Context: an optimization exercise on an open-source flow, tuned for small area and a short achievable clock period. The choices shown serve that exercise and are no tape-out recipe.
In this exercise RTL edits were held to simulation tests only and were not proved equivalent to the original.
Some runs may be left out. An edit can pass the tests and still lose a function that they never use.

**Run 1: placed cells, one colour a class**

Scale bar: 100 µm.
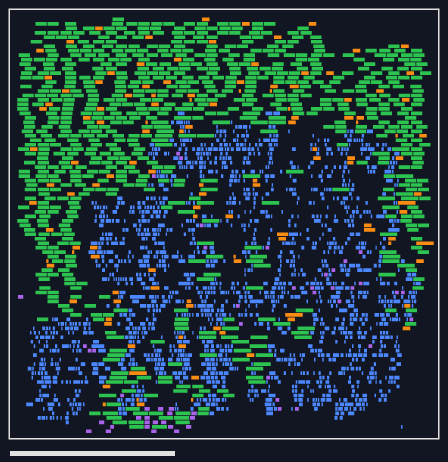
**Run 1: track usage over the die**

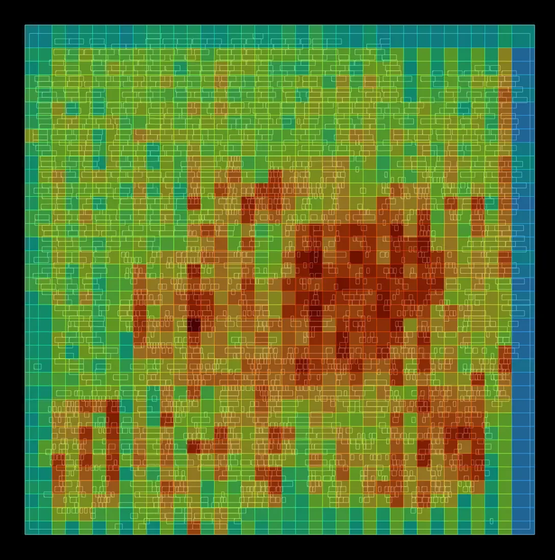
**Run 1: routed metal, one colour a layer**

Scale bar: 100 µm. Only two layers are drawn.
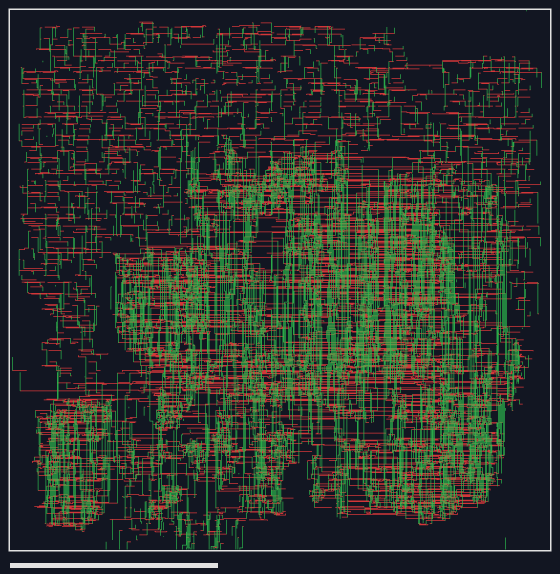
**design/flow/run.sh**
```bash
#!/bin/bash
# synth_recipe.tcl (not shown) runs the flow's synth.tcl, then flattens the netlist and writes it again
# the make line also repeats each setting of config.mk as NAME=value (left out here)
make -C /OpenROAD-flow-scripts/flow DESIGN_CONFIG=/design/flow/config.mk WORK_HOME=/design/flow/orfs CLKGATE_MAP_FILE= SYNTH_SCRIPT=/design/flow/synth_recipe.tcl finish
```
**design/flow/config.mk**
```make
export PLATFORM = sky130hd
export DESIGN_NAME = KEYBOARD_CONTROLLER
export DESIGN_NICKNAME = KEYBOARD_CONTROLLER
export VERILOG_FILES = /design/flow/design.v
export SDC_FILE = /design/flow/constraint.sdc
export NUM_CORES = 4
export LEC_CHECK = 0
export CAP_MARGIN = 20
export CORE_MARGIN = 2
export CORE_UTILIZATION = 40
export CTS_BUF_LIST = sky130_fd_sc_hd__clkbuf_8
export CTS_CLUSTER_DIAMETER = 50
export CTS_CLUSTER_SIZE = 12
export SLEW_MARGIN = 20
```
**design/flow/constraint.sdc**
```tcl
create_clock -name core_clock -period 160.0 [get_ports {CLK_50MHZ}]
set_input_delay 32.0000 -clock core_clock [delete_from_list [all_inputs] [get_ports {CLK_50MHZ}]]
set_output_delay 32.0000 -clock core_clock [all_outputs]
set_load 0.01 [all_outputs]
```
**design/flow/design.v**
```verilog
`timescale 1ns/1ps
module KEYBOARD_CONTROLLER (
	RST_N     ,
	DATA      ,
	CLK_50MHZ ,
	PS2CLK    ,
	ASCII_OUT ,
	COLOR     ,
	COMMAND
	);
	input        RST_N;
	input        DATA;
	input        CLK_50MHZ;
	input        PS2CLK;
	output [7:0] ASCII_OUT;
	output [7:0] COLOR;
	output [1:0] COMMAND;
	wire clk = CLK_50MHZ;
	localparam [5:0] Y_PT = 6'b010000, Y_LP = 6'b010010, Y_RP = 6'b010011,
		Y_SP = 6'b010100, Y_EQ = 6'b010101, Y_QU = 6'b010110, Y_MI = 6'b011001,
		Y_SL = 6'b011011;
	function [5:0] L;    
		input [4:0] n;
		L = {1'b1, n};
	endfunction
	function [5:0] scan2sym;
		input [7:0] s;
		case (s)
			8'h45, 8'h70: scan2sym = 6'd0;
			8'h16, 8'h69: scan2sym = 6'd1;
			8'h1E, 8'h72: scan2sym = 6'd2;
			8'h26, 8'h7A: scan2sym = 6'd3;
			8'h25, 8'h6B: scan2sym = 6'd4;
			8'h2E, 8'h73: scan2sym = 6'd5;
			8'h36, 8'h74: scan2sym = 6'd6;
			8'h3D, 8'h6C: scan2sym = 6'd7;
			8'h3E, 8'h75: scan2sym = 6'd8;
			8'h46, 8'h7D: scan2sym = 6'd9;
			8'h1C: scan2sym = L(1);   8'h32: scan2sym = L(2);   8'h21: scan2sym = L(3);
			8'h23: scan2sym = L(4);   8'h24: scan2sym = L(5);   8'h2B: scan2sym = L(6);
			8'h34: scan2sym = L(7);   8'h33: scan2sym = L(8);   8'h43: scan2sym = L(9);
			8'h3B: scan2sym = L(10);  8'h42: scan2sym = L(11);  8'h4B: scan2sym = L(12);
			8'h3A: scan2sym = L(13);  8'h31: scan2sym = L(14);  8'h44: scan2sym = L(15);
			8'h4D: scan2sym = L(16);  8'h15: scan2sym = L(17);  8'h2D: scan2sym = L(18);
			8'h1B: scan2sym = L(19);  8'h2C: scan2sym = L(20);  8'h3C: scan2sym = L(21);
			8'h2A: scan2sym = L(22);  8'h1D: scan2sym = L(23);  8'h22: scan2sym = L(24);
			8'h35: scan2sym = L(25);  8'h1A: scan2sym = L(26);
			8'h4E, 8'h7B: scan2sym = Y_MI;
			8'h55:        scan2sym = Y_EQ;
			8'h41:        scan2sym = 6'b010001;
			8'h49, 8'h71: scan2sym = Y_PT;
			8'h4A:        scan2sym = Y_SL;
			8'h7C:        scan2sym = 6'b011010;
			8'h79:        scan2sym = 6'b011000;
			8'h54:        scan2sym = Y_LP;
			8'h5B:        scan2sym = Y_RP;
			8'h52:        scan2sym = Y_QU;
			default:      scan2sym = Y_SP;
		endcase
	endfunction
	function [6:0] sym2asc;
		input [5:0] y;
		if (y[5])
			sym2asc = {2'b11, y[4:0]};
		else if (!y[4])
			sym2asc = {3'b011, y[3:0]};
		else
			case (y[3:0])
				4'b0000: sym2asc = 7'h2E;
				4'b0001: sym2asc = 7'h2C;
				4'b0010: sym2asc = 7'h28;
				4'b0011: sym2asc = 7'h29;
				4'b0100: sym2asc = 7'h20;
				4'b0101: sym2asc = 7'h3D;
				4'b0110: sym2asc = 7'h22;
				4'b1000: sym2asc = 7'h2B;
				4'b1001: sym2asc = 7'h2D;
				4'b1010: sym2asc = 7'h2A;
				default: sym2asc = 7'h2F;
			endcase
	endfunction
	function [2:0] sym2col;
		input [5:0] y;
		if (y[5] || y == Y_QU)
			sym2col = 3'b100;
		else if (!y[4] || y[3:1] == 3'b000)
			sym2col = 3'b010;
		else if (y == Y_SP)
			sym2col = 3'b111;
		else
			sym2col = 3'b001;
	endfunction
	function [31:0] atan32;
		input [4:0] i;
		case (i)
			5'd0  : atan32 = 32'b11001001000011111101101010100010;
			5'd1  : atan32 = 32'b01110110101100011001110000010110;
			5'd2  : atan32 = 32'b00111110101101101110101111110010;
			5'd3  : atan32 = 32'b00011111110101011011101010011011;
			5'd4  : atan32 = 32'b00001111111110101010110111011100;
			5'd5  : atan32 = 32'b00000111111111110101010101101111;
			5'd6  : atan32 = 32'b00000011111111111110101010101011;
			5'd7  : atan32 = 32'b00000001111111111111110101010101;
			5'd8  : atan32 = 32'b00000000111111111111111110101011;
			5'd9  : atan32 = 32'b00000000011111111111111111110101;
			5'd10 : atan32 = 32'b00000000001111111111111111111111;
			default: atan32 = 32'd1 << (6'd32 - {1'b0, i});
		endcase
	endfunction
	reg       c1, c2, d1;
	reg [3:0] bc;
	reg [7:0] sr;
	reg       bdone;
	reg       rel;
	wire      fall = c2 & ~c1;
	always @(posedge clk or negedge RST_N) begin
		if (!RST_N) begin
			c1    <= 1'b1;
			c2    <= 1'b1;
			bc    <= 4'd0;
			bdone <= 1'b0;
			rel   <= 1'b0;
		end
		else begin
			c1    <= PS2CLK;
			c2    <= c1;
			bdone <= fall & (bc == 4'd8);
			if (fall)
				bc <= (bc == 4'd10) ? 4'd0 : bc + 4'd1;
			if (bdone) begin
				if (sr == 8'hF0)
					rel <= 1'b1;
				else if (sr != 8'hE0)
					rel <= 1'b0;
			end
		end
	end
	always @(posedge clk) begin
		d1 <= DATA;
		if (fall && bc != 4'd0 && bc <= 4'd8)
			sr <= {d1, sr[7:1]};
	end
	wire kev   = bdone & ~rel & (sr != 8'hF0) & (sr != 8'hE0);
	wire k_ent = (sr == 8'h5A);
	wire k_bs  = (sr == 8'h66);
	wire [5:0] ksym = scan2sym(sr);
	reg [5:0] ring [0:79];
	reg [6:0] ph;
	reg [6:0] count;
	reg [6:0] r;
	reg       pend;
	reg       lock;
	reg       wen;
	reg [5:0] wdat;
	wire [5:0] rout = ring[79];
	integer gi;
	always @(posedge clk) begin
		for (gi = 79; gi > 0; gi = gi - 1)
			ring[gi] <= ring[gi-1];
		ring[0] <= wen ? wdat : ring[79];
	end
	reg [34:0] A, X, Y, T;
	reg [5:0]  b;                  
	wire       pe = (b == 6'd34);  
	wire       b0 = (b == 6'd0);
	reg [6:0] st_n;
	reg       rdy;
	wire [6:0] st;
	reg [5:0] cnt;
	reg [4:0] it;
	reg [1:0] dret;
	reg       fr, mulf, qs, negr, got;
	reg [5:0] sym;
	reg       sym_ent;
	reg       x_int, x_fract, y_int, y_fract, letter, neg_oper, err;
	reg [2:0] oper;
	reg [2:0] cd;
	reg [1:0] cc;
	reg [5:0] mat;
	reg [3:0] dlast;
	reg [1:0] conv;
	reg       cpf, cnf;
	reg       xs, ys, yz, tsg, aneg, fz, ybit, xz;
	reg        c;         
	reg        ad;        
	reg        ex, ey;    
	reg        y0f, s0f, tsf;
	reg        asg;       
	reg [2:0]  psel;      
	reg [2:0]  qsel;      
	reg [3:0]  kidx;
	reg        sub, cinx, mask, abin;
	reg [1:0]  amode;     
	reg [2:0]  xmode;     
	reg        xbin;
	reg [1:0]  ymode;     
	reg        ybin;
	reg [1:0]  tmode;     
	function kbit;
		input [3:0] k;
		input [5:0] bb;
		input [4:0] ii;
		input [5:0] sy;
		input [3:0] dl;
		reg [34:0] v;
		reg [31:0] at;
		begin
			at = atan32(ii);
			case (k)
				4'd0:    v = {31'd0, sy[3:0]};
				4'd1:    v = {31'd0, dl};
				4'd2:    v = 35'd100000;
				4'd3:    v = 35'd10;
				4'd4:    v = {3'b000, at};
				4'd5:    v = {32'b001_10010010000111111011010101000, 3'b000};
				4'd6:    v = {32'b000_10011011011100111111011111001, 3'b000};
				4'd7:    v = {1'b0, 31'b01_10111101011100001010001111011 + 31'd1, 3'b000};
				default: v = {1'b1, 31'b10_01001100100011110101110000101, 3'b000};
			endcase
			kbit = v[bb];
		end
	endfunction
	reg pb, qb;
	always @(*) begin
		case (psel)
			3'd0:    pb = A[0];
			3'd1:    pb = X[0];
			3'd2:    pb = Y[0];
			3'd4:    pb = b0 ? abin : ad;
			default: pb = 1'b0;
		endcase
		case (qsel)
			3'd1:    qb = X[0];
			3'd2:    qb = Y[0];
			3'd3:    qb = T[0];
			3'd4:    qb = kbit(kidx, b, it, sym, dlast);
			default: qb = 1'b0;
		endcase
	end
	wire qx   = qb ^ sub;
	wire ci   = b0 ? (sub | cinx) : c;
	wire sb   = pb ^ qx ^ ci;
	wire co   = (pb & qx) | (pb & ci) | (qx & ci);
	wire sbm  = sb & ~(mask & b[5]);      
	wire y0   = b0 ? Y[0] : y0f;
	reg a34;    
	always @(*) begin
		case (amode)
			2'd1:    a34 = sbm;
			2'd2:    a34 = 1'b0;
			default: a34 = A[0];
		endcase
	end
	always @(posedge clk) begin
		b  <= pe ? 6'd0 : b + 6'd1;
		c  <= co;
		ad <= A[0];
		ex <= X[0];
		ey <= Y[0];
		if (b0) begin
			y0f <= Y[0];
			s0f <= sb;
			tsf <= T[34];
		end
		if (pe) asg <= a34;
		if (amode == 2'd2)
			A <= {1'b0, pe ? 1'b0 : sb, A[33:1]};
		else
			A <= {a34, A[34:1]};
		case (xmode)
			3'd1:    X <= {sbm, X[34:1]};
			3'd2:    X <= {(b >= 6'd16 && b < 6'd32) ? A[19] : X[0], X[34:1]};
			3'd3:    X <= {b0 ? xbin : ex, X[34:1]};
			3'd4:    X <= {b0 ? xbin : (b < 6'd16) ? ex : X[0], X[34:1]};
			default: X <= {X[0], X[34:1]};
		endcase
		case (ymode)
			2'd1:    Y <= {sbm, Y[34:1]};
			2'd2:    Y <= {1'b0, (b < 6'd32) ? Y[0] : (b == 6'd32) ? s0f : 1'b0, Y[33:1]};
			2'd3:    Y <= {b0 ? ybin : ey, Y[34:1]};
			default: Y <= {Y[0], Y[34:1]};
		endcase
		case (tmode)
			2'd1:    T <= {sbm, T[34:1]};
			2'd2:    T <= {tsf, pe ? tsf : T[0], T[33:1]};
			default: T <= {T[0], T[34:1]};
		endcase
	end
	localparam [6:0]
		S_IDLE = 7'd0,  S_FETCH = 7'd1, S_DISP = 7'd2,  S_M1 = 7'd3,   S_M2 = 7'd4,
		S_M3   = 7'd5,  S_M4 = 7'd6,    S_DG6 = 7'd8,  S_DG7 = 7'd9,
		S_CLRA = 7'd10, S_FR0 = 7'd11,  S_FRA = 7'd12,  S_FRF = 7'd13, S_YM = 7'd14,
		S_YI   = 7'd16, S_YS = 7'd17,   S_EV = 7'd18,  S_CLRY = 7'd19,
		S_MST  = 7'd20, S_EVT = 7'd21,  S_QZ1 = 7'd22,  S_QZ2 = 7'd23, S_DV0 = 7'd24,
		S_DV1  = 7'd7,  S_DV2 = 7'd25,  S_DV3 = 7'd26,  S_DS = 7'd27,  S_DSF = 7'd28, S_DV4 = 7'd29,
		S_C1   = 7'd30, S_C2 = 7'd31,   S_C3A = 7'd32,  S_C3B = 7'd15, S_C3C = 7'd64, S_C4 = 7'd33,
		S_C5   = 7'd34,
		S_I1   = 7'd35, S_I2 = 7'd36,   S_I3 = 7'd37,   S_I4 = 7'd38,  S_I5 = 7'd39,
		S_I6   = 7'd40, S_I7 = 7'd41,   S_R1 = 7'd42,   S_R2 = 7'd43,  S_R3 = 7'd44,
		S_R4   = 7'd45, S_R5 = 7'd46,   S_P0 = 7'd47,   S_P1 = 7'd48,  S_P2 = 7'd49,
		S_P3   = 7'd50, S_P4 = 7'd51,   S_PF1 = 7'd52,  S_PF2 = 7'd53, S_PF3 = 7'd54,
		S_PF4  = 7'd55, S_ZR = 7'd56,   S_PF6 = 7'd57,  S_PF7 = 7'd58, S_PF8 = 7'd59,
		S_PSH  = 7'd60, S_PF9 = 7'd61,  S_OUT = 7'd62,  S_ERR = 7'd63, S_PPT = 7'd65;
	wire any_n  = x_int | x_fract | y_int | y_fract;
	wire none   = ~any_n & ~letter;
	wire is_dig = (sym[5:4] == 2'b00);
	wire is_pt  = (sym[5:1] == 5'b01000);
	wire is_op  = (sym[5:2] == 4'b0110);
	wire is_let = sym[5];
	wire cd_nz  = (cd != 3'd0);
	wire is_sin = mat[1] & mat[3] & mat[5];
	wire is_cos = mat[0] & mat[2] & mat[4];
	wire c_swap = conv[1];
	wire srcY   = (oper[0] == c_swap);
	wire negv   = c_swap & (oper[0] ^ conv[0]);
	wire d_pt_x = !sym_ent && is_pt && cd_nz && x_int;
	wire d_pt_y = !sym_ent && is_pt && cd_nz && !x_int && y_int;
	wire d_op_x = !sym_ent && is_op && !letter && x_int;
	wire d_rp_x = !sym_ent && !is_pt && !is_op && sym == Y_RP && letter && x_int && cd_nz;
	reg [5:0] msym;
	reg       mend;
	always @(*) begin
		mend = 1'b0;
		msym = Y_SP;
		case (cnt[4:0])
			5'd0: msym = Y_SP;   5'd1: msym = L(5);   5'd2: msym = L(18);  5'd3: msym = L(18);
			5'd4: msym = L(15);  5'd5: msym = L(18);  5'd6: msym = Y_SL;   5'd7: msym = Y_SP;
			default:
				if (err)
					case (cnt[4:0])
						5'd8:  msym = L(21); 5'd9:  msym = L(14); 5'd10: msym = L(11); 5'd11: msym = L(14);
						5'd12: msym = L(15); 5'd13: msym = L(23); 5'd14: msym = L(14); 5'd15: msym = Y_SP;
						5'd16: msym = L(3);  5'd17: msym = L(15); 5'd18: msym = L(13); 5'd19: msym = L(13);
						5'd20: msym = L(1);  5'd21: msym = L(14); 5'd22: msym = L(4);
						default: mend = 1'b1;
					endcase
				else if (sym_ent)
					case (cnt[4:0])
						5'd8:  msym = L(5);  5'd9:  msym = L(24); 5'd10: msym = L(16); 5'd11: msym = L(18);
						5'd12: msym = L(5);  5'd13: msym = L(19); 5'd14: msym = L(19); 5'd15: msym = L(9);
						5'd16: msym = L(15); 5'd17: msym = L(14); 5'd18: msym = Y_SP;  5'd19: msym = L(14);
						5'd20: msym = L(15); 5'd21: msym = L(20); 5'd22: msym = Y_SP;  5'd23: msym = L(6);
						5'd24: msym = L(21); 5'd25: msym = L(12); 5'd26: msym = L(12);
						default: mend = 1'b1;
					endcase
				else
					case (cnt[4:0])
						5'd8:  msym = L(21); 5'd9:  msym = L(14); 5'd10: msym = L(5);  5'd11: msym = L(24);
						5'd12: msym = L(16); 5'd13: msym = L(5);  5'd14: msym = L(3);  5'd15: msym = L(20);
						5'd16: msym = L(5);  5'd17: msym = L(4);  5'd18: msym = Y_SP;  5'd19: msym = L(20);
						5'd20: msym = L(15); 5'd21: msym = L(11); 5'd22: msym = L(5);  5'd23: msym = L(14);
						5'd24: msym = Y_SP;  5'd25: msym = Y_QU;  5'd27: msym = Y_QU;
						5'd26: if (sym[5:1] == 5'b01001) mend = 1'b1; else msym = sym;
						default: mend = 1'b1;
					endcase
		endcase
	end
	always @(*) begin
		psel = 3'd3; qsel = 3'd0; kidx = 4'd0; sub = 1'b0; cinx = 1'b0; mask = 1'b0; abin = 1'b0;
		amode = 2'd0; xmode = 3'd0; xbin = 1'b0; ymode = 2'd0; ybin = 1'b0; tmode = 2'd0;
		case (st)
			S_IDLE: begin amode = 2'd1; xmode = 3'd1; ymode = 2'd1; end
			S_DISP: begin
				if (d_pt_x || d_op_x || d_rp_x) xmode = 3'd2;
				else if (d_pt_y && !letter) begin psel = 3'd0; ymode = 2'd1; end
			end
			S_CLRA, S_DV3, S_PF2, S_ZR: amode = 2'd1;
			S_M1:  begin psel = 3'd4; tmode = 2'd1; end
			S_M2, S_M3: begin psel = 3'd4; amode = 2'd1; end
			S_M4:  begin psel = 3'd4; qsel = 3'd3; amode = 2'd1; end
			S_DG6: if (letter) begin psel = 3'd0; mask = 1'b1; ymode = 2'd1; end
			S_DG7: begin psel = 3'd0; qsel = 3'd4; kidx = 4'd0; amode = 2'd1; end
			S_FRA: begin
				psel = 3'd4; qsel = 3'd4; kidx = 4'd2; sub = ~asg; amode = 2'd1;
				if (cnt != 6'd16) begin
					if (x_fract) begin xmode = 3'd4; xbin = ~asg; end
					else begin ymode = 2'd3; ybin = ~asg; end
				end
			end
			S_FRF: begin
				if (x_fract) begin xmode = 3'd4; xbin = ~asg; end
				else begin ymode = 2'd3; ybin = ~asg; end
			end
			S_YM:  begin psel = 3'd2; mask = 1'b1; ymode = 2'd1; end
			S_YI:  begin psel = 3'd0; ymode = 2'd1; end
			S_YS:  begin psel = 3'd2; qsel = 3'd2; mask = 1'b1; ymode = 2'd1; end
			S_EV: begin
				case (oper[1:0])
					2'b00: begin psel = 3'd1; qsel = 3'd2; amode = 2'd1; end
					2'b01: begin psel = 3'd1; qsel = 3'd2; sub = 1'b1; mask = 1'b1; amode = 2'd1; end
					2'b10: amode = 2'd1;
					default: ;
				endcase
			end
			S_CLRY, S_C5: ymode = 2'd1;
			S_MST: begin psel = 3'd0; qsel = (mulf & y0) ? 3'd1 : 3'd0; amode = 2'd2; ymode = 2'd2; end
			S_EVT: if (oper != 3'b011 && !oper[2]) amode = 2'd1;
			S_QZ1: begin psel = 3'd2; mask = 1'b1; xmode = 3'd1; end
			S_QZ2: begin qsel = 3'd4; kidx = 4'd1; ymode = 2'd1; end
			S_DV1: if (xs) begin qsel = 3'd1; sub = 1'b1; mask = 1'b1; xmode = 3'd1; end
			S_DV2: if (ys) begin qsel = 3'd2; sub = 1'b1; mask = 1'b1; ymode = 2'd1; end
			S_DS:  begin psel = 3'd4; abin = X[31]; qsel = 3'd2; sub = ~asg; amode = 2'd1; xmode = 3'd3; xbin = ~asg; end
			S_DSF: begin
				xmode = 3'd3; xbin = ~asg;
				if (asg) begin psel = 3'd0; qsel = 3'd2; amode = 2'd1; end
			end
			S_DV4: begin qsel = 3'd1; sub = qs; mask = 1'b1; amode = 2'd1; end
			S_C1:  xmode = 3'd3;
			S_C2:  begin qsel = 3'd1; sub = neg_oper; amode = 2'd1; end
			S_C3A: begin psel = 3'd0; qsel = 3'd4; kidx = 4'd7; sub = 1'b1; end
			S_C3B: begin psel = 3'd0; qsel = 3'd4; kidx = 4'd8; sub = 1'b1; end
			S_C3C: if (cpf | cnf) begin psel = 3'd0; qsel = 3'd4; kidx = 4'd5; sub = cpf; amode = 2'd1; end
			S_C4:  begin qsel = 3'd4; kidx = 4'd6; xmode = 3'd1; end
			S_I1:  begin qsel = 3'd2; tmode = 2'd1; end
			S_I2, S_I5, S_R2: tmode = 2'd2;
			S_PF3: begin tmode = 2'd2; ymode = 2'd3; end
			S_I3:  begin psel = 3'd1; qsel = 3'd3; sub = ~asg; xmode = 3'd1; end
			S_I4:  begin psel = 3'd1; qsel = 3'd3; sub = asg; tmode = 2'd1; end
			S_I6:  begin psel = 3'd2; qsel = 3'd3; sub = asg; ymode = 2'd1; end
			S_I7:  begin psel = 3'd0; qsel = 3'd4; kidx = 4'd4; sub = ~asg; amode = 2'd1; end
			S_R1:  begin qsel = srcY ? 3'd2 : 3'd1; tmode = 2'd1; end
			S_R3:  begin qsel = 3'd3; sub = negv; mask = 1'b1; tmode = 2'd1; end
			S_R4:  if (tsg) begin qsel = 3'd3; sub = 1'b1; mask = 1'b1; tmode = 2'd1; end
			S_R5:  begin qsel = 3'd3; amode = 2'd1; end
			S_P4:  if (!aneg) begin psel = 3'd0; xmode = 3'd1; end
			S_PF1: begin qsel = 3'd4; kidx = 4'd2; tmode = 2'd1; end
			S_PF4: if (ybit) begin psel = 3'd0; qsel = 3'd3; amode = 2'd1; end
			S_PF6: begin psel = 3'd1; tmode = 2'd1; end
			S_PF7: begin psel = 3'd0; xmode = 3'd1; end
			S_PF8: begin qsel = 3'd4; kidx = 4'd3; ymode = 2'd1; end
			S_PF9: begin qsel = 3'd3; xmode = 3'd1; end
			default: ;
		endcase
	end
	reg [1:0] ocmd;
	reg [6:0] oasc;
	reg [2:0] ocol;
	reg       e_sym, e_nl, e_del;
	reg [5:0] esym;
	assign COMMAND   = ocmd;
	assign ASCII_OUT = {1'b0, oasc};
	assign COLOR     = {{3{ocol[2]}}, {3{ocol[1]}}, {2{ocol[0]}}};
	always @(posedge clk or negedge RST_N) begin
		if (!RST_N) begin
			ocmd <= 2'b11;
			oasc <= 7'd0;
			ocol <= 3'b111;
		end
		else if (e_sym) begin
			ocmd <= 2'b00;
			oasc <= sym2asc(esym);
			ocol <= sym2col(esym);
		end
		else begin
			ocmd <= e_nl ? 2'b10 : e_del ? 2'b01 : 2'b11;
			oasc <= 7'd0;
			ocol <= 3'b111;
		end
	end
	wire ph_r  = (ph == r);
	wire ph_c  = (ph == count);
	wire psh_w = (st == S_PSH || st == S_PPT) && ph_c && !got && !b0;
	always @(*) begin
		e_sym = 1'b0; e_nl = 1'b0; e_del = 1'b0; esym = ksym;
		wen = 1'b0; wdat = ksym;
		if (pend && ph_c)
			wen = 1'b1;
		if (kev && !lock) begin
			if (k_bs) begin
				if (count != 7'd0) e_del = 1'b1;
			end
			else if (!k_ent && count != 7'd80)
				e_sym = 1'b1;
		end
		if (psh_w) begin
			wen  = 1'b1;
			wdat = (st == S_PPT) ? Y_PT : sym;
		end
		case (st)
			S_P0, S_P2: begin e_sym = b0; esym = Y_SP; end
			S_P1:       begin e_sym = b0; esym = Y_EQ; end
			S_P3:       begin e_sym = b0 & negr; esym = Y_MI; end
			S_P4:       e_nl = b0 & aneg;
			S_OUT:      if (cnt == 6'd2) e_nl = 1'b1; else if (cnt[0] && ph_r) begin e_sym = 1'b1; esym = rout; end
			S_ERR:      if (mend) e_nl = 1'b1; else begin e_sym = 1'b1; esym = msym; end
			default: ;
		endcase
	end
	assign st = rdy ? st_n : S_IDLE;
	wire rel_line = (st == S_OUT && cnt == 6'd2) || (st == S_ERR && mend) || (st == S_P4 && pe && aneg);
	wire set79    = (st == S_P4 && pe && !aneg);
	always @(posedge clk or negedge RST_N) begin
		if (!RST_N) begin
			rdy   <= 1'b0;
			count <= 7'd0;
			pend  <= 1'b0;
			lock  <= 1'b0;
		end
		else begin
			rdy <= 1'b1;
			if (pend && ph_c) begin
				pend  <= 1'b0;
				count <= count + 7'd1;
			end
			if (kev && !lock) begin
				if (k_bs) begin
					if (count != 7'd0) count <= count - 7'd1;
				end
				else if (k_ent)
					lock <= 1'b1;
				else if (count != 7'd80)
					pend <= 1'b1;
			end
			if (psh_w) count <= count - 7'd1;
			if (set79) count <= 7'd79;
			if (rel_line) begin
				lock  <= 1'b0;
				count <= 7'd0;
			end
		end
	end
	always @(posedge clk) begin
		begin
			ph <= (ph == 7'd79) ? 7'd0 : ph + 7'd1;
			if (psh_w) got <= 1'b1;
			if (b == 6'd31) begin
				xs   <= X[0];
				ys   <= Y[0];
				aneg <= A[0];
				ybit <= Y[0];
			end
			if (st == S_R3 && b == 6'd31) tsg <= sbm;
			if (b0) begin
				yz <= ~Y[0];
				fz <= Y[0];
				xz <= X[0];
			end
			else if (!b[5]) begin
				yz <= yz & ~Y[0];
				fz <= fz | Y[0];
				xz <= xz | X[0];
			end
			if (st == S_PSH && b0) sym <= {2'b00, A[3:0]};
			case (st)
				S_IDLE: begin
					x_int <= 1'b0; x_fract <= 1'b0; y_int <= 1'b0; y_fract <= 1'b0;
					letter <= 1'b0; neg_oper <= 1'b0; err <= 1'b0; negr <= 1'b0;
					oper <= 3'b000; cd <= 3'd0; cc <= 2'd0; mat <= 6'd0; got <= 1'b0;
					if (lock && !pend && pe) begin
						r  <= 7'd0;
						st_n <= S_FETCH;
					end
					else
						st_n <= S_IDLE;
				end
				S_FETCH: begin
					if (!got) begin
						if (r == count) begin
							sym_ent <= 1'b1;
							got     <= 1'b1;
						end
						else if (ph_r) begin
							sym     <= rout;
							sym_ent <= 1'b0;
							r       <= r + 7'd1;
							got     <= 1'b1;
						end
					end
					if (pe && got) begin
						got <= 1'b0;
						st_n  <= S_DISP;
					end
				end
				S_PSH: if (pe && got) begin
					got <= 1'b0;
					if (dret == 2'd1) begin
						it <= it - 5'd1;
						st_n <= (it == 5'd1) ? S_PPT : S_DV3;
					end
					else if (!xz) begin
						r   <= count;
						cnt <= 6'd0;
						st_n  <= S_OUT;
					end
					else
						st_n <= S_DV3;
				end
				S_PPT: if (pe && got) begin
					got  <= 1'b0;
					dret <= 2'd2;
					st_n <= S_PF9;
				end
				S_OUT: begin
					if (cnt == 6'd2) begin
						st_n  <= S_IDLE;
					end
					else if (!cnt[0]) begin
						r   <= r + 7'd1;
						cnt <= 6'd1;
					end
					else if (ph_r) begin
						if (r == 7'd79) cnt <= 6'd2;
						else cnt <= 6'd0;
					end
				end
				S_ERR: begin
					if (mend) begin
						st_n  <= S_IDLE;
					end
					else
						cnt <= cnt + 6'd1;
				end
				default: if (pe) begin
					case (st)
						S_DISP: begin
							if (sym_ent) begin
								if (letter)                 st_n <= S_EVT;
								else if (y_int && cd_nz)    st_n <= S_YI;
								else if (y_fract)           st_n <= S_FR0;
								else begin cnt <= 6'd0; st_n <= S_ERR; end
							end
							else if (is_dig) begin
								if (none) begin x_int <= 1'b1; fr <= 1'b0; st_n <= S_M1; end
								else if (any_n) begin fr <= 1'b0; st_n <= S_M1; end
								else begin cnt <= 6'd0; st_n <= S_ERR; end
							end
							else if (is_pt) begin
								if (cd_nz && x_int) begin
									x_int <= 1'b0; x_fract <= 1'b1; cd <= 3'd0; st_n <= S_CLRA;
								end
								else if (cd_nz && y_int) begin
									y_int <= 1'b0; y_fract <= 1'b1; cd <= 3'd0; st_n <= S_CLRA;
								end
								else begin cnt <= 6'd0; st_n <= S_ERR; end
							end
							else if (is_op) begin
								if (!letter) begin
									if (x_int) begin
										x_int <= 1'b0; y_int <= 1'b1; oper <= {1'b0, sym[1:0]}; cd <= 3'd0;
										st_n <= S_CLRA;
									end
									else if (x_fract) begin
										oper <= {1'b0, sym[1:0]};
										st_n <= S_FR0;
									end
									else begin cnt <= 6'd0; st_n <= S_ERR; end
								end
								else if (x_int && !cd_nz && sym[1:0] == 2'b01 && !neg_oper) begin
									neg_oper <= 1'b1; st_n <= S_FETCH;
								end
								else begin cnt <= 6'd0; st_n <= S_ERR; end
							end
							else if (is_let) begin
								if (none || (letter && !any_n)) begin
									letter <= 1'b1;
									cc <= cc + 2'd1;
									case (cc)
										2'd0: mat[1:0] <= {sym == L(19), sym == L(3)};
										2'd1: mat[3:2] <= {sym == L(9),  sym == L(15)};
										2'd2: mat[5:4] <= {sym == L(14), sym == L(19)};
										default: ;
									endcase
									st_n <= S_FETCH;
								end
								else begin cnt <= 6'd0; st_n <= S_ERR; end
							end
							else if (sym == Y_LP) begin
								if (letter) begin
									x_int <= 1'b1;
									if (is_sin)      begin oper <= 3'b100; st_n <= S_FETCH; end
									else if (is_cos) begin oper <= 3'b101; st_n <= S_FETCH; end
									else begin err <= 1'b1; cnt <= 6'd0; st_n <= S_ERR; end
								end
								else begin cnt <= 6'd0; st_n <= S_ERR; end
							end
							else if (sym == Y_RP) begin
								if (letter && x_int && cd_nz) begin
									x_int <= 1'b0; y_int <= 1'b1; oper <= 3'b011; cd <= 3'd0;
									st_n <= S_CLRA;
								end
								else if (letter && x_fract) st_n <= S_FR0;
								else begin cnt <= 6'd0; st_n <= S_ERR; end
							end
							else if (sym == Y_SP) st_n <= S_FETCH;
							else begin cnt <= 6'd0; st_n <= S_ERR; end
						end
						S_CLRA: st_n <= S_FETCH;
						S_M1: st_n <= S_M2;
						S_M2: st_n <= S_M3;
						S_M3: st_n <= S_M4;
						S_M4: begin
							if (cd != 3'd7) cd <= cd + 3'd1;
							st_n <= fr ? S_FR0 : S_DG6;
						end
						S_DG6: begin
							if (letter) dlast <= sym[3:0];
							st_n <= S_DG7;
						end
						S_DG7: st_n <= S_FETCH;
						S_FR0: begin
							if (cd == 3'd0 || cd > 3'd5) begin cnt <= 6'd0; st_n <= S_ERR; end
							else if (cd != 3'd5) begin fr <= 1'b1; st_n <= S_M1; end
							else begin cd <= 3'd0; cnt <= 6'd16; st_n <= S_FRA; end
						end
						S_FRA: begin
							cnt <= cnt - 6'd1;
							if (cnt == 6'd1) st_n <= S_FRF;
						end
						S_FRF: begin
							if (x_fract) begin
								x_fract <= 1'b0; y_int <= 1'b1; st_n <= S_CLRA;
							end
							else begin
								y_fract <= 1'b0; st_n <= S_YM;
							end
						end
						S_YM: st_n <= S_EV;
						S_YI: begin y_int <= 1'b0; cnt <= 6'd16; st_n <= S_YS; end
						S_YS: begin
							cnt <= cnt - 6'd1;
							if (cnt == 6'd1) st_n <= S_EV;
						end
						S_EV: begin
							mulf <= (oper[1:0] == 2'b10);
							case (oper[1:0])
								2'b00, 2'b01: begin cnt <= 6'd16; st_n <= S_CLRY; end
								2'b10: begin cnt <= 6'd32; st_n <= S_MST; end
								default: st_n <= S_DV0;
							endcase
						end
						S_CLRY: begin
							mulf <= 1'b0;
							st_n <= (cnt == 6'd0) ? S_P0 : S_MST;
						end
						S_MST: begin
							cnt <= cnt - 6'd1;
							if (cnt == 6'd1) st_n <= S_P0;
						end
						S_EVT: begin
							if (oper == 3'b011) st_n <= S_QZ1;
							else if (oper[2]) begin cnt <= 6'd16; st_n <= S_C1; end
							else begin cnt <= 6'd0; st_n <= S_CLRY; end
						end
						S_QZ1: st_n <= S_QZ2;
						S_QZ2: st_n <= S_DV0;
						S_DV0: begin
							qs   <= xs ^ ys;
							dret <= 2'd0;
							st_n <= yz ? S_ZR : S_DV1;
						end
						S_ZR: begin cnt <= 6'd0; st_n <= S_CLRY; end
						S_DV1: st_n <= S_DV2;
						S_DV2: st_n <= S_DV3;
						S_DV3: begin cnt <= 6'd32; st_n <= S_DS; end
						S_DS: begin
							cnt <= cnt - 6'd1;
							if (cnt == 6'd1) st_n <= S_DSF;
						end
						S_DSF: st_n <= (dret == 2'd0) ? S_DV4 : S_PSH;
						S_DV4: begin cnt <= 6'd0; st_n <= S_CLRY; end
						S_C1: begin
							cnt <= cnt - 6'd1;
							if (cnt == 6'd1) st_n <= S_C2;
						end
						S_C2:  st_n <= S_C3A;
						S_C3A: begin cpf <= ~asg & co; st_n <= S_C3B; end
						S_C3B: begin cnf <= asg & ~co; st_n <= S_C3C; end
						S_C3C: begin conv <= cpf ? 2'b10 : cnf ? 2'b11 : 2'b00; st_n <= S_C4; end
						S_C4:  st_n <= S_C5;
						S_C5:  begin it <= 5'd0; st_n <= S_I1; end
						S_I1:  begin cnt <= {1'b0, it}; st_n <= (it == 5'd0) ? S_I3 : S_I2; end
						S_I2:  begin cnt <= cnt - 6'd1; if (cnt == 6'd1) st_n <= S_I3; end
						S_I3:  st_n <= S_I4;
						S_I4:  begin cnt <= {1'b0, it}; st_n <= (it == 5'd0) ? S_I6 : S_I5; end
						S_I5:  begin cnt <= cnt - 6'd1; if (cnt == 6'd1) st_n <= S_I6; end
						S_I6:  st_n <= S_I7;
						S_I7:  begin it <= it + 5'd1; st_n <= (it == 5'd31) ? S_R1 : S_I1; end
						S_R1:  begin cnt <= 6'd3; st_n <= S_R2; end
						S_R2:  begin cnt <= cnt - 6'd1; if (cnt == 6'd1) st_n <= S_R3; end
						S_R3:  st_n <= S_R4;
						S_R4:  begin if (tsg) negr <= 1'b1; st_n <= S_R5; end
						S_R5:  begin cnt <= 6'd29; st_n <= S_CLRY; end
						S_P0:  st_n <= S_P1;
						S_P1:  st_n <= S_P2;
						S_P2:  st_n <= S_P3;
						S_P3:  st_n <= S_P4;
						S_P4: begin
							if (aneg) begin
								st_n  <= S_IDLE;
							end
							else begin
								dret  <= fz ? 2'd1 : 2'd2;
								it    <= 5'd5;
								st_n  <= fz ? S_PF1 : S_PF8;
							end
						end
						S_PF1: st_n <= S_PF2;
						S_PF2: begin cnt <= 6'd16; st_n <= S_PF3; end
						S_PF3: st_n <= S_PF4;
						S_PF4: begin
							cnt <= cnt - 6'd1;
							st_n <= (cnt == 6'd1) ? S_PF6 : S_PF3;
						end
						S_PF6: st_n <= S_PF7;
						S_PF7: st_n <= S_PF8;
						S_PF8: st_n <= S_DV3;
						S_PF9: st_n <= S_DV3;
						default: st_n <= S_IDLE;
					endcase
				end
			endcase
		end
	end
endmodule  
```
==> results_dict.tcl, run 1 <==
set metrics [dict create \
    worstPathRequired_ns 128.00 \
    synth_most_common_cell "dfxtp_1" \
    synthArstFlopShare 0.0394 \
    synthMuxAreaShare 0.0141 \
    period_minus_slack_ns 33.82 \
    grt_pass1_vias 18400 \
    layout_common_cells "652 x dfxtp_1, 210 x nor2_1, 206 x nand2_1" \
    seq_cells 761 \
    place.gp.congestion 0.946 \
    die_y_um 260 \
    worst_setup_path_start_kind "register" \
    cts_buffers 84 \
    clk_latency_ns 0.73 \
    clock_area_frac 0.0545 \
    rsz0062_at_grt "no" \
    synth_top_family_by_area "simple AND/OR/NAND/NOR gates" \
    critPathKind "reg2out" \
    fin_crit_sh 0.211 \
    drc 0 \
    design.die.area_um2 67600 \
    m1WireLength_um 33600 \
    ys_warn_count 2 \
    hold-path-endpoint "ring[40][2]" \
    fillers 6064 \
    r2r_cells 16 \
    grt_pass1_wl_um 113000 \
    worstHoldStart "ring[39][2]" \
    synth_xor_area_frac 0.0164 \
    rrSetupSlack_ns 153.49 \
    io_buffers 20 \
    hpwl_um 50300 \
    crit_family "flip-flops" \
    synthFlopType "dfxtp_1" \
    largest_register_ffs 480 \
    buffer_area_frac 0.0153 \
    postRouteAntennaNets 0 \
    clock-root-buffer "clkbuf_8" \
    via_per_inst 5.67 \
    wl_met2_um 32800 \
    netlist_area_um2 26200 \
    r2r_start "it[3]" \
    area.growth.synth_to_final_pct 9.57 \
    cp_max_fo 3 \
    syn_inst 2454 \
    yosys.area.top_type_share 0.498 \
    n_tap_cell 855 \
    crit_buf_inv 1 \
    final_common_cell "dfxtp_1" \
    hold_viol 0 \
    ios 22 \
    highest_layer "met4" \
    die_width_um 260 \
    dp_slack_ns 126.94 \
    regMostFlops "ring" \
    ctsHtreeMaxLevel 3 \
    routed_wl_um 73000 \
    layout.cells.non_filler 3339 \
    status "timing/DRC/antenna clean" \
    netlist_top_cells_count "652 x dfxtp_1, 210 x nor2_1, 206 x nand2_1" \
    largest_cell_class "registers" \
    critPathCaptureType "primary output" \
    fin_ws_ns 126.18 \
]
Notes on 'placed cells, one colour a class' above:
legend:
  orange:
    class: clock drivers and dummy loads
    cells: 121
    share_of_their_area: 5.7%
  green:
    class: sequential cells
    cells: 761
    share_of_their_area: 59%
  purple:
    class: remaining buffers and delay cells
    cells: 52
    share_of_their_area: 1.6%
  blue:
    class: combinational and other logic
    cells: 1549
    share_of_their_area: 34%
core area: 64600 µm²
Seq/total area: 0.563
post-route cell area: 28700 µm²
Util after Layout: 0.445
Std-Cell Rows: 93

Notes on 'track usage over the die' above:
WL/cell: 21.9 µm
global route hottest layer: met2
met3 Use GR: 0.0317

Notes on 'routed metal, one colour a layer' above:
legend:
  green:
    layer: metal 2
    wire_length: 32.8 mm
  red:
    layer: metal 1
    wire_length: 33.6 mm

**Run 1: routed clock nets over the placement**

Scale bar: 100 µm.
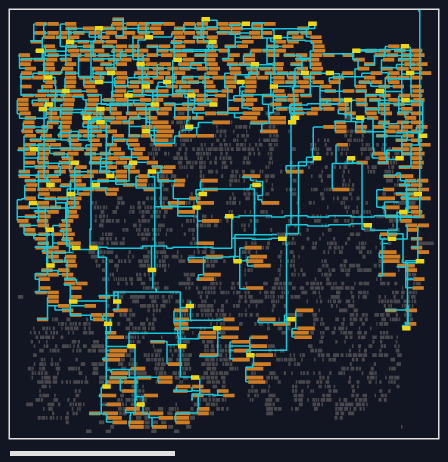

==> run 2: changes to the inputs <==
--- a/design/flow/config.mk
+++ b/design/flow/config.mk
@@ -11,4 +11,4 @@
 export CTS_BUF_LIST = sky130_fd_sc_hd__clkbuf_8
-export CTS_CLUSTER_DIAMETER = 50
-export CTS_CLUSTER_SIZE = 12
+export CTS_CLUSTER_DIAMETER = 65
+export CTS_CLUSTER_SIZE = 19
 export SLEW_MARGIN = 20
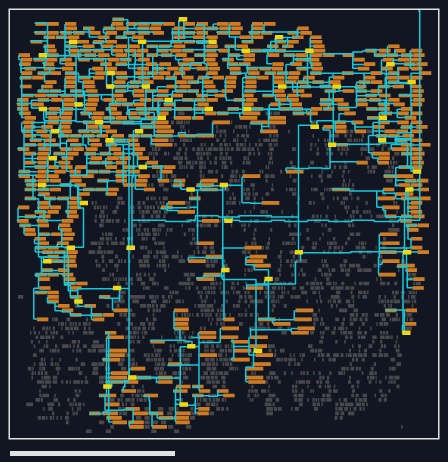
**Above:** run 2 (routed clock nets over the placement).
Scale bar: 100 µm.
legend:
  orange:
    item: flip-flops
    count: 761
  yellow:
    item: clock drivers
    count: 53
  cyan:
    item: clock wires
    length: 7520 µm
flops lie: all over the die

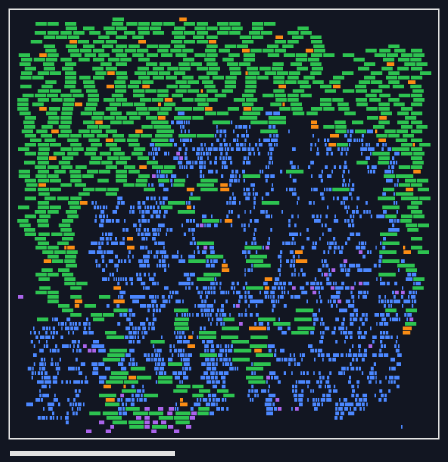
**Above:** run 2 (placed cells, one colour a class).
Scale bar: 100 µm.
legend:
  orange:
    class: clock drivers and dummy loads
    cells: 77
    share_of_their_area: 3.6%
  purple:
    class: remaining buffers and delay cells
    cells: 52
    share_of_their_area: 1.6%
  blue:
    class: combinational and other logic
    cells: 1549
    share_of_their_area: 35%
  green:
    class: sequential cells
    cells: 761
    share_of_their_area: 60%

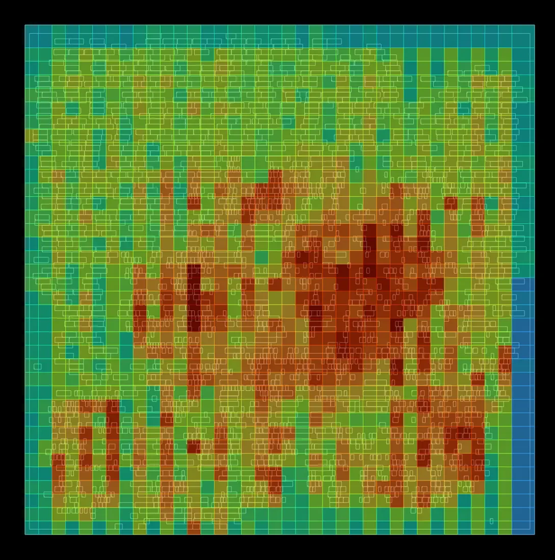
**Above:** run 2 (track usage over the die).
Util after Layout: 0.436
WL/cell: 21.9 µm
GRT Total Usage: 0.213
met1 GRT Util: 0.302

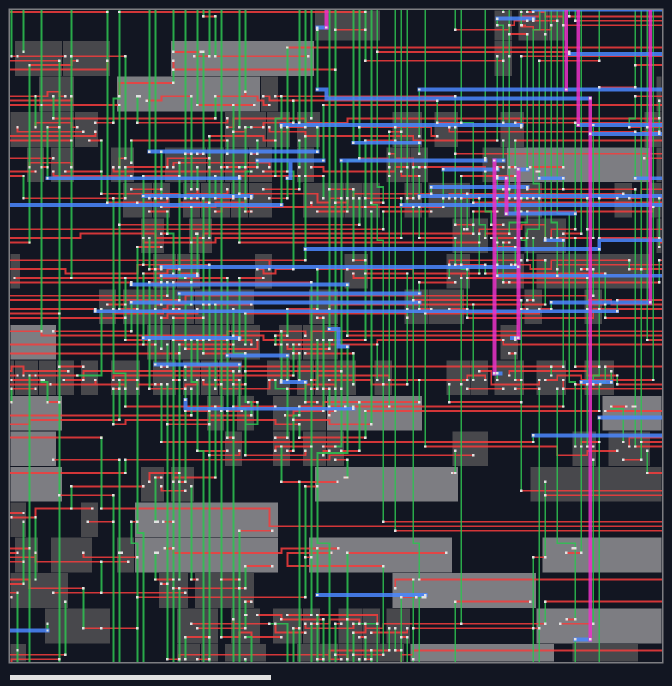
**Above:** run 2 (layout detail).
Scale bar: 20 µm. Window x 105 to 155, y 53 to 103 µm. Cells in grey, sequential cells in the stronger grey; small squares are vias.
legend:
  green:
    layer: metal 2
  blue:
    layer: metal 3
  magenta:
    layer: metal 4
  red:
    layer: metal 1
most frequent: nand2_1 (18), nor2_1 (15), o21ai_0 (13)
cells with their middle in the window: 136
netlist names of flops here include: `r` (5), `cnt` (2), `dret` (2)
sequential cells in the window: 12

==> results_dict.tcl, run 2 <==
set metrics [dict create \
    postSynthAreaPerCell_um2 10.7 \
    worstPathRequired_ns 128.00 \
    crit_family "flip-flops" \
    path_clk_slew_ns 0.11 \
    design.die.area_um2 67600 \
    ys_warn_count 2 \
    netlist_area_um2 26200 \
    rows 93 \
    r2r_start "it[3]" \
    period_minus_slack_ns 33.81 \
    synthesis.nets 2505 \
    hold-path-endpoint "ring[22][5]" \
    synth_xor_area_frac 0.0164 \
    use_met3 0.0289 \
    slowest_stage "dfstp_2" \
    rrSetupSlack_ns 153.46 \
    largest_register_ffs 480 \
    synthArstFlopShare 0.0394 \
    yosys.area.top_type_share 0.498 \
    place.gp.congestion 0.946 \
    worst_setup_path_start_kind "register" \
    critPathKind "reg2out" \
    n_tap_cell 855 \
    rsz0062_at_grt "no" \
    area.growth.synth_to_final_pct 7.34 \
    status "timing/DRC/antenna clean" \
    syn_inst 2454 \
    crit_arrival_ns 1.81 \
    critPathCaptureType "primary output" \
    grt_pass1_wl_um 111000 \
    ys_ff_latch 761 \
    cts_buffers 53 \
    dp_slack_ns 126.94 \
    coreArea_um2 64600 \
    cts_setup_buffers 0 \
    fin_ws_ns 126.19 \
    synth_top_family_by_area "simple AND/OR/NAND/NOR gates" \
    cp-endpoint "COLOR[4]" \
    worstHoldStart "ring[21][5]" \
    ctsHtreeMaxLevel 2 \
    fin_crit_sh 0.211 \
    layout.cells.non_filler 3296 \
    fillers 6098 \
    wl_met2_um 32100 \
    multi_input_area_share 0.330 \
    hold_viol 0 \
    clock_area_frac 0.0347 \
    final_common_cell "dfxtp_1" \
    synth_most_common_cell "dfxtp_1" \
    synthFlopType "dfxtp_1" \
    grt-busiest-layer "met2" \
    synth-compound-area-share 0.148 \
    postRouteAntennaNets 0 \
    grt_max_degree 36 \
    max_slew_margin 0.260 \
    drc 0 \
    stdcell_area_um2 28100 \
    hpwl_um 50300 \
    sh_seq_area 0.575 \
    grt_pass1_vias 18000 \
    clock-root-buffer "clkbuf_8" \
    clock-sinks 761 \
    die_y_um 260 \
    synthMuxAreaShare 0.0141 \
    m1WireLength_um 33300 \
    nNonClkInverters 48 \
    ios 22 \
    io_buffers 20 \
    antenna_found_initial 2 \
    clk_latency_ns 0.71 \
    netlist_top_cells_count "652 x dfxtp_1, 210 x nor2_1, 206 x nand2_1" \
    synth-simple-area-share 0.151 \
    dp.cells 3217 \
    regMostFlops "ring" \
    layout_common_cells "652 x dfxtp_1, 210 x nor2_1, 206 x nand2_1" \
    nClkBuffers 53 \
    crit_path_max_incr_delay_ns 0.56 \
    cp_max_fo 3 \
    cts-resized-gates 0 \
    crit_buf_inv 1 \
    highest_layer "met4" \
    via_per_inst 5.64 \
    routed_wl_um 72300 \
    initialDrtViolationCount 1699 \
    r2r_cells 16 \
    seq_cells 761 \
    die_width_um 260 \
    place_area_um2 27100 \
    buffer_area_frac 0.0157 \
    largest_cell_class "registers" \
]
**Run 2: routed metal, one colour a layer**

Scale bar: 100 µm. Only two layers are drawn.
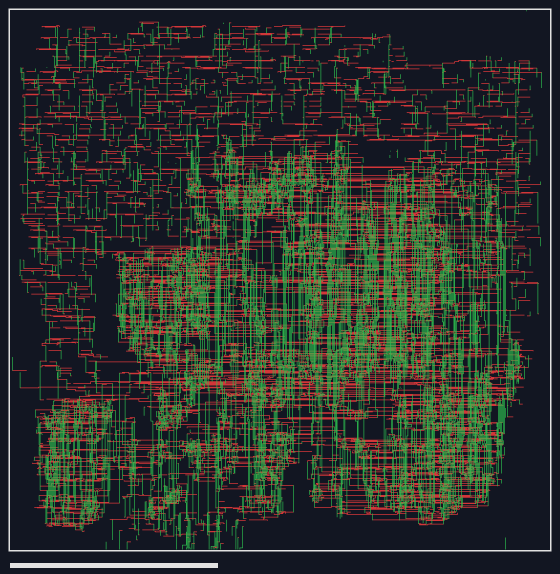

==> run 3: changes to the inputs <==
--- a/design/flow/config.mk
+++ b/design/flow/config.mk
@@ -11,4 +11,4 @@
 export CTS_BUF_LIST = sky130_fd_sc_hd__clkbuf_8
-export CTS_CLUSTER_DIAMETER = 65
-export CTS_CLUSTER_SIZE = 19
+export CTS_CLUSTER_DIAMETER = 60
+export CTS_CLUSTER_SIZE = 16
 export SLEW_MARGIN = 20
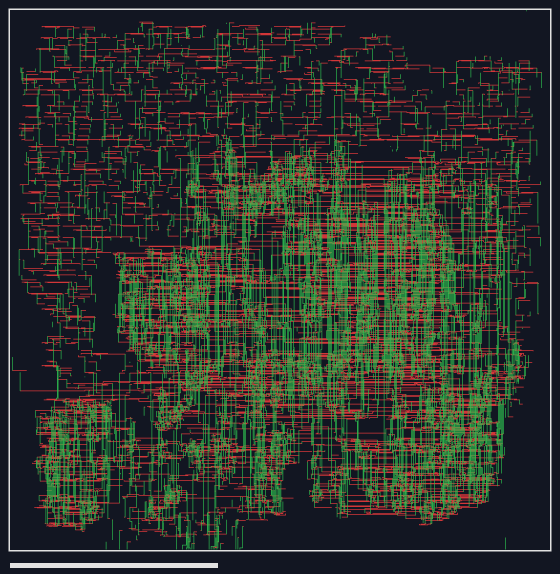
**Above:** run 3 (routed metal, one colour a layer).
Scale bar: 100 µm. Only two layers are drawn.
legend:
  red:
    layer: metal 1
    wire_length: 33.0 mm
  green:
    layer: metal 2
    wire_length: 32.2 mm
Post-Route WL: 72400 µm
via count: 18700

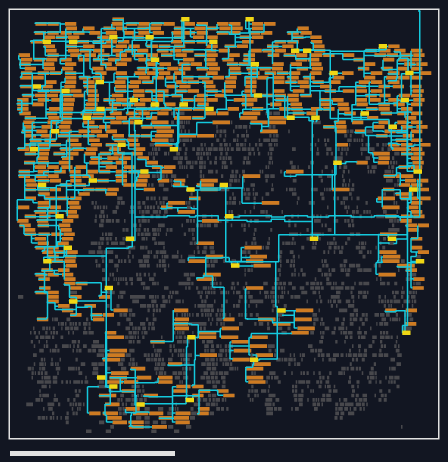
**Above:** run 3 (routed clock nets over the placement).
Scale bar: 100 µm.
legend:
  orange:
    item: flip-flops
    count: 761
  cyan:
    item: clock wires
    length: 7710 µm
  yellow:
    item: clock drivers
    count: 61
flops lie: all over the die
Setup Skew: 0.0386 ns
Clk Latency, worst-skew pair: 0.72 ns

==> results_dict.tcl, run 3 <==
set metrics [dict create \
    status "timing/DRC/antenna clean" \
    ios 22 \
    stdcell_area_um2 28300 \
    crit_family "flip-flops" \
    start_util 0.406 \
    synthFlopType "dfxtp_1" \
    crit_chain "clkdlybuf4s50_1" \
    fin_ws_ns 126.19 \
    fin_crit_sh 0.211 \
    clock-sinks 761 \
    grt_pass1_vias 18200 \
    n_tap_cell 855 \
    rows 93 \
    ys_ff_latch 761 \
    cp_max_fo 3 \
    design.die.area_um2 67600 \
    yosys.area.top_type_share 0.498 \
    grt.total_usage 0.213 \
    synth-compound-area-share 0.148 \
    r2r_start "it[3]" \
    nClkBuffers 62 \
    max_cap_violations 0 \
    cp-endpoint "COLOR[7]" \
    crit_path_start "ocol[2]" \
    use_met3 0.0292 \
    cts_buffer_depth 3 \
    place_area_um2 27100 \
    initialDrtViolationCount 1699 \
    dp.cells 3217 \
    synthesis.nets 2505 \
    antenna_found_initial 2 \
    synth_xor_area_frac 0.0164 \
    multi_input_gates 1501 \
    layout_common_cells "652 x dfxtp_1, 210 x nor2_1, 206 x nand2_1" \
    fillers 6099 \
    period_minus_slack_ns 33.81 \
    regMostFlops "ring" \
    layout-drive-gt1-share 0.0723 \
    drc 0 \
    seq_cells 761 \
    ctsHoldBuffers 0 \
    die_y_um 260 \
    grt_pass1_wl_um 112000 \
    syn_inst 2454 \
    ys_seq_area_frac 0.617 \
    r2r_end "X[34]" \
    via_per_inst 5.66 \
    final_common_cell "dfxtp_1" \
    grt-busiest-layer "met2" \
    rrSetupSlack_ns 153.54 \
    postLayoutCoreUtil 0.438 \
    whs_ns 0.311 \
    clock_area_frac 0.0397 \
    netlist_area_um2 26200 \
    synthMuxAreaShare 0.0141 \
    cts-resized-gates 0 \
    worstHoldStart "ring[20][5]" \
    io_buffers 20 \
    synthArstFlopShare 0.0394 \
    place.gp.congestion 0.946 \
    dp_slack_ns 126.94 \
    crit_buf_inv 1 \
    ctsHtreeMaxLevel 2 \
    highest_layer "met4" \
    setup_violations 0 \
    ys_warn_count 2 \
    drtPass1Iterations 6 \
    crit_arrival_ns 1.81 \
    largest_register_ffs 480 \
    slew_violations 0 \
    yosys.area.top_type "dfxtp_1" \
    nNonClkInverters 48 \
    netlist_top_cells_count "652 x dfxtp_1, 210 x nor2_1, 206 x nand2_1" \
    clock-root-buffer "clkbuf_8" \
    layout.cells.non_filler 3305 \
    cts_setup_buffers 0 \
    synth_most_common_cell "dfxtp_1" \
    hold_viol 0 \
    largest_cell_class "registers" \
    synth-simple-area-share 0.151 \
    worst_setup_path_start_kind "register" \
    avgRoutedWirePerCell_um 21.9 \
    coreArea_um2 64600 \
    worstPathRequired_ns 128.00 \
    grt.overflow.total 0 \
    r2r_cells 16 \
    critPathKind "reg2out" \
    critPathCaptureType "primary output" \
    synth_top_family_by_area "simple AND/OR/NAND/NOR gates" \
    cts_buffers 61 \
    slowest_stage "dfstp_2" \
    die_width_um 260 \
    multi_input_area_share 0.328 \
    postSynthAreaPerCell_um2 10.7 \
    ys_types 105 \
    buffer_area_frac 0.0156 \
    sh_seq_area 0.572 \
    rsz0062_at_grt "no" \
    path_clk_slew_ns 0.09 \
    grt_max_degree 36 \
    setup-tns-final_ns 0 \
    area.growth.synth_to_final_pct 7.88 \
    hpwl_um 50300 \
    max_slew_margin 0.235 \
    hold-path-endpoint "ring[21][5]" \
    met1_usage 0.301 \
    postRouteAntennaNets 0 \
    crit_path_max_incr_delay_ns 0.55 \
    ys_top_cells_by_area "dfxtp_1 50%, edfxtp_1 9.0%, nor2_1 3.0%" \
]
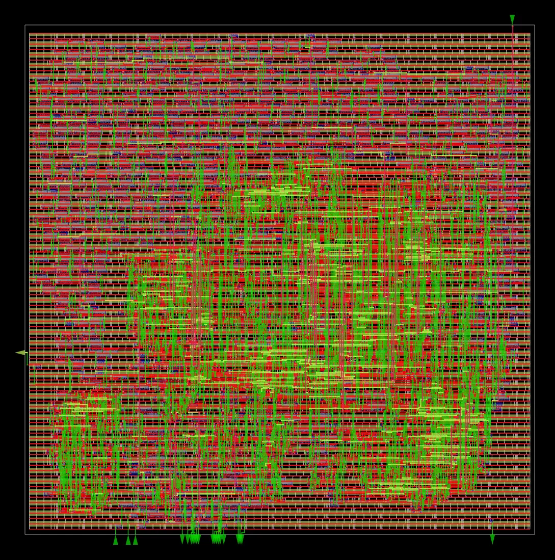
**Above:** run 3 (routing view).
routed length on met1: 33000 µm
met2 WL: 32200 µm

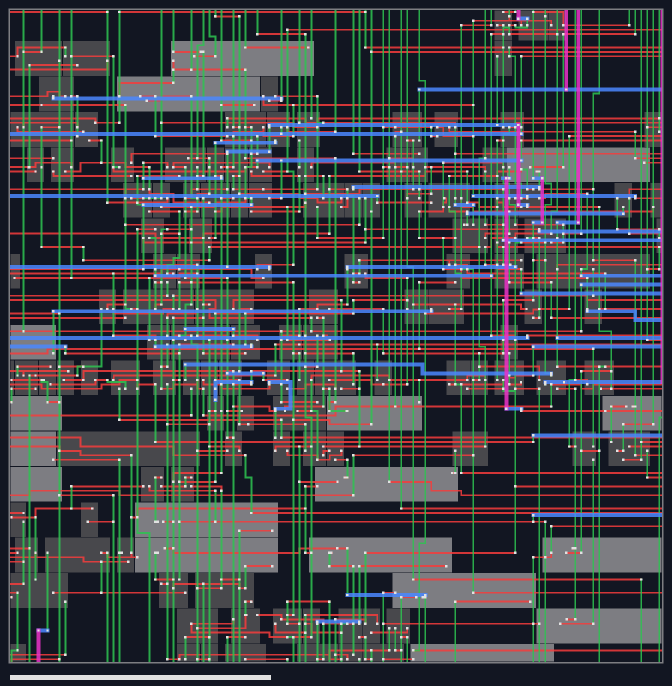
**Above:** run 3 (layout detail).
Scale bar: 20 µm. Window x 105 to 155, y 53 to 103 µm. Cells in grey, sequential cells in the stronger grey; small squares are vias.
legend:
  red:
    layer: metal 1
  magenta:
    layer: metal 4
  green:
    layer: metal 2
  blue:
    layer: metal 3
most frequent: nand2_1 (18), nor2_1 (15), o21ai_0 (13)
cells with their middle in the window: 133
netlist names of flops here include: `r` (5), `cnt` (2), `dret` (2)
sequential cells in the window: 12

**Run 3: placed cells, one colour a class**

Scale bar: 100 µm.
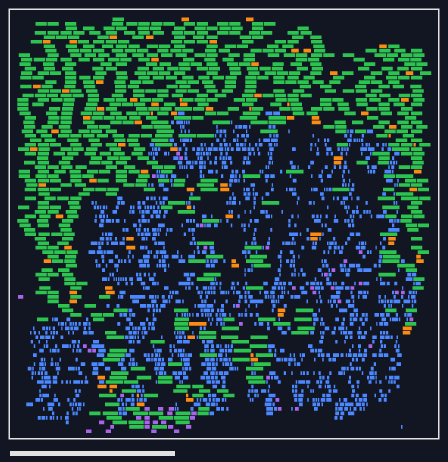

==> run 4: changes to the inputs <==
--- a/design/flow/config.mk
+++ b/design/flow/config.mk
@@ -9,3 +9,3 @@
 export CORE_MARGIN = 2
-export CORE_UTILIZATION = 40
+export CORE_UTILIZATION = 65
 export CTS_BUF_LIST = sky130_fd_sc_hd__clkbuf_8
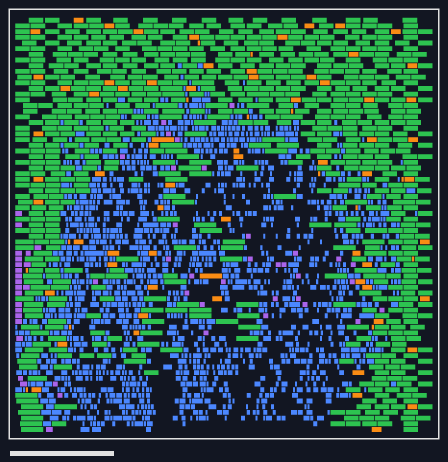
**Above:** run 4 (placed cells, one colour a class).
Scale bar: 50 µm.
legend:
  green:
    class: sequential cells
    cells: 761
    share_of_their_area: 60%
  orange:
    class: clock drivers and dummy loads
    cells: 80
    share_of_their_area: 3.6%
  purple:
    class: remaining buffers and delay cells
    cells: 54
    share_of_their_area: 1.7%
  blue:
    class: combinational and other logic
    cells: 1549
    share_of_their_area: 35%
core area: 39700 µm²
Std-Cell Rows: 73
Seq/total area: 0.584
post-route cell area: 27700 µm²
Util after Layout: 0.698

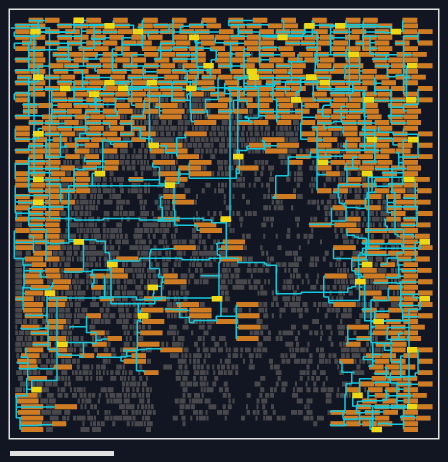
**Above:** run 4 (routed clock nets over the placement).
Scale bar: 50 µm.
legend:
  yellow:
    item: clock drivers
    count: 56
  cyan:
    item: clock wires
    length: 6900 µm
  orange:
    item: flip-flops
    count: 761
routed clock nets: 57

==> results_dict.tcl, run 4 <==
set metrics [dict create \
    slew_violations 0 \
    ctsHtreeMaxLevel 2 \
    crit_family "flip-flops" \
    start_util 0.660 \
    r2r_cells 17 \
    critPathKind "reg2out" \
    layout_common_cells "652 x dfxtp_1, 210 x nor2_1, 206 x nand2_1" \
    synth-simple-area-share 0.151 \
    cts_tree "done" \
    multi_input_area_share 0.334 \
    final_common_cell "dfxtp_1" \
    synth_xor_area_frac 0.0164 \
    clock_area_frac 0.0353 \
    r2r_start "it[3]" \
    hold_path_class "reg2reg" \
    cts_buffers 56 \
    ys_ff_latch 761 \
    dp.cells 2889 \
    synth_fa_ha_area_frac 0.0231 \
    whs_ns 0.304 \
    critPathCaptureType "primary output" \
    netlist_top_cells_count "652 x dfxtp_1, 210 x nor2_1, 206 x nand2_1" \
    grt.overflow.total 0 \
    synth_top_family_by_area "simple AND/OR/NAND/NOR gates" \
    synth_edf_count 79 \
    hold_depth 0 \
    wl_met2_um 32400 \
    yosys.area.top_type_share 0.498 \
    ys_seq_area_frac 0.617 \
    clk_latency_ns 0.71 \
    cts_buffer_depth 3 \
    crit_path_max_incr_delay_ns 0.57 \
    ys_warn_count 2 \
    layout-drive-gt1-share 0.0663 \
    multi_input_gates 1501 \
    rsz0062_at_grt "no" \
    setup_violations 0 \
    place.gp.congestion 1.01 \
    antenna_found_initial 2 \
    yosys.area.top_type "dfxtp_1" \
    largest_cell_class "registers" \
    postRouteAntennaNets 0 \
    worstMarginPinSlew_ns 1.03 \
    seq_cells 761 \
    nNonClkInverters 48 \
    crit_arrival_ns 1.83 \
    setup-tns-final_ns 0 \
    fillers 2791 \
    design.die.area_um2 42000 \
    ios 22 \
    status "timing/DRC/antenna clean" \
    netlist_area_um2 26200 \
    clock-root-buffer "clkbuf_8" \
    synthMuxAreaShare 0.0141 \
    cp-endpoint "COLOR[5]" \
    worst_setup_path_start_kind "register" \
    multi_input_area_um2 9260 \
    buffer_area_frac 0.0164 \
    fin_crit_sh 0.211 \
    drtPass1Iterations 6 \
    clock-sinks 761 \
    syn_inst 2454 \
    synthesis.nets 2505 \
    nets 2473 \
    largest_register_ffs 480 \
    worstPathRequired_ns 128.00 \
    seq_area_um2 16200 \
    initialDrtViolationCount 3245 \
    crit_buf_inv 1 \
    worstHoldStart "ring[4][1]" \
    highest_layer "met4" \
    grt_pass1_vias 19200 \
    synthFlopType "dfxtp_1" \
    ys_top_cells_by_area "dfxtp_1 50%, edfxtp_1 9.0%, nor2_1 3.0%" \
    synthArstFlopShare 0.0394 \
    hold_viol 0 \
    cp_max_fo 3 \
    slowest_stage "dfstp_2" \
    regMostFlops "ring" \
    ys_types 105 \
    path_clk_slew_ns 0.09 \
    grt-busiest-layer "met2" \
    drc 0 \
    die_width_um 205 \
    grt_max_degree 36 \
    skew_ns 0.0464 \
    rrSetupSlack_ns 153.59 \
    n_tap_cell 525 \
    buffers_excl_clock 54 \
    fin_ws_ns 126.17 \
    wl_met3_um 8080 \
    m1WireLength_um 29300 \
    via_per_inst 6.61 \
    layout.cells.non_filler 2970 \
    synth_most_common_cell "dfxtp_1" \
    io_buffers 20 \
    ctsHoldBuffers 0 \
    hold-path-endpoint "ring[5][1]" \
    synth-compound-area-share 0.148 \
    cts_setup_buffers 0 \
    max_freq_ghz 0.0296 \
    max_cap_violations 0 \
    crit_path_start "ocol[2]" \
    postSynthAreaPerCell_um2 10.7 \
    grt_pass1_wl_um 113000 \
    nClkBuffers 57 \
    dp_slack_ns 126.90 \
    hpwl_um 51500 \
    place_area_um2 26700 \
    max_slew_margin 0.292 \
    cts-resized-gates 0 \
    area.growth.synth_to_final_pct 5.74 \
    crit_chain "clkdlybuf4s50_1" \
    period_minus_slack_ns 33.83 \
    r2r_end "A[34]" \
    path_depth 1 \
    antenna-diode-count 1 \
    die_y_um 205 \
]
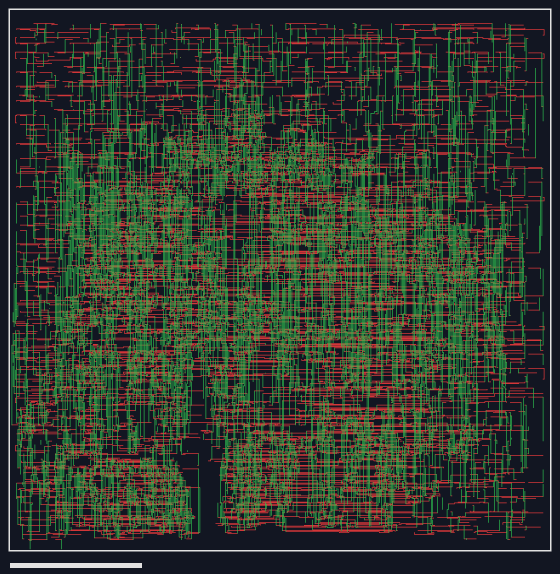
**Above:** run 4 (routed metal, one colour a layer).
Scale bar: 50 µm. Only two layers are drawn.
legend:
  red:
    layer: metal 1
    wire_length: 29.3 mm
  green:
    layer: metal 2
    wire_length: 32.4 mm
GRT Total Usage: 0.353
Post-Route WL: 73500 µm
WL/cell: 24.7 µm
via count: 19600

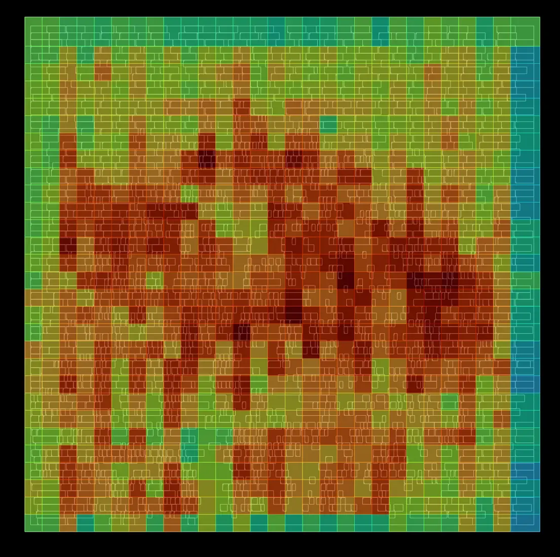
**Above:** run 4 (track usage over the die).
GR Util met2: 0.536
met1 GRT Util: 0.477
met3 Use GR: 0.0873

**Run 4: layout detail**

Scale bar: 20 µm. Window x 77 to 127, y 36 to 86 µm. Cells in grey, sequential cells in the stronger grey; small squares are vias.
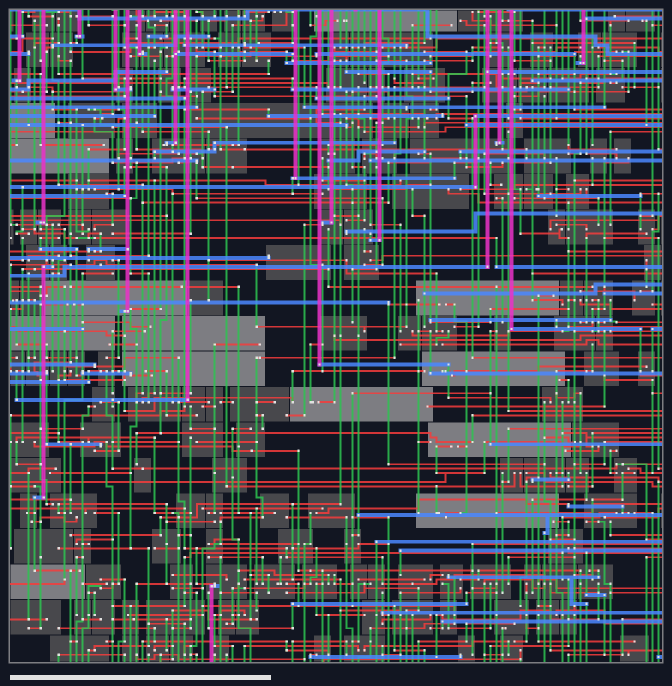

==> run 5: changes to the inputs <==
==> design/flow/flow/run.sh (new file) <==
#!/bin/bash
set -euo pipefail
export BUFFER_PORTS_ARGS="-buffer_cell sky130_fd_sc_hd__buf_2"
bash standard.sh finish > flow_make.log 2>&1
==> design/flow/standard.sh (new file) <==
#!/bin/bash
# synth_recipe.tcl (not shown) runs the flow's synth.tcl, then flattens the netlist and writes it again
# the make line also repeats each setting of config.mk as NAME=value (left out here)
make -C /OpenROAD-flow-scripts/flow DESIGN_CONFIG=/design/flow/config.mk WORK_HOME=/design/flow/orfs CLKGATE_MAP_FILE= SYNTH_SCRIPT=/design/flow/synth_recipe.tcl "${@:-finish}"
--- a/design/flow/config.mk
+++ b/design/flow/config.mk
@@ -9,3 +9,3 @@
 export CORE_MARGIN = 2
-export CORE_UTILIZATION = 65
+export CORE_UTILIZATION = 40
 export CTS_BUF_LIST = sky130_fd_sc_hd__clkbuf_8
removed: design/flow/run.sh
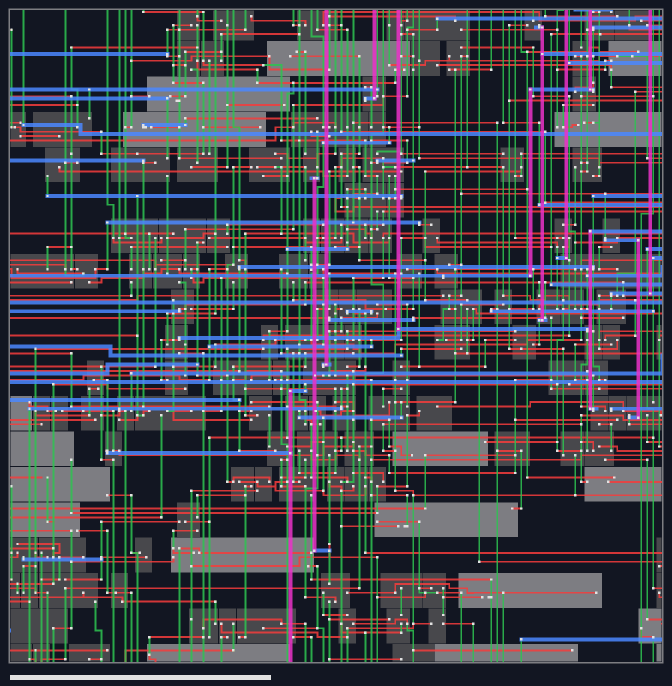
**Above:** run 5 (layout detail).
Scale bar: 20 µm. Window x 105 to 155, y 53 to 103 µm. Cells in grey, sequential cells in the stronger grey; small squares are vias.
legend:
  green:
    layer: metal 2
  magenta:
    layer: metal 4
  red:
    layer: metal 1
  blue:
    layer: metal 3
sequential cells in the window: 14
cells with their middle in the window: 142
netlist names of flops here include: `r` (4), `cnt` (3), `count` (2)
most frequent: nand2_1 (18), nor2_1 (18), o21ai_0 (12)

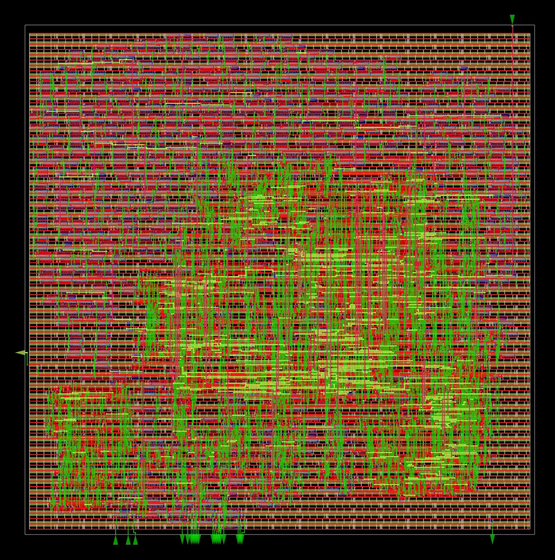
**Above:** run 5 (routing view).
WL/cell: 21.8 µm
met2 WL: 31100 µm

==> results_dict.tcl, run 5 <==
set metrics [dict create \
    cts-resized-gates 0 \
    r2r_start "it[1]" \
    hold_viol 0 \
    worst_setup_path_start_kind "register" \
    buffers_excl_clock 56 \
    start_util 0.406 \
    nets 2486 \
    cts_buffers 67 \
    initialDrtViolationCount 1932 \
    antenna_found_initial 2 \
    vias 18900 \
    synth_fa_ha_area_frac 0.0231 \
    setup_violations 0 \
    synthFlopType "dfxtp_1" \
    largest_cell_class "registers" \
    yosys.area.top_type "dfxtp_1" \
    synthesis.nets 2505 \
    grt_max_degree 36 \
    cts_setup_buffers 0 \
    clock-root-buffer "clkbuf_8" \
    hold_path_class "reg2reg" \
    slowest_stage "dfstp_2" \
    drc 0 \
    synth_xor_area_frac 0.0164 \
    setup-tns-final_ns 0 \
    multi_input_gates 1501 \
    clock_area_frac 0.0432 \
    met1_usage 0.298 \
    whs_ns 0.309 \
    drtPass1Iterations 7 \
    cp-endpoint "COLOR[5]" \
    period_minus_slack_ns 33.38 \
    dp.cells 3221 \
    fillers 6179 \
    ys_top_cells_by_area "dfxtp_1 50%, edfxtp_1 9.0%, nor2_1 3.0%" \
    critPathCaptureType "primary output" \
    rows 93 \
    crit_path_start "ocol[2]" \
    layout-drive-gt1-share 0.0856 \
    use_met3 0.0381 \
    postSynthAreaPerCell_um2 10.7 \
    path_clk_slew_ns 0.10 \
    multi_input_area_um2 9280 \
    antenna-diode-count 2 \
    routed_wl_um 72200 \
    stdcell_area_um2 28300 \
    place.gp.congestion 0.942 \
    postRouteAntennaNets 0 \
    hpwl_um 49400 \
    rsz0062_at_grt "no" \
    synthArstFlopShare 0.0394 \
    critPathKind "reg2out" \
    cp_max_fo 3 \
    status "timing/DRC/antenna clean" \
    ys_types 105 \
    rrSetupSlack_ns 153.77 \
    regMostFlops "ring" \
    postLayoutCoreUtil 0.438 \
    multi_input_area_share 0.328 \
    ios 22 \
    use_met2 0.323 \
    cts_buffer_depth 3 \
    grt.overflow.total 0 \
    r2r_cells 18 \
    grt.total_usage 0.214 \
    max_freq_ghz 0.0300 \
    crit_buf_inv 1 \
    ctsHtreeMaxLevel 3 \
    io_buffers 20 \
    grt_pass1_vias 18500 \
    path_depth 1 \
    design.die.area_um2 67600 \
    fin_ws_ns 126.62 \
    synthMuxAreaShare 0.0141 \
    synth_top_family_by_area "simple AND/OR/NAND/NOR gates" \
    cts_tree "done" \
    seq_cells 761 \
    ys_ff_latch 761 \
    ys_seq_area_frac 0.617 \
    crit_arrival_ns 1.38 \
    layout.cells.non_filler 3321 \
    highest_layer "met4" \
    m1WireLength_um 32800 \
    grt_pass1_wl_um 113000 \
    worstMarginPinSlew_ns 1.07 \
    via_per_inst 5.68 \
    slew_violations 0 \
    netlist_top_cells_count "652 x dfxtp_1, 210 x nor2_1, 206 x nand2_1" \
    yosys.area.top_type_share 0.498 \
    crit_family "flip-flops" \
    die_y_um 260 \
    netlist_area_um2 26200 \
    synth-compound-area-share 0.148 \
    final_common_cell "dfxtp_1" \
    wl_met3_um 4830 \
    hold-path-endpoint "ring[74][0]" \
    worstPathRequired_ns 128.00 \
    buffer_area_frac 0.0131 \
    largest_register_ffs 480 \
    ctsHoldBuffers 0 \
    hold_depth 0 \
    synth_most_common_cell "dfxtp_1" \
    worstHoldStart "ring[73][0]" \
    r2r_end "X[34]" \
    area.growth.synth_to_final_pct 7.99 \
    seq_area_um2 16200 \
    dp_slack_ns 127.37 \
    syn_inst 2454 \
    place_area_um2 27100 \
    max_slew_margin 0.283 \
    nNonClkInverters 48 \
    layout_common_cells "652 x dfxtp_1, 210 x nor2_1, 206 x nand2_1" \
    grt-busiest-layer "met2" \
    die_width_um 260 \
    crit_chain "buf_2" \
    n_tap_cell 855 \
    ys_warn_count 2 \
    fin_crit_sh 0.209 \
    synth-simple-area-share 0.151 \
    sh_seq_area 0.572 \
    clock-sinks 761 \
    synth_edf_count 79 \
    coreArea_um2 64600 \
    crit_path_max_incr_delay_ns 0.54 \
]
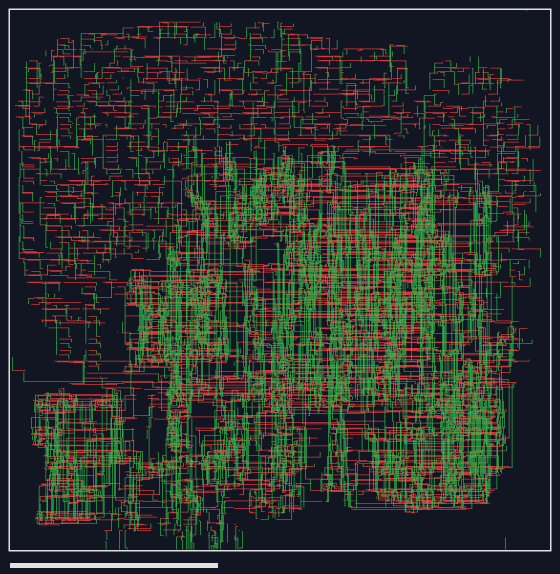
**Above:** run 5 (routed metal, one colour a layer).
Scale bar: 100 µm. Only two layers are drawn.
legend:
  red:
    layer: metal 1
    wire_length: 32.8 mm
  green:
    layer: metal 2
    wire_length: 31.1 mm

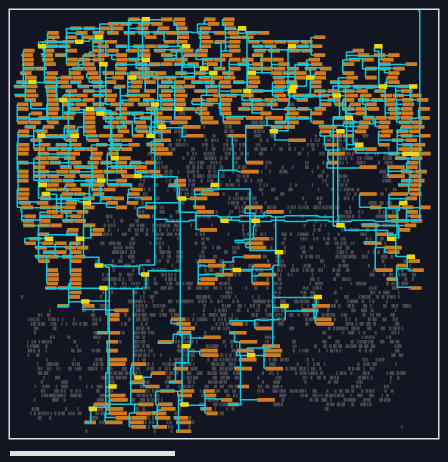
**Above:** run 5 (routed clock nets over the placement).
Scale bar: 100 µm.
legend:
  yellow:
    item: clock drivers
    count: 67
  cyan:
    item: clock wires
    length: 7860 µm
  orange:
    item: flip-flops
    count: 761
routed clock nets: 68
Setup Skew: 0.0715 ns
Clk Latency, worst-skew pair: 0.71 ns

**Run 5: placed cells, one colour a class**

Scale bar: 100 µm.
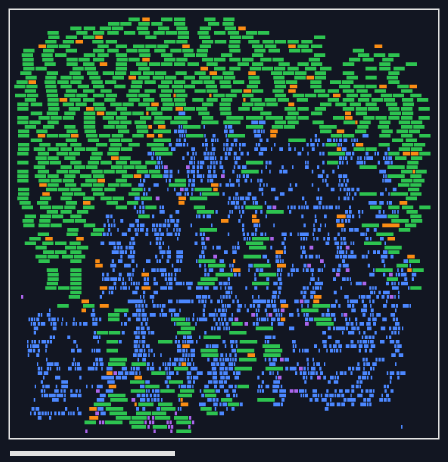

==> run 6: changes to the inputs <==
--- a/design/flow/design.v
+++ b/design/flow/design.v
@@ -117,4 +117,4 @@
 		if (!RST_N) begin
-			c1    <= 1'b1;
-			c2    <= 1'b1;
+			c1    <= 1'b0;
+			c2    <= 1'b0;
 			bc    <= 4'd0;
@@ -434,25 +434,25 @@
 	end
-	reg [1:0] ocmd;
+	reg [1:0] ocmd_n;
 	reg [6:0] oasc;
-	reg [2:0] ocol;
+	reg [2:0] ocol_n;
 	reg       e_sym, e_nl, e_del;
 	reg [5:0] esym;
-	assign COMMAND   = ocmd;
+	assign COMMAND   = ~ocmd_n;
 	assign ASCII_OUT = {1'b0, oasc};
-	assign COLOR     = {{3{ocol[2]}}, {3{ocol[1]}}, {2{ocol[0]}}};
+	assign COLOR     = ~{{3{ocol_n[2]}}, {3{ocol_n[1]}}, {2{ocol_n[0]}}};
 	always @(posedge clk or negedge RST_N) begin
 		if (!RST_N) begin
-			ocmd <= 2'b11;
-			oasc <= 7'd0;
-			ocol <= 3'b111;
+			ocmd_n <= 2'b00;
+			oasc   <= 7'd0;
+			ocol_n <= 3'b000;
 		end
 		else if (e_sym) begin
-			ocmd <= 2'b00;
-			oasc <= sym2asc(esym);
-			ocol <= sym2col(esym);
+			ocmd_n <= 2'b11;
+			oasc   <= sym2asc(esym);
+			ocol_n <= ~sym2col(esym);
 		end
 		else begin
-			ocmd <= e_nl ? 2'b10 : e_del ? 2'b01 : 2'b11;
-			oasc <= 7'd0;
-			ocol <= 3'b111;
+			ocmd_n <= e_nl ? 2'b01 : e_del ? 2'b10 : 2'b00;
+			oasc   <= 7'd0;
+			ocol_n <= 3'b000;
 		end
--- a/design/flow/config.mk
+++ b/design/flow/config.mk
@@ -9,3 +9,3 @@
 export CORE_MARGIN = 2
-export CORE_UTILIZATION = 40
+export CORE_UTILIZATION = 60
 export CTS_BUF_LIST = sky130_fd_sc_hd__clkbuf_8
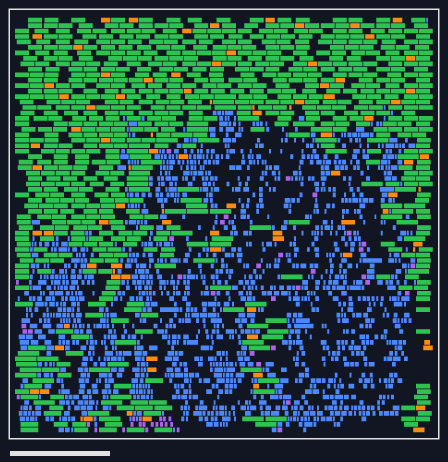
**Above:** run 6 (placed cells, one colour a class).
Scale bar: 50 µm.
legend:
  green:
    class: sequential cells
    cells: 761
    share_of_their_area: 60%
  purple:
    class: remaining buffers and delay cells
    cells: 48
    share_of_their_area: 1.1%
  blue:
    class: combinational and other logic
    cells: 1573
    share_of_their_area: 35%
  orange:
    class: clock drivers and dummy loads
    cells: 87
    share_of_their_area: 4.1%

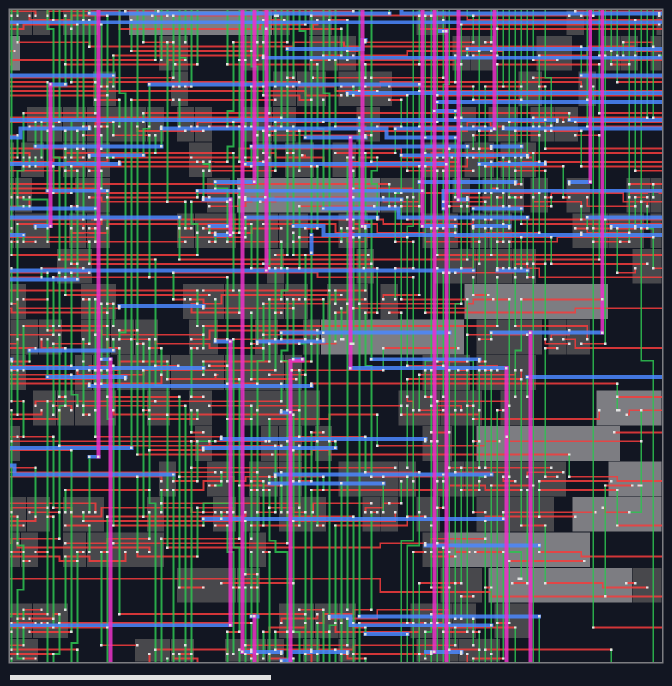
**Above:** run 6 (layout detail).
Scale bar: 20 µm. Window x 82 to 132, y 39 to 89 µm. Cells in grey, sequential cells in the stronger grey; small squares are vias.
legend:
  red:
    layer: metal 1
  green:
    layer: metal 2
  blue:
    layer: metal 3
  magenta:
    layer: metal 4
netlist names of flops here include: `cnt` (5), `dlast` (2)
sequential cells in the window: 8
most frequent: nand2_1 (24), nor2_1 (19), a21oi_1 (18)
cells with their middle in the window: 172

==> results_dict.tcl, run 6 <==
set metrics [dict create \
    fin_ws_ns 126.70 \
    grt_pass1_vias 18400 \
    multi_input_area_share 0.332 \
    postSynthAreaPerCell_um2 10.6 \
    crit_buf_inv 2 \
    start_util 0.609 \
    design.die.area_um2 45400 \
    synthFlopType "dfxtp_1" \
    netlist_area_um2 26200 \
    ios 22 \
    synth-compound-area-share 0.147 \
    setup-tns-final_ns 0 \
    worstHoldStart "ring[26][2]" \
    seq_area_um2 16200 \
    drtPass1Iterations 5 \
    nNonClkInverters 60 \
    buffers_excl_clock 48 \
    grt.total_usage 0.314 \
    rsz0062_at_grt "no" \
    use_met2 0.499 \
    grt_pass1_wl_um 109000 \
    worstMarginPinSlew_ns 1.18 \
    crit_family "flip-flops" \
    clock-root-buffer "clkbuf_8" \
    drc 0 \
    seq_cells 761 \
    clock-sinks 761 \
    hold_depth 0 \
    worstPathRequired_ns 128.00 \
    slowest_stage "dfrtp_1" \
    fin_crit_sh 0.208 \
    layout.cells.non_filler 3054 \
    die_y_um 213 \
    slew_violations 0 \
    synth_top_family_by_area "simple AND/OR/NAND/NOR gates" \
    fillers 3349 \
    r2r_cells 18 \
    nets 2495 \
    stdcell_area_um2 27700 \
    synthArstFlopShare 0.0394 \
    ys_seq_area_frac 0.617 \
    skew_ns 0.0373 \
    vias 19200 \
    met1_usage 0.419 \
    m1WireLength_um 29300 \
    cts_setup_buffers 0 \
    ctsHoldBuffers 0 \
    place_area_um2 26700 \
    clk_latency_ns 0.73 \
    die_width_um 213 \
    crit_path_start "ocol_n[0]" \
    multi_input_area_um2 9210 \
    buffer_area_frac 0.0112 \
    crit_arrival_ns 1.30 \
    cp_max_fo 2 \
    setup_violations 0 \
    crit_path_max_incr_delay_ns 0.39 \
    cts-resized-gates 0 \
    synthesis.nets 2533 \
    rows 76 \
    netlist_top_cells_count "652 x dfxtp_1, 201 x nand2_1, 192 x nor2_1" \
    cts_buffer_depth 3 \
    clock_area_frac 0.0395 \
    grt.overflow.total 0 \
    synth_edf_count 79 \
    dp.cells 2967 \
    largest_register_ffs 480 \
    synth_xor_area_frac 0.0180 \
    status "timing/DRC/antenna clean" \
    critPathKind "reg2out" \
    avgRoutedWirePerCell_um 23.4 \
    wl_met3_um 6640 \
    ys_top_cells_by_area "dfxtp_1 50%, edfxtp_1 9.0%, a21oi_1 3.2%" \
    synth_fa_ha_area_frac 0.0227 \
    synth-simple-area-share 0.150 \
    crit_chain "inv_1 -> buf_2" \
    rrSetupSlack_ns 153.73 \
    area.growth.synth_to_final_pct 5.76 \
    dp_slack_ns 127.38 \
    ys_warn_count 2 \
    ctsHtreeMaxLevel 2 \
    highest_layer "met4" \
    largest_cell_class "registers" \
    synthMuxAreaShare 0.0126 \
    critPathCaptureType "primary output" \
    r2r_start "it[1]" \
    r2r_end "A[34]" \
    io_buffers 20 \
    coreArea_um2 43100 \
    max_freq_ghz 0.0300 \
    yosys.area.top_type_share 0.497 \
    path_depth 2 \
]
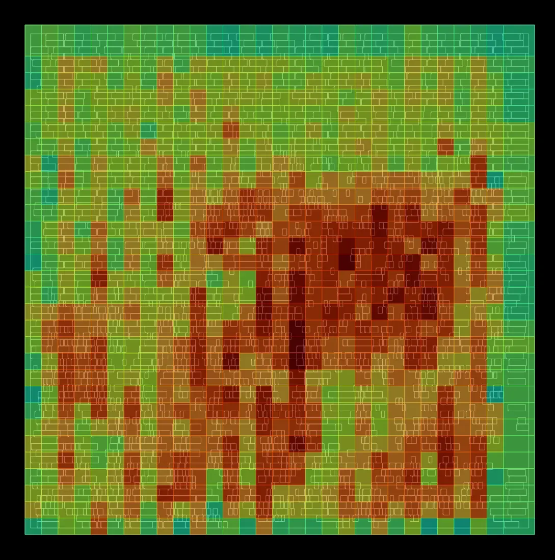
**Above:** run 6 (track usage over the die).
Util after Layout: 0.644
met3 Use GR: 0.0644

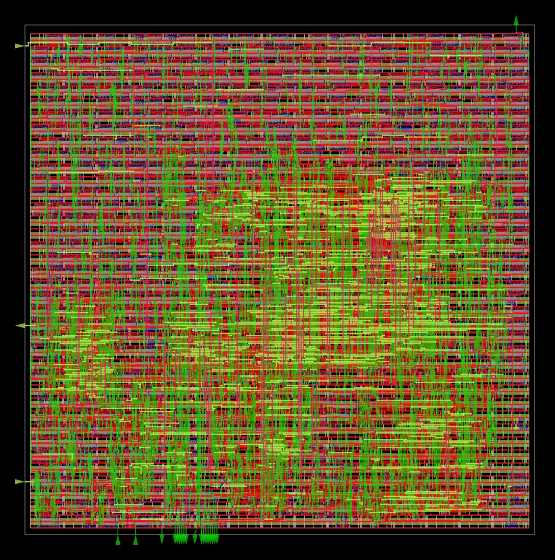
**Above:** run 6 (routing view).
Post-Route WL: 71500 µm
met2 WL: 32300 µm

**Run 6: routed clock nets over the placement**

Scale bar: 50 µm.
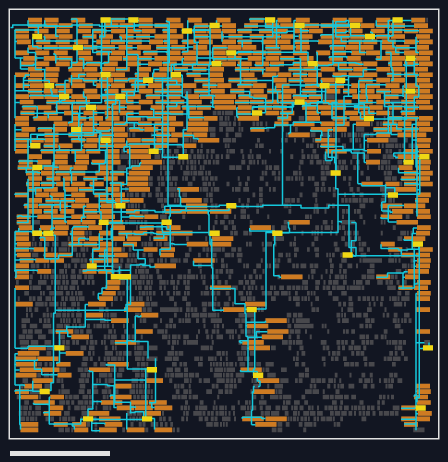

==> run 7: changes to the inputs <==
--- a/design/flow/config.mk
+++ b/design/flow/config.mk
@@ -9,3 +9,3 @@
 export CORE_MARGIN = 2
-export CORE_UTILIZATION = 60
+export CORE_UTILIZATION = 70
 export CTS_BUF_LIST = sky130_fd_sc_hd__clkbuf_8
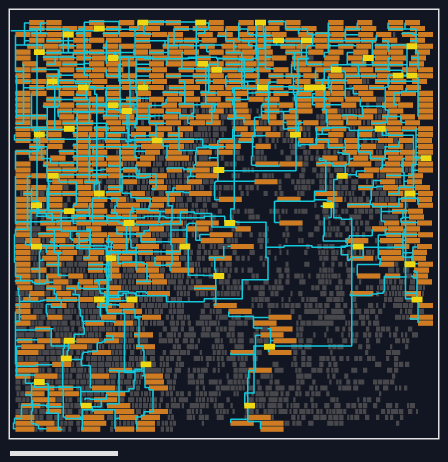
**Above:** run 7 (routed clock nets over the placement).
Scale bar: 50 µm.
legend:
  cyan:
    item: clock wires
    length: 7410 µm
  yellow:
    item: clock drivers
    count: 56
  orange:
    item: flip-flops
    count: 761
flops lie: all over the die

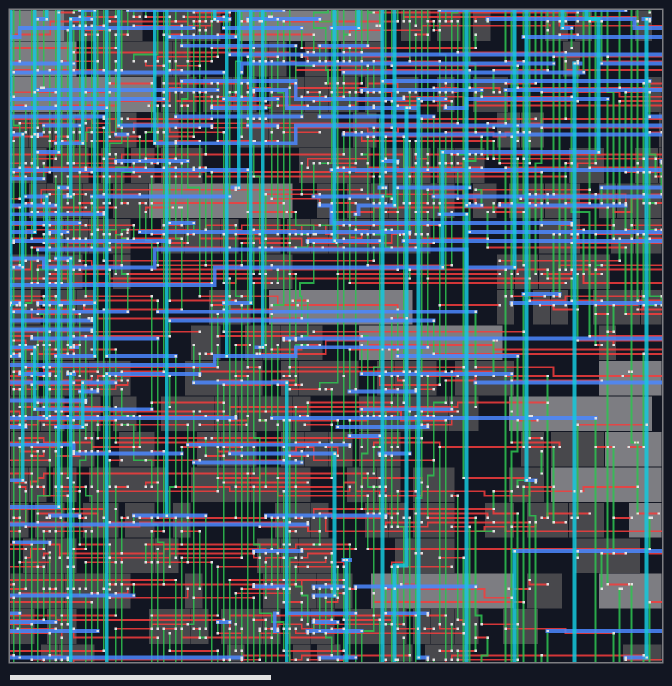
**Above:** run 7 (layout detail).
Scale bar: 20 µm. Window x 74 to 124, y 34 to 84 µm. Cells in grey, sequential cells in the stronger grey; small squares are vias.
legend:
  blue:
    layer: metal 3
  green:
    layer: metal 2
  cyan:
    layer: metal 4
  red:
    layer: metal 1
most frequent: nand2_1 (25), nor2_1 (21), a21oi_1 (21)
sequential cells in the window: 9
cells with their middle in the window: 211
netlist names of flops here include: `cnt` (5)

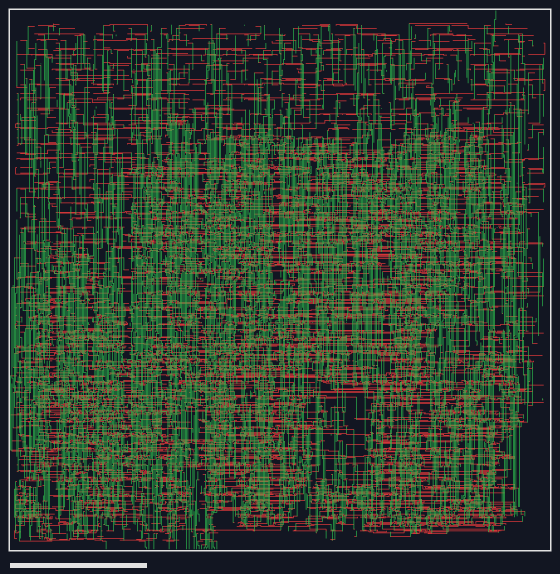
**Above:** run 7 (routed metal, one colour a layer).
Scale bar: 50 µm. Only two layers are drawn.
legend:
  green:
    layer: metal 2
    wire_length: 37.6 mm
  red:
    layer: metal 1
    wire_length: 28.2 mm
Post-Route WL: 85200 µm
via count: 21300
WL/cell: 29.0 µm

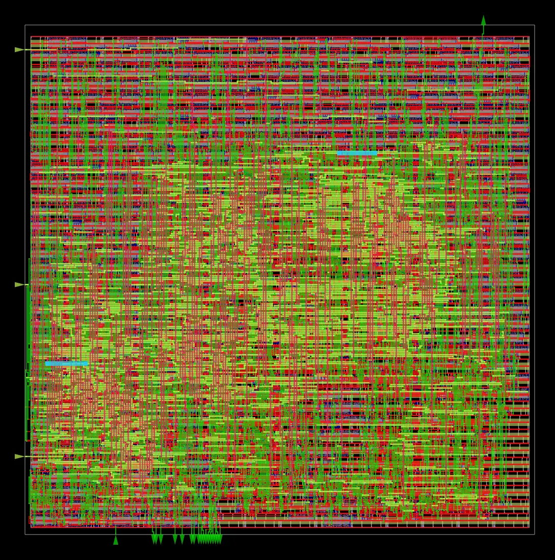
**Above:** run 7 (routing view).
GRT Total Usage: 0.438
met3 WL: 11300 µm
routed length on met1: 28200 µm
met2 WL: 37600 µm
top routing layer used: met5

==> results_dict.tcl, run 7 <==
set metrics [dict create \
    worst_setup_path_start_kind "register" \
    slew_violations 0 \
    layout_common_cells "652 x dfxtp_1, 201 x nand2_1, 192 x nor2_1" \
    ctsHoldBuffers 0 \
    slowest_stage "dfrtp_1" \
    crit_path_max_incr_delay_ns 0.40 \
    yosys.area.top_type_share 0.497 \
    place_area_um2 26500 \
    crit_family "flip-flops" \
    status "timing/DRC/antenna clean" \
    cp_max_fo 3 \
    synth-compound-area-share 0.147 \
    drtPass1Iterations 14 \
    cts_setup_buffers 0 \
    synthArstFlopShare 0.0394 \
    via_per_inst 7.26 \
    crit_path_start "ocol_n[2]" \
    io_buffers 20 \
    postSynthAreaPerCell_um2 10.6 \
    multi_input_area_share 0.336 \
    synth_xor_area_frac 0.0180 \
    ys_warn_count 2 \
    cts_buffer_depth 3 \
    dp.cells 2851 \
    multi_input_area_um2 9220 \
    hpwl_um 56300 \
    worstHoldStart "ring[34][4]" \
    synth-simple-area-share 0.150 \
    setup_violations 0 \
    postRouteAntennaNets 0 \
    synth_fa_ha_area_frac 0.0227 \
    grt_pass1_wl_um 127000 \
    regMostFlops "ring" \
    fin_crit_sh 0.208 \
    stdcell_area_um2 27500 \
    synth_edf_count 79 \
    crit_buf_inv 2 \
    period_minus_slack_ns 33.34 \
    fillers 2245 \
    multi_input_gates 1513 \
    design.die.area_um2 39000 \
    cts_buffers 56 \
    clock_area_frac 0.0342 \
    initialDrtViolationCount 3920 \
    final_common_cell "dfxtp_1" \
    ys_ff_latch 761 \
    skew_ns 0.0701 \
    netlist_top_cells_count "652 x dfxtp_1, 201 x nand2_1, 192 x nor2_1" \
    ys_types 104 \
    clock-root-buffer "clkbuf_8" \
    dp_slack_ns 127.40 \
    start_util 0.713 \
    layout.cells.non_filler 2934 \
    crit_arrival_ns 1.34 \
    coreArea_um2 36800 \
    synthMuxAreaShare 0.0126 \
    seq_cells 761 \
    antenna_found_initial 5 \
    nClkBuffers 57 \
    antenna-diode-count 0 \
    worstPathRequired_ns 128.00 \
    critPathCaptureType "primary output" \
    max_freq_ghz 0.0300 \
    netlist_area_um2 26200 \
    largest_register_ffs 480 \
    hold_path_class "reg2reg" \
    max_slew_margin 0.273 \
    synthFlopType "dfxtp_1" \
    rows 70 \
    grt.overflow.total 0 \
    r2r_cells 18 \
    hold_viol 0 \
    ys_top_cells_by_area "dfxtp_1 50%, edfxtp_1 9.0%, a21oi_1 3.2%" \
    drc 0 \
    ys_seq_area_frac 0.617 \
    synthesis.nets 2533 \
    syn_inst 2482 \
    ios 22 \
    die_y_um 198 \
    hold-path-endpoint "ring[35][4]" \
    sh_seq_area 0.589 \
    path_clk_slew_ns 0.12 \
    hold_depth 0 \
    buffers_excl_clock 49 \
    synth_top_family_by_area "simple AND/OR/NAND/NOR gates" \
    die_width_um 198 \
    ctsHtreeMaxLevel 2 \
    max_cap_violations 0 \
    setup-tns-final_ns 0 \
    whs_ns 0.294 \
    seq_area_um2 16200 \
    clock-sinks 761 \
    area.growth.synth_to_final_pct 4.67 \
    r2r_start "it[0]" \
    synth_most_common_cell "dfxtp_1" \
    fin_ws_ns 126.66 \
    worstMarginPinSlew_ns 1.08 \
    nets 2492 \
    path_depth 2 \
    critPathKind "reg2out" \
    crit_chain "inv_1 -> buf_2" \
    buffer_area_frac 0.0116 \
    grt-busiest-layer "met2" \
    nNonClkInverters 60 \
    layout-drive-gt1-share 0.0681 \
    postLayoutCoreUtil 0.747 \
    largest_cell_class "registers" \
    rrSetupSlack_ns 153.30 \
    n_tap_cell 468 \
    cts_tree "done" \
    cp-endpoint "COLOR[5]" \
    yosys.area.top_type "dfxtp_1" \
    met1_usage 0.511 \
    rsz0062_at_grt "no" \
    grt_pass1_vias 20800 \
    cts-resized-gates 0 \
    use_met3 0.148 \
    use_met2 0.679 \
    r2r_end "A[34]" \
    clk_latency_ns 0.74 \
    place.gp.congestion 1.03 \
    grt_max_degree 37 \
]
**Run 7: placed cells, one colour a class**

Scale bar: 50 µm.
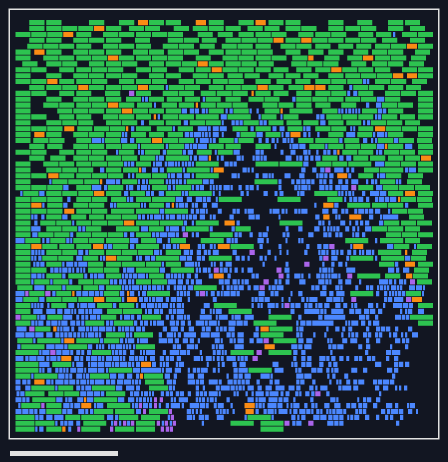

==> run 8: changes to the inputs <==
--- a/design/flow/config.mk
+++ b/design/flow/config.mk
@@ -9,3 +9,3 @@
 export CORE_MARGIN = 2
-export CORE_UTILIZATION = 70
+export CORE_UTILIZATION = 40
 export CTS_BUF_LIST = sky130_fd_sc_hd__clkbuf_8
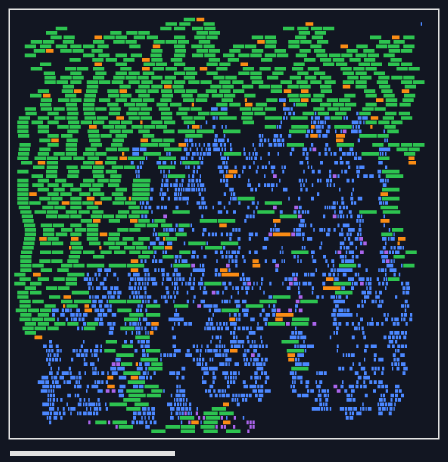
**Above:** run 8 (placed cells, one colour a class).
Scale bar: 100 µm.
legend:
  green:
    class: sequential cells
    cells: 761
    share_of_their_area: 59%
  purple:
    class: remaining buffers and delay cells
    cells: 60
    share_of_their_area: 1.5%
  blue:
    class: combinational and other logic
    cells: 1573
    share_of_their_area: 35%
  orange:
    class: clock drivers and dummy loads
    cells: 98
    share_of_their_area: 4.6%

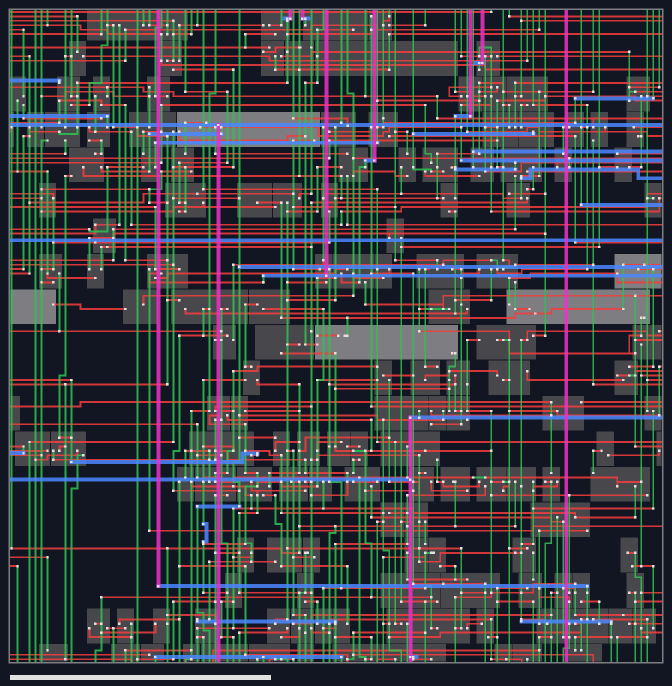
**Above:** run 8 (layout detail).
Scale bar: 20 µm. Window x 105 to 155, y 53 to 103 µm. Cells in grey, sequential cells in the stronger grey; small squares are vias.
legend:
  red:
    layer: metal 1
  green:
    layer: metal 2
  magenta:
    layer: metal 4
  blue:
    layer: metal 3
netlist names of flops here include: `cnt` (3)
sequential cells in the window: 3
most frequent: nor2_1 (20), nand2_1 (16), a21oi_1 (15)
cells with their middle in the window: 147

==> results_dict.tcl, run 8 <==
set metrics [dict create \
    grt.total_usage 0.219 \
    r2r_cells 18 \
    crit_family "flip-flops" \
    n_tap_cell 855 \
    largest_register_ffs 480 \
    place.gp.congestion 0.955 \
    initialDrtViolationCount 1792 \
    cts-resized-gates 0 \
    rows 93 \
    grt_pass1_wl_um 113000 \
    drtPass1Iterations 6 \
    synthArstFlopShare 0.0394 \
    ys_warn_count 2 \
    hold_depth 0 \
    ios 22 \
    hold_viol 0 \
    postSynthAreaPerCell_um2 10.6 \
    dp.cells 3249 \
    via_per_inst 5.66 \
    postRouteAntennaNets 0 \
    period_minus_slack_ns 33.24 \
    synth_most_common_cell "dfxtp_1" \
    rsz0062_at_grt "no" \
    fin_crit_sh 0.208 \
    routed_wl_um 74000 \
    worstPathRequired_ns 128.00 \
    syn_inst 2482 \
    slew_violations 0 \
    fillers 6246 \
    hold-path-endpoint "X[7]" \
    nNonClkInverters 60 \
    max_cap_violations 0 \
    die_width_um 260 \
    cp_max_fo 3 \
    nets 2514 \
    layout_common_cells "652 x dfxtp_1, 201 x nand2_1, 192 x nor2_1" \
    grt-busiest-layer "met2" \
    crit_chain "inv_1 -> buf_2" \
    grt_pass1_vias 18600 \
    start_util 0.406 \
    rrSetupSlack_ns 153.44 \
    use_met3 0.0401 \
    critPathKind "reg2out" \
    antenna_found_initial 2 \
    status "timing/DRC/antenna clean" \
    drc 0 \
    crit_arrival_ns 1.24 \
    use_met2 0.336 \
    place_area_um2 27100 \
    ctsHtreeMaxLevel 3 \
    buffer_area_frac 0.0141 \
    ys_ff_latch 761 \
    slowest_stage "dfrtp_1" \
    regMostFlops "ring" \
    area.growth.synth_to_final_pct 8.15 \
    multi_input_area_share 0.326 \
    multi_input_gates 1513 \
    whs_ns 0.307 \
    hold_path_class "reg2reg" \
    crit_buf_inv 2 \
    wl_met2_um 32800 \
    final_common_cell "dfxtp_1" \
    yosys.area.top_type "dfxtp_1" \
    critPathCaptureType "primary output" \
    dp_slack_ns 127.43 \
    design.die.area_um2 67700 \
    layout-drive-gt1-share 0.0803 \
    postLayoutCoreUtil 0.439 \
    highest_layer "met4" \
    m1WireLength_um 32700 \
    met1_usage 0.299 \
    vias 18900 \
    largest_cell_class "registers" \
    seq_area_um2 16200 \
    synth_edf_count 79 \
    antenna-diode-count 1 \
    crit_path_max_incr_delay_ns 0.36 \
    synthFlopType "dfxtp_1" \
    setup_violations 0 \
    ys_top_cells_by_area "dfxtp_1 50%, edfxtp_1 9.0%, a21oi_1 3.2%" \
    crit_path_start "ocol_n[2]" \
    ys_types 104 \
    cts_buffer_depth 3 \
    cts_setup_buffers 0 \
    r2r_start "it[1]" \
    seq_cells 761 \
    fin_ws_ns 126.76 \
    buffers_excl_clock 60 \
    nClkBuffers 69 \
    worstHoldStart "X[8]" \
    synthesis.nets 2533 \
    path_depth 2 \
    sh_seq_area 0.570 \
]
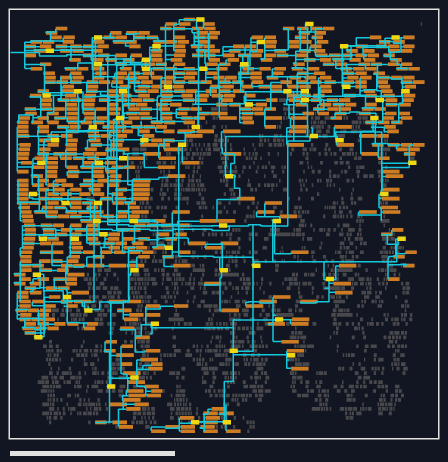
**Above:** run 8 (routed clock nets over the placement).
Scale bar: 100 µm.
legend:
  yellow:
    item: clock drivers
    count: 67
  orange:
    item: flip-flops
    count: 761
  cyan:
    item: clock wires
    length: 7990 µm
routed clock nets: 68

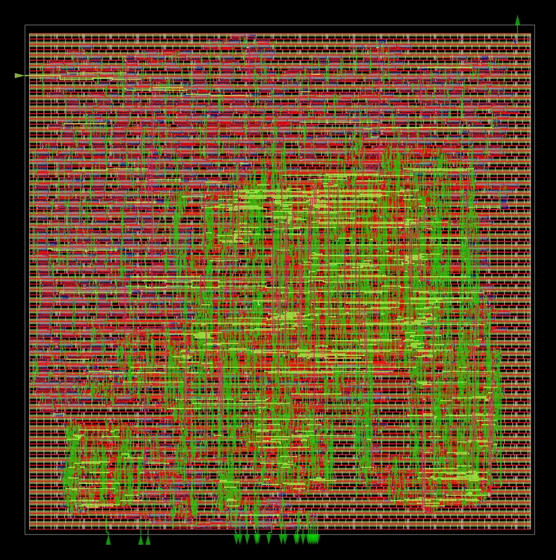
**Above:** run 8 (routing view).
WL/cell: 22.1 µm
met3 WL: 5420 µm

**Run 8: routed metal, one colour a layer**

Scale bar: 100 µm. Only two layers are drawn.
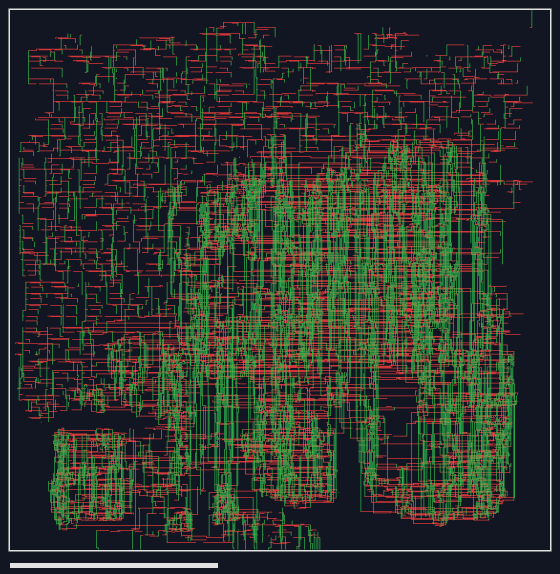

==> run 9: changes to the inputs <==
--- a/design/flow/config.mk
+++ b/design/flow/config.mk
@@ -10,3 +10,3 @@
 export CORE_UTILIZATION = 40
-export CTS_BUF_LIST = sky130_fd_sc_hd__clkbuf_8
+export CTS_BUF_LIST = sky130_fd_sc_hd__clkbuf_8 sky130_fd_sc_hd__clkbuf_16
 export CTS_CLUSTER_DIAMETER = 60
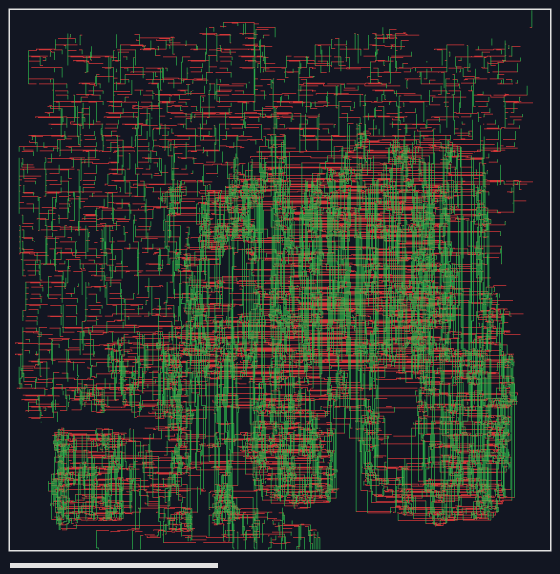
**Above:** run 9 (routed metal, one colour a layer).
Scale bar: 100 µm. Only two layers are drawn.
legend:
  red:
    layer: metal 1
    wire_length: 32.9 mm
  green:
    layer: metal 2
    wire_length: 33.0 mm
WL/cell: 22.2 µm
Post-Route WL: 74200 µm
GRT Total Usage: 0.219
via count: 19000

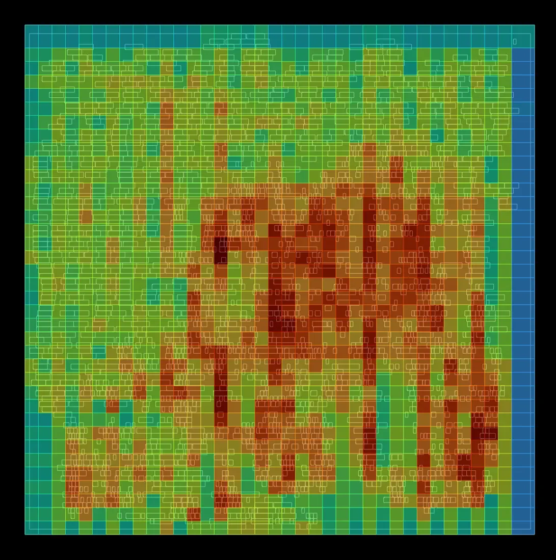
**Above:** run 9 (track usage over the die).
met1 GRT Util: 0.298
met3 Use GR: 0.0426

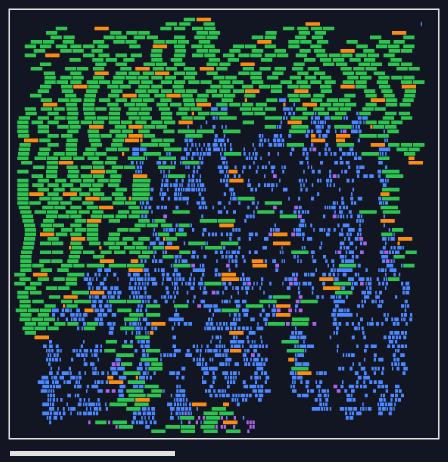
**Above:** run 9 (placed cells, one colour a class).
Scale bar: 100 µm.
legend:
  purple:
    class: remaining buffers and delay cells
    cells: 60
    share_of_their_area: 1.4%
  blue:
    class: combinational and other logic
    cells: 1573
    share_of_their_area: 34%
  green:
    class: sequential cells
    cells: 761
    share_of_their_area: 58%
  orange:
    class: clock drivers and dummy loads
    cells: 98
    share_of_their_area: 7.3%
Util after Layout: 0.451
core area: 64700 µm²
Seq/total area: 0.555
post-route cell area: 29200 µm²
Std-Cell Rows: 93

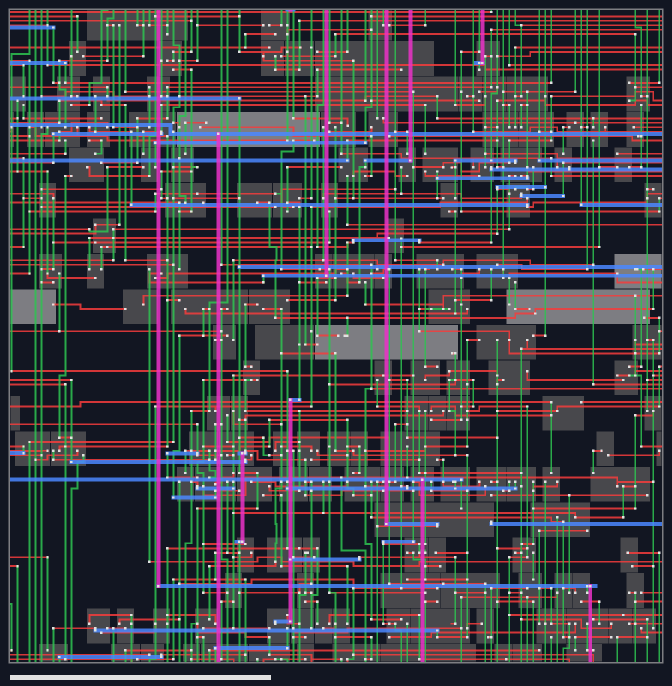
**Above:** run 9 (layout detail).
Scale bar: 20 µm. Window x 105 to 155, y 53 to 103 µm. Cells in grey, sequential cells in the stronger grey; small squares are vias.
legend:
  blue:
    layer: metal 3
  magenta:
    layer: metal 4
  red:
    layer: metal 1
  green:
    layer: metal 2
cells with their middle in the window: 147
sequential cells in the window: 3
netlist names of flops here include: `cnt` (3)
most frequent: nor2_1 (20), nand2_1 (16), a21oi_1 (15)

==> results_dict.tcl, run 9 <==
set metrics [dict create \
    postRouteAntennaNets 0 \
    antenna_found_initial 2 \
    nets 2514 \
    crit_chain "inv_1 -> buf_2" \
    worstMarginPinSlew_ns 1.13 \
    max_cap_violations 0 \
    dp.cells 3249 \
    fin_ws_ns 126.83 \
    seq_area_um2 16200 \
    grt.overflow.total 0 \
    largest_register_ffs 480 \
    whs_ns 0.315 \
    buffer_area_frac 0.0137 \
    synth_edf_count 79 \
    use_met2 0.338 \
    clk_latency_ns 0.61 \
    buffers_excl_clock 60 \
    wl_met2_um 33000 \
    nNonClkInverters 60 \
    place.gp.congestion 0.955 \
    drtPass1Iterations 6 \
    path_depth 2 \
    crit_path_start "ocol_n[2]" \
    postSynthAreaPerCell_um2 10.6 \
    ys_types 104 \
    setup_violations 0 \
    synth_most_common_cell "dfxtp_1" \
    final_common_cell "dfxtp_1" \
    critPathKind "reg2out" \
    ctsHtreeMaxLevel 3 \
    highest_layer "met4" \
    ys_ff_latch 761 \
    largest_cell_class "registers" \
    hold_depth 0 \
    ys_warn_count 2 \
    cts-resized-gates 0 \
    netlist_area_um2 26200 \
    fin_crit_sh 0.207 \
    cts_setup_buffers 0 \
    crit_buf_inv 2 \
    layout-drive-gt1-share 0.0803 \
    synthArstFlopShare 0.0394 \
    initialDrtViolationCount 1825 \
    wl_met3_um 5250 \
    m1WireLength_um 32900 \
    seq_cells 761 \
    r2r_start "it[1]" \
    max_slew_margin 0.243 \
    synthFlopType "dfxtp_1" \
    drc 0 \
    ios 22 \
    r2r_cells 18 \
    cts_buffer_depth 3 \
    syn_inst 2482 \
    hold-path-endpoint "ring[66][2]" \
    yosys.area.top_type_share 0.497 \
    cp-endpoint "COLOR[7]" \
    worstHoldStart "ring[65][2]" \
    crit_arrival_ns 1.17 \
    cts_buffers 67 \
    hold_path_class "reg2reg" \
    max_freq_ghz 0.0301 \
    crit_family "flip-flops" \
    critPathCaptureType "primary output" \
    nClkBuffers 70 \
    ys_top_cells_by_area "dfxtp_1 50%, edfxtp_1 9.0%, a21oi_1 3.2%" \
    design.die.area_um2 67700 \
    status "timing/DRC/antenna clean" \
    die_width_um 260 \
    grt-busiest-layer "met2" \
    fillers 6185 \
    area.growth.synth_to_final_pct 11.1 \
    grt_pass1_vias 18600 \
    period_minus_slack_ns 33.17 \
    layout_common_cells "652 x dfxtp_1, 201 x nand2_1, 192 x nor2_1" \
    dp_slack_ns 127.43 \
    slowest_stage "dfrtp_1" \
    synthesis.nets 2533 \
    rrSetupSlack_ns 153.45 \
    grt_pass1_wl_um 114000 \
    slew_violations 0 \
    place_area_um2 27100 \
    crit_path_max_incr_delay_ns 0.36 \
    n_tap_cell 855 \
    multi_input_gates 1513 \
    rsz0062_at_grt "no" \
    via_per_inst 5.67 \
    regMostFlops "ring" \
    antenna-diode-count 1 \
    multi_input_area_share 0.317 \
    yosys.area.top_type "dfxtp_1" \
    worstPathRequired_ns 128.00 \
    start_util 0.406 \
    hold_viol 0 \
    synth-simple-area-share 0.150 \
    cp_max_fo 3 \
]
**Run 9: routing view**

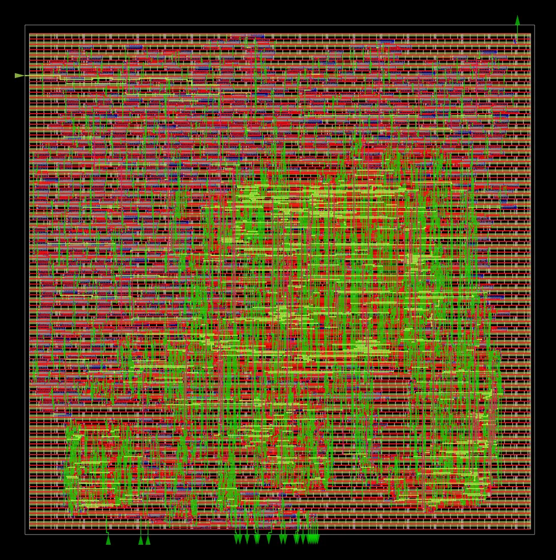

==> run 10: changes to the inputs <==
--- a/design/flow/config.mk
+++ b/design/flow/config.mk
@@ -9,6 +9,6 @@
 export CORE_MARGIN = 2
-export CORE_UTILIZATION = 40
-export CTS_BUF_LIST = sky130_fd_sc_hd__clkbuf_8 sky130_fd_sc_hd__clkbuf_16
-export CTS_CLUSTER_DIAMETER = 60
-export CTS_CLUSTER_SIZE = 16
+export CORE_UTILIZATION = 60
+export CTS_BUF_LIST = sky130_fd_sc_hd__clkbuf_8
+export CTS_CLUSTER_DIAMETER = 50
+export CTS_CLUSTER_SIZE = 18
 export SLEW_MARGIN = 20
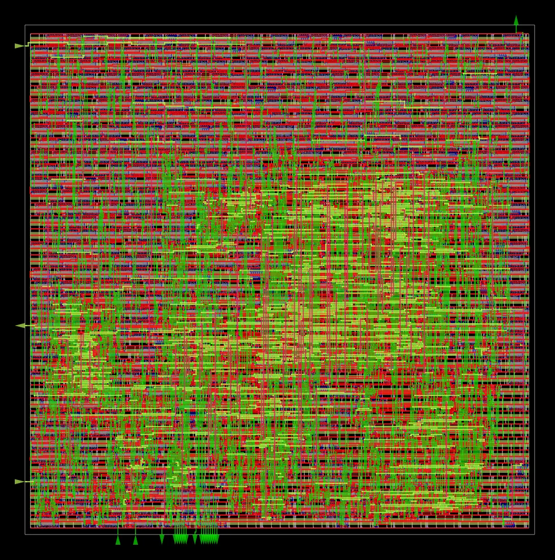
**Above:** run 10 (routing view).
met2 WL: 32100 µm
met3 WL: 6630 µm
Post-Route WL: 71100 µm
WL/cell: 23.3 µm

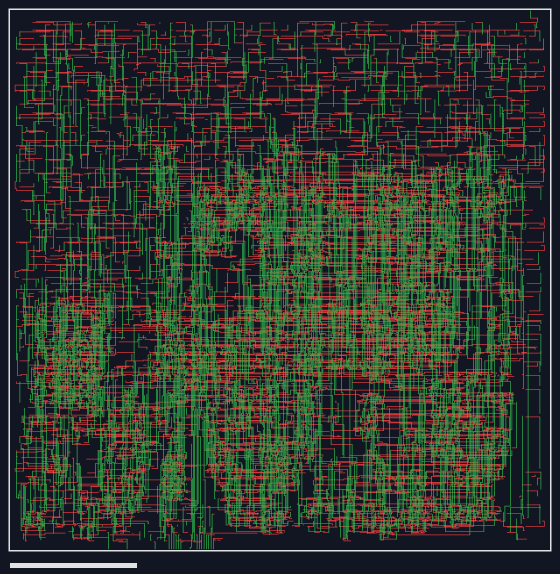
**Above:** run 10 (routed metal, one colour a layer).
Scale bar: 50 µm. Only two layers are drawn.
legend:
  red:
    layer: metal 1
    wire_length: 29.3 mm
  green:
    layer: metal 2
    wire_length: 32.1 mm
GRT Total Usage: 0.312
via count: 19300

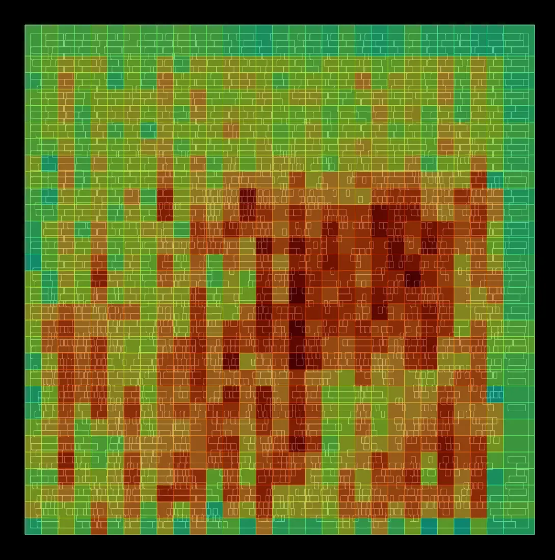
**Above:** run 10 (track usage over the die).
met3 Use GR: 0.0655
met1 GRT Util: 0.418
Util after Layout: 0.644
GR Util met2: 0.493

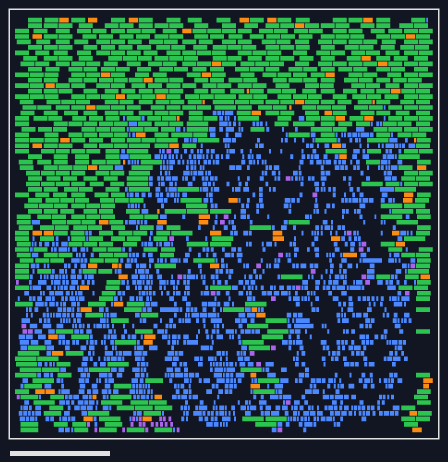
**Above:** run 10 (placed cells, one colour a class).
Scale bar: 50 µm.
legend:
  purple:
    class: remaining buffers and delay cells
    cells: 48
    share_of_their_area: 1.1%
  orange:
    class: clock drivers and dummy loads
    cells: 86
    share_of_their_area: 4.0%
  green:
    class: sequential cells
    cells: 761
    share_of_their_area: 60%
  blue:
    class: combinational and other logic
    cells: 1573
    share_of_their_area: 35%

==> results_dict.tcl, run 10 <==
set metrics [dict create \
    status "timing/DRC/antenna clean" \
    max_slew_margin 0.205 \
    slowest_stage "dfrtp_1" \
    dp_slack_ns 127.38 \
    antenna_found_initial 0 \
    largest_register_ffs 480 \
    max_freq_ghz 0.0300 \
    nets 2493 \
    hold_depth 0 \
    ios 22 \
    path_depth 2 \
    rrSetupSlack_ns 153.78 \
    crit_path_max_incr_delay_ns 0.38 \
    ys_ff_latch 761 \
    buffer_area_frac 0.0112 \
    crit_buf_inv 2 \
    area.growth.synth_to_final_pct 5.69 \
    synth_edf_count 79 \
    highest_layer "met4" \
    initialDrtViolationCount 2536 \
    via_per_inst 6.31 \
    rsz0062_at_grt "no" \
    grt_pass1_vias 18400 \
    netlist_area_um2 26200 \
    grt_pass1_wl_um 108000 \
    synthArstFlopShare 0.0394 \
    dp.cells 2967 \
    buffers_excl_clock 48 \
    layout-drive-gt1-share 0.0717 \
    cts_buffer_depth 3 \
    seq_cells 761 \
    place.gp.congestion 1.02 \
    crit_family "flip-flops" \
    crit_arrival_ns 1.29 \
    ys_types 104 \
    multi_input_gates 1513 \
    worstPathRequired_ns 128.00 \
    yosys.area.top_type_share 0.497 \
    synthFlopType "dfxtp_1" \
    design.die.area_um2 45400 \
    layout_common_cells "652 x dfxtp_1, 201 x nand2_1, 191 x nor2_1" \
    critPathKind "reg2out" \
    seq_area_um2 16200 \
    place_area_um2 26700 \
    cp_max_fo 3 \
    fin_ws_ns 126.71 \
    ys_warn_count 2 \
    cts-resized-gates 0 \
    cts_setup_buffers 0 \
    coreArea_um2 43100 \
    drc 0 \
    cts_buffers 58 \
    drtPass1Iterations 6 \
    crit_path_start "ocol_n[1]" \
    stdcell_area_um2 27700 \
    r2r_start "it[1]" \
    postSynthAreaPerCell_um2 10.6 \
    fillers 3360 \
    hold_viol 0 \
    grt.overflow.total 0 \
    yosys.area.top_type "dfxtp_1" \
    hold_path_class "reg2reg" \
    slew_violations 0 \
    m1WireLength_um 29300 \
    worstMarginPinSlew_ns 1.18 \
    crit_chain "inv_1 -> buf_2" \
    ctsHtreeMaxLevel 2 \
    synth_most_common_cell "dfxtp_1" \
    n_tap_cell 585 \
    grt-busiest-layer "met2" \
    rows 76 \
]
**Run 10: routed clock nets over the placement**

Scale bar: 50 µm.
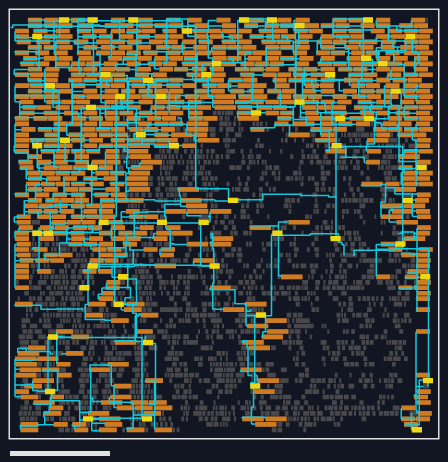

==> run 11: changes to the inputs <==
--- a/design/flow/design.v
+++ b/design/flow/design.v
@@ -253,4 +253,13 @@
 	end
+	always @(posedge clk or negedge RST_N) begin
+		if (!RST_N) begin
+			b  <= 6'd0;
+			ph <= 7'd0;
+		end
+		else begin
+			b  <= pe ? 6'd0 : b + 6'd1;
+			ph <= (ph == 7'd79) ? 7'd0 : ph + 7'd1;
+		end
+	end
 	always @(posedge clk) begin
-		b  <= pe ? 6'd0 : b + 6'd1;
 		c  <= co;
@@ -523,3 +532,2 @@
 		begin
-			ph <= (ph == 7'd79) ? 7'd0 : ph + 7'd1;
 			if (psh_w) got <= 1'b1;
--- a/design/flow/config.mk
+++ b/design/flow/config.mk
@@ -11,4 +11,4 @@
 export CTS_BUF_LIST = sky130_fd_sc_hd__clkbuf_8
-export CTS_CLUSTER_DIAMETER = 50
-export CTS_CLUSTER_SIZE = 18
+export CTS_CLUSTER_DIAMETER = 60
+export CTS_CLUSTER_SIZE = 16
 export SLEW_MARGIN = 20
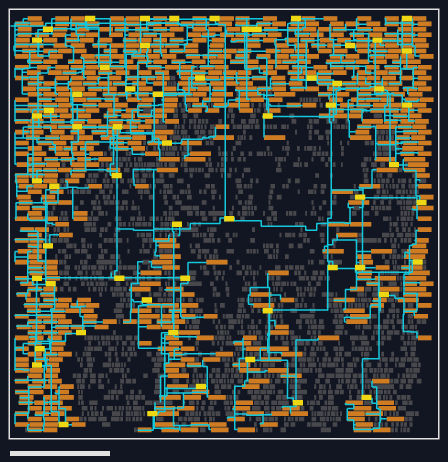
**Above:** run 11 (routed clock nets over the placement).
Scale bar: 50 µm.
legend:
  yellow:
    item: clock drivers
    count: 59
  orange:
    item: flip-flops
    count: 761
  cyan:
    item: clock wires
    length: 7120 µm
flops lie: all over the die
Clk Latency, worst-skew pair: 0.72 ns
Setup Skew: 0.0401 ns

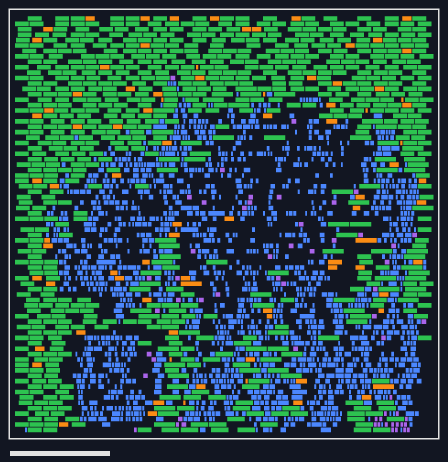
**Above:** run 11 (placed cells, one colour a class).
Scale bar: 50 µm.
legend:
  green:
    class: sequential cells
    cells: 761
    share_of_their_area: 59%
  blue:
    class: combinational and other logic
    cells: 1594
    share_of_their_area: 36%
  orange:
    class: clock drivers and dummy loads
    cells: 84
    share_of_their_area: 4.0%
  purple:
    class: remaining buffers and delay cells
    cells: 58
    share_of_their_area: 1.4%
post-route cell area: 28300 µm²
Std-Cell Rows: 77
Seq/total area: 0.573
Util after Layout: 0.642

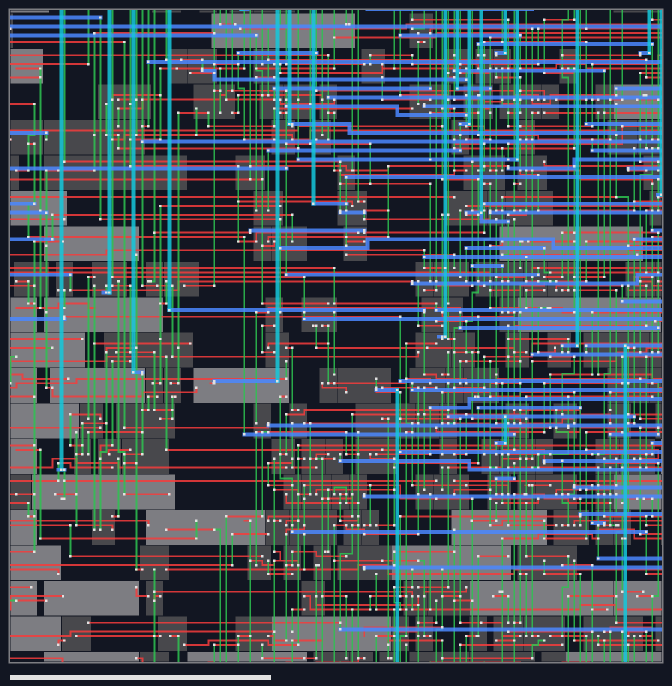
**Above:** run 11 (layout detail).
Scale bar: 20 µm. Window x 83 to 133, y 40 to 90 µm. Cells in grey, sequential cells in the stronger grey; small squares are vias.
legend:
  blue:
    layer: metal 3
  red:
    layer: metal 1
  green:
    layer: metal 2
  cyan:
    layer: metal 4
cells with their middle in the window: 158
sequential cells in the window: 18
netlist names of flops here include: `T` (2), `count` (2), `dret` (2)
most frequent: nand2_1 (25), nor2_1 (19), o21ai_0 (12)

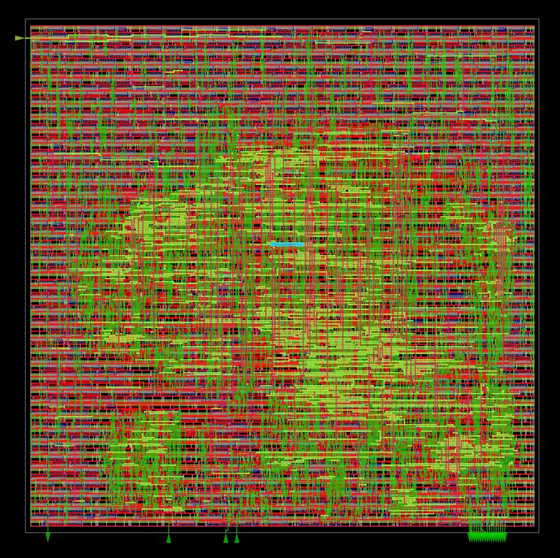
**Above:** run 11 (routing view).
met2 WL: 33700 µm
WL/cell: 24.4 µm
routed length on met1: 29900 µm
met3 WL: 7850 µm

==> results_dict.tcl, run 11 <==
set metrics [dict create \
    n_tap_cell 592 \
    ys_warn_count 2 \
    ys_seq_area_frac 0.608 \
    max_cap_violations 0 \
    hold_path_class "reg2reg" \
    r2r_cells 19 \
    antenna_found_initial 2 \
    critPathKind "reg2out" \
    fin_crit_sh 0.208 \
    postSynthAreaPerCell_um2 10.6 \
    cts_tree "done" \
    slowest_stage "dfrtp_1" \
    clock-root-buffer "clkbuf_8" \
    fin_ws_ns 126.71 \
    netlist_top_cells_count "639 x dfxtp_1, 207 x nand2_1, 188 x nor2_1" \
    regMostFlops "ring" \
    die_width_um 215 \
    clock-sinks 761 \
    vias 20000 \
    dp.cells 3005 \
    syn_inst 2510 \
    slew_violations 0 \
    worstMarginPinSlew_ns 1.07 \
    initialDrtViolationCount 2826 \
    synthFlopType "dfxtp_1" \
    whs_ns 0.313 \
    antenna-diode-count 0 \
    routed_wl_um 75400 \
    ys_ff_latch 761 \
    setup-tns-final_ns 0 \
    use_met2 0.503 \
    crit_chain "inv_1 -> buf_2" \
    worstHoldStart "ring[13][3]" \
    layout_common_cells "639 x dfxtp_1, 207 x nand2_1, 188 x nor2_1" \
    seq_cells 761 \
    largest_register_ffs 480 \
    synth-compound-area-share 0.149 \
    area.growth.synth_to_final_pct 6.02 \
    crit_path_max_incr_delay_ns 0.38 \
    grt.total_usage 0.322 \
    multi_input_gates 1532 \
    crit_buf_inv 2 \
    design.die.area_um2 46300 \
    postRouteAntennaNets 0 \
    use_met3 0.0664 \
    coreArea_um2 44100 \
    r2r_end "A[34]" \
    synth_edf_count 79 \
    yosys.area.top_type "dfxtp_1" \
    max_freq_ghz 0.0300 \
    cp-endpoint "COLOR[3]" \
    multi_input_area_share 0.340 \
    hold_depth 0 \
    r2r_start "it[0]" \
    grt.overflow.total 0 \
    period_minus_slack_ns 33.29 \
    synth_most_common_cell "dfxtp_1" \
    synthArstFlopShare 0.0565 \
    grt_max_degree 45 \
    synth_xor_area_frac 0.0163 \
    ios 22 \
    synthesis.nets 2561 \
    layout.cells.non_filler 3089 \
    layout-drive-gt1-share 0.0801 \
    path_depth 2 \
    netlist_area_um2 26700 \
    via_per_inst 6.46 \
    rsz0062_at_grt "no" \
    status "timing/DRC/antenna clean" \
    highest_layer "met5" \
    crit_arrival_ns 1.29 \
    synth-simple-area-share 0.158 \
    cts_setup_buffers 0 \
    nets 2525 \
    max_slew_margin 0.281 \
    cts-resized-gates 0 \
    io_buffers 20 \
    crit_family "flip-flops" \
    cts_buffers 59 \
    seq_area_um2 16200 \
    die_y_um 215 \
    met1_usage 0.429 \
    start_util 0.606 \
    buffers_excl_clock 58 \
    grt_pass1_wl_um 116000 \
    largest_cell_class "registers" \
    buffer_area_frac 0.0137 \
    ctsHtreeMaxLevel 2 \
    nNonClkInverters 62 \
    worst_setup_path_start_kind "register" \
    hold_viol 0 \
    synth_fa_ha_area_frac 0.0223 \
    grt-busiest-layer "met2" \
    path_clk_slew_ns 0.10 \
    setup_violations 0 \
    ys_top_cells_by_area "dfxtp_1 48%, edfxtp_1 8.9%, dfrtp_1 4.0%" \
    hold-path-endpoint "ring[14][3]" \
    crit_path_start "ocol_n[1]" \
    synthMuxAreaShare 0.0130 \
    critPathCaptureType "primary output" \
    ys_types 108 \
    place.gp.congestion 1.03 \
    place_area_um2 27200 \
    final_common_cell "dfxtp_1" \
    dp_slack_ns 127.15 \
    ctsHoldBuffers 0 \
    multi_input_area_um2 9630 \
    nClkBuffers 60 \
    grt_pass1_vias 19400 \
    cp_max_fo 3 \
    clock_area_frac 0.0390 \
    drc 0 \
    worstPathRequired_ns 128.00 \
    drtPass1Iterations 9 \
    yosys.area.top_type_share 0.479 \
    rrSetupSlack_ns 153.69 \
    fillers 3513 \
    hpwl_um 53600 \
    cts_buffer_depth 3 \
    synth_top_family_by_area "simple AND/OR/NAND/NOR gates" \
]
**Run 11: routed metal, one colour a layer**

Scale bar: 50 µm. Only two layers are drawn.
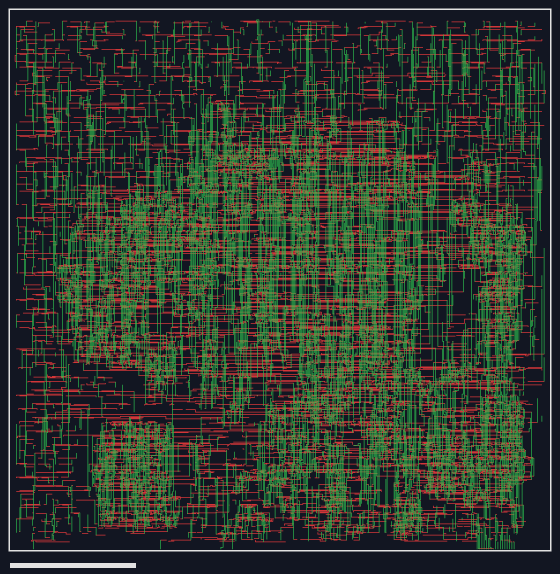

==> run 12: changes to the inputs <==
--- a/design/flow/design.v
+++ b/design/flow/design.v
@@ -330,8 +330,8 @@
 	reg       mend;
+	reg [4:0] mc;    
 	always @(*) begin
-		mend = 1'b0;
-		msym = Y_SP;
+		mc = 5'd0;
 		case (cnt[4:0])
-			5'd0: msym = Y_SP;   5'd1: msym = L(5);   5'd2: msym = L(18);  5'd3: msym = L(18);
-			5'd4: msym = L(15);  5'd5: msym = L(18);  5'd6: msym = Y_SL;   5'd7: msym = Y_SP;
+			5'd0: mc = 5'd0;   5'd1: mc = 5'd5;   5'd2: mc = 5'd18;  5'd3: mc = 5'd18;
+			5'd4: mc = 5'd15;  5'd5: mc = 5'd18;  5'd6: mc = 5'd27;   5'd7: mc = 5'd0;
 			default:
@@ -339,7 +339,7 @@
 					case (cnt[4:0])
-						5'd8:  msym = L(21); 5'd9:  msym = L(14); 5'd10: msym = L(11); 5'd11: msym = L(14);
-						5'd12: msym = L(15); 5'd13: msym = L(23); 5'd14: msym = L(14); 5'd15: msym = Y_SP;
-						5'd16: msym = L(3);  5'd17: msym = L(15); 5'd18: msym = L(13); 5'd19: msym = L(13);
-						5'd20: msym = L(1);  5'd21: msym = L(14); 5'd22: msym = L(4);
-						default: mend = 1'b1;
+						5'd8:  mc = 5'd21; 5'd9:  mc = 5'd14; 5'd10: mc = 5'd11; 5'd11: mc = 5'd14;
+						5'd12: mc = 5'd15; 5'd13: mc = 5'd23; 5'd14: mc = 5'd14; 5'd15: mc = 5'd0;
+						5'd16: mc = 5'd3;  5'd17: mc = 5'd15; 5'd18: mc = 5'd13; 5'd19: mc = 5'd13;
+						5'd20: mc = 5'd1;  5'd21: mc = 5'd14; 5'd22: mc = 5'd4;
+						default: mc = 5'd31;
 					endcase
@@ -347,8 +347,8 @@
 					case (cnt[4:0])
-						5'd8:  msym = L(5);  5'd9:  msym = L(24); 5'd10: msym = L(16); 5'd11: msym = L(18);
-						5'd12: msym = L(5);  5'd13: msym = L(19); 5'd14: msym = L(19); 5'd15: msym = L(9);
-						5'd16: msym = L(15); 5'd17: msym = L(14); 5'd18: msym = Y_SP;  5'd19: msym = L(14);
-						5'd20: msym = L(15); 5'd21: msym = L(20); 5'd22: msym = Y_SP;  5'd23: msym = L(6);
-						5'd24: msym = L(21); 5'd25: msym = L(12); 5'd26: msym = L(12);
-						default: mend = 1'b1;
+						5'd8:  mc = 5'd5;  5'd9:  mc = 5'd24; 5'd10: mc = 5'd16; 5'd11: mc = 5'd18;
+						5'd12: mc = 5'd5;  5'd13: mc = 5'd19; 5'd14: mc = 5'd19; 5'd15: mc = 5'd9;
+						5'd16: mc = 5'd15; 5'd17: mc = 5'd14; 5'd18: mc = 5'd0;  5'd19: mc = 5'd14;
+						5'd20: mc = 5'd15; 5'd21: mc = 5'd20; 5'd22: mc = 5'd0;  5'd23: mc = 5'd6;
+						5'd24: mc = 5'd21; 5'd25: mc = 5'd12; 5'd26: mc = 5'd12;
+						default: mc = 5'd31;
 					endcase
@@ -356,11 +356,19 @@
 					case (cnt[4:0])
-						5'd8:  msym = L(21); 5'd9:  msym = L(14); 5'd10: msym = L(5);  5'd11: msym = L(24);
-						5'd12: msym = L(16); 5'd13: msym = L(5);  5'd14: msym = L(3);  5'd15: msym = L(20);
-						5'd16: msym = L(5);  5'd17: msym = L(4);  5'd18: msym = Y_SP;  5'd19: msym = L(20);
-						5'd20: msym = L(15); 5'd21: msym = L(11); 5'd22: msym = L(5);  5'd23: msym = L(14);
-						5'd24: msym = Y_SP;  5'd25: msym = Y_QU;  5'd27: msym = Y_QU;
-						5'd26: if (sym[5:1] == 5'b01001) mend = 1'b1; else msym = sym;
-						default: mend = 1'b1;
+						5'd8:  mc = 5'd21; 5'd9:  mc = 5'd14; 5'd10: mc = 5'd5;  5'd11: mc = 5'd24;
+						5'd12: mc = 5'd16; 5'd13: mc = 5'd5;  5'd14: mc = 5'd3;  5'd15: mc = 5'd20;
+						5'd16: mc = 5'd5;  5'd17: mc = 5'd4;  5'd18: mc = 5'd0;  5'd19: mc = 5'd20;
+						5'd20: mc = 5'd15; 5'd21: mc = 5'd11; 5'd22: mc = 5'd5;  5'd23: mc = 5'd14;
+						5'd24: mc = 5'd0;  5'd25: mc = 5'd28;  5'd27: mc = 5'd28;
+						5'd26: mc = 5'd29;
+						default: mc = 5'd31;
 					endcase
 		endcase
+		case (mc)
+			5'd0:    msym = Y_SP;
+			5'd27:   msym = Y_SL;
+			5'd28:   msym = Y_QU;
+			5'd29:   msym = sym;
+			default: msym = {1'b1, mc};
+		endcase
+		mend = (mc == 5'd31) || (mc == 5'd29 && sym[5:1] == 5'b01001);
 	end
--- a/design/flow/config.mk
+++ b/design/flow/config.mk
@@ -7,3 +7,3 @@
 export LEC_CHECK = 0
-export CAP_MARGIN = 20
+export CAP_MARGIN = 5
 export CORE_MARGIN = 2
@@ -13,2 +13,2 @@
 export CTS_CLUSTER_SIZE = 16
-export SLEW_MARGIN = 20
+export SLEW_MARGIN = 5
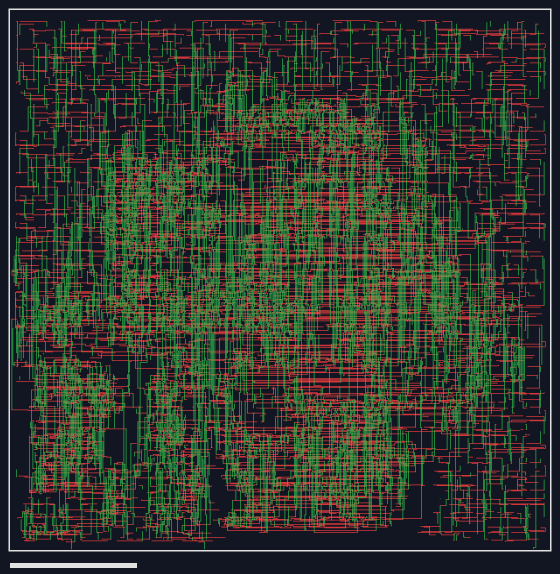
**Above:** run 12 (routed metal, one colour a layer).
Scale bar: 50 µm. Only two layers are drawn.
legend:
  red:
    layer: metal 1
    wire_length: 30.4 mm
  green:
    layer: metal 2
    wire_length: 32.1 mm

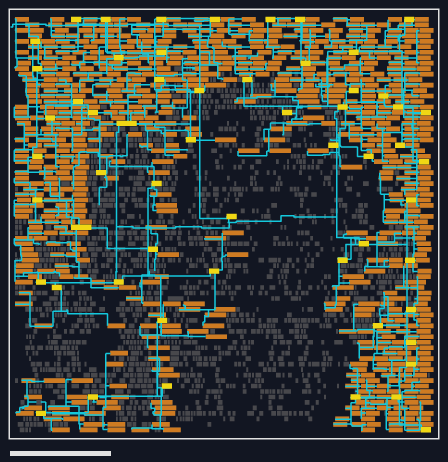
**Above:** run 12 (routed clock nets over the placement).
Scale bar: 50 µm.
legend:
  yellow:
    item: clock drivers
    count: 59
  orange:
    item: flip-flops
    count: 761
  cyan:
    item: clock wires
    length: 6860 µm
flops lie: all over the die

==> results_dict.tcl, run 12 <==
set metrics [dict create \
    status "timing/DRC/antenna clean" \
    stdcell_area_um2 27700 \
    crit_chain "inv_1 -> buf_2" \
    ys_warn_count 2 \
    hold-path-endpoint "A[16]" \
    crit_arrival_ns 1.35 \
    worstMarginPinSlew_ns 1.16 \
    r2r_end "A[34]" \
    synth_most_common_cell "dfxtp_1" \
    synth-compound-area-share 0.138 \
    worstPathRequired_ns 128.00 \
    cts_setup_buffers 0 \
    nets 2479 \
    netlist_top_cells_count "639 x dfxtp_1, 207 x nand2_1, 190 x nor2_1" \
    ctsHoldBuffers 0 \
    coreArea_um2 43100 \
    clk_latency_ns 0.71 \
    crit_family "flip-flops" \
    antenna_found_initial 1 \
    hold_path_class "reg2reg" \
    max_freq_ghz 0.0300 \
    grt_pass1_wl_um 110000 \
    r2r_start "it[0]" \
    highest_layer "met5" \
    ios 22 \
    fin_crit_sh 0.208 \
    postSynthAreaPerCell_um2 10.7 \
    grt_max_degree 44 \
    hpwl_um 52100 \
    ys_top_cells_by_area "dfxtp_1 49%, edfxtp_1 9.1%, dfrtp_1 4.1%" \
    worst_setup_path_start_kind "register" \
    cts_tree "done" \
    nClkBuffers 61 \
    clock-sinks 761 \
    io_buffers 20 \
    grt_pass1_vias 18400 \
    area.growth.synth_to_final_pct 6.00 \
    layout_common_cells "639 x dfxtp_1, 207 x nand2_1, 190 x nor2_1" \
    die_width_um 213 \
    clock_area_frac 0.0376 \
    drtPass1Iterations 8 \
    buffer_area_frac 0.0125 \
    synth-simple-area-share 0.156 \
    slew_violations 0 \
    start_util 0.607 \
    cts-resized-gates 0 \
    fillers 3260 \
    nNonClkInverters 58 \
    place_area_um2 26700 \
    cp_max_fo 3 \
    fin_ws_ns 126.65 \
    layout-drive-gt1-share 0.0733 \
    buffers_excl_clock 53 \
    largest_cell_class "registers" \
    synth_edf_count 79 \
    initialDrtViolationCount 2690 \
    grt-busiest-layer "met2" \
    ys_seq_area_frac 0.621 \
    design.die.area_um2 45300 \
    skew_ns 0.0632 \
    syn_inst 2452 \
    ys_ff_latch 761 \
    setup-tns-final_ns 0 \
    dp_slack_ns 127.02 \
    place.gp.congestion 1.05 \
    regMostFlops "ring" \
    n_tap_cell 585 \
    cp-endpoint "COLOR[7]" \
    critPathKind "reg2out" \
    dp.cells 2953 \
    via_per_inst 6.28 \
]
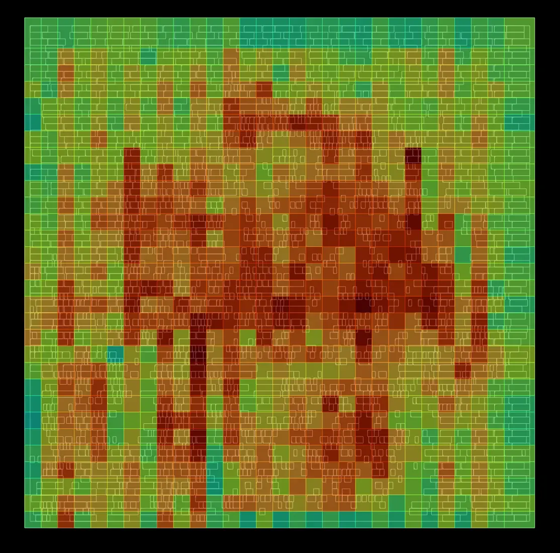
**Above:** run 12 (track usage over the die).
GRT Total Usage: 0.320
met1 GRT Util: 0.428
GR Util met2: 0.499
met3 Use GR: 0.0756
WL/cell: 23.8 µm

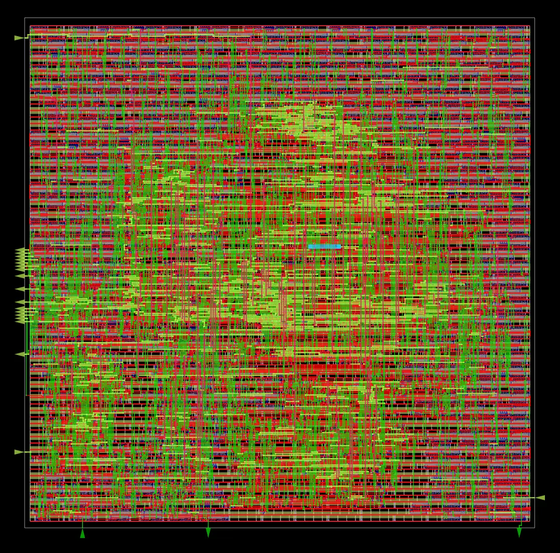
**Above:** run 12 (routing view).
met2 WL: 32100 µm
Post-Route WL: 72500 µm
routed length on met1: 30400 µm

**Run 12: layout detail**

Scale bar: 20 µm. Window x 81 to 131, y 39 to 89 µm. Cells in grey, sequential cells in the stronger grey; small squares are vias.
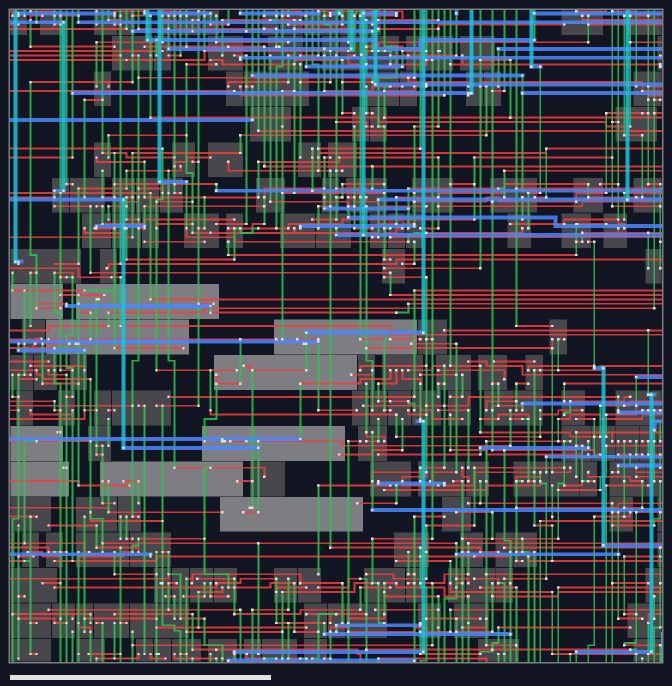

==> run 13: changes to the inputs <==
--- a/design/flow/config.mk
+++ b/design/flow/config.mk
@@ -7,3 +7,3 @@
 export LEC_CHECK = 0
-export CAP_MARGIN = 5
+export CAP_MARGIN = 20
 export CORE_MARGIN = 2
@@ -13,2 +13,2 @@
 export CTS_CLUSTER_SIZE = 16
-export SLEW_MARGIN = 5
+export SLEW_MARGIN = 20
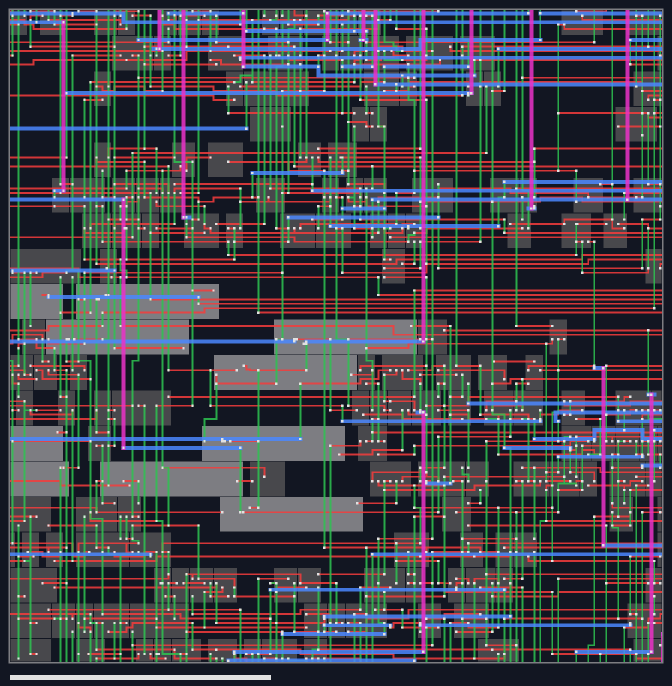
**Above:** run 13 (layout detail).
Scale bar: 20 µm. Window x 81 to 131, y 39 to 89 µm. Cells in grey, sequential cells in the stronger grey; small squares are vias.
legend:
  blue:
    layer: metal 3
  magenta:
    layer: metal 4
  green:
    layer: metal 2
  red:
    layer: metal 1
cells with their middle in the window: 164
sequential cells in the window: 7
netlist names of flops here include: `dlast` (4), `it` (3)
most frequent: nor2_1 (25), nand2_1 (19), a21oi_1 (13)

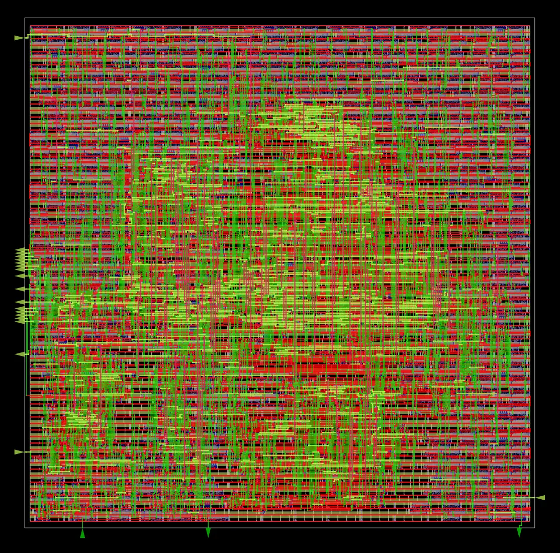
**Above:** run 13 (routing view).
Post-Route WL: 72400 µm
met2 WL: 31800 µm
via count: 19000
routed length on met1: 30400 µm
met3 WL: 6790 µm

==> results_dict.tcl, run 13 <==
set metrics [dict create \
    grt_max_degree 44 \
    crit_family "flip-flops" \
    crit_arrival_ns 1.35 \
    nets 2479 \
    crit_path_start "ocol_n[2]" \
    netlist_area_um2 26200 \
    synthFlopType "dfxtp_1" \
    layout_common_cells "639 x dfxtp_1, 207 x nand2_1, 190 x nor2_1" \
    die_width_um 213 \
    cp-endpoint "COLOR[7]" \
    cts-resized-gates 0 \
    grt.total_usage 0.320 \
    sh_seq_area 0.586 \
    cts_tree "done" \
    nNonClkInverters 58 \
    drc 0 \
    final_common_cell "dfxtp_1" \
    fillers 3260 \
    dp_slack_ns 127.02 \
    layout-drive-gt1-share 0.0737 \
    use_met2 0.499 \
    design.die.area_um2 45300 \
    ys_types 95 \
    status "timing/DRC/antenna clean" \
    seq_cells 761 \
    synth_fa_ha_area_frac 0.0223 \
    syn_inst 2452 \
    hold-path-endpoint "A[16]" \
    drtPass1Iterations 7 \
    hold_depth 0 \
    io_buffers 20 \
    largest_cell_class "registers" \
    worstPathRequired_ns 128.00 \
    initialDrtViolationCount 2653 \
    nClkBuffers 61 \
    regMostFlops "ring" \
    place_area_um2 26700 \
    hold_path_class "reg2reg" \
    synth-simple-area-share 0.156 \
    worst_setup_path_start_kind "register" \
    postRouteAntennaNets 0 \
    area.growth.synth_to_final_pct 6.05 \
    rows 76 \
    stdcell_area_um2 27700 \
    worstMarginPinSlew_ns 0.984 \
    cp_max_fo 3 \
    place.gp.congestion 1.05 \
    worstHoldStart "A[17]" \
    antenna_found_initial 1 \
    setup_violations 0 \
    highest_layer "met4" \
    fin_crit_sh 0.208 \
    crit_chain "inv_1 -> buf_2" \
    buffer_area_frac 0.0126 \
    crit_path_max_incr_delay_ns 0.39 \
    hold_viol 0 \
    postSynthAreaPerCell_um2 10.7 \
    slew_violations 0 \
    multi_input_gates 1496 \
    dp.cells 2953 \
    synth-compound-area-share 0.138 \
    ios 22 \
    ctsHoldBuffers 0 \
    layout.cells.non_filler 3041 \
    yosys.area.top_type_share 0.489 \
    coreArea_um2 43100 \
    skew_ns 0.0643 \
    r2r_end "A[34]" \
    max_freq_ghz 0.0300 \
    critPathCaptureType "primary output" \
    grt_pass1_wl_um 110000 \
    start_util 0.607 \
    synth_edf_count 79 \
    met1_usage 0.428 \
    ys_warn_count 2 \
    multi_input_area_um2 9150 \
    n_tap_cell 585 \
    clock_area_frac 0.0376 \
    hpwl_um 52100 \
    synth_most_common_cell "dfxtp_1" \
    netlist_top_cells_count "639 x dfxtp_1, 207 x nand2_1, 190 x nor2_1" \
    ys_ff_latch 761 \
    buffers_excl_clock 53 \
    clock-sinks 761 \
    ys_seq_area_frac 0.621 \
    multi_input_area_share 0.330 \
    cts_setup_buffers 0 \
    use_met3 0.0756 \
    r2r_start "it[0]" \
    fin_ws_ns 126.65 \
    grt-busiest-layer "met2" \
    cts_buffers 59 \
    setup-tns-final_ns 0 \
    critPathKind "reg2out" \
    grt_pass1_vias 18400 \
    die_y_um 213 \
    rsz0062_at_grt "no" \
    clk_latency_ns 0.72 \
    via_per_inst 6.26 \
    ctsHtreeMaxLevel 2 \
    ys_top_cells_by_area "dfxtp_1 49%, edfxtp_1 9.1%, dfrtp_1 4.1%" \
]
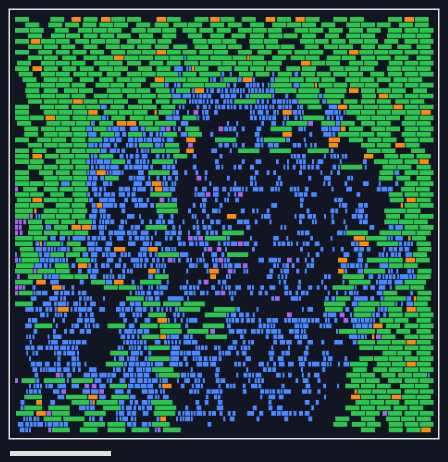
**Above:** run 13 (placed cells, one colour a class).
Scale bar: 50 µm.
legend:
  purple:
    class: remaining buffers and delay cells
    cells: 53
    share_of_their_area: 1.3%
  green:
    class: sequential cells
    cells: 761
    share_of_their_area: 60%
  orange:
    class: clock drivers and dummy loads
    cells: 87
    share_of_their_area: 3.9%
  blue:
    class: combinational and other logic
    cells: 1554
    share_of_their_area: 35%

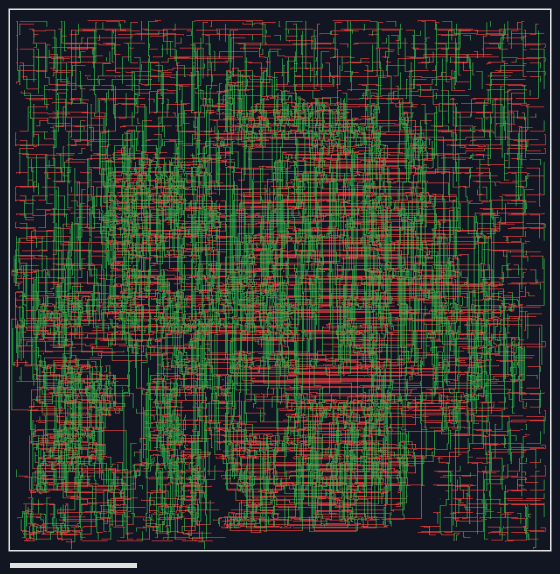
**Above:** run 13 (routed metal, one colour a layer).
Scale bar: 50 µm. Only two layers are drawn.
legend:
  red:
    layer: metal 1
    wire_length: 30.4 mm
  green:
    layer: metal 2
    wire_length: 31.8 mm
WL/cell: 23.8 µm


==> notes/layouts.md <==
Pictures saved along the way, in no particular order.

Routing view.
panel A
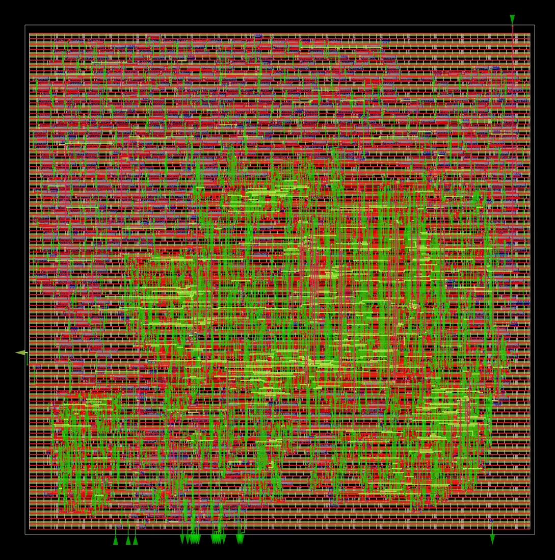
panel B
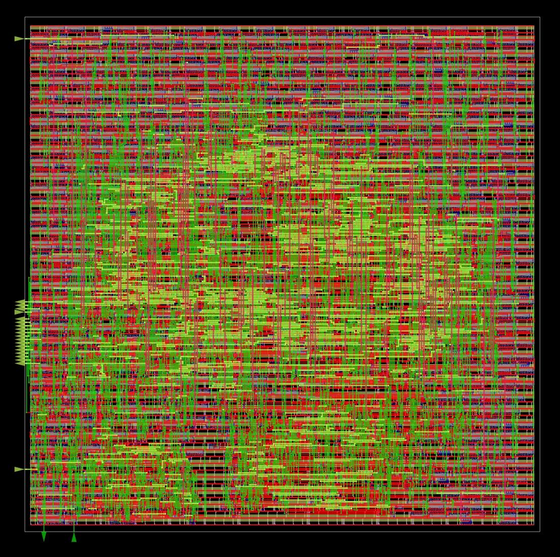
The one with the highest track usage is panel B.
panel B: run 4
panel A: run 1


==> screenshots <==
Track usage over the die.
(a)
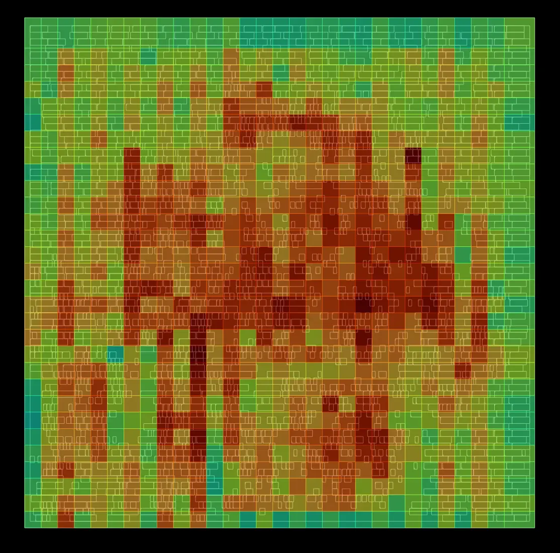
(b)
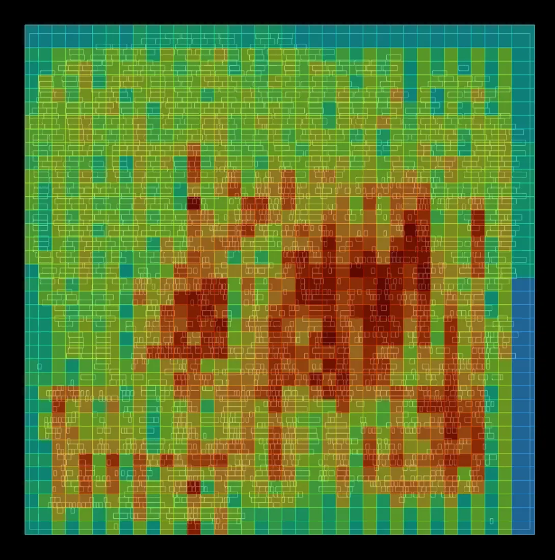
(c)
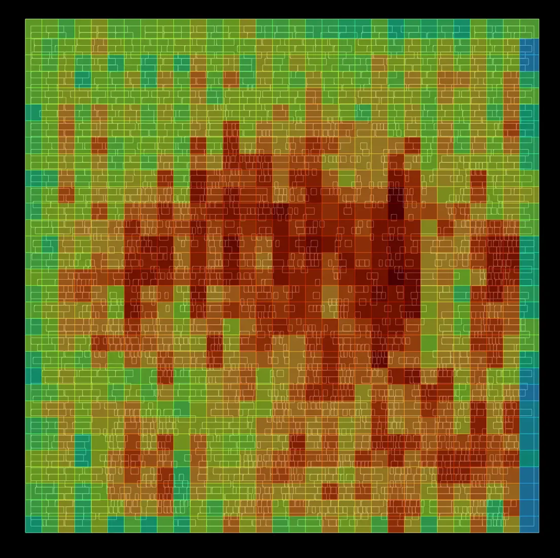
(d)
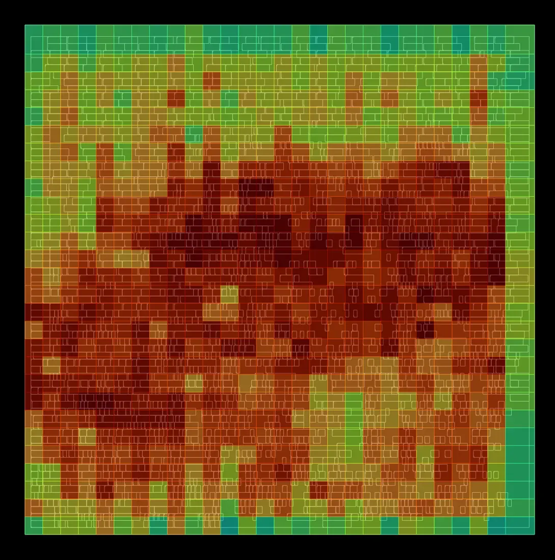
(e)
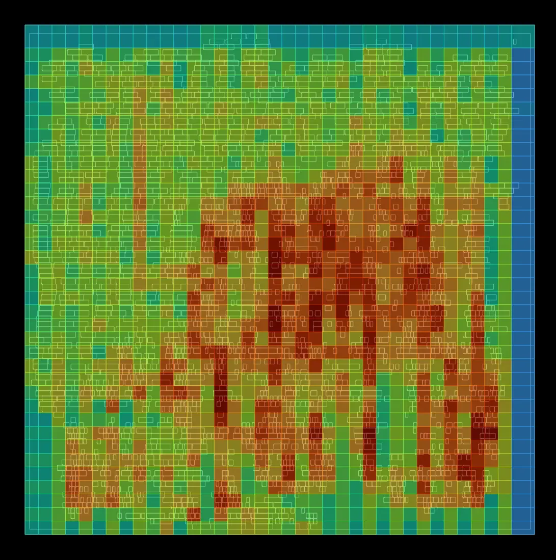
The one with the highest utilization is (d).
The one with the most wire per cell is (d).
(e) comes from run 8.
(d) comes from run 7.
(c) comes from run 11.
(a) comes from run 13.
(b) comes from run 5.

what the ideal ports hide:
How much do the figures lean on ideal ports? The routed layouts below were timed once more, with nothing changed but the port constraints.
Step 1 sets driving cells, clkbuf_16 on the clock port and buf_2 on the other inputs (assumed; they add their load-dependent delay and slew).
Step 2 adds t to the input delays and takes it off the output delays; t is the mean of the earliest and latest rising clock arrival at the registers after step 1. Input paths then give back, and output paths get back, about the clock's delay inside the block.
a / b / c = ideal / step 1 / step 2; a / b = the first two.
run | t, ns | setup WS [ns] | worst data-port slew with drivers (ns)
run 1 | 0.762 | 126.178 / 126.115 / 126.878 | 0.03
run 2 | 0.748 | 126.193 / 126.129 / 126.877 | 0.03
run 3 | 0.763 | 126.192 / 126.129 / 126.892 | 0.03
run 4 | 0.740 | 126.167 / 126.111 / 126.851 | 0.04
run 5 | 0.738 | 126.622 / 126.558 / 127.296 | 0.03
run 6 | 0.761 | 126.700 / 126.649 / 127.410 | 0.03
run 7 | 0.764 | 126.663 / 126.608 / 127.372 | 0.05
run 8 | 0.724 | 126.761 / 126.706 / 127.429 | 0.03
run 9 | 0.659 | 126.826 / 126.766 / 127.425 | 0.03
run 10 | 0.744 | 126.714 / 126.662 / 127.406 | 0.03
run 11 | 0.754 | 126.713 / 126.660 / 127.413 | 0.03
run 12 | 0.736 | 126.653 / 126.598 / 127.091 | 0.04
run 13 | 0.740 | 126.652 / 126.598 / 127.337 | 0.04
After both steps setup and hold are still met in every run listed. Setup slack includes reset recovery checks.
